What follows belongs to an exercise in optimizing a design on an open flow for small area; a production flow would make more cautious choices.
The RTL of this run was laid out without a check of its function.
No activity file was given, so power comes from the tool's default toggle rates.

**flow/design.v**
```verilog
`timescale 1ns / 1ps
module pola_yolo_Delay_signed_module#(
        parameter delay_clock = 10,
        parameter Data_bit = 16
    )(
        input  M_AXI_ACLK,
        input  rst,
        input  over_conf_threshold,
        input  signed [Data_bit-1 : 0]input_data,
        output signed [Data_bit-1 : 0]output_data
    );
    integer i;
    reg [Data_bit-1:0] r [0:delay_clock-1];
    assign output_data = r[delay_clock-1];
    always@(posedge M_AXI_ACLK)begin
        if(rst) begin
            for(i=0;i<delay_clock;i=i+1)begin
                r[i] <= 0;
            end
        end else begin
            for(i=0;i<delay_clock-1;i=i+1)begin
                r[i+1] <= r[i];
            end
            if(over_conf_threshold)begin
                r[0] <= input_data;
            end else begin
                r[0] <= 0;
            end
        end
    end
endmodule
module pola_yolo_Delay_unsigned_module#(
        parameter delay_clock = 10,
        parameter Data_bit = 16
    )(
        input  M_AXI_ACLK,
        input  rst,
        input  over_conf_threshold,
        input  [Data_bit-1 : 0]input_data,
        output [Data_bit-1 : 0]output_data
    );
    integer i;
    reg [Data_bit-1:0] r [0:delay_clock-1];
    assign output_data = r[delay_clock-1];
    always@(posedge M_AXI_ACLK)begin
        if(rst) begin
            for(i=0;i<delay_clock;i=i+1)begin
                r[i] <= 0;
            end
        end else begin
            for(i=0;i<delay_clock-1;i=i+1)begin
                r[i+1] <= r[i];
            end
            if(over_conf_threshold)begin
                r[0] <= input_data;
            end else begin
                r[0] <= 0;
            end
        end
    end
endmodule
module pola_yolo_Delay_1bit_module#(
        parameter delay_clock = 10
    )(
        input  M_AXI_ACLK,
        input  rst,
        input  over_conf_threshold,
        input  input_data,
        output output_data
    );
    integer i;
    reg  r [0:delay_clock-1];
    assign output_data = r[delay_clock-1];
    always@(posedge M_AXI_ACLK)begin
        if(rst) begin
            for(i=0;i<delay_clock;i=i+1)begin
                r[i] <= 0;
            end
        end else begin
            for(i=0;i<delay_clock-1;i=i+1)begin
                r[i+1] <= r[i];
            end
            if(over_conf_threshold)begin
                r[0] <= input_data;
            end else begin
                r[0] <= 0;
            end
        end
    end
endmodule
module fpga_linear_sigmoid_func_layer#(
        parameter data_bit                        = 16,
        parameter alpga_shift_bit                 = 15,
        parameter bias_shift_bit                  = 999,
        parameter alpha_shift_value               = 2**alpga_shift_bit,
        parameter bias_shift_value                = 2**bias_shift_bit,
        parameter data_negative_8_alpha           = 0.00247 * alpha_shift_value,
        parameter data_negative_4_point_5_alpha   = 0.02415 * alpha_shift_value,
        parameter data_negative_3_alpha           = 0.0639  * alpha_shift_value,
        parameter data_negative_2_point_5_alpha   = 0.0831  * alpha_shift_value,
        parameter data_negative_2_alpha           = 0.12891 * alpha_shift_value,
        parameter data_negative_1_point_5_alpha   = 0.16351 * alpha_shift_value,
        parameter data_negative_1_alpha           = 0.23674 * alpha_shift_value,
        parameter data_positive_1_alpha           = 0.16351 * alpha_shift_value,
        parameter data_positive_1_point_5_alpha   = 0.12891 * alpha_shift_value,
        parameter data_positive_2_alpha           = 0.0831  * alpha_shift_value,
        parameter data_positive_2_point_5_alpha   = 0.0639  * alpha_shift_value,
        parameter data_positive_3_alpha           = 0.02415 * alpha_shift_value,
        parameter data_positive_4_point_5_alpha   = 0.00247 * alpha_shift_value,
        parameter data_positive_8_alpha           = 0       * alpha_shift_value,
        parameter data_negative_8_bias            = 0.01843 * bias_shift_value,
        parameter data_negative_4_point_5_bias    = 0.11599 * bias_shift_value,   
        parameter data_negative_3_bias            = 0.23525 * bias_shift_value,          
        parameter data_negative_2_point_5_bias    = 0.28325 * bias_shift_value,          
        parameter data_negative_2_bias            = 0.37487 * bias_shift_value,          
        parameter data_negative_1_point_5_bias    = 0.42677 * bias_shift_value, 
        parameter data_negative_1_bias            = 0.5     * bias_shift_value,          
        parameter data_positive_1_bias            = 0.57323 * bias_shift_value,              
        parameter data_positive_1_point_5_bias    = 0.62513 * bias_shift_value,          
        parameter data_positive_2_bias            = 0.71675 * bias_shift_value,          
        parameter data_positive_2_point_5_bias    = 0.76475 * bias_shift_value,          
        parameter data_positive_3_bias            = 0.88401 * bias_shift_value,  
        parameter data_positive_4_point_5_bias    = 0.98157 * bias_shift_value,          
        parameter data_positive_8_bias            = 1       * bias_shift_value,
        parameter range_value_negative_8          = -8      * bias_shift_value,
        parameter range_value_negative_4_point_5  = -4.5    * bias_shift_value,    
        parameter range_value_negative_3          = -3      * bias_shift_value,
        parameter range_value_negative_2_point_5  = -2.5    * bias_shift_value,    
        parameter range_value_negative_2          = -2      * bias_shift_value,
        parameter range_value_negative_1_point_5  = -1.5    * bias_shift_value,    
        parameter range_value_negative_1          = -1      * bias_shift_value,
        parameter range_value_positive_1          = 1       * bias_shift_value,
        parameter range_value_positive_1_point_5  = 1.5     * bias_shift_value,
        parameter range_value_positive_2          = 2       * bias_shift_value,
        parameter range_value_positive_2_point_5  = 2.5     * bias_shift_value,
        parameter range_value_positive_3          = 3       * bias_shift_value,
        parameter range_value_positive_4_point_5  = 4.5     * bias_shift_value,
        parameter range_value_positive_8          = 8       * bias_shift_value
    )(
        input               M_AXI_ACLK,
        input               rst,
        input   [2:0]repair_bit,
        input  signed       [data_bit-1:0] input_data, 
        output reg  signed  [data_bit-1:0] output_alpha,
        output reg  signed  [data_bit-1:0] output_bias
    );
    wire signed [data_bit-1:0]data_negative_8_alpha_reg         = data_negative_8_alpha        ;
    wire signed [data_bit-1:0]data_negative_4_point_5_alpha_reg = data_negative_4_point_5_alpha;
    wire signed [data_bit-1:0]data_negative_3_alpha_reg         = data_negative_3_alpha        ;
    wire signed [data_bit-1:0]data_negative_2_point_5_alpha_reg = data_negative_2_point_5_alpha;
    wire signed [data_bit-1:0]data_negative_2_alpha_reg         = data_negative_2_alpha        ;
    wire signed [data_bit-1:0]data_negative_1_point_5_alpha_reg = data_negative_1_point_5_alpha;
    wire signed [data_bit-1:0]data_negative_1_alpha_reg         = data_negative_1_alpha        ;
    wire signed [data_bit-1:0]data_positive_1_alpha_reg         = data_positive_1_alpha        ;
    wire signed [data_bit-1:0]data_positive_1_point_5_alpha_reg = data_positive_1_point_5_alpha;
    wire signed [data_bit-1:0]data_positive_2_alpha_reg         = data_positive_2_alpha        ;
    wire signed [data_bit-1:0]data_positive_2_point_5_alpha_reg = data_positive_2_point_5_alpha;
    wire signed [data_bit-1:0]data_positive_3_alpha_reg         = data_positive_3_alpha        ;
    wire signed [data_bit-1:0]data_positive_4_point_5_alpha_reg = data_positive_4_point_5_alpha;
    wire signed [data_bit-1:0]data_positive_8_alpha_reg         = data_positive_8_alpha        ;
    wire signed [data_bit-1:0]data_negative_8_bias_reg          = data_negative_8_bias        ;
    wire signed [data_bit-1:0]data_negative_4_point_5_bias_reg  = data_negative_4_point_5_bias;
    wire signed [data_bit-1:0]data_negative_3_bias_reg          = data_negative_3_bias        ;
    wire signed [data_bit-1:0]data_negative_2_point_5_bias_reg  = data_negative_2_point_5_bias;
    wire signed [data_bit-1:0]data_negative_2_bias_reg          = data_negative_2_bias        ;
    wire signed [data_bit-1:0]data_negative_1_point_5_bias_reg  = data_negative_1_point_5_bias;
    wire signed [data_bit-1:0]data_negative_1_bias_reg          = data_negative_1_bias        ;
    wire signed [data_bit-1:0]data_positive_1_bias_reg          = data_positive_1_bias        ;
    wire signed [data_bit-1:0]data_positive_1_point_5_bias_reg  = data_positive_1_point_5_bias;
    wire signed [data_bit-1:0]data_positive_2_bias_reg          = data_positive_2_bias        ;
    wire signed [data_bit-1:0]data_positive_2_point_5_bias_reg  = data_positive_2_point_5_bias;
    wire signed [data_bit-1:0]data_positive_3_bias_reg          = data_positive_3_bias        ;
    wire signed [data_bit-1:0]data_positive_4_point_5_bias_reg  = data_positive_4_point_5_bias;
    wire signed [data_bit-1:0]data_positive_8_bias_reg          = data_positive_8_bias        ;
    wire signed [data_bit-1:0]range_value_negative_8_reg        = range_value_negative_8        ;
    wire signed [data_bit-1:0]range_value_negative_4_point_5_reg = range_value_negative_4_point_5;
    wire signed [data_bit-1:0]range_value_negative_3_reg         = range_value_negative_3        ;
    wire signed [data_bit-1:0]range_value_negative_2_point_5_reg = range_value_negative_2_point_5;
    wire signed [data_bit-1:0]range_value_negative_2_reg         = range_value_negative_2        ;
    wire signed [data_bit-1:0]range_value_negative_1_point_5_reg = range_value_negative_1_point_5;
    wire signed [data_bit-1:0]range_value_negative_1_reg         = range_value_negative_1        ;
    wire signed [data_bit-1:0]range_value_positive_1_reg         = range_value_positive_1        ;
    wire signed [data_bit-1:0]range_value_positive_1_point_5_reg = range_value_positive_1_point_5;
    wire signed [data_bit-1:0]range_value_positive_2_reg         = range_value_positive_2        ;
    wire signed [data_bit-1:0]range_value_positive_2_point_5_reg = range_value_positive_2_point_5;
    wire signed [data_bit-1:0]range_value_positive_3_reg         = range_value_positive_3        ;
    wire signed [data_bit-1:0]range_value_positive_4_point_5_reg = range_value_positive_4_point_5;
    wire signed [data_bit-1:0]range_value_positive_8_reg         = range_value_positive_8        ;
    reg [3:0]range_signal;
    always@(posedge M_AXI_ACLK)begin
        case (range_signal)
            0   :   begin
                output_alpha <= 0;
                output_bias  <= 0;
            end
            1   :   begin
                output_alpha <= (data_negative_8_alpha_reg>>>repair_bit);
                output_bias  <= (data_negative_8_bias_reg>>>repair_bit);
            end
            2   :   begin
                output_alpha <= (data_negative_4_point_5_alpha_reg>>>repair_bit);
                output_bias  <= (data_negative_4_point_5_bias_reg>>>repair_bit);
            end
            3   :   begin
                output_alpha <= (data_negative_3_alpha_reg>>>repair_bit);
                output_bias  <= (data_negative_3_bias_reg>>>repair_bit);
            end
            4   :   begin
                output_alpha <= (data_negative_2_point_5_alpha_reg>>>repair_bit);
                output_bias  <= (data_negative_2_point_5_bias_reg>>>repair_bit);
            end
            5   :   begin
                output_alpha <= (data_negative_2_alpha_reg>>>repair_bit);
                output_bias  <= (data_negative_2_bias_reg>>>repair_bit);
            end
            6   :   begin
                output_alpha <= (data_negative_1_point_5_alpha_reg>>>repair_bit);
                output_bias <= (data_negative_1_point_5_bias_reg>>>repair_bit);
            end
            7   :   begin
                output_alpha <= (data_negative_1_alpha_reg>>>repair_bit);
                output_bias  <= (data_negative_1_bias_reg>>>repair_bit);
            end
            8   :   begin
                output_alpha <= (data_positive_1_alpha_reg>>>repair_bit);
                output_bias  <= (data_positive_1_bias_reg>>>repair_bit);
            end
            9   :   begin
                output_alpha <= (data_positive_1_point_5_alpha_reg>>>repair_bit);
                output_bias  <= (data_positive_1_point_5_bias_reg>>>repair_bit);
            end
            10  :   begin
                output_alpha <= (data_positive_2_alpha_reg>>>repair_bit);
                output_bias  <= (data_positive_2_bias_reg>>>repair_bit);
            end
            11  :   begin
                output_alpha <= (data_positive_2_point_5_alpha_reg>>>repair_bit);
                output_bias  <= (data_positive_2_point_5_bias_reg>>>repair_bit);
            end
            12  :   begin
                output_alpha <= (data_positive_3_alpha_reg>>>repair_bit);
                output_bias  <= (data_positive_3_bias_reg>>>repair_bit);
            end
            13  :   begin
                output_alpha <= (data_positive_4_point_5_alpha_reg>>>repair_bit);
                output_bias  <= (data_positive_4_point_5_bias_reg>>>repair_bit);
            end
            14  :   begin
                output_alpha <= (data_positive_8_alpha_reg>>>repair_bit);
                output_bias  <= (data_positive_8_bias_reg>>>repair_bit);
            end
            default: begin
                output_alpha <= 0;
                output_bias  <= 0;
            end
        endcase
    end
    always@(posedge M_AXI_ACLK)begin
        if(input_data<=(range_value_negative_8_reg>>>repair_bit))
            range_signal <= 0;
        else if(input_data>(range_value_negative_8_reg>>>repair_bit) && input_data<=(range_value_negative_4_point_5_reg>>>repair_bit))
            range_signal <= 1;
        else if(input_data>(range_value_negative_4_point_5_reg>>>repair_bit) && input_data<=(range_value_negative_3_reg>>>repair_bit))
            range_signal <= 2;
        else if(input_data>(range_value_negative_3_reg>>>repair_bit) && input_data<=(range_value_negative_2_point_5_reg>>>repair_bit))
            range_signal <= 3;
        else if(input_data>(range_value_negative_2_point_5_reg>>>repair_bit) && input_data<=(range_value_negative_2_reg>>>repair_bit))
            range_signal <= 4;
        else if(input_data>(range_value_negative_2_reg>>>repair_bit) && input_data<=(range_value_negative_1_point_5_reg>>>repair_bit))
            range_signal <= 5;
        else if(input_data>(range_value_negative_1_point_5_reg>>>repair_bit) && input_data<=(range_value_negative_1_reg>>>repair_bit))
            range_signal <= 6;
        else if(input_data>(range_value_negative_1_reg>>>repair_bit) && input_data<=(range_value_positive_1_reg>>>repair_bit))
            range_signal <= 7;
        else if(input_data>(range_value_positive_1_reg>>>repair_bit) && input_data<=(range_value_positive_1_point_5_reg>>>repair_bit))
            range_signal <= 8;
        else if(input_data>(range_value_positive_1_point_5_reg>>>repair_bit) && input_data<=(range_value_positive_2_reg>>>repair_bit))
            range_signal <= 9;
        else if(input_data>(range_value_positive_2_reg>>>repair_bit) && input_data<=(range_value_positive_2_point_5_reg>>>repair_bit))
            range_signal <= 10;    
        else if(input_data>(range_value_positive_2_point_5_reg>>>repair_bit) && input_data<=(range_value_positive_3_reg>>>repair_bit))
            range_signal <= 11;    
        else if(input_data>(range_value_positive_3_reg>>>repair_bit) && input_data<=(range_value_positive_4_point_5_reg>>>repair_bit))
            range_signal <= 12; 
        else if(input_data>(range_value_positive_4_point_5_reg>>>repair_bit) && input_data<=(range_value_positive_8_reg>>>repair_bit))
            range_signal <= 13; 
        else if(input_data>(range_value_positive_8_reg>>>repair_bit))
            range_signal <= 14;
        else
            range_signal <= 0;
    end
endmodule
module fpga_exp_lookuptable_func_layer#(
    parameter data_bit                        = 16,
    parameter alpga_shift_bit                 = 15,
    parameter bias_shift_bit                  = 999,
    parameter alpha_shift_value               = 2**alpga_shift_bit,
    parameter bias_shift_value                = 2**bias_shift_bit,
    parameter data_positive_exp_1_point_125            = 3.080217  * bias_shift_value,
    parameter data_positive_exp_1_point_117188         = 3.0562464 * bias_shift_value,
    parameter data_positive_exp_1_point_101563         = 3.0088637 * bias_shift_value,
    parameter data_positive_exp_1_point_085938         = 2.9622156 * bias_shift_value,
    parameter data_positive_exp_1_point_070313         = 2.9162907 * bias_shift_value,
    parameter data_positive_exp_1_point_054688         = 2.8710778 * bias_shift_value,
    parameter data_positive_exp_1_point_039063         = 2.8265659 * bias_shift_value,
    parameter data_positive_exp_1_point_023438         = 2.782744  * bias_shift_value,
    parameter data_positive_exp_1_point_007813         = 2.7396016 * bias_shift_value,
    parameter data_positive_exp_0_point_125            = 1.133148  * bias_shift_value,
    parameter data_positive_exp_0_point_117188         = 1.1243302 * bias_shift_value,
    parameter data_positive_exp_0_point_101563         = 1.1068991 * bias_shift_value,
    parameter data_positive_exp_0_point_085938         = 1.0897382 * bias_shift_value,
    parameter data_positive_exp_0_point_070313         = 1.0728434 * bias_shift_value,
    parameter data_positive_exp_0_point_054688         = 1.0562105 * bias_shift_value,
    parameter data_positive_exp_0_point_039063         = 1.0398355 * bias_shift_value,
    parameter data_positive_exp_0_point_023438         = 1.0237143 * bias_shift_value,
    parameter data_positive_exp_0_point_007813         = 1.0078431 * bias_shift_value,
    parameter data_negative_exp_0_point_875            = 0.416862  * bias_shift_value,
    parameter data_negative_exp_0_point_88281          = 0.413618  * bias_shift_value,
    parameter data_negative_exp_0_point_89844          = 0.4072054 * bias_shift_value,
    parameter data_negative_exp_0_point_91406          = 0.4008923 * bias_shift_value,
    parameter data_negative_exp_0_point_92969          = 0.394677  * bias_shift_value,
    parameter data_negative_exp_0_point_94531          = 0.3885581 * bias_shift_value,
    parameter data_negative_exp_0_point_96094          = 0.3825341 * bias_shift_value,
    parameter data_negative_exp_0_point_97656          = 0.3766035 * bias_shift_value,
    parameter data_negative_exp_0_point_99219          = 0.3707648 * bias_shift_value,
    parameter data_negative_exp_1_point_875            = 0.153355  * bias_shift_value,
    parameter data_negative_exp_1_point_88281          = 0.1521615 * bias_shift_value,
    parameter data_negative_exp_1_point_89844          = 0.1498025 * bias_shift_value, 
    parameter data_negative_exp_1_point_91406          = 0.14748   * bias_shift_value,
    parameter data_negative_exp_1_point_92969          = 0.1451936 * bias_shift_value,
    parameter data_negative_exp_1_point_94531          = 0.1429425 * bias_shift_value, 
    parameter data_negative_exp_1_point_96094          = 0.1407264 * bias_shift_value,
    parameter data_negative_exp_1_point_97656          = 0.1385447 * bias_shift_value,
    parameter data_negative_exp_1_point_99219          = 0.1363967 * bias_shift_value,
    parameter data_negative_exp_2_point                = 0.135335  * bias_shift_value,
    parameter range_value_positive_1_point_125          = 1.125     * bias_shift_value,
    parameter range_value_positive_1_point_109375       = 1.109375  * bias_shift_value,
    parameter range_value_positive_1_point_09375        = 1.09375   * bias_shift_value,
    parameter range_value_positive_1_point_078125       = 1.078125  * bias_shift_value,
    parameter range_value_positive_1_point_0625         = 1.0625    * bias_shift_value,
    parameter range_value_positive_1_point_046875       = 1.046875  * bias_shift_value,
    parameter range_value_positive_1_point_03125        = 1.03125   * bias_shift_value,
    parameter range_value_positive_1_point_015625       = 1.015625  * bias_shift_value,
    parameter range_value_positive_1_point              = 1         * bias_shift_value,
    parameter range_value_positive_0_point_125          = 0.125     * bias_shift_value,
    parameter range_value_positive_0_point_109375       = 0.109375  * bias_shift_value,
    parameter range_value_positive_0_point_09375        = 0.09375   * bias_shift_value,
    parameter range_value_positive_0_point_078125       = 0.078125  * bias_shift_value,
    parameter range_value_positive_0_point_0625         = 0.0625    * bias_shift_value,
    parameter range_value_positive_0_point_046875       = 0.046875  * bias_shift_value,
    parameter range_value_positive_0_point_03125        = 0.03125   * bias_shift_value,
    parameter range_value_positive_0_point_015625       = 0.015625  * bias_shift_value,
    parameter range_value_positive_0_point              = 0         * bias_shift_value,
    parameter range_value_negative_0_point_875          = -0.875    * bias_shift_value,
    parameter range_value_negative_0_point_89063        = -0.89063  * bias_shift_value,
    parameter range_value_negative_0_point_90625        = -0.90625  * bias_shift_value,
    parameter range_value_negative_0_point_92188        = -0.92188  * bias_shift_value,
    parameter range_value_negative_0_point_9375         = -0.9375   * bias_shift_value,
    parameter range_value_negative_0_point_95313        = -0.95313  * bias_shift_value,
    parameter range_value_negative_0_point_96875        = -0.96875  * bias_shift_value,
    parameter range_value_negative_0_point_98438        = -0.98438  * bias_shift_value,
    parameter range_value_negative_1_point              = -1        * bias_shift_value,
    parameter range_value_negative_1_point_875          = -1.875    * bias_shift_value,
    parameter range_value_negative_1_point_89063        = -1.89063  * bias_shift_value,
    parameter range_value_negative_1_point_90625        = -1.90625  * bias_shift_value,
    parameter range_value_negative_1_point_92188        = -1.92188  * bias_shift_value,
    parameter range_value_negative_1_point_9375         = -1.9375   * bias_shift_value,
    parameter range_value_negative_1_point_95313        = -1.95313  * bias_shift_value,
    parameter range_value_negative_1_point_96875        = -1.96875  * bias_shift_value,
    parameter range_value_negative_1_point_98438        = -1.98438  * bias_shift_value,
    parameter range_value_negative_2_point              = -2        * bias_shift_value
)(
    input   M_AXI_ACLK,
    input   rst,
    input   [2:0]repair_bit,
    input   signed [data_bit-1:0] input_data,
    output  reg signed  [data_bit-1:0] output_alpha,
    output  reg signed  [data_bit-1:0] output_bias
);
    wire signed  [data_bit-1:0]data_positive_exp_1_point_125_reg     = data_positive_exp_1_point_125   ;
    wire signed  [data_bit-1:0]data_positive_exp_1_point_117188_reg  = data_positive_exp_1_point_117188;
    wire signed  [data_bit-1:0]data_positive_exp_1_point_101563_reg  = data_positive_exp_1_point_101563;
    wire signed  [data_bit-1:0]data_positive_exp_1_point_085938_reg  = data_positive_exp_1_point_085938;
    wire signed  [data_bit-1:0]data_positive_exp_1_point_070313_reg  = data_positive_exp_1_point_070313;
    wire signed  [data_bit-1:0]data_positive_exp_1_point_054688_reg  = data_positive_exp_1_point_054688;
    wire signed  [data_bit-1:0]data_positive_exp_1_point_039063_reg  = data_positive_exp_1_point_039063;
    wire signed  [data_bit-1:0]data_positive_exp_1_point_023438_reg  = data_positive_exp_1_point_023438;
    wire signed  [data_bit-1:0]data_positive_exp_1_point_007813_reg  = data_positive_exp_1_point_007813;
    wire signed  [data_bit-1:0]data_positive_exp_0_point_125_reg     = data_positive_exp_0_point_125   ;
    wire signed  [data_bit-1:0]data_positive_exp_0_point_117188_reg  = data_positive_exp_0_point_117188;
    wire signed  [data_bit-1:0]data_positive_exp_0_point_101563_reg  = data_positive_exp_0_point_101563;
    wire signed  [data_bit-1:0]data_positive_exp_0_point_085938_reg  = data_positive_exp_0_point_085938;
    wire signed  [data_bit-1:0]data_positive_exp_0_point_070313_reg  = data_positive_exp_0_point_070313;
    wire signed  [data_bit-1:0]data_positive_exp_0_point_054688_reg  = data_positive_exp_0_point_054688;
    wire signed  [data_bit-1:0]data_positive_exp_0_point_039063_reg  = data_positive_exp_0_point_039063;
    wire signed  [data_bit-1:0]data_positive_exp_0_point_023438_reg  = data_positive_exp_0_point_023438;
    wire signed  [data_bit-1:0]data_positive_exp_0_point_007813_reg  = data_positive_exp_0_point_007813;
    wire signed  [data_bit-1:0]data_negative_exp_0_point_875_reg     = data_negative_exp_0_point_875  ;
    wire signed  [data_bit-1:0]data_negative_exp_0_point_88281_reg   = data_negative_exp_0_point_88281;
    wire signed  [data_bit-1:0]data_negative_exp_0_point_89844_reg   = data_negative_exp_0_point_89844;
    wire signed  [data_bit-1:0]data_negative_exp_0_point_91406_reg   = data_negative_exp_0_point_91406;
    wire signed  [data_bit-1:0]data_negative_exp_0_point_92969_reg   = data_negative_exp_0_point_92969;
    wire signed  [data_bit-1:0]data_negative_exp_0_point_94531_reg   = data_negative_exp_0_point_94531;
    wire signed  [data_bit-1:0]data_negative_exp_0_point_96094_reg   = data_negative_exp_0_point_96094;
    wire signed  [data_bit-1:0]data_negative_exp_0_point_97656_reg   = data_negative_exp_0_point_97656;
    wire signed  [data_bit-1:0]data_negative_exp_0_point_99219_reg   = data_negative_exp_0_point_99219;
    wire signed  [data_bit-1:0]data_negative_exp_1_point_875_reg     = data_negative_exp_1_point_875  ;
    wire signed  [data_bit-1:0]data_negative_exp_1_point_88281_reg   = data_negative_exp_1_point_88281;
    wire signed  [data_bit-1:0]data_negative_exp_1_point_89844_reg   = data_negative_exp_1_point_89844;
    wire signed  [data_bit-1:0]data_negative_exp_1_point_91406_reg   = data_negative_exp_1_point_91406;
    wire signed  [data_bit-1:0]data_negative_exp_1_point_92969_reg   = data_negative_exp_1_point_92969;
    wire signed  [data_bit-1:0]data_negative_exp_1_point_94531_reg   = data_negative_exp_1_point_94531;
    wire signed  [data_bit-1:0]data_negative_exp_1_point_96094_reg   = data_negative_exp_1_point_96094;
    wire signed  [data_bit-1:0]data_negative_exp_1_point_97656_reg   = data_negative_exp_1_point_97656;
    wire signed  [data_bit-1:0]data_negative_exp_1_point_99219_reg   = data_negative_exp_1_point_99219;
    wire signed  [data_bit-1:0]data_negative_exp_2_point_reg         = data_negative_exp_2_point      ;
    wire signed  [data_bit-1:0]range_value_positive_1_point_125_reg    = range_value_positive_1_point_125   ;
    wire signed  [data_bit-1:0]range_value_positive_1_point_109375_reg = range_value_positive_1_point_109375;
    wire signed  [data_bit-1:0]range_value_positive_1_point_09375_reg  = range_value_positive_1_point_09375 ;
    wire signed  [data_bit-1:0]range_value_positive_1_point_078125_reg = range_value_positive_1_point_078125;
    wire signed  [data_bit-1:0]range_value_positive_1_point_0625_reg   = range_value_positive_1_point_0625  ;
    wire signed  [data_bit-1:0]range_value_positive_1_point_046875_reg = range_value_positive_1_point_046875;
    wire signed  [data_bit-1:0]range_value_positive_1_point_03125_reg  = range_value_positive_1_point_03125 ;
    wire signed  [data_bit-1:0]range_value_positive_1_point_015625_reg = range_value_positive_1_point_015625;
    wire signed  [data_bit-1:0]range_value_positive_1_point_reg        = range_value_positive_1_point       ;
    wire signed  [data_bit-1:0]range_value_positive_0_point_125_reg    = range_value_positive_0_point_125   ;
    wire signed  [data_bit-1:0]range_value_positive_0_point_109375_reg = range_value_positive_0_point_109375;
    wire signed  [data_bit-1:0]range_value_positive_0_point_09375_reg  = range_value_positive_0_point_09375 ;
    wire signed  [data_bit-1:0]range_value_positive_0_point_078125_reg = range_value_positive_0_point_078125;
    wire signed  [data_bit-1:0]range_value_positive_0_point_0625_reg   = range_value_positive_0_point_0625  ;
    wire signed  [data_bit-1:0]range_value_positive_0_point_046875_reg = range_value_positive_0_point_046875;
    wire signed  [data_bit-1:0]range_value_positive_0_point_03125_reg  = range_value_positive_0_point_03125 ;
    wire signed  [data_bit-1:0]range_value_positive_0_point_015625_reg = range_value_positive_0_point_015625;
    wire signed  [data_bit-1:0]range_value_positive_0_point_reg        = range_value_positive_0_point       ;
    wire signed  [data_bit-1:0]range_value_negative_0_point_875_reg    = range_value_negative_0_point_875  ;
    wire signed  [data_bit-1:0]range_value_negative_0_point_89063_reg  = range_value_negative_0_point_89063;
    wire signed  [data_bit-1:0]range_value_negative_0_point_90625_reg  = range_value_negative_0_point_90625;
    wire signed  [data_bit-1:0]range_value_negative_0_point_92188_reg  = range_value_negative_0_point_92188;
    wire signed  [data_bit-1:0]range_value_negative_0_point_9375_reg   = range_value_negative_0_point_9375 ;
    wire signed  [data_bit-1:0]range_value_negative_0_point_95313_reg  = range_value_negative_0_point_95313;
    wire signed  [data_bit-1:0]range_value_negative_0_point_96875_reg  = range_value_negative_0_point_96875;
    wire signed  [data_bit-1:0]range_value_negative_0_point_98438_reg  = range_value_negative_0_point_98438;
    wire signed  [data_bit-1:0]range_value_negative_1_point_reg        = range_value_negative_1_point      ;
    wire signed  [data_bit-1:0]range_value_negative_1_point_875_reg    = range_value_negative_1_point_875  ;
    wire signed  [data_bit-1:0]range_value_negative_1_point_89063_reg  = range_value_negative_1_point_89063;
    wire signed  [data_bit-1:0]range_value_negative_1_point_90625_reg  = range_value_negative_1_point_90625;
    wire signed  [data_bit-1:0]range_value_negative_1_point_92188_reg  = range_value_negative_1_point_92188;
    wire signed  [data_bit-1:0]range_value_negative_1_point_9375_reg   = range_value_negative_1_point_9375 ;
    wire signed  [data_bit-1:0]range_value_negative_1_point_95313_reg  = range_value_negative_1_point_95313;
    wire signed  [data_bit-1:0]range_value_negative_1_point_96875_reg  = range_value_negative_1_point_96875;
    wire signed  [data_bit-1:0]range_value_negative_1_point_98438_reg  = range_value_negative_1_point_98438;
    wire signed  [data_bit-1:0]range_value_negative_2_point_reg        = range_value_negative_2_point      ;
    reg  signed [data_bit-1:0]output_alpha_find;
    reg  signed [data_bit-1:0]output_bias_find;
    reg  signed [data_bit-1:0]output_alpha_pre;
    wire signed [data_bit-1:0]output_bias_find_output;
    reg        [5:0]         range_signal;
    exp_bias_choose_func_layer#(.bias_shift_bit(bias_shift_bit)) exp_layer(
        .rst(rst),
        .M_AXI_ACLK(M_AXI_ACLK),
        .repair_bit(repair_bit),
        .input_data(output_bias_find),
        .output_data(output_bias_find_output)
    );
    always@(posedge M_AXI_ACLK)begin
        if(rst)begin
            output_alpha_pre    <= 0;
            output_alpha        <= 0;
            output_bias         <= 0;
        end else begin
            output_alpha_pre    <= output_alpha_find;
            output_alpha        <= output_alpha_pre;
            output_bias         <= output_bias_find_output;
        end
    end
    always@(posedge M_AXI_ACLK)begin
        case (range_signal)
            0   :   begin
                output_alpha_find <= (data_positive_exp_1_point_125_reg>>>repair_bit);
                output_bias_find  <= input_data - (range_value_positive_1_point_125_reg>>>repair_bit);
            end
            1   :   begin
                output_alpha_find <= (data_positive_exp_1_point_117188_reg>>>repair_bit);
                output_bias_find  <= input_data - (range_value_positive_1_point_109375_reg>>>repair_bit);
            end
            2   :   begin
                output_alpha_find <= (data_positive_exp_1_point_101563_reg>>>repair_bit);
                output_bias_find  <= input_data - (range_value_positive_1_point_09375_reg>>>repair_bit);
            end
            3   :   begin
                output_alpha_find <= (data_positive_exp_1_point_085938_reg>>>repair_bit);
                output_bias_find  <= input_data - (range_value_positive_1_point_078125_reg>>>repair_bit); 
            end
            4   :   begin
                output_alpha_find <= (data_positive_exp_1_point_070313_reg>>>repair_bit);
                output_bias_find  <= input_data - (range_value_positive_1_point_0625_reg>>>repair_bit); 
            end
            5   :   begin
                output_alpha_find <= (data_positive_exp_1_point_054688_reg>>>repair_bit);
                output_bias_find  <= input_data - (range_value_positive_1_point_046875_reg>>>repair_bit); 
            end
            6   :   begin
                output_alpha_find <= (data_positive_exp_1_point_039063_reg>>>repair_bit);
                output_bias_find  <= input_data - (range_value_positive_1_point_03125_reg>>>repair_bit); 
            end
            7   :   begin
                output_alpha_find <= (data_positive_exp_1_point_023438_reg>>>repair_bit);
                output_bias_find  <= input_data - (range_value_positive_1_point_015625_reg>>>repair_bit); 
            end
            8   :   begin
                output_alpha_find <= (data_positive_exp_1_point_007813_reg>>>repair_bit);
                output_bias_find  <= input_data - (range_value_positive_1_point_reg>>>repair_bit); 
            end
            9   :   begin
                output_alpha_find <= (data_positive_exp_0_point_125_reg>>>repair_bit);
                output_bias_find  <= input_data - (range_value_positive_0_point_125_reg>>>repair_bit); 
            end
            10  :   begin
                output_alpha_find <= (data_positive_exp_0_point_117188_reg>>>repair_bit);
                output_bias_find  <= input_data - (range_value_positive_0_point_109375_reg>>>repair_bit);
            end
            11  :   begin
                output_alpha_find <= (data_positive_exp_0_point_101563_reg>>>repair_bit);
                output_bias_find  <= input_data - (range_value_positive_0_point_09375_reg>>>repair_bit);
            end
            12  :   begin
                output_alpha_find <= (data_positive_exp_0_point_085938_reg>>>repair_bit);
                output_bias_find  <= input_data - (range_value_positive_0_point_078125_reg>>>repair_bit);
            end
            13  :   begin
                output_alpha_find <= (data_positive_exp_0_point_070313_reg>>>repair_bit);
                output_bias_find  <= input_data - (range_value_positive_0_point_0625_reg>>>repair_bit);
            end
            14  :   begin
                output_alpha_find <= (data_positive_exp_0_point_054688_reg>>>repair_bit);
                output_bias_find  <= input_data - (range_value_positive_0_point_046875_reg>>>repair_bit);
            end
            15  :   begin
                output_alpha_find <= (data_positive_exp_0_point_039063_reg>>>repair_bit);
                output_bias_find  <= input_data - (range_value_positive_0_point_03125_reg>>>repair_bit);
            end
            16  :   begin
                output_alpha_find <= (data_positive_exp_0_point_023438_reg>>>repair_bit);
                output_bias_find  <= input_data - (range_value_positive_0_point_015625_reg>>>repair_bit);
            end
            17  :   begin
                output_alpha_find <= (data_positive_exp_0_point_007813_reg>>>repair_bit);
                output_bias_find  <= input_data - (range_value_positive_0_point_reg>>>repair_bit);
            end
            18  :   begin
                output_alpha_find <= (data_negative_exp_0_point_875_reg>>>repair_bit);
                output_bias_find  <= input_data - (range_value_negative_0_point_875_reg>>>repair_bit);
            end
            19  :   begin
                output_alpha_find <= (data_negative_exp_0_point_88281_reg>>>repair_bit);
                output_bias_find  <= input_data - (range_value_negative_0_point_89063_reg>>>repair_bit);
            end
            20  :   begin
                output_alpha_find <= (data_negative_exp_0_point_89844_reg>>>repair_bit);
                output_bias_find  <= input_data - (range_value_negative_0_point_90625_reg>>>repair_bit);
            end
            21  :   begin
                output_alpha_find <= (data_negative_exp_0_point_91406_reg>>>repair_bit);
                output_bias_find  <= input_data - (range_value_negative_0_point_92188_reg>>>repair_bit);
            end
            22  :   begin
                output_alpha_find <= (data_negative_exp_0_point_92969_reg>>>repair_bit);
                output_bias_find  <= input_data - (range_value_negative_0_point_9375_reg>>>repair_bit);  
            end
            23  :   begin
                output_alpha_find <= (data_negative_exp_0_point_94531_reg>>>repair_bit);
                output_bias_find  <= input_data - (range_value_negative_0_point_95313_reg>>>repair_bit);
            end
            24  :   begin
                output_alpha_find <= (data_negative_exp_0_point_96094_reg>>>repair_bit);
                output_bias_find  <= input_data - (range_value_negative_0_point_96875_reg>>>repair_bit);
            end
            25  :   begin
                output_alpha_find <= (data_negative_exp_0_point_97656_reg>>>repair_bit);
                output_bias_find  <= input_data - (range_value_negative_0_point_98438_reg>>>repair_bit);
            end
            26  :   begin
                output_alpha_find <= (data_negative_exp_0_point_99219_reg>>>repair_bit);
                output_bias_find  <= input_data - (range_value_negative_1_point_reg>>>repair_bit);
            end
            27  :   begin
                output_alpha_find <= (data_negative_exp_1_point_875_reg>>>repair_bit);
                output_bias_find  <= input_data - (range_value_negative_1_point_875_reg>>>repair_bit);
            end
            28  :   begin
                output_alpha_find <= (data_negative_exp_1_point_88281_reg>>>repair_bit);
                output_bias_find  <= input_data - (range_value_negative_1_point_89063_reg>>>repair_bit);
            end
            29  :   begin
                output_alpha_find <= (data_negative_exp_1_point_89844_reg>>>repair_bit);
                output_bias_find  <= input_data - (range_value_negative_1_point_90625_reg>>>repair_bit);
            end
            30  :   begin
                output_alpha_find <= (data_negative_exp_1_point_91406_reg>>>repair_bit);
                output_bias_find  <= input_data - (range_value_negative_1_point_92188_reg>>>repair_bit);
            end
            31  :   begin
                output_alpha_find <= (data_negative_exp_1_point_92969_reg>>>repair_bit);
                output_bias_find  <= input_data - (range_value_negative_1_point_9375_reg>>>repair_bit);
            end
            32  :   begin
                output_alpha_find <= (data_negative_exp_1_point_94531_reg>>>repair_bit);
                output_bias_find  <= input_data - (range_value_negative_1_point_95313_reg>>>repair_bit);
            end
            33  :   begin
                output_alpha_find <= (data_negative_exp_1_point_96094_reg>>>repair_bit);
                output_bias_find  <= input_data - (range_value_negative_1_point_96875_reg>>>repair_bit);
            end
            34  :   begin
                output_alpha_find <= (data_negative_exp_1_point_97656_reg>>>repair_bit);
                output_bias_find  <= input_data - (range_value_negative_1_point_98438_reg>>>repair_bit);
            end
            35  :   begin
                output_alpha_find <= (data_negative_exp_1_point_99219_reg>>>repair_bit);
                output_bias_find  <= input_data - (range_value_negative_2_point_reg>>>repair_bit);
            end
            36  :   begin
                output_alpha_find <= (data_negative_exp_2_point_reg>>>repair_bit);
                output_bias_find  <= 16'h0000;
            end
            default: begin
                output_alpha_find <= 16'hxxxx;
                output_bias_find  <= 16'hxxxx;
            end
        endcase
    end
    always@(posedge M_AXI_ACLK)begin
        if(input_data > (range_value_positive_1_point_125_reg>>>repair_bit))
            range_signal <= 0;
        else if(input_data > (range_value_positive_1_point_109375_reg>>>repair_bit))
            range_signal <= 1;
        else if(input_data > (range_value_positive_1_point_09375_reg>>>repair_bit))
            range_signal <= 2;
        else if(input_data > (range_value_positive_1_point_078125_reg>>>repair_bit))
            range_signal <= 3;
        else if(input_data > (range_value_positive_1_point_0625_reg>>>repair_bit))
            range_signal <= 4;
        else if(input_data > (range_value_positive_1_point_046875_reg>>>repair_bit))
            range_signal <= 5;
        else if(input_data > (range_value_positive_1_point_03125_reg>>>repair_bit))
            range_signal <= 6;
        else if(input_data > (range_value_positive_1_point_015625_reg>>>repair_bit))
            range_signal <= 7;
        else if(input_data > (range_value_positive_1_point_reg>>>repair_bit))
            range_signal <= 8;
        else if(input_data > (range_value_positive_0_point_125_reg>>>repair_bit)) 
            range_signal <= 9;
        else if(input_data > (range_value_positive_0_point_109375_reg>>>repair_bit))
            range_signal <= 10;
        else if(input_data > (range_value_positive_0_point_09375_reg>>>repair_bit))
            range_signal <= 11;
        else if(input_data > (range_value_positive_0_point_078125_reg>>>repair_bit))
            range_signal <= 12;
        else if(input_data > (range_value_positive_0_point_0625_reg>>>repair_bit))
            range_signal <= 13;
        else if(input_data > (range_value_positive_0_point_046875_reg>>>repair_bit))
            range_signal <= 14;
        else if(input_data > (range_value_positive_0_point_03125_reg>>>repair_bit))
            range_signal <= 15;
        else if(input_data > (range_value_positive_0_point_015625_reg>>>repair_bit))
            range_signal <= 16;
        else if(input_data > (range_value_positive_0_point_reg>>>repair_bit))
            range_signal <= 17;
        else if(input_data > (range_value_negative_0_point_875_reg>>>repair_bit)) 
            range_signal <= 18;
        else if(input_data > (range_value_negative_0_point_89063_reg>>>repair_bit))
            range_signal <= 19;
        else if(input_data > (range_value_negative_0_point_90625_reg>>>repair_bit))
            range_signal <= 20;
        else if(input_data > (range_value_negative_0_point_92188_reg>>>repair_bit))
            range_signal <= 21;
        else if(input_data > (range_value_negative_0_point_9375_reg>>>repair_bit))
            range_signal <= 22;
        else if(input_data > (range_value_negative_0_point_95313_reg>>>repair_bit))
            range_signal <= 23;
        else if(input_data > (range_value_negative_0_point_96875_reg>>>repair_bit))
            range_signal <= 24;
        else if(input_data > (range_value_negative_0_point_98438_reg>>>repair_bit))
            range_signal <= 25;
        else if(input_data > (range_value_negative_1_point_reg>>>repair_bit))
            range_signal <= 26;
        else if(input_data > (range_value_negative_1_point_875_reg>>>repair_bit)) 
            range_signal <= 27;
        else if(input_data > (range_value_negative_1_point_89063_reg>>>repair_bit))
            range_signal <= 28;
        else if(input_data > (range_value_negative_1_point_90625_reg>>>repair_bit))
            range_signal <= 29;
        else if(input_data > (range_value_negative_1_point_92188_reg>>>repair_bit))
            range_signal <= 30;
        else if(input_data > (range_value_negative_1_point_9375_reg>>>repair_bit))
            range_signal <= 31;
        else if(input_data > (range_value_negative_1_point_95313_reg>>>repair_bit))
            range_signal <= 32;
        else if(input_data > (range_value_negative_1_point_96875_reg>>>repair_bit))
            range_signal <= 33;    
        else if(input_data > (range_value_negative_1_point_98438_reg>>>repair_bit))
            range_signal <= 34;
        else if(input_data > (range_value_negative_2_point_reg>>>repair_bit))
            range_signal <= 35;
        else if(input_data <= (range_value_negative_2_point_reg>>>repair_bit))
            range_signal <= 36;
        else begin
            range_signal <= 37;
        end
    end
endmodule
module exp_bias_choose_func_layer#(
        parameter data_bit                              = 16,
        parameter alpga_shift_bit                       = 15,
        parameter bias_shift_bit                        = 999,
        parameter alpha_shift_value                     = 2**alpga_shift_bit,
        parameter bias_shift_value                      = 2**bias_shift_bit,
        parameter range_value_positive_0_point_8125     = 0.8125 * bias_shift_value,
        parameter range_value_positive_0_point_6875     = 0.6875 * bias_shift_value,
        parameter range_value_positive_0_point_5625     = 0.5625 * bias_shift_value,
        parameter range_value_positive_0_point_4375     = 0.4375 * bias_shift_value,
        parameter range_value_positive_0_point_3125     = 0.3125 * bias_shift_value,
        parameter range_value_positive_0_point_1875     = 0.1875 * bias_shift_value,
        parameter range_value_positive_0_point_0625     = 0.0625 * bias_shift_value,
        parameter data_positive_exp_0_point_875         = 2.398875 * bias_shift_value,
        parameter data_positive_exp_0_point_75          = 2.117    * bias_shift_value,
        parameter data_positive_exp_0_point_625         = 1.868246 * bias_shift_value,
        parameter data_positive_exp_0_point_5           = 1.648721 * bias_shift_value,
        parameter data_positive_exp_0_point_375         = 1.454991 * bias_shift_value,
        parameter data_positive_exp_0_point_250         = 1.284025 * bias_shift_value,
        parameter data_positive_exp_0_point_125         = 1.133148 * bias_shift_value,
        parameter data_positive_exp_0_point             = 1        * bias_shift_value
    )(
        input   rst,
        input   M_AXI_ACLK,
        input   [2:0]repair_bit,
        input   signed [data_bit-1:0] input_data,
        output  reg signed [data_bit-1:0] output_data
    );
    wire signed [data_bit-1:0] range_value_positive_0_point_8125_reg = range_value_positive_0_point_8125;
    wire signed [data_bit-1:0] range_value_positive_0_point_6875_reg = range_value_positive_0_point_6875;
    wire signed [data_bit-1:0] range_value_positive_0_point_5625_reg = range_value_positive_0_point_5625;
    wire signed [data_bit-1:0] range_value_positive_0_point_4375_reg = range_value_positive_0_point_4375;
    wire signed [data_bit-1:0] range_value_positive_0_point_3125_reg = range_value_positive_0_point_3125;
    wire signed [data_bit-1:0] range_value_positive_0_point_1875_reg = range_value_positive_0_point_1875;
    wire signed [data_bit-1:0] range_value_positive_0_point_0625_reg = range_value_positive_0_point_0625;
    wire signed [data_bit-1:0] data_positive_exp_0_point_875_reg     = data_positive_exp_0_point_875    ;
    wire signed [data_bit-1:0] data_positive_exp_0_point_75_reg      = data_positive_exp_0_point_75     ;
    wire signed [data_bit-1:0] data_positive_exp_0_point_625_reg     = data_positive_exp_0_point_625    ;
    wire signed [data_bit-1:0] data_positive_exp_0_point_5_reg       = data_positive_exp_0_point_5      ;
    wire signed [data_bit-1:0] data_positive_exp_0_point_375_reg     = data_positive_exp_0_point_375    ;
    wire signed [data_bit-1:0] data_positive_exp_0_point_250_reg     = data_positive_exp_0_point_250    ;
    wire signed [data_bit-1:0] data_positive_exp_0_point_125_reg     = data_positive_exp_0_point_125    ;
    wire signed [data_bit-1:0] data_positive_exp_0_point_reg         = data_positive_exp_0_point        ;
    always@(posedge M_AXI_ACLK)begin
        if(rst)
            output_data <= 0;
        else if(input_data>(range_value_positive_0_point_8125_reg>>>repair_bit))begin
            output_data <= (data_positive_exp_0_point_875_reg>>>repair_bit);
        end else if(input_data>(range_value_positive_0_point_6875_reg>>>repair_bit))begin
            output_data <= (data_positive_exp_0_point_75_reg>>>repair_bit);
        end else if(input_data>(range_value_positive_0_point_5625_reg>>>repair_bit))begin
            output_data <= (data_positive_exp_0_point_625_reg>>>repair_bit);
        end else if(input_data>(range_value_positive_0_point_4375_reg>>>repair_bit))begin
            output_data <= (data_positive_exp_0_point_5_reg>>>repair_bit);
        end else if(input_data>(range_value_positive_0_point_3125_reg>>>repair_bit))begin
            output_data <= (data_positive_exp_0_point_375_reg>>>repair_bit);
        end else if(input_data>(range_value_positive_0_point_1875_reg>>>repair_bit))begin
            output_data <= (data_positive_exp_0_point_250_reg>>>repair_bit);
        end else if(input_data>(range_value_positive_0_point_0625_reg>>>repair_bit))begin
            output_data <= (data_positive_exp_0_point_125_reg>>>repair_bit);
        end else if(input_data<=(range_value_positive_0_point_0625_reg>>>repair_bit))begin
            output_data <= (data_positive_exp_0_point_reg>>>repair_bit);
        end else begin
            output_data <= 16'hxxxx;
        end
    end
endmodule
module fpga_linear_sigmoid_func_layer_PLAN#(
        parameter data_bit                                              = 16,
        parameter bias_shift_bit                                        = 999,
        parameter bias_shift_value                                      = (2 ** bias_shift_bit),
        parameter cond_positive_more_than_5_float                       = 5      * bias_shift_value,
        parameter cond_positive_small_than_5_and_more_than_2_375_float  = 2.375  * bias_shift_value,
        parameter cond_positive_small_than_2_375_and_more_than_1_float  = 1      * bias_shift_value,
        parameter cond_positive_small_than_1_and_more_than_0_float      = 0      * bias_shift_value,
        parameter cond_negative_small_than_0_and_more_than_1_float      = 0      * bias_shift_value,
        parameter cond_negative_small_than_1_and_more_than_2_375_float  = -1     * bias_shift_value,
        parameter cond_negative_small_than_2_375_and_more_than_5_float  = -2.375 * bias_shift_value,
        parameter cond_negative_small_than_5_float                      = -5     * bias_shift_value,
        parameter value_positive_more_than_5_bias_float                 = 1      * bias_shift_value,
        parameter value_positive_more_than_2_375_bias_float             = 0.84375* bias_shift_value,
        parameter value_positive_more_than_1_bias_float                 = 0.625  * bias_shift_value,
        parameter value_positive_more_than_0_bias_float                 = 0.5    * bias_shift_value,
        parameter value_negative_small_than_0_bias_float                = 0.5    * bias_shift_value,
        parameter value_negative_small_than_1_bias_float                = 0.375  * bias_shift_value,
        parameter value_negative_small_than_2_375_bias_float            = 0.15625* bias_shift_value,
        parameter value_negative_small_than_5_bias_float                = 0      * bias_shift_value
    )(
        input   rst,
        input   M_AXI_ACLK,
        input                [2:0]          repair_bit,
        input        signed  [data_bit-1:0] input_data,
        output  reg  signed  [data_bit-1:0] output_data_alpha,
        output  reg  signed  [data_bit-1:0] output_data_beta,
        output  reg          [8:0]          output_add_signal,    
        output  reg          [4:0]debug_line
    );
        wire signed[data_bit-1:0] cond_positive_more_than_5_reg                       = cond_positive_more_than_5_float                     ;
        wire signed[data_bit-1:0] cond_positive_small_than_5_and_more_than_2_375_reg  = cond_positive_small_than_5_and_more_than_2_375_float;
        wire signed[data_bit-1:0] cond_positive_small_than_2_375_and_more_than_1_reg  = cond_positive_small_than_2_375_and_more_than_1_float;
        wire signed[data_bit-1:0] cond_positive_small_than_1_and_more_than_0_reg      = cond_positive_small_than_1_and_more_than_0_float    ;
        wire signed[data_bit-1:0] cond_negative_small_than_0_and_more_than_1_reg      = cond_negative_small_than_0_and_more_than_1_float    ;
        wire signed[data_bit-1:0] cond_negative_small_than_1_and_more_than_2_375_reg  = cond_negative_small_than_1_and_more_than_2_375_float;
        wire signed[data_bit-1:0] cond_negative_small_than_2_375_and_more_than_5_reg  = cond_negative_small_than_2_375_and_more_than_5_float;
        wire signed[data_bit-1:0] cond_negative_small_than_5_reg                      = cond_negative_small_than_5_float                    ;
        wire signed[data_bit-1:0] value_positive_more_than_5_bias_reg                 = value_positive_more_than_5_bias_float               ;
        wire signed[data_bit-1:0] value_positive_more_than_2_375_bias_reg             = value_positive_more_than_2_375_bias_float           ;
        wire signed[data_bit-1:0] value_positive_more_than_1_bias_reg                 = value_positive_more_than_1_bias_float               ;
        wire signed[data_bit-1:0] value_positive_more_than_0_bias_reg                 = value_positive_more_than_0_bias_float               ;
        wire signed[data_bit-1:0] value_negative_small_than_0_bias_reg                = value_negative_small_than_0_bias_float              ;
        wire signed[data_bit-1:0] value_negative_small_than_1_bias_reg                = value_negative_small_than_1_bias_float              ;
        wire signed[data_bit-1:0] value_negative_small_than_2_375_bias_reg            = value_negative_small_than_2_375_bias_float          ;
        wire signed[data_bit-1:0] value_negative_small_than_5_bias_reg                = value_negative_small_than_5_bias_float              ;
        wire signed[data_bit-1:0] cond_positive_more_than_5                           = cond_positive_more_than_5_reg                         >>> repair_bit;
        wire signed[data_bit-1:0] cond_positive_small_than_5_and_more_than_2_375      = cond_positive_small_than_5_and_more_than_2_375_reg    >>> repair_bit;
        wire signed[data_bit-1:0] cond_positive_small_than_2_375_and_more_than_1      = cond_positive_small_than_2_375_and_more_than_1_reg    >>> repair_bit;
        wire signed[data_bit-1:0] cond_positive_small_than_1_and_more_than_0          = cond_positive_small_than_1_and_more_than_0_reg        >>> repair_bit;
        wire signed[data_bit-1:0] cond_negative_small_than_0_and_more_than_1          = cond_negative_small_than_0_and_more_than_1_reg        >>> repair_bit;
        wire signed[data_bit-1:0] cond_negative_small_than_1_and_more_than_2_375      = cond_negative_small_than_1_and_more_than_2_375_reg    >>> repair_bit;
        wire signed[data_bit-1:0] cond_negative_small_than_2_375_and_more_than_5      = cond_negative_small_than_2_375_and_more_than_5_reg    >>> repair_bit;
        wire signed[data_bit-1:0] cond_negative_small_than_5                          = cond_negative_small_than_5_reg                        >>> repair_bit;
        wire signed[data_bit-1:0] value_positive_more_than_5_bias                     = value_positive_more_than_5_bias_reg                   >>> repair_bit;
        wire signed[data_bit-1:0] value_positive_more_than_2_375_bias                 = value_positive_more_than_2_375_bias_reg               >>> repair_bit;
        wire signed[data_bit-1:0] value_positive_more_than_1_bias                     = value_positive_more_than_1_bias_reg                   >>> repair_bit;
        wire signed[data_bit-1:0] value_positive_more_than_0_bias                     = value_positive_more_than_0_bias_reg                   >>> repair_bit;
        wire signed[data_bit-1:0] value_negative_small_than_0_bias                    = value_negative_small_than_0_bias_reg                  >>> repair_bit;
        wire signed[data_bit-1:0] value_negative_small_than_1_bias                    = value_negative_small_than_1_bias_reg                  >>> repair_bit;
        wire signed[data_bit-1:0] value_negative_small_than_2_375_bias                = value_negative_small_than_2_375_bias_reg              >>> repair_bit;
        wire signed[data_bit-1:0] value_negative_small_than_5_bias                    = value_negative_small_than_5_bias_reg                  >>> repair_bit; 
        always@(posedge M_AXI_ACLK)begin
            if(rst)begin
                output_data_alpha <= 0;
                output_data_beta  <= 0;
                debug_line        <= 0;
                output_add_signal <= 0;
            end else if(input_data>=cond_positive_more_than_5)begin
                output_data_alpha <= 0;
                output_data_beta  <= value_positive_more_than_5_bias;
                debug_line        <= 1;
                output_add_signal <= 0;
            end else if((input_data > cond_positive_small_than_5_and_more_than_2_375))begin
                output_data_alpha <= (input_data >>> 5);
                output_data_beta  <= value_positive_more_than_2_375_bias;
                debug_line        <= 2;
                output_add_signal <= 0;
            end else if((input_data > cond_positive_small_than_2_375_and_more_than_1))begin
                output_data_alpha <= (input_data >>> 3);
                output_data_beta  <= value_positive_more_than_1_bias;
                debug_line        <= 3;
                output_add_signal <= 0;
            end else if((input_data > cond_positive_small_than_1_and_more_than_0))begin
                output_data_alpha <= (input_data >>> 2);
                output_data_beta  <= value_positive_more_than_0_bias;
                debug_line        <= 4;
                output_add_signal <= 0;
            end else if((input_data > cond_negative_small_than_1_and_more_than_2_375))begin
                output_data_alpha <= (input_data >>> 2);
                output_data_beta  <= value_negative_small_than_0_bias;
                debug_line        <= 5;
                output_add_signal <= 0;
            end else if((input_data > cond_negative_small_than_2_375_and_more_than_5))begin
                output_data_alpha <= (input_data >>> 3);
                output_data_beta  <= value_negative_small_than_1_bias;
                debug_line        <= 6;
                output_add_signal <= 0;
            end else if((input_data > cond_negative_small_than_5))begin
                output_data_alpha <= (input_data >>> 5);
                output_data_beta  <= value_negative_small_than_2_375_bias;
                debug_line        <= 7;
                output_add_signal <= 0;
            end else if((input_data < cond_negative_small_than_5))begin
                output_data_alpha <= 0;
                output_data_beta  <= value_negative_small_than_5_bias;
                debug_line        <= 8;
                output_add_signal <= 0;
            end else begin
                output_data_alpha <= 16'hffff;
                output_data_beta  <= 16'hffff;
                debug_line        <= 0;
                output_add_signal <= 0;
            end
        end
endmodule
module fpga_exp_lookuptable_func_layer_total#(
        parameter data_bit                          = 16,
        parameter bias_shift_bit                    = 999,
        parameter exp_cell                          = 9
    )(
        input                   rst,
        input                   M_AXI_ACLK,
        input                   [2:0]             repair_bit,
        input   signed          [data_bit-1:0]    EXP_initial_value,
        input   signed          [data_bit-1:0]    ORG_input_data,
        input   signed          [8*(data_bit)-1:0]EXP_input_data     ,  
        input   signed          [8*(data_bit)-1:0]EXP_input_K_data   ,  
        output  signed          [9*(data_bit)-1:0]output_data_alpha  ,
        output  signed          [9*(data_bit)-1:0]output_data_beta   ,
        output  signed          [9*(data_bit)-1:0]output_data_K_alpha,
        output  signed          [9*(data_bit)-1:0]output_data_K_beta ,
        output                  [9*2-1:0]         output_add_signal     
    );
        wire    signed          [data_bit-1:0] EXP_initial_value_fixed = EXP_initial_value>>>repair_bit;
        fpga_exp_lookuptable_func_layer_0 #(.bias_shift_bit(bias_shift_bit)) exp_layer_0(
            .M_AXI_ACLK(M_AXI_ACLK),
            .rst(rst),
            .repair_bit(repair_bit),
            .EXP_initial_value(EXP_initial_value_fixed),
            .ORG_input_data(ORG_input_data),
            .output_data_alpha(output_data_alpha[(data_bit-1)-:16]),
            .output_data_beta(output_data_beta[(data_bit-1)-:16]),
            .output_data_K_alpha(output_data_K_alpha[(data_bit-1)-:16]),
            .output_data_K_beta(output_data_K_beta[(data_bit-1)-:16]),
            .output_add_signal(output_add_signal[1-:2])
        );
        fpga_exp_lookuptable_func_layer_1 #(.bias_shift_bit(bias_shift_bit)) exp_layer_1(
            .M_AXI_ACLK(M_AXI_ACLK),
            .rst(rst),
            .repair_bit(repair_bit),
            .EXP_initial_value(EXP_input_data[(data_bit-1)-:16]),
            .ORG_input_data(EXP_input_K_data[(data_bit-1)-:16]),
            .output_data_alpha(output_data_alpha[(2*data_bit-1)-:16]),
            .output_data_beta(output_data_beta[(2*data_bit-1)-:16]),
            .output_data_K_alpha(output_data_K_alpha[(2*data_bit-1)-:16]),
            .output_data_K_beta(output_data_K_beta[(2*data_bit-1)-:16]),
            .output_add_signal(output_add_signal[3-:2])
        );
        fpga_exp_lookuptable_func_layer_2 #(.bias_shift_bit(bias_shift_bit)) exp_layer_2(
            .M_AXI_ACLK(M_AXI_ACLK),
            .rst(rst),
            .repair_bit(repair_bit),
            .EXP_initial_value(EXP_input_data[(2*data_bit-1)-:16]),
            .ORG_input_data(EXP_input_K_data[(2*data_bit-1)-:16]),
            .output_data_alpha(output_data_alpha[(3*data_bit-1)-:16]),
            .output_data_beta(output_data_beta[(3*data_bit-1)-:16]),
            .output_data_K_alpha(output_data_K_alpha[(3*data_bit-1)-:16]),
            .output_data_K_beta(output_data_K_beta[(3*data_bit-1)-:16]),
            .output_add_signal(output_add_signal[5-:2])
        );
        fpga_exp_lookuptable_func_layer_3 #(.bias_shift_bit(bias_shift_bit)) exp_layer_3(
            .M_AXI_ACLK(M_AXI_ACLK),
            .rst(rst),
            .repair_bit(repair_bit),
            .EXP_initial_value(EXP_input_data[(3*data_bit-1)-:16]),
            .ORG_input_data(EXP_input_K_data[(3*data_bit-1)-:16]),
            .output_data_alpha(output_data_alpha[(4*data_bit-1)-:16]),
            .output_data_beta(output_data_beta[(4*data_bit-1)-:16]),
            .output_data_K_alpha(output_data_K_alpha[(4*data_bit-1)-:16]),
            .output_data_K_beta(output_data_K_beta[(4*data_bit-1)-:16]),
            .output_add_signal(output_add_signal[7-:2])
        );
        fpga_exp_lookuptable_func_layer_4 #(.bias_shift_bit(bias_shift_bit)) exp_layer_4(
            .M_AXI_ACLK(M_AXI_ACLK),
            .rst(rst),
            .repair_bit(repair_bit),
            .EXP_initial_value(EXP_input_data[(4*data_bit-1)-:16]),
            .ORG_input_data(EXP_input_K_data[(4*data_bit-1)-:16]),
            .output_data_alpha(output_data_alpha[(5*data_bit-1)-:16]),
            .output_data_beta(output_data_beta[(5*data_bit-1)-:16]),
            .output_data_K_alpha(output_data_K_alpha[(5*data_bit-1)-:16]),
            .output_data_K_beta(output_data_K_beta[(5*data_bit-1)-:16]),
            .output_add_signal(output_add_signal[9-:2])
        );
        fpga_exp_lookuptable_func_layer_5 #(.bias_shift_bit(bias_shift_bit)) exp_layer_5(
            .M_AXI_ACLK(M_AXI_ACLK),
            .rst(rst),
            .repair_bit(repair_bit),
            .EXP_initial_value(EXP_input_data[(5*data_bit-1)-:16]),
            .ORG_input_data(EXP_input_K_data[(5*data_bit-1)-:16]),
            .output_data_alpha(output_data_alpha[(6*data_bit-1)-:16]),
            .output_data_beta(output_data_beta[(6*data_bit-1)-:16]),
            .output_data_K_alpha(output_data_K_alpha[(6*data_bit-1)-:16]),
            .output_data_K_beta(output_data_K_beta[(6*data_bit-1)-:16]),
            .output_add_signal(output_add_signal[11-:2])
        );
        fpga_exp_lookuptable_func_layer_6 #(.bias_shift_bit(bias_shift_bit)) exp_layer_6(
            .M_AXI_ACLK(M_AXI_ACLK),
            .rst(rst),
            .repair_bit(repair_bit),
            .EXP_initial_value(EXP_input_data[(6*data_bit-1)-:16]),
            .ORG_input_data(EXP_input_K_data[(6*data_bit-1)-:16]),
            .output_data_alpha(output_data_alpha[(7*data_bit-1)-:16]),
            .output_data_beta(output_data_beta[(7*data_bit-1)-:16]),
            .output_data_K_alpha(output_data_K_alpha[(7*data_bit-1)-:16]),
            .output_data_K_beta(output_data_K_beta[(7*data_bit-1)-:16]),
            .output_add_signal(output_add_signal[13-:2])
        );
        fpga_exp_lookuptable_func_layer_7 #(.bias_shift_bit(bias_shift_bit)) exp_layer_7(
            .M_AXI_ACLK(M_AXI_ACLK),
            .rst(rst),
            .repair_bit(repair_bit),
            .EXP_initial_value(EXP_input_data[(7*data_bit-1)-:16]),
            .ORG_input_data(EXP_input_K_data[(7*data_bit-1)-:16]),
            .output_data_alpha(output_data_alpha[(8*data_bit-1)-:16]),
            .output_data_beta(output_data_beta[(8*data_bit-1)-:16]),
            .output_data_K_alpha(output_data_K_alpha[(8*data_bit-1)-:16]),
            .output_data_K_beta(output_data_K_beta[(8*data_bit-1)-:16]),
            .output_add_signal(output_add_signal[15-:2])
        );
        fpga_exp_lookuptable_func_layer_8 #(.bias_shift_bit(bias_shift_bit)) exp_layer_8(
            .M_AXI_ACLK(M_AXI_ACLK),
            .rst(rst),
            .repair_bit(repair_bit),
            .EXP_initial_value(EXP_input_data[(8*data_bit-1)-:16]),
            .ORG_input_data(EXP_input_K_data[(8*data_bit-1)-:16]),
            .output_data_alpha(output_data_alpha[(9*data_bit-1)-:16]),
            .output_data_beta(output_data_beta[(9*data_bit-1)-:16]),
            .output_data_K_alpha(output_data_K_alpha[(9*data_bit-1)-:16]),
            .output_data_K_beta(output_data_K_beta[(9*data_bit-1)-:16]),
            .output_add_signal(output_add_signal[17-:2])
        );
endmodule
module fpga_exp_lookuptable_func_layer_0#(
        parameter data_bit                          = 16,
        parameter bias_shift_bit                    = 999,
        parameter bias_shift_value                  = (2**bias_shift_bit),
        parameter cond_positive_K_value_float       = 1.3863 * bias_shift_value,   
        parameter cond_negative_K_value_float       = -1.3863 * bias_shift_value   
    )(
        input                   rst,
        input                   M_AXI_ACLK,
        input                   [2:0] repair_bit,
        input   signed          [data_bit-1:0]EXP_initial_value,
        input   signed          [data_bit-1:0]ORG_input_data,
        output  reg signed      [data_bit-1:0]output_data_alpha,
        output  reg signed      [data_bit-1:0]output_data_beta,
        output  reg signed      [data_bit-1:0]output_data_K_alpha,
        output  reg signed      [data_bit-1:0]output_data_K_beta,
        output  reg             [1:0]         output_add_signal
    );
        wire signed [data_bit-1:0]cond_positive_K_value_reg_no_fixed    = cond_positive_K_value_float;
        wire signed [data_bit-1:0]cond_negative_K_value_reg_no_fixed    = cond_negative_K_value_float;
        wire signed [data_bit-1:0]cond_positive_K_value_reg             = cond_positive_K_value_reg_no_fixed    >>>repair_bit;
        wire signed [data_bit-1:0]cond_negative_K_value_reg             = cond_negative_K_value_reg_no_fixed    >>>repair_bit;
        always@(*)begin
            if(rst)begin
                output_data_alpha   = 0;
                output_data_beta    = 0;
                output_data_K_alpha = 0;
                output_data_K_beta  = 0;
                output_add_signal   = 2'b00;
            end else if((ORG_input_data > cond_positive_K_value_reg))begin
                output_data_alpha   = EXP_initial_value<<<2;
                output_data_beta    = 0;
                output_data_K_alpha = ORG_input_data;
                output_data_K_beta  = cond_positive_K_value_reg;
                output_add_signal   = 2'b10;
            end else if((ORG_input_data < cond_negative_K_value_reg))begin
                output_data_alpha   = EXP_initial_value>>>2;
                output_data_beta    = 0;
                output_data_K_alpha = ORG_input_data;
                output_data_K_beta  = cond_negative_K_value_reg;
                output_add_signal   = 2'b11;
            end else begin
                output_data_alpha   = EXP_initial_value  ;
                output_data_beta    = 0                  ;
                output_data_K_alpha = ORG_input_data     ;
                output_data_K_beta  = 0                  ;
                output_add_signal   = 2'b00;
            end
        end
endmodule
module fpga_exp_lookuptable_func_layer_1#(
        parameter data_bit                          = 16,
        parameter bias_shift_bit                    = 999,
        parameter bias_shift_value                  = (2**bias_shift_bit),
        parameter cond_positive_K_value_float       = 0.6931 * bias_shift_value,   
        parameter cond_negative_K_value_float       = -0.6931 * bias_shift_value   
    )(
        input                   rst,
        input                   M_AXI_ACLK,
        input                   [2:0]repair_bit,
        input   signed          [data_bit-1:0]EXP_initial_value,
        input   signed          [data_bit-1:0]ORG_input_data,
        output  reg signed      [data_bit-1:0]output_data_alpha,
        output  reg signed      [data_bit-1:0]output_data_beta,
        output  reg signed      [data_bit-1:0]output_data_K_alpha,
        output  reg signed      [data_bit-1:0]output_data_K_beta,
        output  reg             [1:0]         output_add_signal
    );
        wire signed [data_bit-1:0]cond_positive_K_value_reg_no_fixed    = cond_positive_K_value_float;
        wire signed [data_bit-1:0]cond_negative_K_value_reg_no_fixed    = cond_negative_K_value_float;
        wire signed [data_bit-1:0]cond_positive_K_value_reg             = cond_positive_K_value_reg_no_fixed    >>>repair_bit;
        wire signed [data_bit-1:0]cond_negative_K_value_reg             = cond_negative_K_value_reg_no_fixed    >>>repair_bit;
        always@(*)begin
            if(rst)begin
                output_data_alpha   = 0;
                output_data_beta    = 0;
                output_data_K_alpha = 0;
                output_data_K_beta  = 0;
                output_add_signal   = 2'b00;
            end else if((ORG_input_data > cond_positive_K_value_reg))begin
                output_data_alpha   = EXP_initial_value<<<1;
                output_data_beta    = 0;
                output_data_K_alpha = ORG_input_data;
                output_data_K_beta  = cond_positive_K_value_reg;
                output_add_signal   = 2'b10;
            end else if((ORG_input_data < cond_negative_K_value_reg))begin
                output_data_alpha   = EXP_initial_value>>>1;
                output_data_beta    = 0;
                output_data_K_alpha = ORG_input_data;
                output_data_K_beta  = cond_negative_K_value_reg;
                output_add_signal   = 2'b11;
            end else begin
                output_data_alpha   = EXP_initial_value  ;
                output_data_beta    = 0                  ;
                output_data_K_alpha = ORG_input_data     ;
                output_data_K_beta  = 0                  ;
                output_add_signal   = 2'b00;
            end
        end
endmodule
module fpga_exp_lookuptable_func_layer_2#(
        parameter data_bit                          = 16,
        parameter bias_shift_bit                    = 999,
        parameter bias_shift_value                  = (2**bias_shift_bit),
        parameter cond_positive_K_value_float       = 0.4055 * bias_shift_value,    
        parameter cond_negative_K_value_float       = -0.2877 * bias_shift_value   
    )(
        input                   rst,
        input                   M_AXI_ACLK,
        input                   [2:0]repair_bit,
        input   signed          [data_bit-1:0]EXP_initial_value,
        input   signed          [data_bit-1:0]ORG_input_data,
        output  reg signed      [data_bit-1:0]output_data_alpha,
        output  reg signed      [data_bit-1:0]output_data_beta,
        output  reg signed      [data_bit-1:0]output_data_K_alpha,
        output  reg signed      [data_bit-1:0]output_data_K_beta,
        output  reg             [1:0]         output_add_signal
    );
        wire signed [data_bit-1:0]cond_positive_K_value_reg_no_fixed    = cond_positive_K_value_float;
        wire signed [data_bit-1:0]cond_negative_K_value_reg_no_fixed    = cond_negative_K_value_float;
        wire signed [data_bit-1:0]cond_positive_K_value_reg             = cond_positive_K_value_reg_no_fixed    >>>repair_bit;
        wire signed [data_bit-1:0]cond_negative_K_value_reg             = cond_negative_K_value_reg_no_fixed    >>>repair_bit;
        always@(*)begin
            if(rst)begin
                output_data_alpha   = 0;
                output_data_beta    = 0;
                output_data_K_alpha = 0;
                output_data_K_beta  = 0;
                output_add_signal   = 2'b00;
            end else if((ORG_input_data > cond_positive_K_value_reg))begin
                output_data_alpha   = EXP_initial_value;
                output_data_beta    = EXP_initial_value>>>1;
                output_data_K_alpha = ORG_input_data;
                output_data_K_beta  = cond_positive_K_value_reg;
                output_add_signal   = 2'b10;
            end else if((ORG_input_data < cond_negative_K_value_reg))begin
                output_data_alpha   = EXP_initial_value;
                output_data_beta    = EXP_initial_value>>>2;
                output_data_K_alpha = ORG_input_data;
                output_data_K_beta  = cond_negative_K_value_reg;
                output_add_signal   = 2'b11;
           end else begin
                output_data_alpha   = EXP_initial_value  ;
                output_data_beta    = 0                  ;
                output_data_K_alpha = ORG_input_data     ;
                output_data_K_beta  = 0                  ;
                output_add_signal   = 2'b00;
            end
        end
endmodule
module fpga_exp_lookuptable_func_layer_3#(
        parameter data_bit                          = 16,
        parameter bias_shift_bit                    = 999,
        parameter bias_shift_value                  = (2**bias_shift_bit),
        parameter cond_positive_K_value_float       = 0.2231 * bias_shift_value,    
        parameter cond_negative_K_value_float       = -0.1335 * bias_shift_value    
    )(
        input                   rst,
        input                   M_AXI_ACLK,
        input                   [2:0]repair_bit,
        input   signed          [data_bit-1:0]EXP_initial_value,
        input   signed          [data_bit-1:0]ORG_input_data,
        output  reg signed      [data_bit-1:0]output_data_alpha,
        output  reg signed      [data_bit-1:0]output_data_beta,
        output  reg signed      [data_bit-1:0]output_data_K_alpha,
        output  reg signed      [data_bit-1:0]output_data_K_beta,
        output  reg             [1:0]         output_add_signal
    );
        wire signed [data_bit-1:0]cond_positive_K_value_reg_no_fixed    = cond_positive_K_value_float;
        wire signed [data_bit-1:0]cond_negative_K_value_reg_no_fixed    = cond_negative_K_value_float;
        wire signed [data_bit-1:0]cond_positive_K_value_reg             = cond_positive_K_value_reg_no_fixed    >>>repair_bit;
        wire signed [data_bit-1:0]cond_negative_K_value_reg             = cond_negative_K_value_reg_no_fixed    >>>repair_bit;
        always@(*)begin
            if(rst)begin
                output_data_alpha   = 0;
                output_data_beta    = 0;
                output_data_K_alpha = 0;
                output_data_K_beta  = 0;
                output_add_signal   = 2'b00;
            end else if((ORG_input_data > cond_positive_K_value_reg))begin
                output_data_alpha   = EXP_initial_value;
                output_data_beta    = EXP_initial_value>>>2;
                output_data_K_alpha = ORG_input_data;
                output_data_K_beta  = cond_positive_K_value_reg;
                output_add_signal   = 2'b10;
            end else if((ORG_input_data < cond_negative_K_value_reg))begin
                output_data_alpha   = EXP_initial_value;
                output_data_beta    = EXP_initial_value>>>3;
                output_data_K_alpha = ORG_input_data;
                output_data_K_beta  = cond_negative_K_value_reg;
                output_add_signal   = 2'b11;
            end else begin
                output_data_alpha   = EXP_initial_value  ;
                output_data_beta    = 0                  ;
                output_data_K_alpha = ORG_input_data     ;
                output_data_K_beta  = 0                  ;
                output_add_signal   = 2'b00;
            end
        end
endmodule
module fpga_exp_lookuptable_func_layer_4#(
        parameter data_bit                          = 16,
        parameter bias_shift_bit                    = 999,
        parameter bias_shift_value                  = (2**bias_shift_bit),
        parameter cond_positive_K_value_float       = 0.1178 * bias_shift_value,    
        parameter cond_negative_K_value_float       = -0.0645 * bias_shift_value    
    )(
        input                   rst,
        input                   M_AXI_ACLK,
        input                   [2:0]repair_bit,
        input   signed          [data_bit-1:0]EXP_initial_value,
        input   signed          [data_bit-1:0]ORG_input_data,
        output  reg signed      [data_bit-1:0]output_data_alpha,
        output  reg signed      [data_bit-1:0]output_data_beta,
        output  reg signed      [data_bit-1:0]output_data_K_alpha,
        output  reg signed      [data_bit-1:0]output_data_K_beta,
        output  reg             [1:0]         output_add_signal
    );
        wire signed [data_bit-1:0]cond_positive_K_value_reg_no_fixed    = cond_positive_K_value_float;
        wire signed [data_bit-1:0]cond_negative_K_value_reg_no_fixed    = cond_negative_K_value_float;
        wire signed [data_bit-1:0]cond_positive_K_value_reg             = cond_positive_K_value_reg_no_fixed    >>>repair_bit;
        wire signed [data_bit-1:0]cond_negative_K_value_reg             = cond_negative_K_value_reg_no_fixed    >>>repair_bit;
        always@(*)begin
            if(rst)begin
                output_data_alpha   = 0;
                output_data_beta    = 0;
                output_data_K_alpha = 0;
                output_data_K_beta  = 0;
                output_add_signal   = 2'b00;
            end else if((ORG_input_data > cond_positive_K_value_reg))begin
                output_data_alpha   = EXP_initial_value;
                output_data_beta    = EXP_initial_value>>>3;
                output_data_K_alpha = ORG_input_data;
                output_data_K_beta  = cond_positive_K_value_reg;
                output_add_signal   = 2'b10;
            end else if((ORG_input_data < cond_negative_K_value_reg))begin
                output_data_alpha   = EXP_initial_value;
                output_data_beta    = EXP_initial_value>>>4;
                output_data_K_alpha = ORG_input_data;
                output_data_K_beta  = cond_negative_K_value_reg;
                output_add_signal   = 2'b11;
            end else begin
                output_data_alpha   = EXP_initial_value  ;
                output_data_beta    = 0                  ;
                output_data_K_alpha = ORG_input_data     ;
                output_data_K_beta  = 0                  ;
                output_add_signal   = 2'b00;
            end
        end
endmodule
module fpga_exp_lookuptable_func_layer_5#(
        parameter data_bit                          = 16,
        parameter bias_shift_bit                    = 999,
        parameter bias_shift_value                  = (2**bias_shift_bit),
        parameter cond_positive_K_value_float       = 0.0606 * bias_shift_value,    
        parameter cond_negative_K_value_float       = -0.0317 * bias_shift_value    
    )(
        input                   rst,
        input                   M_AXI_ACLK,
        input                   [2:0]repair_bit,
        input   signed          [data_bit-1:0]EXP_initial_value,
        input   signed          [data_bit-1:0]ORG_input_data,
        output  reg signed      [data_bit-1:0]output_data_alpha,
        output  reg signed      [data_bit-1:0]output_data_beta,
        output  reg signed      [data_bit-1:0]output_data_K_alpha,
        output  reg signed      [data_bit-1:0]output_data_K_beta,
        output  reg             [1:0]         output_add_signal
    );
        wire signed [data_bit-1:0]cond_positive_K_value_reg_no_fixed    = cond_positive_K_value_float;
        wire signed [data_bit-1:0]cond_negative_K_value_reg_no_fixed    = cond_negative_K_value_float;
        wire signed [data_bit-1:0]cond_positive_K_value_reg             = cond_positive_K_value_reg_no_fixed    >>>repair_bit;
        wire signed [data_bit-1:0]cond_negative_K_value_reg             = cond_negative_K_value_reg_no_fixed    >>>repair_bit;
        always@(*)begin
            if(rst)begin
                output_data_alpha   = 0;
                output_data_beta    = 0;
                output_data_K_alpha = 0;
                output_data_K_beta  = 0;
                output_add_signal   = 2'b00;
            end else if((ORG_input_data > cond_positive_K_value_reg))begin
                output_data_alpha   = EXP_initial_value;
                output_data_beta    = EXP_initial_value>>>4;
                output_data_K_alpha = ORG_input_data;
                output_data_K_beta  = cond_positive_K_value_reg;
                output_add_signal   = 2'b10;
            end else if((ORG_input_data < cond_negative_K_value_reg))begin
                output_data_alpha   = EXP_initial_value;
                output_data_beta    = EXP_initial_value>>>5;
                output_data_K_alpha = ORG_input_data;
                output_data_K_beta  = cond_negative_K_value_reg;
                output_add_signal   = 2'b11;
            end else begin
                output_data_alpha   = EXP_initial_value  ;
                output_data_beta    = 0                  ;
                output_data_K_alpha = ORG_input_data     ;
                output_data_K_beta  = 0                  ;
                output_add_signal   = 2'b00;
            end
        end
endmodule
module fpga_exp_lookuptable_func_layer_6#(
        parameter data_bit                          = 16,
        parameter bias_shift_bit                    = 999,
        parameter bias_shift_value                  = (2**bias_shift_bit),
        parameter cond_positive_K_value_float       = 0.0308 * bias_shift_value,    
        parameter cond_negative_K_value_float       = -0.0157 * bias_shift_value    
    )(
        input                   rst,
        input                   M_AXI_ACLK,
        input                   [2:0]repair_bit,
        input   signed          [data_bit-1:0]EXP_initial_value,
        input   signed          [data_bit-1:0]ORG_input_data,
        output  reg signed      [data_bit-1:0]output_data_alpha,
        output  reg signed      [data_bit-1:0]output_data_beta,
        output  reg signed      [data_bit-1:0]output_data_K_alpha,
        output  reg signed      [data_bit-1:0]output_data_K_beta,
        output  reg             [1:0]         output_add_signal
    );
        wire signed [data_bit-1:0]cond_positive_K_value_reg_no_fixed    = cond_positive_K_value_float;
        wire signed [data_bit-1:0]cond_negative_K_value_reg_no_fixed    = cond_negative_K_value_float;
        wire signed [data_bit-1:0]cond_positive_K_value_reg             = cond_positive_K_value_reg_no_fixed    >>>repair_bit;
        wire signed [data_bit-1:0]cond_negative_K_value_reg             = cond_negative_K_value_reg_no_fixed    >>>repair_bit;
        always@(*)begin
            if(rst)begin
                output_data_alpha   = 0;
                output_data_beta    = 0;
                output_data_K_alpha = 0;
                output_data_K_beta  = 0;
                output_add_signal   = 2'b00;
            end else if((ORG_input_data > cond_positive_K_value_reg))begin
                output_data_alpha   = EXP_initial_value;
                output_data_beta    = EXP_initial_value>>>5;
                output_data_K_alpha = ORG_input_data;
                output_data_K_beta  = cond_positive_K_value_reg;
                output_add_signal   = 2'b10;
            end else if((ORG_input_data < cond_negative_K_value_reg))begin
                output_data_alpha   = EXP_initial_value;
                output_data_beta    = EXP_initial_value>>>6;
                output_data_K_alpha = ORG_input_data;
                output_data_K_beta  = cond_negative_K_value_reg;
                output_add_signal   = 2'b11;
            end else begin
                output_data_alpha   = EXP_initial_value  ;
                output_data_beta    = 0                  ;
                output_data_K_alpha = ORG_input_data     ;
                output_data_K_beta  = 0                  ;
                output_add_signal   = 2'b00;
            end
        end
endmodule
module fpga_exp_lookuptable_func_layer_7#(
        parameter data_bit                          = 16,
        parameter bias_shift_bit                    = 999,
        parameter bias_shift_value                  = (2**bias_shift_bit),
        parameter cond_positive_K_value_float       = 0.0155 * bias_shift_value,    
        parameter cond_negative_K_value_float       = -0.0078 * bias_shift_value    
    )(
        input                   rst,
        input                   M_AXI_ACLK,
        input                   [2:0]repair_bit,
        input   signed          [data_bit-1:0]EXP_initial_value,
        input   signed          [data_bit-1:0]ORG_input_data,
        output  reg signed      [data_bit-1:0]output_data_alpha,
        output  reg signed      [data_bit-1:0]output_data_beta,
        output  reg signed      [data_bit-1:0]output_data_K_alpha,
        output  reg signed      [data_bit-1:0]output_data_K_beta,
        output  reg             [1:0]         output_add_signal
    );
        wire signed [data_bit-1:0]cond_positive_K_value_reg_no_fixed    = cond_positive_K_value_float;
        wire signed [data_bit-1:0]cond_negative_K_value_reg_no_fixed    = cond_negative_K_value_float;
        wire signed [data_bit-1:0]cond_positive_K_value_reg             = cond_positive_K_value_reg_no_fixed    >>>repair_bit;
        wire signed [data_bit-1:0]cond_negative_K_value_reg             = cond_negative_K_value_reg_no_fixed    >>>repair_bit;
        always@(*)begin
            if(rst)begin
                output_data_alpha   = 0;
                output_data_beta    = 0;
                output_data_K_alpha = 0;
                output_data_K_beta  = 0;
                output_add_signal   = 2'b00;
            end else if((ORG_input_data > cond_positive_K_value_reg))begin
                output_data_alpha   = EXP_initial_value;
                output_data_beta    = EXP_initial_value>>>6;
                output_data_K_alpha = ORG_input_data;
                output_data_K_beta  = cond_positive_K_value_reg;
                output_add_signal   = 2'b10;
            end else if((ORG_input_data < cond_negative_K_value_reg))begin
                output_data_alpha   = EXP_initial_value;
                output_data_beta    = EXP_initial_value>>>7;
                output_data_K_alpha = ORG_input_data;
                output_data_K_beta  = cond_negative_K_value_reg;
                output_add_signal   = 2'b11;
            end else begin
                output_data_alpha   = EXP_initial_value  ;
                output_data_beta    = 0                  ;
                output_data_K_alpha = ORG_input_data     ;
                output_data_K_beta  = 0                  ;
                output_add_signal   = 2'b00;
            end
        end
endmodule
module fpga_exp_lookuptable_func_layer_8#(
        parameter data_bit                          = 16,
        parameter bias_shift_bit                    = 999,
        parameter bias_shift_value                  = (2**bias_shift_bit),
        parameter cond_positive_K_value_float       = 0.0078 * bias_shift_value,    
        parameter cond_negative_K_value_float       = -0.0039 * bias_shift_value    
    )(
        input                   rst,
        input                   M_AXI_ACLK,
        input                   [2:0]repair_bit,
        input   signed          [data_bit-1:0]EXP_initial_value,
        input   signed          [data_bit-1:0]ORG_input_data,
        output  reg signed      [data_bit-1:0]output_data_alpha,
        output  reg signed      [data_bit-1:0]output_data_beta,
        output  reg signed      [data_bit-1:0]output_data_K_alpha,
        output  reg signed      [data_bit-1:0]output_data_K_beta,
        output  reg             [1:0]         output_add_signal
    );
        wire signed [data_bit-1:0]cond_positive_K_value_reg_no_fixed    = cond_positive_K_value_float;
        wire signed [data_bit-1:0]cond_negative_K_value_reg_no_fixed    = cond_negative_K_value_float;
        wire signed [data_bit-1:0]cond_positive_K_value_reg             = cond_positive_K_value_reg_no_fixed    >>>repair_bit;
        wire signed [data_bit-1:0]cond_negative_K_value_reg             = cond_negative_K_value_reg_no_fixed    >>>repair_bit;
        always@(*)begin
            if(rst)begin
                output_data_alpha   = 0;
                output_data_beta    = 0;
                output_data_K_alpha = 0;
                output_data_K_beta  = 0;
                output_add_signal   = 2'b00;
            end else if((ORG_input_data > cond_positive_K_value_reg))begin
                output_data_alpha   = EXP_initial_value;
                output_data_beta    = EXP_initial_value>>>7;
                output_data_K_alpha = ORG_input_data;
                output_data_K_beta  = cond_positive_K_value_reg;
                output_add_signal   = 2'b10;
            end else if((ORG_input_data < cond_negative_K_value_reg))begin
                output_data_alpha   = EXP_initial_value;
                output_data_beta    = EXP_initial_value>>>8;
                output_data_K_alpha = ORG_input_data;
                output_data_K_beta  = cond_negative_K_value_reg;
                output_add_signal   = 2'b11;
            end else begin
                output_data_alpha   = EXP_initial_value  ;
                output_data_beta    = 0                  ;
                output_data_K_alpha = ORG_input_data     ;
                output_data_K_beta  = 0                  ;
                output_add_signal   = 2'b00;
            end
        end
endmodule
module exp_anchor_parameter_func_layer_total#(
        parameter data_bit                  = 16,
        parameter exp_anchor_cell           = 8,
        parameter exp_anchor_number         = 2
    )(
        input                       rst,
        input                       M_AXI_ACLK,
        input   signed  [exp_anchor_number * 1               * data_bit-1:0]    input_data,
        input           [1                 * 1               * data_bit-1:0]    data_parameter,
        output  signed  [exp_anchor_number * exp_anchor_cell * data_bit-1:0]    output_data
    );
        exp_anchor_parameter_func_layer_0 exp_anchor_parameter_0(
            .M_AXI_ACLK(M_AXI_ACLK),
            .rst(rst),
            .input_data(input_data),
            .data_parameter(data_parameter),
            .output_data_w(output_data[(1*data_bit-1)-:16]),
            .output_data_h(output_data[(5*data_bit-1)-:16])
        );
        exp_anchor_parameter_func_layer_1 exp_anchor_parameter_1(
            .M_AXI_ACLK(M_AXI_ACLK),
            .rst(rst),
            .input_data(input_data),
            .data_parameter(data_parameter),
            .output_data_w(output_data[(2*data_bit-1)-:16]),
            .output_data_h(output_data[(6*data_bit-1)-:16])
        );
        exp_anchor_parameter_func_layer_2 exp_anchor_parameter_2(
            .M_AXI_ACLK(M_AXI_ACLK),
            .rst(rst),
            .input_data(input_data),
            .data_parameter(data_parameter),
            .output_data_w(output_data[(3*data_bit-1)-:16]),
            .output_data_h(output_data[(7*data_bit-1)-:16])
        );
        exp_anchor_parameter_func_layer_3 exp_anchor_parameter_3(
            .M_AXI_ACLK(M_AXI_ACLK),
            .rst(rst),
            .input_data(input_data),
            .data_parameter(data_parameter),
            .output_data_w(output_data[(4*data_bit-1)-:16]),
            .output_data_h(output_data[(8*data_bit-1)-:16])
        );
        exp_anchor_parameter_func_layer_4 exp_anchor_parameter_4(
            .M_AXI_ACLK(M_AXI_ACLK),
            .rst(rst),
            .input_data(input_data),
            .data_parameter(data_parameter),
            .output_data_w(output_data[(9*data_bit-1)-:16]),
            .output_data_h(output_data[(13*data_bit-1)-:16])
        );
        exp_anchor_parameter_func_layer_5 exp_anchor_parameter_5(
            .M_AXI_ACLK(M_AXI_ACLK),
            .rst(rst),
            .input_data(input_data),
            .data_parameter(data_parameter),
            .output_data_w(output_data[(10*data_bit-1)-:16]),
            .output_data_h(output_data[(14*data_bit-1)-:16])
        );
        exp_anchor_parameter_func_layer_6 exp_anchor_parameter_6(
            .M_AXI_ACLK(M_AXI_ACLK),
            .rst(rst),
            .input_data(input_data),
            .data_parameter(data_parameter),
            .output_data_w(output_data[(11*data_bit-1)-:16]),
            .output_data_h(output_data[(15*data_bit-1)-:16])
        );
        exp_anchor_parameter_func_layer_7 exp_anchor_parameter_7(
            .M_AXI_ACLK(M_AXI_ACLK),
            .rst(rst),
            .input_data(input_data),
            .data_parameter(data_parameter),
            .output_data_w(output_data[(12*data_bit-1)-:16]),
            .output_data_h(output_data[(16*data_bit-1)-:16])
        );
endmodule
module exp_anchor_parameter_func_layer_0#(
        parameter data_bit                  = 16
    )(
        input                                       rst,
        input                                       M_AXI_ACLK,
        input   signed      [2*data_bit-1:0]        input_data,
        input               [data_bit-1:0]          data_parameter,
        output  reg signed  [data_bit-1:0]          output_data_w,
        output  reg signed  [data_bit-1:0]          output_data_h
    );
        always@(*)begin
            if(data_parameter[11-:4]==4'b0100)begin
                output_data_w = input_data[(data_bit-1)  -:16] <<< 5;
                output_data_h = input_data[(2*data_bit-1)-:16] <<< 5;
            end else if(data_parameter[11-:4]==4'b1000)begin
                output_data_w = input_data[(data_bit-1)  -:16] <<< 6;
                output_data_h = input_data[(2*data_bit-1)-:16] <<< 6;
            end else if(data_parameter[11-:4]==4'b1100)begin
                output_data_w = input_data[(data_bit-1)  -:16] <<< 7;
                output_data_h = input_data[(2*data_bit-1)-:16] <<< 7;
            end else if(data_parameter[11-:4]==4'b0101)begin
                output_data_w = input_data[(data_bit-1)  -:16] <<< 2;
                output_data_h = input_data[(2*data_bit-1)-:16] <<< 3;
            end else if(data_parameter[11-:4]==4'b1001)begin
                output_data_w = input_data[(data_bit-1)  -:16] <<< 3;
                output_data_h = input_data[(2*data_bit-1)-:16] <<< 4;
            end else if(data_parameter[11-:4]==4'b1101)begin
                output_data_w = input_data[(data_bit-1)  -:16] <<< 4;
                output_data_h = input_data[(2*data_bit-1)-:16] <<< 5;
            end else begin
                output_data_w = 0;
                output_data_h = 0;
            end
        end
endmodule
module exp_anchor_parameter_func_layer_1#(
        parameter data_bit                  = 16
    )(
        input                                       rst,
        input                                       M_AXI_ACLK,
        input   signed      [2*data_bit-1:0]        input_data,
        input               [data_bit-1:0]          data_parameter,
        output  reg signed  [data_bit-1:0]          output_data_w,
        output  reg signed  [data_bit-1:0]          output_data_h
    );
        always@(*)begin
            if(data_parameter[11-:4]==4'b0100)begin
                output_data_w = input_data[(data_bit-1)  -:16] <<< 4;
                output_data_h = input_data[(2*data_bit-1)-:16] <<< 4;
            end else if(data_parameter[11-:4]==4'b1000)begin
                output_data_w = input_data[(data_bit-1)  -:16] <<< 4;
                output_data_h = input_data[(2*data_bit-1)-:16] <<< 5;
            end else if(data_parameter[11-:4]==4'b1100)begin
                output_data_w = input_data[(data_bit-1)  -:16] <<< 6;
                output_data_h = input_data[(2*data_bit-1)-:16] <<< 6;
            end else if(data_parameter[11-:4]==4'b0101)begin
                output_data_w = input_data[(data_bit-1)  -:16] <<< 1;
                output_data_h = 0;
            end else if(data_parameter[11-:4]==4'b1001)begin
                output_data_w = input_data[(data_bit-1)  -:16] <<< 2;
                output_data_h = 0;
            end else if(data_parameter[11-:4]==4'b1101)begin
                output_data_w = input_data[(data_bit-1)  -:16] <<< 2;
                output_data_h = input_data[(2*data_bit-1)-:16] <<< 1;
            end else begin
                output_data_w = 0;
                output_data_h = 0;
            end
        end
endmodule
module exp_anchor_parameter_func_layer_2#(
        parameter data_bit                  = 16
    )(
        input                                       rst,
        input                                       M_AXI_ACLK,
        input   signed      [2*data_bit-1:0]        input_data,
        input               [data_bit-1:0]          data_parameter,
        output  reg signed  [data_bit-1:0]          output_data_w,
        output  reg signed  [data_bit-1:0]          output_data_h
    );
        always@(*)begin
            if(data_parameter[11-:4]==4'b0100)begin
                output_data_w = input_data[(data_bit-1)  -:16] <<< 0;
                output_data_h = input_data[(2*data_bit-1)-:16] <<< 1;
            end else if(data_parameter[11-:4]==4'b1000)begin
                output_data_w = input_data[(data_bit-1)  -:16] <<< 1;
                output_data_h = input_data[(2*data_bit-1)-:16] <<< 3;
            end else if(data_parameter[11-:4]==4'b1100)begin
                output_data_w = input_data[(data_bit-1)  -:16] <<< 4;
                output_data_h = input_data[(2*data_bit-1)-:16] <<< 2;
            end else if(data_parameter[11-:4]==4'b0101)begin
                output_data_w = 0;
                output_data_h = 0;
            end else if(data_parameter[11-:4]==4'b1001)begin
                output_data_w = input_data[(data_bit-1)  -:16] <<< 1;
                output_data_h = 0;
            end else if(data_parameter[11-:4]==4'b1101)begin
                output_data_w = input_data[(data_bit-1)  -:16] <<< 1;
                output_data_h = input_data[(2*data_bit-1)-:16] <<< 0;
            end else begin
                output_data_w = 0;
                output_data_h = 0;
            end
        end
endmodule
module exp_anchor_parameter_func_layer_3#(
        parameter data_bit                  = 16
    )(
        input                                       rst,
        input                                       M_AXI_ACLK,
        input   signed      [2*data_bit-1:0]        input_data,
        input               [data_bit-1:0]          data_parameter,
        output  reg signed  [data_bit-1:0]          output_data_w,
        output  reg signed  [data_bit-1:0]          output_data_h
    );
        always@(*)begin
            if(data_parameter[11-:4]==4'b0100)begin
                output_data_w = 0;
                output_data_h = 0;
            end else if(data_parameter[11-:4]==4'b1000)begin
                output_data_w = input_data[(data_bit-1)  -:16] <<< 0;
                output_data_h = 0;
            end else if(data_parameter[11-:4]==4'b1100)begin
                output_data_w = input_data[(data_bit-1)  -:16] <<< 1;
                output_data_h = 0;
            end else if(data_parameter[11-:4]==4'b0101)begin
                output_data_w = 0;
                output_data_h = 0;
            end else if(data_parameter[11-:4]==4'b1001)begin
                output_data_w = 0;
                output_data_h = 0;
            end else if(data_parameter[11-:4]==4'b1101)begin
                output_data_w = 0;
                output_data_h = 0;
            end else begin
                output_data_w = 0;
                output_data_h = 0;
            end
        end
endmodule
module exp_anchor_parameter_func_layer_4#(
        parameter data_bit                  = 16
    )(
        input                                       rst,
        input                                       M_AXI_ACLK,
        input   signed      [2*data_bit-1:0]        input_data,
        input               [data_bit-1:0]          data_parameter,
        output  reg signed  [data_bit-1:0]          output_data_w,
        output  reg signed  [data_bit-1:0]          output_data_h
    );
        always@(*)begin
            if(data_parameter[11-:4]==4'b0100)begin
                output_data_w = 0;
                output_data_h = 0;
            end else if(data_parameter[11-:4]==4'b1000)begin
                output_data_w = 0;
                output_data_h = 0;
            end else if(data_parameter[11-:4]==4'b1100)begin
                output_data_w = input_data[(data_bit-1)  -:16] <<< 0;
                output_data_h = 0;
            end else if(data_parameter[11-:4]==4'b0101)begin
                output_data_w = 0;
                output_data_h = 0;
            end else if(data_parameter[11-:4]==4'b1001)begin
                output_data_w = 0;
                output_data_h = 0;
            end else if(data_parameter[11-:4]==4'b1101)begin
                output_data_w = 0;
                output_data_h = 0;
            end else begin
                output_data_w = 0;
                output_data_h = 0;
            end
        end
endmodule
module exp_anchor_parameter_func_layer_5#(
        parameter data_bit                  = 16
    )(
        input                                       rst,
        input                                       M_AXI_ACLK,
        input   signed      [2*data_bit-1:0]        input_data,
        input               [data_bit-1:0]          data_parameter,
        output  reg signed  [data_bit-1:0]          output_data_w,
        output  reg signed  [data_bit-1:0]          output_data_h
    );
        always@(*)begin
            if(data_parameter[11-:4]==4'b0100)begin
                output_data_w = 0;
                output_data_h = 0;
            end else if(data_parameter[11-:4]==4'b1000)begin
                output_data_w = 0;
                output_data_h = 0;
            end else if(data_parameter[11-:4]==4'b1100)begin
                output_data_w = 0;
                output_data_h = 0;
            end else if(data_parameter[11-:4]==4'b0101)begin
                output_data_w = 0;
                output_data_h = 0;
            end else if(data_parameter[11-:4]==4'b1001)begin
                output_data_w = 0;
                output_data_h = 0;
            end else if(data_parameter[11-:4]==4'b1101)begin
                output_data_w = 0;
                output_data_h = 0;
            end else begin
                output_data_w = 0;
                output_data_h = 0;
            end
        end
endmodule
module exp_anchor_parameter_func_layer_6#(
        parameter data_bit                  = 16
    )(
        input                                       rst,
        input                                       M_AXI_ACLK,
        input   signed      [2*data_bit-1:0]        input_data,
        input               [data_bit-1:0]          data_parameter,
        output  reg signed  [data_bit-1:0]          output_data_w,
        output  reg signed  [data_bit-1:0]          output_data_h
    );
        always@(*)begin
            if(data_parameter[11-:4]==4'b0100)begin
                output_data_w = 0;
                output_data_h = 0;
            end else if(data_parameter[11-:4]==4'b1000)begin
                output_data_w = 0;
                output_data_h = 0;
            end else if(data_parameter[11-:4]==4'b1100)begin
                output_data_w = 0;
                output_data_h = 0;
            end else if(data_parameter[11-:4]==4'b0101)begin
                output_data_w = 0;
                output_data_h = 0;
            end else if(data_parameter[11-:4]==4'b1001)begin
                output_data_w = 0;
                output_data_h = 0;
            end else if(data_parameter[11-:4]==4'b1101)begin
                output_data_w = 0;
                output_data_h = 0;
            end else begin
                output_data_w = 0;
                output_data_h = 0;
            end
        end
endmodule
module exp_anchor_parameter_func_layer_7#(
        parameter data_bit                  = 16
    )(
        input                                       rst,
        input                                       M_AXI_ACLK,
        input   signed      [2*data_bit-1:0]        input_data,
        input               [data_bit-1:0]          data_parameter,
        output  reg signed  [data_bit-1:0]          output_data_w,
        output  reg signed  [data_bit-1:0]          output_data_h
    );
        always@(*)begin
            if(data_parameter[11-:4]==4'b0100)begin
                output_data_w = 0;
                output_data_h = 0;
            end else if(data_parameter[11-:4]==4'b1000)begin
                output_data_w = 0;
                output_data_h = 0;
            end else if(data_parameter[11-:4]==4'b1100)begin
                output_data_w = 0;
                output_data_h = 0;
            end else if(data_parameter[11-:4]==4'b0101)begin
                output_data_w = 0;
                output_data_h = 0;
            end else if(data_parameter[11-:4]==4'b1001)begin
                output_data_w = 0;
                output_data_h = 0;
            end else if(data_parameter[11-:4]==4'b1101)begin
                output_data_w = 0;
                output_data_h = 0;
            end else begin
                output_data_w = 0;
                output_data_h = 0;
            end
        end
endmodule
module stride_func_layer_total#(
        parameter data_bit                  = 16,
        parameter stride_module_cell        = 7,
        parameter series_present            = 4
    )(
        input                                               rst,
        input                                               M_AXI_ACLK,
        input           [data_bit-1:0]                      data_parameter,
        input   signed  [data_bit-1:0]                      input_data,
        output  signed  [stride_module_cell * data_bit-1:0] output_data
    );
        wire [stride_module_cell * 4-1:0] input_data_shift_xx00_series = {
            4'b1111,4'b1111,4'b0100,4'b0011,4'b0010,4'b0001,4'b0000
        };
        wire [stride_module_cell * series_present-1:0] input_data_shift_xx01_series = {
            4'b1111,4'b1111,4'b1111,4'b0011,4'b0010,4'b0001,4'b0000
        };
        genvar idp;
        generate
            for(idp=0;idp<stride_module_cell;idp=idp+1)begin
                stride_func_layer stride_func_parameter(
                    .rst(rst),
                    .M_AXI_ACLK(M_AXI_ACLK),
                    .data_parameter(data_parameter),
                    .input_data(input_data),
                    .input_data_shift_xx00_series_layer(input_data_shift_xx00_series[((series_present * (idp+1))-1)-:4]),
                    .input_data_shift_xx01_series_layer(input_data_shift_xx01_series[((series_present * (idp+1))-1)-:4]),
                    .output_data(output_data[((data_bit * (idp+1))-1)-:16])
                );
            end
        endgenerate 
endmodule
module stride_func_layer#(
        parameter data_bit                  = 16,
        parameter series_present            = 4
    )(
        input                                           rst,
        input                                           M_AXI_ACLK,
        input               [data_bit-1:0]              data_parameter,
        input   signed      [data_bit-1:0]              input_data,
        input               [series_present-1:0]        input_data_shift_xx00_series_layer,
        input               [series_present-1:0]        input_data_shift_xx01_series_layer,
        output  reg signed  [data_bit-1:0]              output_data
    );
        always@(*)begin
            if(data_parameter[9-:2]==0 && input_data_shift_xx00_series_layer!=4'b1111)begin
                output_data = input_data <<< input_data_shift_xx00_series_layer;
            end else if(data_parameter[9-:2]==1 && input_data_shift_xx01_series_layer!=4'b1111)begin
                output_data = input_data <<< input_data_shift_xx01_series_layer;
            end else begin
                output_data = 0;
            end
        end
endmodule
module iou_func_total#(
        parameter data_bit      = 16
    )(
        input   rst,
        input   M_AXI_ACLK,
        input   [2:0] Current_state,
        input   signed  [data_bit-1:0]  best_left_point,
        input   signed  [data_bit-1:0]  best_down_point,
        input   signed  [data_bit-1:0]  best_right_point,
        input   signed  [data_bit-1:0]  best_top_point,
        input   signed  [data_bit-1:0]  best_add_bw_bh_point,
        input   signed  [data_bit-1:0]  another_left_point,
        input   signed  [data_bit-1:0]  another_down_point,
        input   signed  [data_bit-1:0]  another_right_point,
        input   signed  [data_bit-1:0]  another_top_point,
        input   signed  [data_bit-1:0]  another_add_bw_bh_point,
        output  signed  [data_bit-1:0]  inter_left_delay,
        output  signed  [data_bit-1:0]  inter_right_delay,
        output  signed  [data_bit-1:0]  inter_down_delay,
        output  signed  [data_bit-1:0]  inter_top_delay,
        output  signed  [data_bit-1:0]  inter_best_add_bw_bh_delay,
        output  signed  [data_bit-1:0]  inter_another_add_bw_bh_delay,
        output  inter_en_delay
    );
        reg signed  [data_bit-1:0]  inter_left , inter_right , inter_down , inter_top;
        reg  inter_left_right_singal , inter_top_down_singal;
        wire inter_en;
        assign inter_en                = inter_left_right_singal && inter_top_down_singal;
        pola_yolo_Delay_signed_module #(.delay_clock(2)) delay_module_iou_best_add_bh_bw(
            .M_AXI_ACLK         (M_AXI_ACLK),
            .rst                (rst),
            .over_conf_threshold(1),
            .input_data         (best_add_bw_bh_point),
            .output_data        (inter_best_add_bw_bh_delay)
        );
        pola_yolo_Delay_signed_module #(.delay_clock(2)) delay_module_iou_another_add_bh_bw(
            .M_AXI_ACLK         (M_AXI_ACLK),
            .rst                (rst),
            .over_conf_threshold(1),
            .input_data         (another_add_bw_bh_point),
            .output_data        (inter_another_add_bw_bh_delay)
        );
        pola_yolo_Delay_signed_module #(.delay_clock(1)) delay_module_iou_inter_left(
            .M_AXI_ACLK         (M_AXI_ACLK),
            .rst                (rst),
            .over_conf_threshold(1),
            .input_data         (inter_left),
            .output_data        (inter_left_delay)
        );
        pola_yolo_Delay_signed_module #(.delay_clock(1)) delay_module_iou_inter_right(
            .M_AXI_ACLK         (M_AXI_ACLK),
            .rst                (rst),
            .over_conf_threshold(1),
            .input_data         (inter_right),
            .output_data        (inter_right_delay)
        );
        pola_yolo_Delay_signed_module #(.delay_clock(1)) delay_module_iou_inter_down(
            .M_AXI_ACLK         (M_AXI_ACLK),
            .rst                (rst),
            .over_conf_threshold(1),
            .input_data         (inter_down),
            .output_data        (inter_down_delay)
        );
        pola_yolo_Delay_signed_module #(.delay_clock(1)) delay_module_iou_inter_top(
            .M_AXI_ACLK         (M_AXI_ACLK),
            .rst                (rst),
            .over_conf_threshold(1),
            .input_data         (inter_top),
            .output_data        (inter_top_delay)
        );
        pola_yolo_Delay_signed_module #(.delay_clock(2)) delay_module_iou_inter_en(
            .M_AXI_ACLK         (M_AXI_ACLK),
            .rst                (rst),
            .over_conf_threshold(1),
            .input_data         (inter_en),
            .output_data        (inter_en_delay)
        );
        always@(posedge M_AXI_ACLK)begin
            if(rst)begin
                inter_left              <= 0;
                inter_right             <= 0;
                inter_top               <= 0;
                inter_down              <= 0;
                inter_left_right_singal <= 0;
                inter_top_down_singal   <= 0;
            end else if(Current_state==3'b011)begin
                inter_left              <= (best_left_point > another_left_point)   ? best_left_point : another_left_point;
                inter_right             <= (best_right_point < another_right_point) ? best_right_point: another_right_point;
                inter_top               <= (best_top_point < another_top_point)     ? best_top_point  : another_top_point;
                inter_down              <= (best_down_point > another_down_point)   ? best_down_point : another_down_point;
                inter_left_right_singal <= (inter_left < inter_right)               ? 1               : 0;
                inter_top_down_singal   <= (inter_top > inter_down)                 ? 1               : 0;
            end else begin
                inter_left_right_singal <= inter_left_right_singal;
                inter_top_down_singal   <= inter_top_down_singal;
            end
        end
endmodule
module process_mul_element#(
        parameter data_bit = 16
    )(
        input               rst,
        input               M_AXI_ACLK,
        input   signed      [data_bit-1:0] input_data,
        input   signed      [data_bit-1:0] input_alpha,
        output  signed      [data_bit-1:0] output_data
    );
        reg signed [31:0]tmp_answer;
        assign output_data = tmp_answer>>>data_bit;
        always@(posedge M_AXI_ACLK)begin
            if(rst)
                tmp_answer <= 0;
            else
                tmp_answer <= (input_data * input_alpha);
        end
endmodule
module process_add_element#(
        parameter data_bit = 16
    )(
        input               rst,
        input               M_AXI_ACLK,
        input   signed      [data_bit-1:0] input_data_alpha, 
        input   signed      [data_bit-1:0] input_data_beta,
        input                              output_add_signal,
        output  signed      [data_bit-1:0] output_data
    );
        reg [data_bit:0] output_data_tmp;
        assign output_data = (output_data_tmp[data_bit]^output_data_tmp[data_bit-1]) ? output_data_tmp[data_bit-:16] : output_data_tmp[(data_bit-1)-:16];
        always@(posedge M_AXI_ACLK)begin
            if(rst)begin
                output_data_tmp <= 0;
            end else if(output_add_signal)begin
                output_data_tmp <= (input_data_alpha - input_data_beta);
            end else begin
                output_data_tmp <= (input_data_alpha + input_data_beta);
            end
        end
endmodule
`timescale 1ns / 1ps
module YOLO_PE_Func_Control#(
        parameter Data_bit                  = 16,
        parameter exp_cell                  = 9,             
        parameter layer_shift_bit           = 10,
        parameter repair_bit                = 0,
        parameter sigmoid_exp_add_number    = 6,             
        parameter exp_anchor_cell           = 8,             
        parameter exp_anchor_number         = 2,             
        parameter delay_clock_sigmoid       = 2,
        parameter delay_clock_exp           = 9,
        parameter avoid_overflow_number     = 4,
        parameter stride_module_cell        = 7,
        parameter series_present            = 4,
        parameter iou_thresh_value_float    = 0.35388936*2**Data_bit,
        parameter PROCESS_inst_state        = 3'b001,
        parameter PROCESS_point_state       = 3'b010,
        parameter PROCESS_iou_state         = 3'b011
    )(
        input  M_AXI_ACLK,
        input  rst,
        input  over_conf_threshold,
        input  [1:0]Current_state,
        input  [Data_bit-1:0] data_parameter,
        input  signed[Data_bit-1:0] Max_value_cmp_left,      
        input  signed[Data_bit-1:0] Max_value_cmp_down,      
        input  signed[Data_bit-1:0] Max_value_cmp_right,     
        input  signed[Data_bit-1:0] Max_value_cmp_top,       
        input  signed[Data_bit-1:0] Max_value_cmp_w_add_h,   
        input  signed[Data_bit-1:0] Max_value_cmp_conf,      
        input  signed[Data_bit-1:0] data_in_bx0,    
        input  signed[Data_bit-1:0] data_in_by0,    
        input  signed[Data_bit-1:0] data_in_bw0,    
        input  signed[Data_bit-1:0] data_in_bh0,    
        input  signed[Data_bit-1:0] data_in_bx1,    
        input  signed[Data_bit-1:0] data_in_by1,    
        input  signed[Data_bit-1:0] data_in_bw1,    
        input  signed[Data_bit-1:0] data_in_bh1,    
        output signed[Data_bit-1:0] data_out_bx,
        output signed[Data_bit-1:0] data_out_by,
        output signed[Data_bit-1:0] data_out_bw,
        output signed[Data_bit-1:0] data_out_bh,
        output signed[Data_bit-1:0] data_out_conf,
        output signed[Data_bit-1:0] data_out_class,
        output signed[Data_bit-1:0] data_out_index,
        output signed[Data_bit-1:0] data_out_add_bw_bh,
        output is_delete_singal,
        output signed [Data_bit-1:0]inter_best_add_bw_bh_delay,
        output signed [Data_bit-1:0]inter_another_add_bw_bh_delay
    );
        reg [2:0]Current_state_YOLO_PE_FUNC_CONTROL;
        always@(posedge M_AXI_ACLK)begin
            if(rst)
                Current_state_YOLO_PE_FUNC_CONTROL <= 0;
            else if(Current_state==PROCESS_inst_state)
                Current_state_YOLO_PE_FUNC_CONTROL <= 1;
            else if(Current_state==PROCESS_point_state)
                Current_state_YOLO_PE_FUNC_CONTROL <= 2;
            else if(Current_state==PROCESS_iou_state)
                Current_state_YOLO_PE_FUNC_CONTROL <= 3;
            else
                Current_state_YOLO_PE_FUNC_CONTROL <= Current_state_YOLO_PE_FUNC_CONTROL;
        end
        wire    signed  [Data_bit-1:0]inter_left_delay , inter_right_delay , inter_down_delay , inter_top_delay;
        wire    inter_en_delay;
        iou_func_total iou_func_layer(
            .rst                        (rst),
            .M_AXI_ACLK                 (M_AXI_ACLK),
            .Current_state              (Current_state_YOLO_PE_FUNC_CONTROL),
            .best_left_point            (Max_value_cmp_left),
            .best_down_point            (Max_value_cmp_down),
            .best_right_point           (Max_value_cmp_right),
            .best_top_point             (Max_value_cmp_top),
            .best_add_bw_bh_point       (Max_value_cmp_w_add_h),
            .another_left_point         (data_in_bx0),
            .another_down_point         (data_in_by0),
            .another_right_point        (data_in_bw0),
            .another_top_point          (data_in_bh0),
            .another_add_bw_bh_point    (data_in_bw1),
            .inter_left_delay           (inter_left_delay),
            .inter_right_delay          (inter_right_delay),
            .inter_down_delay           (inter_down_delay),
            .inter_top_delay            (inter_top_delay),
            .inter_best_add_bw_bh_delay (inter_best_add_bw_bh_delay),
            .inter_another_add_bw_bh_delay(inter_another_add_bw_bh_delay),
            .inter_en_delay              (inter_en_delay)
        );
        wire [Data_bit-1 : 0] delay_data_parameter_sigmoid;
        wire [Data_bit-1 : 0] delay_data_parameter_sigmoid_stride;
        wire [Data_bit-1 : 0] delay_data_parameter_exp;
        pola_yolo_Delay_signed_module #(.delay_clock(delay_clock_sigmoid)) delay_module_data_parameter_alignment_sigmoid(
            .M_AXI_ACLK         (M_AXI_ACLK),
            .rst                (rst),
            .over_conf_threshold(over_conf_threshold),
            .input_data         (data_parameter),
            .output_data        (delay_data_parameter_sigmoid)
        );
        pola_yolo_Delay_signed_module #(.delay_clock(delay_clock_exp)) delay_module_data_parameter_alignment_exp(
            .M_AXI_ACLK         (M_AXI_ACLK),
            .rst                (rst),
            .over_conf_threshold(over_conf_threshold),
            .input_data         (data_parameter),
            .output_data        (delay_data_parameter_exp)
        );
        wire signed[Data_bit-1:0] sigmoid_output_alpha_0 , sigmoid_output_beta_0;
        wire signed[Data_bit-1:0] sigmoid_output_alpha_1 , sigmoid_output_beta_1;
        wire       [8:0]          sigmoid_output_add_signal_0 , sigmoid_output_add_signal_1;
        wire [4:0]debug_line_0,debug_line_1;
        fpga_linear_sigmoid_func_layer_PLAN #(.bias_shift_bit(layer_shift_bit)) sigmoid_layer_total_0(
            .M_AXI_ACLK         (M_AXI_ACLK),
            .rst                (rst),
            .repair_bit         (repair_bit),
            .input_data         (data_in_bx0),
            .output_data_alpha  (sigmoid_output_alpha_0),
            .output_data_beta   (sigmoid_output_beta_0),
            .debug_line         (debug_line_0),
            .output_add_signal  (sigmoid_output_add_signal_0)
        );
        fpga_linear_sigmoid_func_layer_PLAN #(.bias_shift_bit(layer_shift_bit)) sigmoid_layer_total_1(
            .M_AXI_ACLK         (M_AXI_ACLK),
            .rst                (rst),
            .repair_bit         (repair_bit),
            .input_data         (data_in_by0),
            .output_data_alpha  (sigmoid_output_alpha_1),
            .output_data_beta   (sigmoid_output_beta_1),
            .debug_line         (debug_line_1),
            .output_add_signal  (sigmoid_output_add_signal_1)
        );
        wire signed[Data_bit-1:0]EXP_initial_value_0    = 1<<<layer_shift_bit;
        wire signed[Data_bit-1:0]EXP_initial_value_1    = 1<<<layer_shift_bit;
        wire signed[Data_bit-1:0]ORG_input_data_0       = data_in_bw0;
        wire signed[Data_bit-1:0]ORG_input_data_1       = data_in_bh0;
        wire signed[(exp_cell-1)*(Data_bit)-1:0]        EXP_input_data_0;
        wire signed[(exp_cell-1)*(Data_bit)-1:0]        EXP_input_data_1;
        wire signed[(exp_cell-1)*(Data_bit)-1:0]        EXP_input_K_data_0;   
        wire signed[(exp_cell-1)*(Data_bit)-1:0]        EXP_input_K_data_1;
        wire signed[exp_cell*(Data_bit)-1:0]            output_data_alpha_0;
        wire signed[exp_cell*(Data_bit)-1:0]            output_data_alpha_1;
        wire signed[exp_cell*(Data_bit)-1:0]            output_data_beta_0;
        wire signed[exp_cell*(Data_bit)-1:0]            output_data_beta_1;
        wire signed[exp_cell*(Data_bit)-1:0]            output_data_K_alpha_0;
        wire signed[exp_cell*(Data_bit)-1:0]            output_data_K_alpha_1;
        wire signed[exp_cell*(Data_bit)-1:0]            output_data_K_beta_0;
        wire signed[exp_cell*(Data_bit)-1:0]            output_data_K_beta_1;
        wire       [exp_cell*2-1:0]exp_output_add_signal_0 , exp_output_add_signal_1;
        fpga_exp_lookuptable_func_layer_total #(.bias_shift_bit(layer_shift_bit)) exp_layer_total_0(
            .M_AXI_ACLK         (M_AXI_ACLK),
            .rst                (rst),
            .repair_bit         (repair_bit),
            .EXP_initial_value  (EXP_initial_value_0),
            .ORG_input_data     (ORG_input_data_0),
            .EXP_input_data     (EXP_input_data_0),
            .EXP_input_K_data   (EXP_input_K_data_0),
            .output_data_alpha  (output_data_alpha_0),
            .output_data_beta   (output_data_beta_0),
            .output_data_K_alpha(output_data_K_alpha_0),
            .output_data_K_beta (output_data_K_beta_0),
            .output_add_signal  (exp_output_add_signal_0)
        );
        fpga_exp_lookuptable_func_layer_total #(.bias_shift_bit(layer_shift_bit)) exp_layer_total_1(
            .M_AXI_ACLK         (M_AXI_ACLK),
            .rst                (rst),
            .repair_bit         (repair_bit),
            .EXP_initial_value  (EXP_initial_value_1),
            .ORG_input_data     (ORG_input_data_1),
            .EXP_input_data     (EXP_input_data_1),   
            .EXP_input_K_data   (EXP_input_K_data_1),
            .output_data_alpha  (output_data_alpha_1),
            .output_data_beta   (output_data_beta_1),
            .output_data_K_alpha(output_data_K_alpha_1),
            .output_data_K_beta (output_data_K_beta_1),
            .output_add_signal  (exp_output_add_signal_1)
        );
        wire [9*sigmoid_exp_add_number-1:0]add_signal_all_output_data_control_0, add_signal_all_output_data_control_1, add_signal_all_output_data_control_2;
        wire [9*sigmoid_exp_add_number-1:0]add_signal_all_output_data_control = (Current_state_YOLO_PE_FUNC_CONTROL==PROCESS_inst_state) ? add_signal_all_output_data_control_0 : (Current_state_YOLO_PE_FUNC_CONTROL==PROCESS_point_state) ? add_signal_all_output_data_control_1 : (Current_state_YOLO_PE_FUNC_CONTROL==PROCESS_iou_state) ? add_signal_all_output_data_control_2 : 0;
        assign add_signal_all_output_data_control_0 = {
            exp_output_add_signal_1[18-1-:2] , exp_output_add_signal_0[18-1-:2] , sigmoid_output_add_signal_1[9-1-:1] , sigmoid_output_add_signal_0[9-1-:1] ,
            exp_output_add_signal_1[16-1-:2] , exp_output_add_signal_0[16-1-:2] , sigmoid_output_add_signal_1[8-1-:1] , sigmoid_output_add_signal_0[8-1-:1] ,
            exp_output_add_signal_1[14-1-:2] , exp_output_add_signal_0[14-1-:2] , sigmoid_output_add_signal_1[7-1-:1] , sigmoid_output_add_signal_0[7-1-:1] ,
            exp_output_add_signal_1[12-1-:2] , exp_output_add_signal_0[12-1-:2] , sigmoid_output_add_signal_1[6-1-:1] , sigmoid_output_add_signal_0[6-1-:1] ,
            exp_output_add_signal_1[10-1-:2] , exp_output_add_signal_0[10-1-:2] , sigmoid_output_add_signal_1[5-1-:1] , sigmoid_output_add_signal_0[5-1-:1] ,
            exp_output_add_signal_1[8-1-: 2] , exp_output_add_signal_0[8-1-: 2] , sigmoid_output_add_signal_1[4-1-:1] , sigmoid_output_add_signal_0[4-1-:1] ,
            exp_output_add_signal_1[6-1-: 2] , exp_output_add_signal_0[6-1-: 2] , sigmoid_output_add_signal_1[3-1-:1] , sigmoid_output_add_signal_0[3-1-:1] ,
            exp_output_add_signal_1[4-1-: 2] , exp_output_add_signal_0[4-1-: 2] , sigmoid_output_add_signal_1[2-1-:1] , sigmoid_output_add_signal_0[2-1-:1] ,
            exp_output_add_signal_1[2-1-: 2] , exp_output_add_signal_0[2-1-: 2] , sigmoid_output_add_signal_1[1-1-:1] , sigmoid_output_add_signal_0[1-1-:1]
        };
        assign add_signal_all_output_data_control_1 = {
            {48{1'b0}},{1'b0,1'b0,1'b0,1'b0,1'b1,1'b1}
        };
        assign add_signal_all_output_data_control_2 = {
            {48{1'b0}},{1'b0,1'b0,1'b0,1'b1,1'b1,1'b0}
        };
        wire signed[sigmoid_exp_add_number*Data_bit-1:0]add_element_1_output_data_control;
        wire signed[sigmoid_exp_add_number*Data_bit-1:0]add_element_2_output_data_control;
        wire signed[sigmoid_exp_add_number*Data_bit-1:0]add_element_3_output_data_control;
        wire signed[sigmoid_exp_add_number*Data_bit-1:0]add_element_4_output_data_control;
        wire signed[sigmoid_exp_add_number*Data_bit-1:0]add_element_5_output_data_control;
        wire signed[sigmoid_exp_add_number*Data_bit-1:0]add_element_6_output_data_control;
        wire signed[sigmoid_exp_add_number*Data_bit-1:0]add_element_7_output_data_control;
        wire signed[sigmoid_exp_add_number*Data_bit-1:0]add_element_8_output_data_control;
        wire signed[sigmoid_exp_add_number*Data_bit-1:0]add_element_9_output_data_control;
        wire signed[9*sigmoid_exp_add_number*Data_bit-1:0]add_element_all_output_data_control;
        wire  signed  [stride_module_cell * Data_bit-1:0] sigmoid_stride_output_data_0 , sigmoid_stride_output_data_1;
        pola_yolo_Delay_unsigned_module #(.delay_clock(1)) delay_sigmoid_stride_module(
            .M_AXI_ACLK         (M_AXI_ACLK),
            .rst                (rst),
            .over_conf_threshold(1),
            .input_data         (delay_data_parameter_sigmoid),
            .output_data        (delay_data_parameter_sigmoid_stride)
        );
        stride_func_layer_total sigmoid_stride_func_layer_0(
            .rst            (rst),
            .M_AXI_ACLK     (M_AXI_ACLK),
            .data_parameter (delay_data_parameter_sigmoid_stride),
            .input_data     (add_element_2_output_data_control[(Data_bit-1)-:16]>>>avoid_overflow_number),
            .output_data    (sigmoid_stride_output_data_0)
        );
        stride_func_layer_total sigmoid_stride_func_layer_1(
            .rst            (rst),
            .M_AXI_ACLK     (M_AXI_ACLK),
            .data_parameter (delay_data_parameter_sigmoid_stride),
            .input_data     (add_element_2_output_data_control[(2*Data_bit-1)-:16]>>>avoid_overflow_number),
            .output_data    (sigmoid_stride_output_data_1)
        );
        wire [Data_bit-1:0]add_sigmoid_stride_output_2_0 = sigmoid_stride_output_data_0[(1 * Data_bit-1)-:16];
        wire [Data_bit-1:0]add_sigmoid_stride_output_2_1 = sigmoid_stride_output_data_1[(1 * Data_bit-1)-:16];
        wire [Data_bit-1:0]add_sigmoid_stride_output_3_0 , add_sigmoid_stride_output_3_1;
        wire [Data_bit-1:0]add_sigmoid_stride_output_4_0 , add_sigmoid_stride_output_4_1;
        wire [Data_bit-1:0]add_sigmoid_stride_output_5_0 , add_sigmoid_stride_output_5_1;
        wire [Data_bit-1:0]add_sigmoid_stride_output_6_0 , add_sigmoid_stride_output_6_1;
        wire [Data_bit-1:0]add_sigmoid_stride_output_7_0 , add_sigmoid_stride_output_7_1;
        wire [Data_bit-1:0]add_sigmoid_stride_output_8_0 , add_sigmoid_stride_output_8_1;
        wire [Data_bit-1:0]add_sigmoid_stride_output_9_0 , add_sigmoid_stride_output_9_1;
        pola_yolo_Delay_signed_module #(.delay_clock(1)) delay_module_sigmoid_stride_func_layer_1_0(
            .M_AXI_ACLK         (M_AXI_ACLK),
            .rst                (rst),
            .over_conf_threshold(1),
            .input_data         (sigmoid_stride_output_data_0[(2 * Data_bit-1)-:16]),
            .output_data        (add_sigmoid_stride_output_3_0)
        );
        pola_yolo_Delay_signed_module #(.delay_clock(1)) delay_module_sigmoid_stride_func_layer_1_1(
            .M_AXI_ACLK         (M_AXI_ACLK),
            .rst                (rst),
            .over_conf_threshold(1),
            .input_data         (sigmoid_stride_output_data_1[(2 * Data_bit-1)-:16]),
            .output_data        (add_sigmoid_stride_output_3_1)
        );
        pola_yolo_Delay_signed_module #(.delay_clock(2)) delay_module_sigmoid_stride_func_layer_2_0(
            .M_AXI_ACLK         (M_AXI_ACLK),
            .rst                (rst),
            .over_conf_threshold(1),
            .input_data         (sigmoid_stride_output_data_0[(3 * Data_bit-1)-:16]),
            .output_data        (add_sigmoid_stride_output_4_0)
        );
        pola_yolo_Delay_signed_module #(.delay_clock(2)) delay_module_sigmoid_stride_func_layer_2_1(
            .M_AXI_ACLK         (M_AXI_ACLK),
            .rst                (rst),
            .over_conf_threshold(1),
            .input_data         (sigmoid_stride_output_data_1[(3 * Data_bit-1)-:16]),
            .output_data        (add_sigmoid_stride_output_4_1)
        );
        pola_yolo_Delay_signed_module #(.delay_clock(3)) delay_module_sigmoid_stride_func_layer_3_0(
            .M_AXI_ACLK         (M_AXI_ACLK),
            .rst                (rst),
            .over_conf_threshold(1),
            .input_data         (sigmoid_stride_output_data_0[(4 * Data_bit-1)-:16]),
            .output_data        (add_sigmoid_stride_output_5_0)
        );
        pola_yolo_Delay_signed_module #(.delay_clock(3)) delay_module_sigmoid_stride_func_layer_3_1(
            .M_AXI_ACLK         (M_AXI_ACLK),
            .rst                (rst),
            .over_conf_threshold(1),
            .input_data         (sigmoid_stride_output_data_1[(4 * Data_bit-1)-:16]),
            .output_data        (add_sigmoid_stride_output_5_1)
        );
        pola_yolo_Delay_signed_module #(.delay_clock(4)) delay_module_sigmoid_stride_func_layer_4_0(
            .M_AXI_ACLK         (M_AXI_ACLK),
            .rst                (rst),
            .over_conf_threshold(1),
            .input_data         (sigmoid_stride_output_data_0[(5 * Data_bit-1)-:16]),
            .output_data        (add_sigmoid_stride_output_6_0)
        );
        pola_yolo_Delay_signed_module #(.delay_clock(4)) delay_module_sigmoid_stride_func_layer_4_1(
            .M_AXI_ACLK         (M_AXI_ACLK),
            .rst                (rst),
            .over_conf_threshold(1),
            .input_data         (sigmoid_stride_output_data_1[(5 * Data_bit-1)-:16]),
            .output_data        (add_sigmoid_stride_output_6_1)
        );
        pola_yolo_Delay_signed_module #(.delay_clock(5)) delay_module_sigmoid_stride_func_layer_5_0(
            .M_AXI_ACLK         (M_AXI_ACLK),
            .rst                (rst),
            .over_conf_threshold(1),
            .input_data         (sigmoid_stride_output_data_0[(6 * Data_bit-1)-:16]),
            .output_data        (add_sigmoid_stride_output_7_0)
        );
        pola_yolo_Delay_signed_module #(.delay_clock(5)) delay_module_sigmoid_stride_func_layer_5_1(
            .M_AXI_ACLK         (M_AXI_ACLK),
            .rst                (rst),
            .over_conf_threshold(1),
            .input_data         (sigmoid_stride_output_data_1[(6 * Data_bit-1)-:16]),
            .output_data        (add_sigmoid_stride_output_7_1)
        );
        pola_yolo_Delay_signed_module #(.delay_clock(6)) delay_module_sigmoid_stride_func_layer_6_0(
            .M_AXI_ACLK         (M_AXI_ACLK),
            .rst                (rst),
            .over_conf_threshold(1),
            .input_data         (sigmoid_stride_output_data_0[(7 * Data_bit-1)-:16]),
            .output_data        (add_sigmoid_stride_output_8_0)
        );
        pola_yolo_Delay_signed_module #(.delay_clock(6)) delay_module_sigmoid_stride_func_layer_6_1(
            .M_AXI_ACLK         (M_AXI_ACLK),
            .rst                (rst),
            .over_conf_threshold(1),
            .input_data         (sigmoid_stride_output_data_1[(7 * Data_bit-1)-:16]),
            .output_data        (add_sigmoid_stride_output_8_1)
        );
        assign{
                add_element_9_output_data_control,add_element_8_output_data_control,add_element_7_output_data_control,
                add_element_6_output_data_control,add_element_5_output_data_control,add_element_4_output_data_control,
                add_element_3_output_data_control,add_element_2_output_data_control,add_element_1_output_data_control
            } = add_element_all_output_data_control;
        assign EXP_input_data_0   = {add_element_9_output_data_control[3*Data_bit-1-:16],add_element_8_output_data_control[3*Data_bit-1-:16],add_element_7_output_data_control[3*Data_bit-1-:16],add_element_6_output_data_control[3*Data_bit-1-:16],add_element_5_output_data_control[3*Data_bit-1-:16],add_element_4_output_data_control[3*Data_bit-1-:16],add_element_3_output_data_control[3*Data_bit-1-:16],add_element_2_output_data_control[3*Data_bit-1-:16],add_element_1_output_data_control[3*Data_bit-1-:16]};
        assign EXP_input_K_data_0 = {add_element_9_output_data_control[4*Data_bit-1-:16],add_element_8_output_data_control[4*Data_bit-1-:16],add_element_7_output_data_control[4*Data_bit-1-:16],add_element_6_output_data_control[4*Data_bit-1-:16],add_element_5_output_data_control[4*Data_bit-1-:16],add_element_4_output_data_control[4*Data_bit-1-:16],add_element_3_output_data_control[4*Data_bit-1-:16],add_element_2_output_data_control[4*Data_bit-1-:16],add_element_1_output_data_control[4*Data_bit-1-:16]};
        assign EXP_input_data_1   = {add_element_9_output_data_control[5*Data_bit-1-:16],add_element_8_output_data_control[5*Data_bit-1-:16],add_element_7_output_data_control[5*Data_bit-1-:16],add_element_6_output_data_control[5*Data_bit-1-:16],add_element_5_output_data_control[5*Data_bit-1-:16],add_element_4_output_data_control[5*Data_bit-1-:16],add_element_3_output_data_control[5*Data_bit-1-:16],add_element_2_output_data_control[5*Data_bit-1-:16],add_element_1_output_data_control[5*Data_bit-1-:16]};
        assign EXP_input_K_data_1 = {add_element_9_output_data_control[6*Data_bit-1-:16],add_element_8_output_data_control[6*Data_bit-1-:16],add_element_7_output_data_control[6*Data_bit-1-:16],add_element_6_output_data_control[6*Data_bit-1-:16],add_element_5_output_data_control[6*Data_bit-1-:16],add_element_4_output_data_control[6*Data_bit-1-:16],add_element_3_output_data_control[6*Data_bit-1-:16],add_element_2_output_data_control[6*Data_bit-1-:16],add_element_1_output_data_control[6*Data_bit-1-:16]};
        wire signed[Data_bit-1:0]add_element_1_1_alpha_data_control  = (Current_state_YOLO_PE_FUNC_CONTROL==PROCESS_inst_state) ? sigmoid_output_alpha_0                     : (Current_state_YOLO_PE_FUNC_CONTROL==PROCESS_point_state) ? data_in_bx0      : (Current_state_YOLO_PE_FUNC_CONTROL==PROCESS_iou_state) ? inter_best_add_bw_bh_delay      : 0;
        wire signed[Data_bit-1:0]add_element_1_2_alpha_data_control  = (Current_state_YOLO_PE_FUNC_CONTROL==PROCESS_inst_state) ? sigmoid_output_alpha_1                     : (Current_state_YOLO_PE_FUNC_CONTROL==PROCESS_point_state) ? data_in_by0      : (Current_state_YOLO_PE_FUNC_CONTROL==PROCESS_iou_state) ? inter_right_delay               : 0;
        wire signed[Data_bit-1:0]add_element_1_3_alpha_data_control  = (Current_state_YOLO_PE_FUNC_CONTROL==PROCESS_inst_state) ? output_data_alpha_0  [(Data_bit-1)-:16]    : (Current_state_YOLO_PE_FUNC_CONTROL==PROCESS_point_state) ? data_in_bx0      : (Current_state_YOLO_PE_FUNC_CONTROL==PROCESS_iou_state) ? inter_top_delay                 : 0;
        wire signed[Data_bit-1:0]add_element_1_4_alpha_data_control  = (Current_state_YOLO_PE_FUNC_CONTROL==PROCESS_inst_state) ? output_data_K_alpha_0[(Data_bit-1)-:16]    : (Current_state_YOLO_PE_FUNC_CONTROL==PROCESS_point_state) ? data_in_by0      : (Current_state_YOLO_PE_FUNC_CONTROL==PROCESS_iou_state) ? 0                               : 0;
        wire signed[Data_bit-1:0]add_element_1_5_alpha_data_control  = (Current_state_YOLO_PE_FUNC_CONTROL==PROCESS_inst_state) ? output_data_alpha_1  [(Data_bit-1)-:16]    : (Current_state_YOLO_PE_FUNC_CONTROL==PROCESS_point_state) ? data_in_bw0      : (Current_state_YOLO_PE_FUNC_CONTROL==PROCESS_iou_state) ? 0                               : 0;
        wire signed[Data_bit-1:0]add_element_1_6_alpha_data_control  = (Current_state_YOLO_PE_FUNC_CONTROL==PROCESS_inst_state) ? output_data_K_alpha_1[(Data_bit-1)-:16]    : (Current_state_YOLO_PE_FUNC_CONTROL==PROCESS_point_state) ? 0                : (Current_state_YOLO_PE_FUNC_CONTROL==PROCESS_iou_state) ? 0                               : 0;
        wire signed[Data_bit-1:0]add_element_1_1_beta_data_control   = (Current_state_YOLO_PE_FUNC_CONTROL==PROCESS_inst_state) ? sigmoid_output_beta_0                      : (Current_state_YOLO_PE_FUNC_CONTROL==PROCESS_point_state) ? data_in_bw0>>>1  : (Current_state_YOLO_PE_FUNC_CONTROL==PROCESS_iou_state) ? inter_another_add_bw_bh_delay   : 0;
        wire signed[Data_bit-1:0]add_element_1_2_beta_data_control   = (Current_state_YOLO_PE_FUNC_CONTROL==PROCESS_inst_state) ? sigmoid_output_beta_1                      : (Current_state_YOLO_PE_FUNC_CONTROL==PROCESS_point_state) ? data_in_bh0>>>1  : (Current_state_YOLO_PE_FUNC_CONTROL==PROCESS_iou_state) ? inter_left_delay                : 0;
        wire signed[Data_bit-1:0]add_element_1_3_beta_data_control   = (Current_state_YOLO_PE_FUNC_CONTROL==PROCESS_inst_state) ? output_data_beta_0  [(Data_bit-1)-:16]     : (Current_state_YOLO_PE_FUNC_CONTROL==PROCESS_point_state) ? data_in_bw0>>>1  : (Current_state_YOLO_PE_FUNC_CONTROL==PROCESS_iou_state) ? inter_down_delay                : 0;
        wire signed[Data_bit-1:0]add_element_1_4_beta_data_control   = (Current_state_YOLO_PE_FUNC_CONTROL==PROCESS_inst_state) ? output_data_K_beta_0[(Data_bit-1)-:16]     : (Current_state_YOLO_PE_FUNC_CONTROL==PROCESS_point_state) ? data_in_bh0>>>1  : (Current_state_YOLO_PE_FUNC_CONTROL==PROCESS_iou_state) ? 0                               : 0;
        wire signed[Data_bit-1:0]add_element_1_5_beta_data_control   = (Current_state_YOLO_PE_FUNC_CONTROL==PROCESS_inst_state) ? output_data_beta_1  [(Data_bit-1)-:16]     : (Current_state_YOLO_PE_FUNC_CONTROL==PROCESS_point_state) ? data_in_bh0      : (Current_state_YOLO_PE_FUNC_CONTROL==PROCESS_iou_state) ? 0                               : 0;
        wire signed[Data_bit-1:0]add_element_1_6_beta_data_control   = (Current_state_YOLO_PE_FUNC_CONTROL==PROCESS_inst_state) ? output_data_K_beta_1[(Data_bit-1)-:16]     : (Current_state_YOLO_PE_FUNC_CONTROL==PROCESS_point_state) ? 0                : (Current_state_YOLO_PE_FUNC_CONTROL==PROCESS_iou_state) ? 0                               : 0;
        wire signed[sigmoid_exp_add_number*Data_bit-1:0]add_element_1_total_alpha_data_control = {
            add_element_1_6_alpha_data_control,
            add_element_1_5_alpha_data_control,
            add_element_1_4_alpha_data_control,
            add_element_1_3_alpha_data_control,
            add_element_1_2_alpha_data_control,
            add_element_1_1_alpha_data_control
        };
        wire signed[sigmoid_exp_add_number*Data_bit-1:0]add_element_1_total_beta_data_control = {
            add_element_1_6_beta_data_control,
            add_element_1_5_beta_data_control,
            add_element_1_4_beta_data_control,
            add_element_1_3_beta_data_control,
            add_element_1_2_beta_data_control,
            add_element_1_1_beta_data_control
        };
        wire signed[Data_bit-1:0]add_element_2_1_alpha_data_control  = (Current_state_YOLO_PE_FUNC_CONTROL==PROCESS_inst_state) ? add_element_1_output_data_control[(Data_bit-1)-:16]   : (Current_state_YOLO_PE_FUNC_CONTROL==PROCESS_point_state) ? 0                : (Current_state_YOLO_PE_FUNC_CONTROL==PROCESS_iou_state) ? add_element_1_output_data_control[(2 * Data_bit-1)-:16] : 0;
        wire signed[Data_bit-1:0]add_element_2_2_alpha_data_control  = (Current_state_YOLO_PE_FUNC_CONTROL==PROCESS_inst_state) ? add_element_1_output_data_control[(2*Data_bit-1)-:16] : (Current_state_YOLO_PE_FUNC_CONTROL==PROCESS_point_state) ? 0                : (Current_state_YOLO_PE_FUNC_CONTROL==PROCESS_iou_state) ? 0                                                       : 0;
        wire signed[Data_bit-1:0]add_element_2_3_alpha_data_control  = (Current_state_YOLO_PE_FUNC_CONTROL==PROCESS_inst_state) ? output_data_alpha_0  [(2*Data_bit-1)-:16]             : (Current_state_YOLO_PE_FUNC_CONTROL==PROCESS_point_state) ? 0                : (Current_state_YOLO_PE_FUNC_CONTROL==PROCESS_iou_state) ? 0                                                       : 0;
        wire signed[Data_bit-1:0]add_element_2_4_alpha_data_control  = (Current_state_YOLO_PE_FUNC_CONTROL==PROCESS_inst_state) ? output_data_K_alpha_0[(2*Data_bit-1)-:16]             : (Current_state_YOLO_PE_FUNC_CONTROL==PROCESS_point_state) ? 0                : (Current_state_YOLO_PE_FUNC_CONTROL==PROCESS_iou_state) ? 0                                                       : 0;
        wire signed[Data_bit-1:0]add_element_2_5_alpha_data_control  = (Current_state_YOLO_PE_FUNC_CONTROL==PROCESS_inst_state) ? output_data_alpha_1  [(2*Data_bit-1)-:16]             : (Current_state_YOLO_PE_FUNC_CONTROL==PROCESS_point_state) ? 0                : (Current_state_YOLO_PE_FUNC_CONTROL==PROCESS_iou_state) ? 0                                                       : 0;
        wire signed[Data_bit-1:0]add_element_2_6_alpha_data_control  = (Current_state_YOLO_PE_FUNC_CONTROL==PROCESS_inst_state) ? output_data_K_alpha_1[(2*Data_bit-1)-:16]             : (Current_state_YOLO_PE_FUNC_CONTROL==PROCESS_point_state) ? 0                : (Current_state_YOLO_PE_FUNC_CONTROL==PROCESS_iou_state) ? 0                                                       : 0;
        wire signed[Data_bit-1:0]add_element_2_1_beta_data_control   = (Current_state_YOLO_PE_FUNC_CONTROL==PROCESS_inst_state) ? delay_data_parameter_sigmoid[3-:4]<<<layer_shift_bit  : (Current_state_YOLO_PE_FUNC_CONTROL==PROCESS_point_state) ? 0                : (Current_state_YOLO_PE_FUNC_CONTROL==PROCESS_iou_state) ? add_element_1_output_data_control[(3 * Data_bit-1)-:16] : 0;
        wire signed[Data_bit-1:0]add_element_2_2_beta_data_control   = (Current_state_YOLO_PE_FUNC_CONTROL==PROCESS_inst_state) ? delay_data_parameter_sigmoid[7-:4]<<<layer_shift_bit  : (Current_state_YOLO_PE_FUNC_CONTROL==PROCESS_point_state) ? 0                : (Current_state_YOLO_PE_FUNC_CONTROL==PROCESS_iou_state) ? 0                                                       : 0;
        wire signed[Data_bit-1:0]add_element_2_3_beta_data_control   = (Current_state_YOLO_PE_FUNC_CONTROL==PROCESS_inst_state) ? output_data_beta_0  [(2*Data_bit-1)-:16]              : (Current_state_YOLO_PE_FUNC_CONTROL==PROCESS_point_state) ? 0                : (Current_state_YOLO_PE_FUNC_CONTROL==PROCESS_iou_state) ? 0                                                       : 0;
        wire signed[Data_bit-1:0]add_element_2_4_beta_data_control   = (Current_state_YOLO_PE_FUNC_CONTROL==PROCESS_inst_state) ? output_data_K_beta_0[(2*Data_bit-1)-:16]              : (Current_state_YOLO_PE_FUNC_CONTROL==PROCESS_point_state) ? 0                : (Current_state_YOLO_PE_FUNC_CONTROL==PROCESS_iou_state) ? 0                                                       : 0;
        wire signed[Data_bit-1:0]add_element_2_5_beta_data_control   = (Current_state_YOLO_PE_FUNC_CONTROL==PROCESS_inst_state) ? output_data_beta_1  [(2*Data_bit-1)-:16]              : (Current_state_YOLO_PE_FUNC_CONTROL==PROCESS_point_state) ? 0                : (Current_state_YOLO_PE_FUNC_CONTROL==PROCESS_iou_state) ? 0                                                       : 0;
        wire signed[Data_bit-1:0]add_element_2_6_beta_data_control   = (Current_state_YOLO_PE_FUNC_CONTROL==PROCESS_inst_state) ? output_data_K_beta_1[(2*Data_bit-1)-:16]              : (Current_state_YOLO_PE_FUNC_CONTROL==PROCESS_point_state) ? 0                : (Current_state_YOLO_PE_FUNC_CONTROL==PROCESS_iou_state) ? 0                                                       : 0;
        wire signed[sigmoid_exp_add_number*Data_bit-1:0]add_element_2_total_alpha_data_control = {
            add_element_2_6_alpha_data_control,
            add_element_2_5_alpha_data_control,
            add_element_2_4_alpha_data_control,
            add_element_2_3_alpha_data_control,
            add_element_2_2_alpha_data_control,
            add_element_2_1_alpha_data_control
        };
        wire signed[sigmoid_exp_add_number*Data_bit-1:0]add_element_2_total_beta_data_control = {
            add_element_2_6_beta_data_control,
            add_element_2_5_beta_data_control,
            add_element_2_4_beta_data_control,
            add_element_2_3_beta_data_control,
            add_element_2_2_beta_data_control,
            add_element_2_1_beta_data_control
        };
        wire signed[Data_bit-1:0]add_element_3_1_alpha_data_control  = (Current_state_YOLO_PE_FUNC_CONTROL==PROCESS_inst_state) ? add_element_2_output_data_control[(Data_bit-1)-:16]   >>>avoid_overflow_number : 0 ;  
        wire signed[Data_bit-1:0]add_element_3_2_alpha_data_control  = (Current_state_YOLO_PE_FUNC_CONTROL==PROCESS_inst_state) ? add_element_2_output_data_control[(2*Data_bit-1)-:16] >>>avoid_overflow_number : 0 ;  
        wire signed[Data_bit-1:0]add_element_3_3_alpha_data_control  = (Current_state_YOLO_PE_FUNC_CONTROL==PROCESS_inst_state) ? output_data_alpha_0  [(3*Data_bit-1)-:16]  : 0 ;  
        wire signed[Data_bit-1:0]add_element_3_4_alpha_data_control  = (Current_state_YOLO_PE_FUNC_CONTROL==PROCESS_inst_state) ? output_data_K_alpha_0[(3*Data_bit-1)-:16]  : 0 ;  
        wire signed[Data_bit-1:0]add_element_3_5_alpha_data_control  = (Current_state_YOLO_PE_FUNC_CONTROL==PROCESS_inst_state) ? output_data_alpha_1  [(3*Data_bit-1)-:16]  : 0 ;  
        wire signed[Data_bit-1:0]add_element_3_6_alpha_data_control  = (Current_state_YOLO_PE_FUNC_CONTROL==PROCESS_inst_state) ? output_data_K_alpha_1[(3*Data_bit-1)-:16]  : 0 ;  
        wire signed[Data_bit-1:0]add_element_3_1_beta_data_control   = (Current_state_YOLO_PE_FUNC_CONTROL==PROCESS_inst_state) ? add_sigmoid_stride_output_2_0              : 0 ;  
        wire signed[Data_bit-1:0]add_element_3_2_beta_data_control   = (Current_state_YOLO_PE_FUNC_CONTROL==PROCESS_inst_state) ? add_sigmoid_stride_output_2_1              : 0 ;  
        wire signed[Data_bit-1:0]add_element_3_3_beta_data_control   = (Current_state_YOLO_PE_FUNC_CONTROL==PROCESS_inst_state) ? output_data_beta_0  [(3*Data_bit-1)-:16]   : 0 ;  
        wire signed[Data_bit-1:0]add_element_3_4_beta_data_control   = (Current_state_YOLO_PE_FUNC_CONTROL==PROCESS_inst_state) ? output_data_K_beta_0[(3*Data_bit-1)-:16]   : 0 ;  
        wire signed[Data_bit-1:0]add_element_3_5_beta_data_control   = (Current_state_YOLO_PE_FUNC_CONTROL==PROCESS_inst_state) ? output_data_beta_1  [(3*Data_bit-1)-:16]   : 0 ;  
        wire signed[Data_bit-1:0]add_element_3_6_beta_data_control   = (Current_state_YOLO_PE_FUNC_CONTROL==PROCESS_inst_state) ? output_data_K_beta_1[(3*Data_bit-1)-:16]   : 0 ;  
        wire signed[sigmoid_exp_add_number*Data_bit-1:0]add_element_3_total_alpha_data_control = {
            add_element_3_6_alpha_data_control,
            add_element_3_5_alpha_data_control,
            add_element_3_4_alpha_data_control,
            add_element_3_3_alpha_data_control,
            add_element_3_2_alpha_data_control,
            add_element_3_1_alpha_data_control
        };
        wire signed[sigmoid_exp_add_number*Data_bit-1:0]add_element_3_total_beta_data_control = {
            add_element_3_6_beta_data_control,
            add_element_3_5_beta_data_control,
            add_element_3_4_beta_data_control,
            add_element_3_3_beta_data_control,
            add_element_3_2_beta_data_control,
            add_element_3_1_beta_data_control
        };
        wire signed[Data_bit-1:0]add_element_4_1_alpha_data_control  = (Current_state_YOLO_PE_FUNC_CONTROL==PROCESS_inst_state) ? add_element_3_output_data_control[(Data_bit-1)-:16]   : 0 ;  
        wire signed[Data_bit-1:0]add_element_4_2_alpha_data_control  = (Current_state_YOLO_PE_FUNC_CONTROL==PROCESS_inst_state) ? add_element_3_output_data_control[(2*Data_bit-1)-:16] : 0 ;  
        wire signed[Data_bit-1:0]add_element_4_3_alpha_data_control  = (Current_state_YOLO_PE_FUNC_CONTROL==PROCESS_inst_state) ? output_data_alpha_0  [(4*Data_bit-1)-:16]  : 0 ;  
        wire signed[Data_bit-1:0]add_element_4_4_alpha_data_control  = (Current_state_YOLO_PE_FUNC_CONTROL==PROCESS_inst_state) ? output_data_K_alpha_0[(4*Data_bit-1)-:16]  : 0 ;  
        wire signed[Data_bit-1:0]add_element_4_5_alpha_data_control  = (Current_state_YOLO_PE_FUNC_CONTROL==PROCESS_inst_state) ? output_data_alpha_1  [(4*Data_bit-1)-:16]  : 0 ;  
        wire signed[Data_bit-1:0]add_element_4_6_alpha_data_control  = (Current_state_YOLO_PE_FUNC_CONTROL==PROCESS_inst_state) ? output_data_K_alpha_1[(4*Data_bit-1)-:16]  : 0 ;  
        wire signed[Data_bit-1:0]add_element_4_1_beta_data_control   = (Current_state_YOLO_PE_FUNC_CONTROL==PROCESS_inst_state) ? add_sigmoid_stride_output_3_0              : 0 ;  
        wire signed[Data_bit-1:0]add_element_4_2_beta_data_control   = (Current_state_YOLO_PE_FUNC_CONTROL==PROCESS_inst_state) ? add_sigmoid_stride_output_3_1              : 0 ;  
        wire signed[Data_bit-1:0]add_element_4_3_beta_data_control   = (Current_state_YOLO_PE_FUNC_CONTROL==PROCESS_inst_state) ? output_data_beta_0  [(4*Data_bit-1)-:16]   : 0 ;  
        wire signed[Data_bit-1:0]add_element_4_4_beta_data_control   = (Current_state_YOLO_PE_FUNC_CONTROL==PROCESS_inst_state) ? output_data_K_beta_0[(4*Data_bit-1)-:16]   : 0 ;  
        wire signed[Data_bit-1:0]add_element_4_5_beta_data_control   = (Current_state_YOLO_PE_FUNC_CONTROL==PROCESS_inst_state) ? output_data_beta_1  [(4*Data_bit-1)-:16]   : 0 ;  
        wire signed[Data_bit-1:0]add_element_4_6_beta_data_control   = (Current_state_YOLO_PE_FUNC_CONTROL==PROCESS_inst_state) ? output_data_K_beta_1[(4*Data_bit-1)-:16]   : 0 ;  
        wire signed[sigmoid_exp_add_number*Data_bit-1:0]add_element_4_total_alpha_data_control = {
            add_element_4_6_alpha_data_control,
            add_element_4_5_alpha_data_control,
            add_element_4_4_alpha_data_control,
            add_element_4_3_alpha_data_control,
            add_element_4_2_alpha_data_control,
            add_element_4_1_alpha_data_control
        };
        wire signed[sigmoid_exp_add_number*Data_bit-1:0]add_element_4_total_beta_data_control = {
            add_element_4_6_beta_data_control,
            add_element_4_5_beta_data_control,
            add_element_4_4_beta_data_control,
            add_element_4_3_beta_data_control,
            add_element_4_2_beta_data_control,
            add_element_4_1_beta_data_control
        };
        wire signed[Data_bit-1:0]add_element_5_1_alpha_data_control  = (Current_state_YOLO_PE_FUNC_CONTROL==PROCESS_inst_state) ? add_element_4_output_data_control[(Data_bit-1)-:16]   : 0 ;  
        wire signed[Data_bit-1:0]add_element_5_2_alpha_data_control  = (Current_state_YOLO_PE_FUNC_CONTROL==PROCESS_inst_state) ? add_element_4_output_data_control[(2*Data_bit-1)-:16] : 0 ;  
        wire signed[Data_bit-1:0]add_element_5_3_alpha_data_control  = (Current_state_YOLO_PE_FUNC_CONTROL==PROCESS_inst_state) ? output_data_alpha_0  [(5*Data_bit-1)-:16]  : 0 ;  
        wire signed[Data_bit-1:0]add_element_5_4_alpha_data_control  = (Current_state_YOLO_PE_FUNC_CONTROL==PROCESS_inst_state) ? output_data_K_alpha_0[(5*Data_bit-1)-:16]  : 0 ;  
        wire signed[Data_bit-1:0]add_element_5_5_alpha_data_control  = (Current_state_YOLO_PE_FUNC_CONTROL==PROCESS_inst_state) ? output_data_alpha_1  [(5*Data_bit-1)-:16]  : 0 ;  
        wire signed[Data_bit-1:0]add_element_5_6_alpha_data_control  = (Current_state_YOLO_PE_FUNC_CONTROL==PROCESS_inst_state) ? output_data_K_alpha_1[(5*Data_bit-1)-:16]  : 0 ;  
        wire signed[Data_bit-1:0]add_element_5_1_beta_data_control   = (Current_state_YOLO_PE_FUNC_CONTROL==PROCESS_inst_state) ? add_sigmoid_stride_output_4_0              : 0 ;  
        wire signed[Data_bit-1:0]add_element_5_2_beta_data_control   = (Current_state_YOLO_PE_FUNC_CONTROL==PROCESS_inst_state) ? add_sigmoid_stride_output_4_1              : 0 ;  
        wire signed[Data_bit-1:0]add_element_5_3_beta_data_control   = (Current_state_YOLO_PE_FUNC_CONTROL==PROCESS_inst_state) ? output_data_beta_0  [(5*Data_bit-1)-:16]   : 0 ;  
        wire signed[Data_bit-1:0]add_element_5_4_beta_data_control   = (Current_state_YOLO_PE_FUNC_CONTROL==PROCESS_inst_state) ? output_data_K_beta_0[(5*Data_bit-1)-:16]   : 0 ;  
        wire signed[Data_bit-1:0]add_element_5_5_beta_data_control   = (Current_state_YOLO_PE_FUNC_CONTROL==PROCESS_inst_state) ? output_data_beta_1  [(5*Data_bit-1)-:16]   : 0 ;  
        wire signed[Data_bit-1:0]add_element_5_6_beta_data_control   = (Current_state_YOLO_PE_FUNC_CONTROL==PROCESS_inst_state) ? output_data_K_beta_1[(5*Data_bit-1)-:16]   : 0 ;  
        wire signed[sigmoid_exp_add_number*Data_bit-1:0]add_element_5_total_alpha_data_control = {
            add_element_5_6_alpha_data_control,
            add_element_5_5_alpha_data_control,
            add_element_5_4_alpha_data_control,
            add_element_5_3_alpha_data_control,
            add_element_5_2_alpha_data_control,
            add_element_5_1_alpha_data_control
        };
        wire signed[sigmoid_exp_add_number*Data_bit-1:0]add_element_5_total_beta_data_control = {
            add_element_5_6_beta_data_control,
            add_element_5_5_beta_data_control,
            add_element_5_4_beta_data_control,
            add_element_5_3_beta_data_control,
            add_element_5_2_beta_data_control,
            add_element_5_1_beta_data_control
        };
        wire signed[Data_bit-1:0]add_element_6_1_alpha_data_control  = (Current_state_YOLO_PE_FUNC_CONTROL==PROCESS_inst_state) ? add_element_5_output_data_control[(Data_bit-1)-:16]   : 0 ;  
        wire signed[Data_bit-1:0]add_element_6_2_alpha_data_control  = (Current_state_YOLO_PE_FUNC_CONTROL==PROCESS_inst_state) ? add_element_5_output_data_control[(2*Data_bit-1)-:16] : 0 ;  
        wire signed[Data_bit-1:0]add_element_6_3_alpha_data_control  = (Current_state_YOLO_PE_FUNC_CONTROL==PROCESS_inst_state) ? output_data_alpha_0  [(6*Data_bit-1)-:16]  : 0 ;  
        wire signed[Data_bit-1:0]add_element_6_4_alpha_data_control  = (Current_state_YOLO_PE_FUNC_CONTROL==PROCESS_inst_state) ? output_data_K_alpha_0[(6*Data_bit-1)-:16]  : 0 ;  
        wire signed[Data_bit-1:0]add_element_6_5_alpha_data_control  = (Current_state_YOLO_PE_FUNC_CONTROL==PROCESS_inst_state) ? output_data_alpha_1  [(6*Data_bit-1)-:16]  : 0 ;  
        wire signed[Data_bit-1:0]add_element_6_6_alpha_data_control  = (Current_state_YOLO_PE_FUNC_CONTROL==PROCESS_inst_state) ? output_data_K_alpha_1[(6*Data_bit-1)-:16]  : 0 ;  
        wire signed[Data_bit-1:0]add_element_6_1_beta_data_control   = (Current_state_YOLO_PE_FUNC_CONTROL==PROCESS_inst_state) ? add_sigmoid_stride_output_5_0              : 0 ;  
        wire signed[Data_bit-1:0]add_element_6_2_beta_data_control   = (Current_state_YOLO_PE_FUNC_CONTROL==PROCESS_inst_state) ? add_sigmoid_stride_output_5_1              : 0 ;  
        wire signed[Data_bit-1:0]add_element_6_3_beta_data_control   = (Current_state_YOLO_PE_FUNC_CONTROL==PROCESS_inst_state) ? output_data_beta_0  [(6*Data_bit-1)-:16]   : 0 ;  
        wire signed[Data_bit-1:0]add_element_6_4_beta_data_control   = (Current_state_YOLO_PE_FUNC_CONTROL==PROCESS_inst_state) ? output_data_K_beta_0[(6*Data_bit-1)-:16]   : 0 ;  
        wire signed[Data_bit-1:0]add_element_6_5_beta_data_control   = (Current_state_YOLO_PE_FUNC_CONTROL==PROCESS_inst_state) ? output_data_beta_1  [(6*Data_bit-1)-:16]   : 0 ;  
        wire signed[Data_bit-1:0]add_element_6_6_beta_data_control   = (Current_state_YOLO_PE_FUNC_CONTROL==PROCESS_inst_state) ? output_data_K_beta_1[(6*Data_bit-1)-:16]   : 0 ;  
        wire signed[sigmoid_exp_add_number*Data_bit-1:0]add_element_6_total_alpha_data_control = {
            add_element_6_6_alpha_data_control,
            add_element_6_5_alpha_data_control,
            add_element_6_4_alpha_data_control,
            add_element_6_3_alpha_data_control,
            add_element_6_2_alpha_data_control,
            add_element_6_1_alpha_data_control
        };
        wire signed[sigmoid_exp_add_number*Data_bit-1:0]add_element_6_total_beta_data_control = {
            add_element_6_6_beta_data_control,
            add_element_6_5_beta_data_control,
            add_element_6_4_beta_data_control,
            add_element_6_3_beta_data_control,
            add_element_6_2_beta_data_control,
            add_element_6_1_beta_data_control
        };
        wire signed[Data_bit-1:0]add_element_7_1_alpha_data_control  = (Current_state_YOLO_PE_FUNC_CONTROL==PROCESS_inst_state) ? add_element_6_output_data_control[(Data_bit-1)-:16]   : 0 ;  
        wire signed[Data_bit-1:0]add_element_7_2_alpha_data_control  = (Current_state_YOLO_PE_FUNC_CONTROL==PROCESS_inst_state) ? add_element_6_output_data_control[(2*Data_bit-1)-:16] : 0 ;  
        wire signed[Data_bit-1:0]add_element_7_3_alpha_data_control  = (Current_state_YOLO_PE_FUNC_CONTROL==PROCESS_inst_state) ? output_data_alpha_0  [(7*Data_bit-1)-:16]  : 0 ;  
        wire signed[Data_bit-1:0]add_element_7_4_alpha_data_control  = (Current_state_YOLO_PE_FUNC_CONTROL==PROCESS_inst_state) ? output_data_K_alpha_0[(7*Data_bit-1)-:16]  : 0 ;  
        wire signed[Data_bit-1:0]add_element_7_5_alpha_data_control  = (Current_state_YOLO_PE_FUNC_CONTROL==PROCESS_inst_state) ? output_data_alpha_1  [(7*Data_bit-1)-:16]  : 0 ;  
        wire signed[Data_bit-1:0]add_element_7_6_alpha_data_control  = (Current_state_YOLO_PE_FUNC_CONTROL==PROCESS_inst_state) ? output_data_K_alpha_1[(7*Data_bit-1)-:16]  : 0 ;  
        wire signed[Data_bit-1:0]add_element_7_1_beta_data_control   = (Current_state_YOLO_PE_FUNC_CONTROL==PROCESS_inst_state) ? add_sigmoid_stride_output_6_0              : 0 ;  
        wire signed[Data_bit-1:0]add_element_7_2_beta_data_control   = (Current_state_YOLO_PE_FUNC_CONTROL==PROCESS_inst_state) ? add_sigmoid_stride_output_6_1              : 0 ;  
        wire signed[Data_bit-1:0]add_element_7_3_beta_data_control   = (Current_state_YOLO_PE_FUNC_CONTROL==PROCESS_inst_state) ? output_data_beta_0  [(7*Data_bit-1)-:16]   : 0 ;  
        wire signed[Data_bit-1:0]add_element_7_4_beta_data_control   = (Current_state_YOLO_PE_FUNC_CONTROL==PROCESS_inst_state) ? output_data_K_beta_0[(7*Data_bit-1)-:16]   : 0 ;  
        wire signed[Data_bit-1:0]add_element_7_5_beta_data_control   = (Current_state_YOLO_PE_FUNC_CONTROL==PROCESS_inst_state) ? output_data_beta_1  [(7*Data_bit-1)-:16]   : 0 ;  
        wire signed[Data_bit-1:0]add_element_7_6_beta_data_control   = (Current_state_YOLO_PE_FUNC_CONTROL==PROCESS_inst_state) ? output_data_K_beta_1[(7*Data_bit-1)-:16]   : 0 ;  
        wire signed[sigmoid_exp_add_number*Data_bit-1:0]add_element_7_total_alpha_data_control = {
            add_element_7_6_alpha_data_control,
            add_element_7_5_alpha_data_control,
            add_element_7_4_alpha_data_control,
            add_element_7_3_alpha_data_control,
            add_element_7_2_alpha_data_control,
            add_element_7_1_alpha_data_control
        };
        wire signed[sigmoid_exp_add_number*Data_bit-1:0]add_element_7_total_beta_data_control = {
            add_element_7_6_beta_data_control,
            add_element_7_5_beta_data_control,
            add_element_7_4_beta_data_control,
            add_element_7_3_beta_data_control,
            add_element_7_2_beta_data_control,
            add_element_7_1_beta_data_control
        };
        wire signed[Data_bit-1:0]add_element_8_1_alpha_data_control  = (Current_state_YOLO_PE_FUNC_CONTROL==PROCESS_inst_state) ? add_element_7_output_data_control[(Data_bit-1)-:16]   : 0 ;  
        wire signed[Data_bit-1:0]add_element_8_2_alpha_data_control  = (Current_state_YOLO_PE_FUNC_CONTROL==PROCESS_inst_state) ? add_element_7_output_data_control[(2*Data_bit-1)-:16] : 0 ;  
        wire signed[Data_bit-1:0]add_element_8_3_alpha_data_control  = (Current_state_YOLO_PE_FUNC_CONTROL==PROCESS_inst_state) ? output_data_alpha_0  [(8*Data_bit-1)-:16]  : 0 ;  
        wire signed[Data_bit-1:0]add_element_8_4_alpha_data_control  = (Current_state_YOLO_PE_FUNC_CONTROL==PROCESS_inst_state) ? output_data_K_alpha_0[(8*Data_bit-1)-:16]  : 0 ;  
        wire signed[Data_bit-1:0]add_element_8_5_alpha_data_control  = (Current_state_YOLO_PE_FUNC_CONTROL==PROCESS_inst_state) ? output_data_alpha_1  [(8*Data_bit-1)-:16]  : 0 ;  
        wire signed[Data_bit-1:0]add_element_8_6_alpha_data_control  = (Current_state_YOLO_PE_FUNC_CONTROL==PROCESS_inst_state) ? output_data_K_alpha_1[(8*Data_bit-1)-:16]  : 0 ;  
        wire signed[Data_bit-1:0]add_element_8_1_beta_data_control   = (Current_state_YOLO_PE_FUNC_CONTROL==PROCESS_inst_state) ? add_sigmoid_stride_output_7_0              : 0 ;  
        wire signed[Data_bit-1:0]add_element_8_2_beta_data_control   = (Current_state_YOLO_PE_FUNC_CONTROL==PROCESS_inst_state) ? add_sigmoid_stride_output_7_1              : 0 ;  
        wire signed[Data_bit-1:0]add_element_8_3_beta_data_control   = (Current_state_YOLO_PE_FUNC_CONTROL==PROCESS_inst_state) ? output_data_beta_0  [(8*Data_bit-1)-:16]   : 0 ;  
        wire signed[Data_bit-1:0]add_element_8_4_beta_data_control   = (Current_state_YOLO_PE_FUNC_CONTROL==PROCESS_inst_state) ? output_data_K_beta_0[(8*Data_bit-1)-:16]   : 0 ;  
        wire signed[Data_bit-1:0]add_element_8_5_beta_data_control   = (Current_state_YOLO_PE_FUNC_CONTROL==PROCESS_inst_state) ? output_data_beta_1  [(8*Data_bit-1)-:16]   : 0 ;  
        wire signed[Data_bit-1:0]add_element_8_6_beta_data_control   = (Current_state_YOLO_PE_FUNC_CONTROL==PROCESS_inst_state) ? output_data_K_beta_1[(8*Data_bit-1)-:16]   : 0 ;  
        wire signed[sigmoid_exp_add_number*Data_bit-1:0]add_element_8_total_alpha_data_control = {
            add_element_8_6_alpha_data_control,
            add_element_8_5_alpha_data_control,
            add_element_8_4_alpha_data_control,
            add_element_8_3_alpha_data_control,
            add_element_8_2_alpha_data_control,
            add_element_8_1_alpha_data_control
        };
        wire signed[sigmoid_exp_add_number*Data_bit-1:0]add_element_8_total_beta_data_control = {
            add_element_8_6_beta_data_control,
            add_element_8_5_beta_data_control,
            add_element_8_4_beta_data_control,
            add_element_8_3_beta_data_control,
            add_element_8_2_beta_data_control,
            add_element_8_1_beta_data_control
        };
        wire signed[Data_bit-1:0]add_element_9_1_alpha_data_control  = (Current_state_YOLO_PE_FUNC_CONTROL==PROCESS_inst_state) ? add_element_8_output_data_control[(Data_bit-1)-:16]   : 0 ;  
        wire signed[Data_bit-1:0]add_element_9_2_alpha_data_control  = (Current_state_YOLO_PE_FUNC_CONTROL==PROCESS_inst_state) ? add_element_8_output_data_control[(2*Data_bit-1)-:16] : 0 ;  
        wire signed[Data_bit-1:0]add_element_9_3_alpha_data_control  = (Current_state_YOLO_PE_FUNC_CONTROL==PROCESS_inst_state) ? output_data_alpha_0  [(9*Data_bit-1)-:16]  : 0 ;  
        wire signed[Data_bit-1:0]add_element_9_4_alpha_data_control  = (Current_state_YOLO_PE_FUNC_CONTROL==PROCESS_inst_state) ? output_data_K_alpha_0[(9*Data_bit-1)-:16]  : 0 ;  
        wire signed[Data_bit-1:0]add_element_9_5_alpha_data_control  = (Current_state_YOLO_PE_FUNC_CONTROL==PROCESS_inst_state) ? output_data_alpha_1  [(9*Data_bit-1)-:16]  : 0 ;  
        wire signed[Data_bit-1:0]add_element_9_6_alpha_data_control  = (Current_state_YOLO_PE_FUNC_CONTROL==PROCESS_inst_state) ? output_data_K_alpha_1[(9*Data_bit-1)-:16]  : 0 ;  
        wire signed[Data_bit-1:0]add_element_9_1_beta_data_control   = (Current_state_YOLO_PE_FUNC_CONTROL==PROCESS_inst_state) ? add_sigmoid_stride_output_8_0              : 0 ;  
        wire signed[Data_bit-1:0]add_element_9_2_beta_data_control   = (Current_state_YOLO_PE_FUNC_CONTROL==PROCESS_inst_state) ? add_sigmoid_stride_output_8_1              : 0 ;  
        wire signed[Data_bit-1:0]add_element_9_3_beta_data_control   = (Current_state_YOLO_PE_FUNC_CONTROL==PROCESS_inst_state) ? output_data_beta_0  [(9*Data_bit-1)-:16]   : 0 ;  
        wire signed[Data_bit-1:0]add_element_9_4_beta_data_control   = (Current_state_YOLO_PE_FUNC_CONTROL==PROCESS_inst_state) ? output_data_K_beta_0[(9*Data_bit-1)-:16]   : 0 ;  
        wire signed[Data_bit-1:0]add_element_9_5_beta_data_control   = (Current_state_YOLO_PE_FUNC_CONTROL==PROCESS_inst_state) ? output_data_beta_1  [(9*Data_bit-1)-:16]   : 0 ;  
        wire signed[Data_bit-1:0]add_element_9_6_beta_data_control   = (Current_state_YOLO_PE_FUNC_CONTROL==PROCESS_inst_state) ? output_data_K_beta_1[(9*Data_bit-1)-:16]   : 0 ;  
        wire signed[sigmoid_exp_add_number*Data_bit-1:0]add_element_9_total_alpha_data_control = {
            add_element_9_6_alpha_data_control,
            add_element_9_5_alpha_data_control,
            add_element_9_4_alpha_data_control,
            add_element_9_3_alpha_data_control,
            add_element_9_2_alpha_data_control,
            add_element_9_1_alpha_data_control
        };
        wire signed[sigmoid_exp_add_number*Data_bit-1:0]add_element_9_total_beta_data_control = {
            add_element_9_6_beta_data_control,
            add_element_9_5_beta_data_control,
            add_element_9_4_beta_data_control,
            add_element_9_3_beta_data_control,
            add_element_9_2_beta_data_control,
            add_element_9_1_beta_data_control
        };
        wire signed[9*sigmoid_exp_add_number*Data_bit-1:0] add_element_all_alpha_data_control , add_element_all_beta_data_control;
        assign add_element_all_alpha_data_control = {
            add_element_9_total_alpha_data_control,
            add_element_8_total_alpha_data_control,
            add_element_7_total_alpha_data_control,
            add_element_6_total_alpha_data_control,
            add_element_5_total_alpha_data_control,
            add_element_4_total_alpha_data_control,
            add_element_3_total_alpha_data_control,
            add_element_2_total_alpha_data_control,
            add_element_1_total_alpha_data_control
        };
        assign add_element_all_beta_data_control = {
            add_element_9_total_beta_data_control,
            add_element_8_total_beta_data_control,
            add_element_7_total_beta_data_control,
            add_element_6_total_beta_data_control,
            add_element_5_total_beta_data_control,
            add_element_4_total_beta_data_control,
            add_element_3_total_beta_data_control,
            add_element_2_total_beta_data_control,
            add_element_1_total_beta_data_control
        };
        genvar idx;
        generate
            for(idx=0;idx<exp_cell*sigmoid_exp_add_number;idx=idx+1)begin
                process_add_element add_element_sigmoid_exp(
                    .M_AXI_ACLK(M_AXI_ACLK) , 
                    .rst(rst) , 
                    .input_data_alpha(add_element_all_alpha_data_control[((Data_bit * (idx+1))-1)-:16]) ,
                    .input_data_beta(add_element_all_beta_data_control[((Data_bit * (idx+1))-1)-:16]) ,
                    .output_data(add_element_all_output_data_control[((Data_bit * (idx+1))-1)-:16]),
                    .output_add_signal(add_signal_all_output_data_control[idx])
                );
            end
        endgenerate
        wire signed [(exp_anchor_cell-1) * exp_anchor_number * Data_bit-1:0] exp_anchor_add_output_data; 
        wire signed [exp_anchor_cell  * Data_bit-1:0] exp_anchor_output_data_alpha , exp_anchor_output_data_beta;  
        wire signed [(exp_anchor_cell + exp_anchor_cell - 1) * Data_bit-1:0] exp_input_data_alpha = {
                exp_anchor_add_output_data[(13 * Data_bit-1)-:16],
                exp_anchor_add_output_data[(11 * Data_bit-1)-:16],
                exp_anchor_add_output_data[(9 * Data_bit-1)-:16],
                exp_anchor_add_output_data[(7 * Data_bit-1)-:16],
                exp_anchor_add_output_data[(5 * Data_bit-1)-:16],
                exp_anchor_add_output_data[(3 * Data_bit-1)-:16],
                exp_anchor_add_output_data[(1 * Data_bit-1)-:16],
                exp_anchor_output_data_alpha
            };
        wire signed [(exp_anchor_cell + exp_anchor_cell - 1) * Data_bit-1:0] exp_input_data_beta  = {
                exp_anchor_add_output_data[(14 * Data_bit-1)-:16],
                exp_anchor_add_output_data[(12 * Data_bit-1)-:16],
                exp_anchor_add_output_data[(10 * Data_bit-1)-:16],
                exp_anchor_add_output_data[(8 * Data_bit-1)-:16],
                exp_anchor_add_output_data[(6 * Data_bit-1)-:16],
                exp_anchor_add_output_data[(4 * Data_bit-1)-:16],
                exp_anchor_add_output_data[(2 * Data_bit-1)-:16],
                exp_anchor_output_data_beta
            };
        wire signed [(2*Data_bit-1):0]exp_anchor_box_all_input_data  = {
                {avoid_overflow_number{add_element_9_output_data_control[(5*Data_bit-1)-:1]}},add_element_9_output_data_control[(5*Data_bit-1)-:12],
                {avoid_overflow_number{add_element_9_output_data_control[(3*Data_bit-1)-:1]}},add_element_9_output_data_control[(3*Data_bit-1)-:12]
            };
        exp_anchor_parameter_func_layer_total exp_anchor_layer(
            .rst(rst),
            .M_AXI_ACLK(M_AXI_ACLK),
            .input_data(exp_anchor_box_all_input_data),
            .data_parameter(delay_data_parameter_exp),
            .output_data({exp_anchor_output_data_beta , exp_anchor_output_data_alpha})
        );
        genvar idj;
        generate
            for(idj=0;idj<exp_anchor_number*(exp_anchor_cell-1);idj=idj+1)begin
                process_add_element add_element_exp_anchor(
                    .M_AXI_ACLK(M_AXI_ACLK) , 
                    .rst(rst) , 
                    .input_data_alpha(exp_input_data_alpha[((Data_bit * (idj+1))-1)-:16]) ,
                    .input_data_beta(exp_input_data_beta[((Data_bit * (idj+1))-1)-:16]) ,
                    .output_data(exp_anchor_add_output_data[((Data_bit * (idj+1))-1)-:16]),
                    .output_add_signal(0)
                );
            end
        endgenerate
        wire signed [Data_bit-1:0] sigmoid_output_data_0 , sigmoid_output_data_1;
        pola_yolo_Delay_signed_module #(.delay_clock(2)) delay_module_sigmoid_to_alignment_exp_0(
            .M_AXI_ACLK         (M_AXI_ACLK),
            .rst                (rst),
            .over_conf_threshold(1),
            .input_data         (add_element_9_output_data_control[(1 * Data_bit-1)-:16]),
            .output_data        (sigmoid_output_data_0)
        );
        pola_yolo_Delay_signed_module #(.delay_clock(2)) delay_module_sigmoid_to_alignment_exp_1(
            .M_AXI_ACLK         (M_AXI_ACLK),
            .rst                (rst),
            .over_conf_threshold(1),
            .input_data         (add_element_9_output_data_control[(2 * Data_bit-1)-:16]),
            .output_data        (sigmoid_output_data_1)
        );
        wire signed[Data_bit-1:0]iou_thresh_value_reg = iou_thresh_value_float;
        wire signed[Data_bit-1:0]iou_thresh_value_mul_result;
        wire signed[Data_bit-1:0]inter_add_result = $signed(add_element_2_output_data_control[(1 * Data_bit-1)-:16]);
        assign is_delete_singal = (( inter_add_result > iou_thresh_value_mul_result && inter_en_delay) ? 1 : 0 );
        process_mul_element iou_thresh_mul_only(
            .M_AXI_ACLK (M_AXI_ACLK),
            .rst        (rst),
            .input_data ($signed(add_element_1_output_data_control[(1 * Data_bit-1)-:16])),
            .input_alpha(iou_thresh_value_reg),
            .output_data(iou_thresh_value_mul_result)
        );
        assign data_out_bx        =  (Current_state_YOLO_PE_FUNC_CONTROL==PROCESS_inst_state) ? sigmoid_output_data_0                               : add_element_1_output_data_control[(1 * Data_bit-1)-:16];
        assign data_out_by        =  (Current_state_YOLO_PE_FUNC_CONTROL==PROCESS_inst_state) ? sigmoid_output_data_1                               : add_element_1_output_data_control[(2 * Data_bit-1)-:16];
        assign data_out_bw        =  (Current_state_YOLO_PE_FUNC_CONTROL==PROCESS_inst_state) ? exp_anchor_add_output_data[(13 * Data_bit-1)-:16]   : add_element_1_output_data_control[(3 * Data_bit-1)-:16];
        assign data_out_bh        =  (Current_state_YOLO_PE_FUNC_CONTROL==PROCESS_inst_state) ? exp_anchor_add_output_data[(14 * Data_bit-1)-:16]   : add_element_1_output_data_control[(4 * Data_bit-1)-:16];
        assign data_out_add_bw_bh =  (Current_state_YOLO_PE_FUNC_CONTROL==PROCESS_inst_state) ? 0                                                   : add_element_1_output_data_control[(5 * Data_bit-1)-:16];
        assign data_out_conf      =  (Current_state_YOLO_PE_FUNC_CONTROL==PROCESS_inst_state) ? 0                                                   : data_in_bx1;             
        assign data_out_class     =  (Current_state_YOLO_PE_FUNC_CONTROL==PROCESS_inst_state) ? 0                                                   : 0;             
        assign data_out_index     =  (Current_state_YOLO_PE_FUNC_CONTROL==PROCESS_inst_state) ? 0                                                   : 0;             
endmodule
```
**flow/run.sh**
```bash
#!/bin/bash
# synth_recipe.tcl (not shown) runs the flow's synth.tcl, then flattens the netlist and writes it again
# the make line also repeats each setting of config.mk as NAME=value (left out here)
make -C /OpenROAD-flow-scripts/flow DESIGN_CONFIG=/design/flow/config.mk WORK_HOME=/design/flow/orfs CLKGATE_MAP_FILE= SYNTH_SCRIPT=/design/flow/synth_recipe.tcl finish
```
**flow/config.mk**
```make
export PLATFORM = sky130hd
export DESIGN_NAME = YOLO_PE_Func_Control
export DESIGN_NICKNAME = YOLO_PE_Func_Control
export VERILOG_FILES = /design/flow/design.v
export SDC_FILE = /design/flow/constraint.sdc
export NUM_CORES = 4
export LEC_CHECK = 0
export CAP_MARGIN = 20
export CORE_MARGIN = 2
export CORE_UTILIZATION = 40
export SLEW_MARGIN = 20
```
**flow/constraint.sdc**
```tcl
create_clock -name core_clock -period 10.0 [get_ports {M_AXI_ACLK}]
set_input_delay 2.0000 -clock core_clock [delete_from_list [all_inputs] [get_ports {M_AXI_ACLK}]]
set_output_delay 2.0000 -clock core_clock [all_outputs]
set_load 0.01 [all_outputs]
```
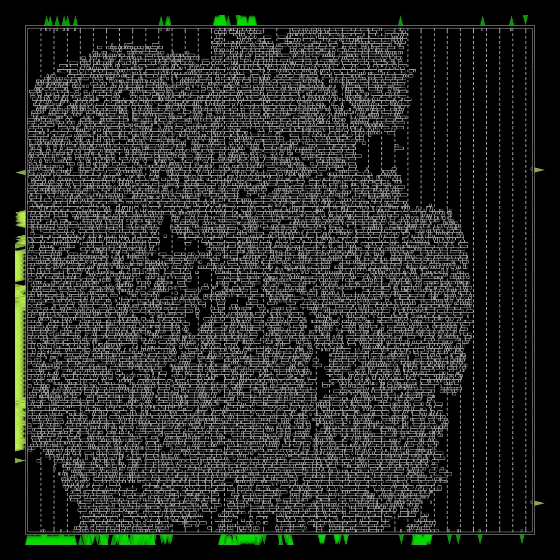
Fig. 1. Placed standard cells.
tapcells inserted: 3743
fillers: 28300

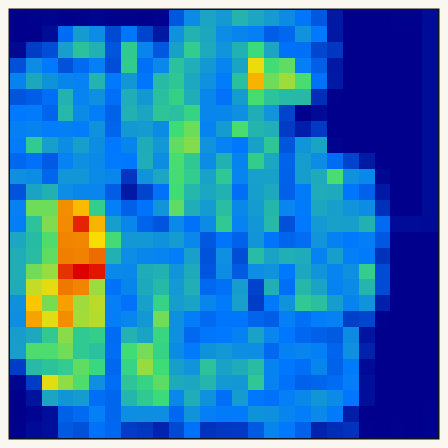
Fig. 2. Wire density map.
The die is cut into 27 by 27 equal tiles; dark blue is low, red is high, scaled to the fullest tile. Values are wire area over tile area, all layers added.
tiles over half the peak: 9.5%
mean over tiles: 0.18
emptiest ninth of the die: upper right
fullest tile: 0.67
Routed WL: 316000 um
DR vias: 96800
wire length per cell: 17.5 um
All-Layer GR Usage: 0.213

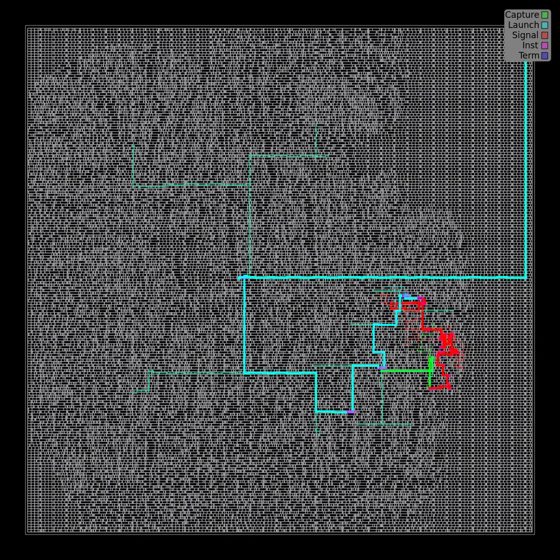
Fig. 3. Path with the least slack.
final worst setup slack: 2640 ps
setup tns final: 0 ps
fin crit period: 7360 ps
fin util: 0.447

==> impl_metrics.toml <==
[status]
status = "complete, no violations"

[final_layout]
area_growth_pct = 11.3
drive_gt1_frac = 0.0551
stdcell_count = 18100
fin_area_mm2 = 0.126
seqCellArea_mm2 = 0.0322
nets = 15700
multi_input_area_mm2 = 0.0757

[floorplanning]
dieArea_mm2 = 0.287
io_pins = 406
core_mm2 = 0.282
die_w_um = 536
rows = 195
die_y_um = 536
start_util = 0.402

[worst_setup_path]
startpoint_type = "flop"
crit_type = "flop to flop"
crit_slowest_cell = "ha_1"
cp_max_fo = 23
slowest_delay_ps = 840
cp_data_arrival_time_ps = 8110
required_ps = 10750
critPathBufInv = 2
critical_path.top_delay_family = "compound AO/OA/AOI/OAI gates"
critPathCaptureType = "flop"
path_cells = "inv_1 -> ha_1 -> nand2_1 -> a2111oi_0 -> or2_2 -> nor2_2 -> inv_1 -> o21ai_2 -> nand2_1 -> ha_1 -> and3_1 -> a21boi_0 -> o21ai_1 -> o211a_1 -> o21ai_0 -> nand2_1 -> ha_1 -> o41ai_1 -> o21ai_0 -> o41ai_1 -> o21ai_0 -> a31oi_1 -> xnor2_1 -> nor2_1"

[pwr]
cellPowerDensity_mw_per_mm2 = 300
totalPowerFinal_mw = 37.8
leakage_nw = 54.4
power.internal_mw = 21.4
switching_share = 0.433
p_clk_frac = 0.186
switching_power_mw = 16.3
comb_cell_power_mw = 22.2
powerSeq_mw = 8.59
pwr-share-comb = 0.587
power_leader = "combinational cells"
clock_power_mw = 7.01
sequentialPowerShare = 0.228
peakVddDrop_uv = 332

[clock_tree]
cts_tree = "done"
cts_buffers = 185
postCtsResizedCells = 0
clkLatencyLatePin_ps = 860
cts.sinks = 1607
cts_root_buffer = "clkbuf_16"
clk_path_buf_depth = 4
clkSlewWorstSetupHoldPaths_ps = 60
ctsHoldBuffers = 0
postCtsSetupRepairBufs = 0
htree_levels = 4

[run]
maxCapViolCount = 0

[yosys]
yosysWarningCount = 81
synth_edf_count = 0
ys_ff_latch = 1607
ys_top_cells_by_count = "nor2_1 (2116), dfxtp_1 (1607), ha_1 (1143)"
ys_types = 114
synth_area_mm2 = 0.113
syn_inst = 14200
synth_ff_type = "dfxtp_1"
synth_largest_area_cell = "dfxtp_1"
yosysSeqAreaShare = 0.284
yosysTopAreaCellShare = 0.284
yosys-top-cells-area = "dfxtp_1 (28%), ha_1 (13%), nor2_1 (7.0%)"
avgSynthCellArea_um2 = 7.99
yosysMostFrequentCell = "nor2_1"
synthArstFlopShare = 0

[timing]
slew_headroom = 0.158
fin_worst_skew_ps = 85.1
min_period_over_period = 0.736
rsz0062_at_grt = "no"
finalSetupViolations = 0
whs_ps = 392
hold_viol = 0
worst_pin_slew_ps = 1260
drv_slew = 0
max_freq_mhz = 136

[placement]
dp_slack_ps = 2160
post-place-cells = 17700
dpl.hpwl_um = 242000
place_congestion = 0.955
io_buffers = 321
placed_area_mm2 = 0.120

[min_path]
hold_class = "flop to flop"

[global_route]
grt_pass1_vias = 90700
grt_pass1_wl_um = 499000
antenna_found_initial = 7
grt_max_degree = 187
grt_overflow = 0

[routing]
drt_iter0_drc = 6527
drc = 0
ant_nets = 0
vias_per_cell = 5.36
drt_first_pass_iters = 9
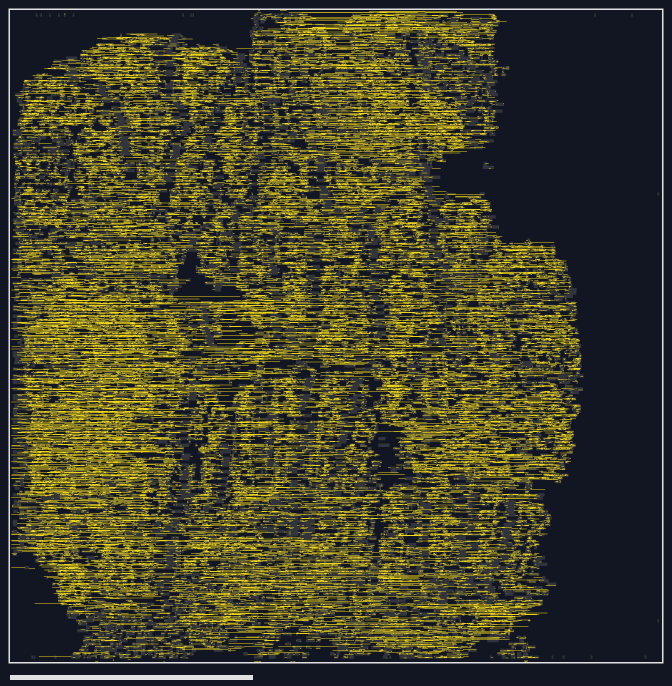
Fig. 4. Metal 1.
The bar under the picture is 200 um long.
share of all routed wire: 45%
nets with wire on the layer: 14849
main direction: horizontal
longest straight run: 107 um
wire length on this layer: 143 mm
met1 usage: 0.280

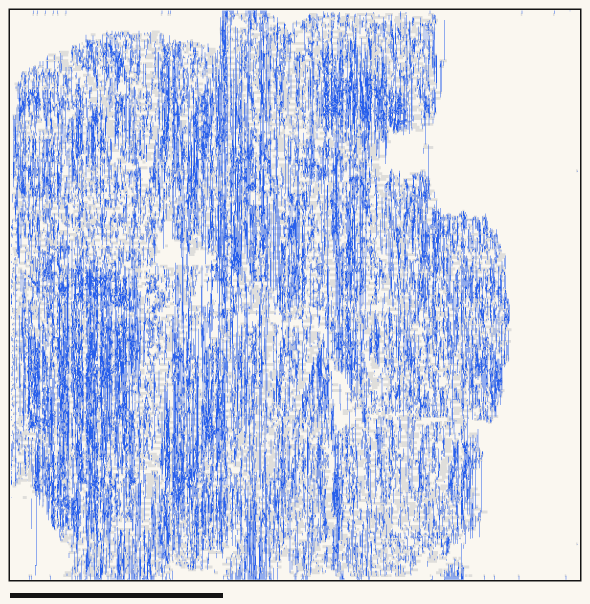
Fig. 5. Met2 routing.
The bar under the picture is 200 um long.
longest straight run: 154 um
main direction: vertical
met2 GRT Util: 0.350

## sequential cells by signal, summed over array words and instances (netlist names), 16 cells and up
register and flops:
delay_module_sigmoid_to_alignment_exp_0.r 32, iou_func_layer.delay_module_iou_inter_down.r 16, genblk2.add_element_exp_anchor.output_data_tmp 201, delay_module_sigmoid_to_alignment_exp_1.r 32, iou_func_layer.inter_right 16, genblk1.add_element_sigmoid_exp.output_data_tmp 866
delay_module_sigmoid_stride_func_layer_3_1.r 24, iou_thresh_mul_only.tmp_answer 16, iou_func_layer.inter_down 16, delay_module_sigmoid_stride_func_layer_4_0.r 48, iou_func_layer.delay_module_iou_inter_right.r 16, delay_module_data_parameter_alignment_exp.r 52
iou_func_layer.inter_top 16, iou_func_layer.inter_left 16, iou_func_layer.delay_module_iou_best_add_bh_bw.r 32, iou_func_layer.delay_module_iou_inter_top.r 16, iou_func_layer.delay_module_iou_another_add_bh_bw.r 32, delay_module_sigmoid_stride_func_layer_4_1.r 48
iou_func_layer.delay_module_iou_inter_left.r 16
## cell type report
type,instances,share of cell area
multi-input cells,11200,0.601
flip-flops and latches,1607,0.255
clock buffers,257,0.0423
well taps,3743,0.0372
repair buffers,470,0.0348
inverters,745,0.0222
clock inverters,68,0.00728
diodes,4,0.0000794
## metal layers
layer	vias to the layer above	track usage	wire [um]
met2	2262	0.350	142000
met3	562	0.0331	17600
met1	44500	0.280	143000
met5	-	0	27
met4	4	0.0821	13300
li1	49500	-	-
## placed cells by master, fill, tap and decap left out, types with 186 or more instances in the layout
cell type / count
ha_1: 1143
xnor2_1: 382
dfxtp_1: 1605
mux2_2: 186
nor3_1: 463
nor2_1: 2113
inv_1: 729
clkdlybuf4s50_1: 320
nor2b_1: 532
mux2i_1: 719
o21ai_0: 658
xor2_1: 276
a21oi_1: 888
nand2_1: 1055
clkbuf_16: 189
nand3_1: 273
## path summary, 6_finish.rpt
path	end	slack [ps]	cells after the start
setup / recovery	flop	2640	24
hold / removal	flop	390	1
setup reg to reg	flop	2640	24
hold reg to reg	flop	390	1
## cells by family after synthesis
kind of cell / synth area share
AND/OR/NAND/NOR: 0.220
multiplexers: 0.0828
AO/OA/AOI/OAI: 0.168
buffers and inverters: 0.0494
XOR/XNOR: 0.0513
adder cells (fa/ha/maj): 0.145
other: 0.0000663
flip-flops: 0.284

-- separate check: timing with driven ports --
How much do the figures lean on ideal ports? The routed layout below was timed once more, with nothing changed but the port constraints. Step 1 sets driving cells, clkbuf_16 on the clock port and buf_2 on the other inputs (assumed; they add their load-dependent delay and slew). Step 2 times the ports against the registers' clock, not the clock port: input delays grow and output delays shrink by t, the midpoint of the rising clock arrivals with the driver on. Slacks: no drivers / after step 1 / after step 2; pairs: no drivers / after step 1.
t (ns): 0.937
slack for setup (ns): 2.639 / 2.639 / 2.008
hold slack, ns: 0.392 / 0.392 / 0.392
slew at the worst register clock pin (ns): 0.07 / 0.07
After both steps this run still meets setup and hold. The setup slack of this run moves by 0.000 ns with the drivers and by -0.631 ns with both steps.
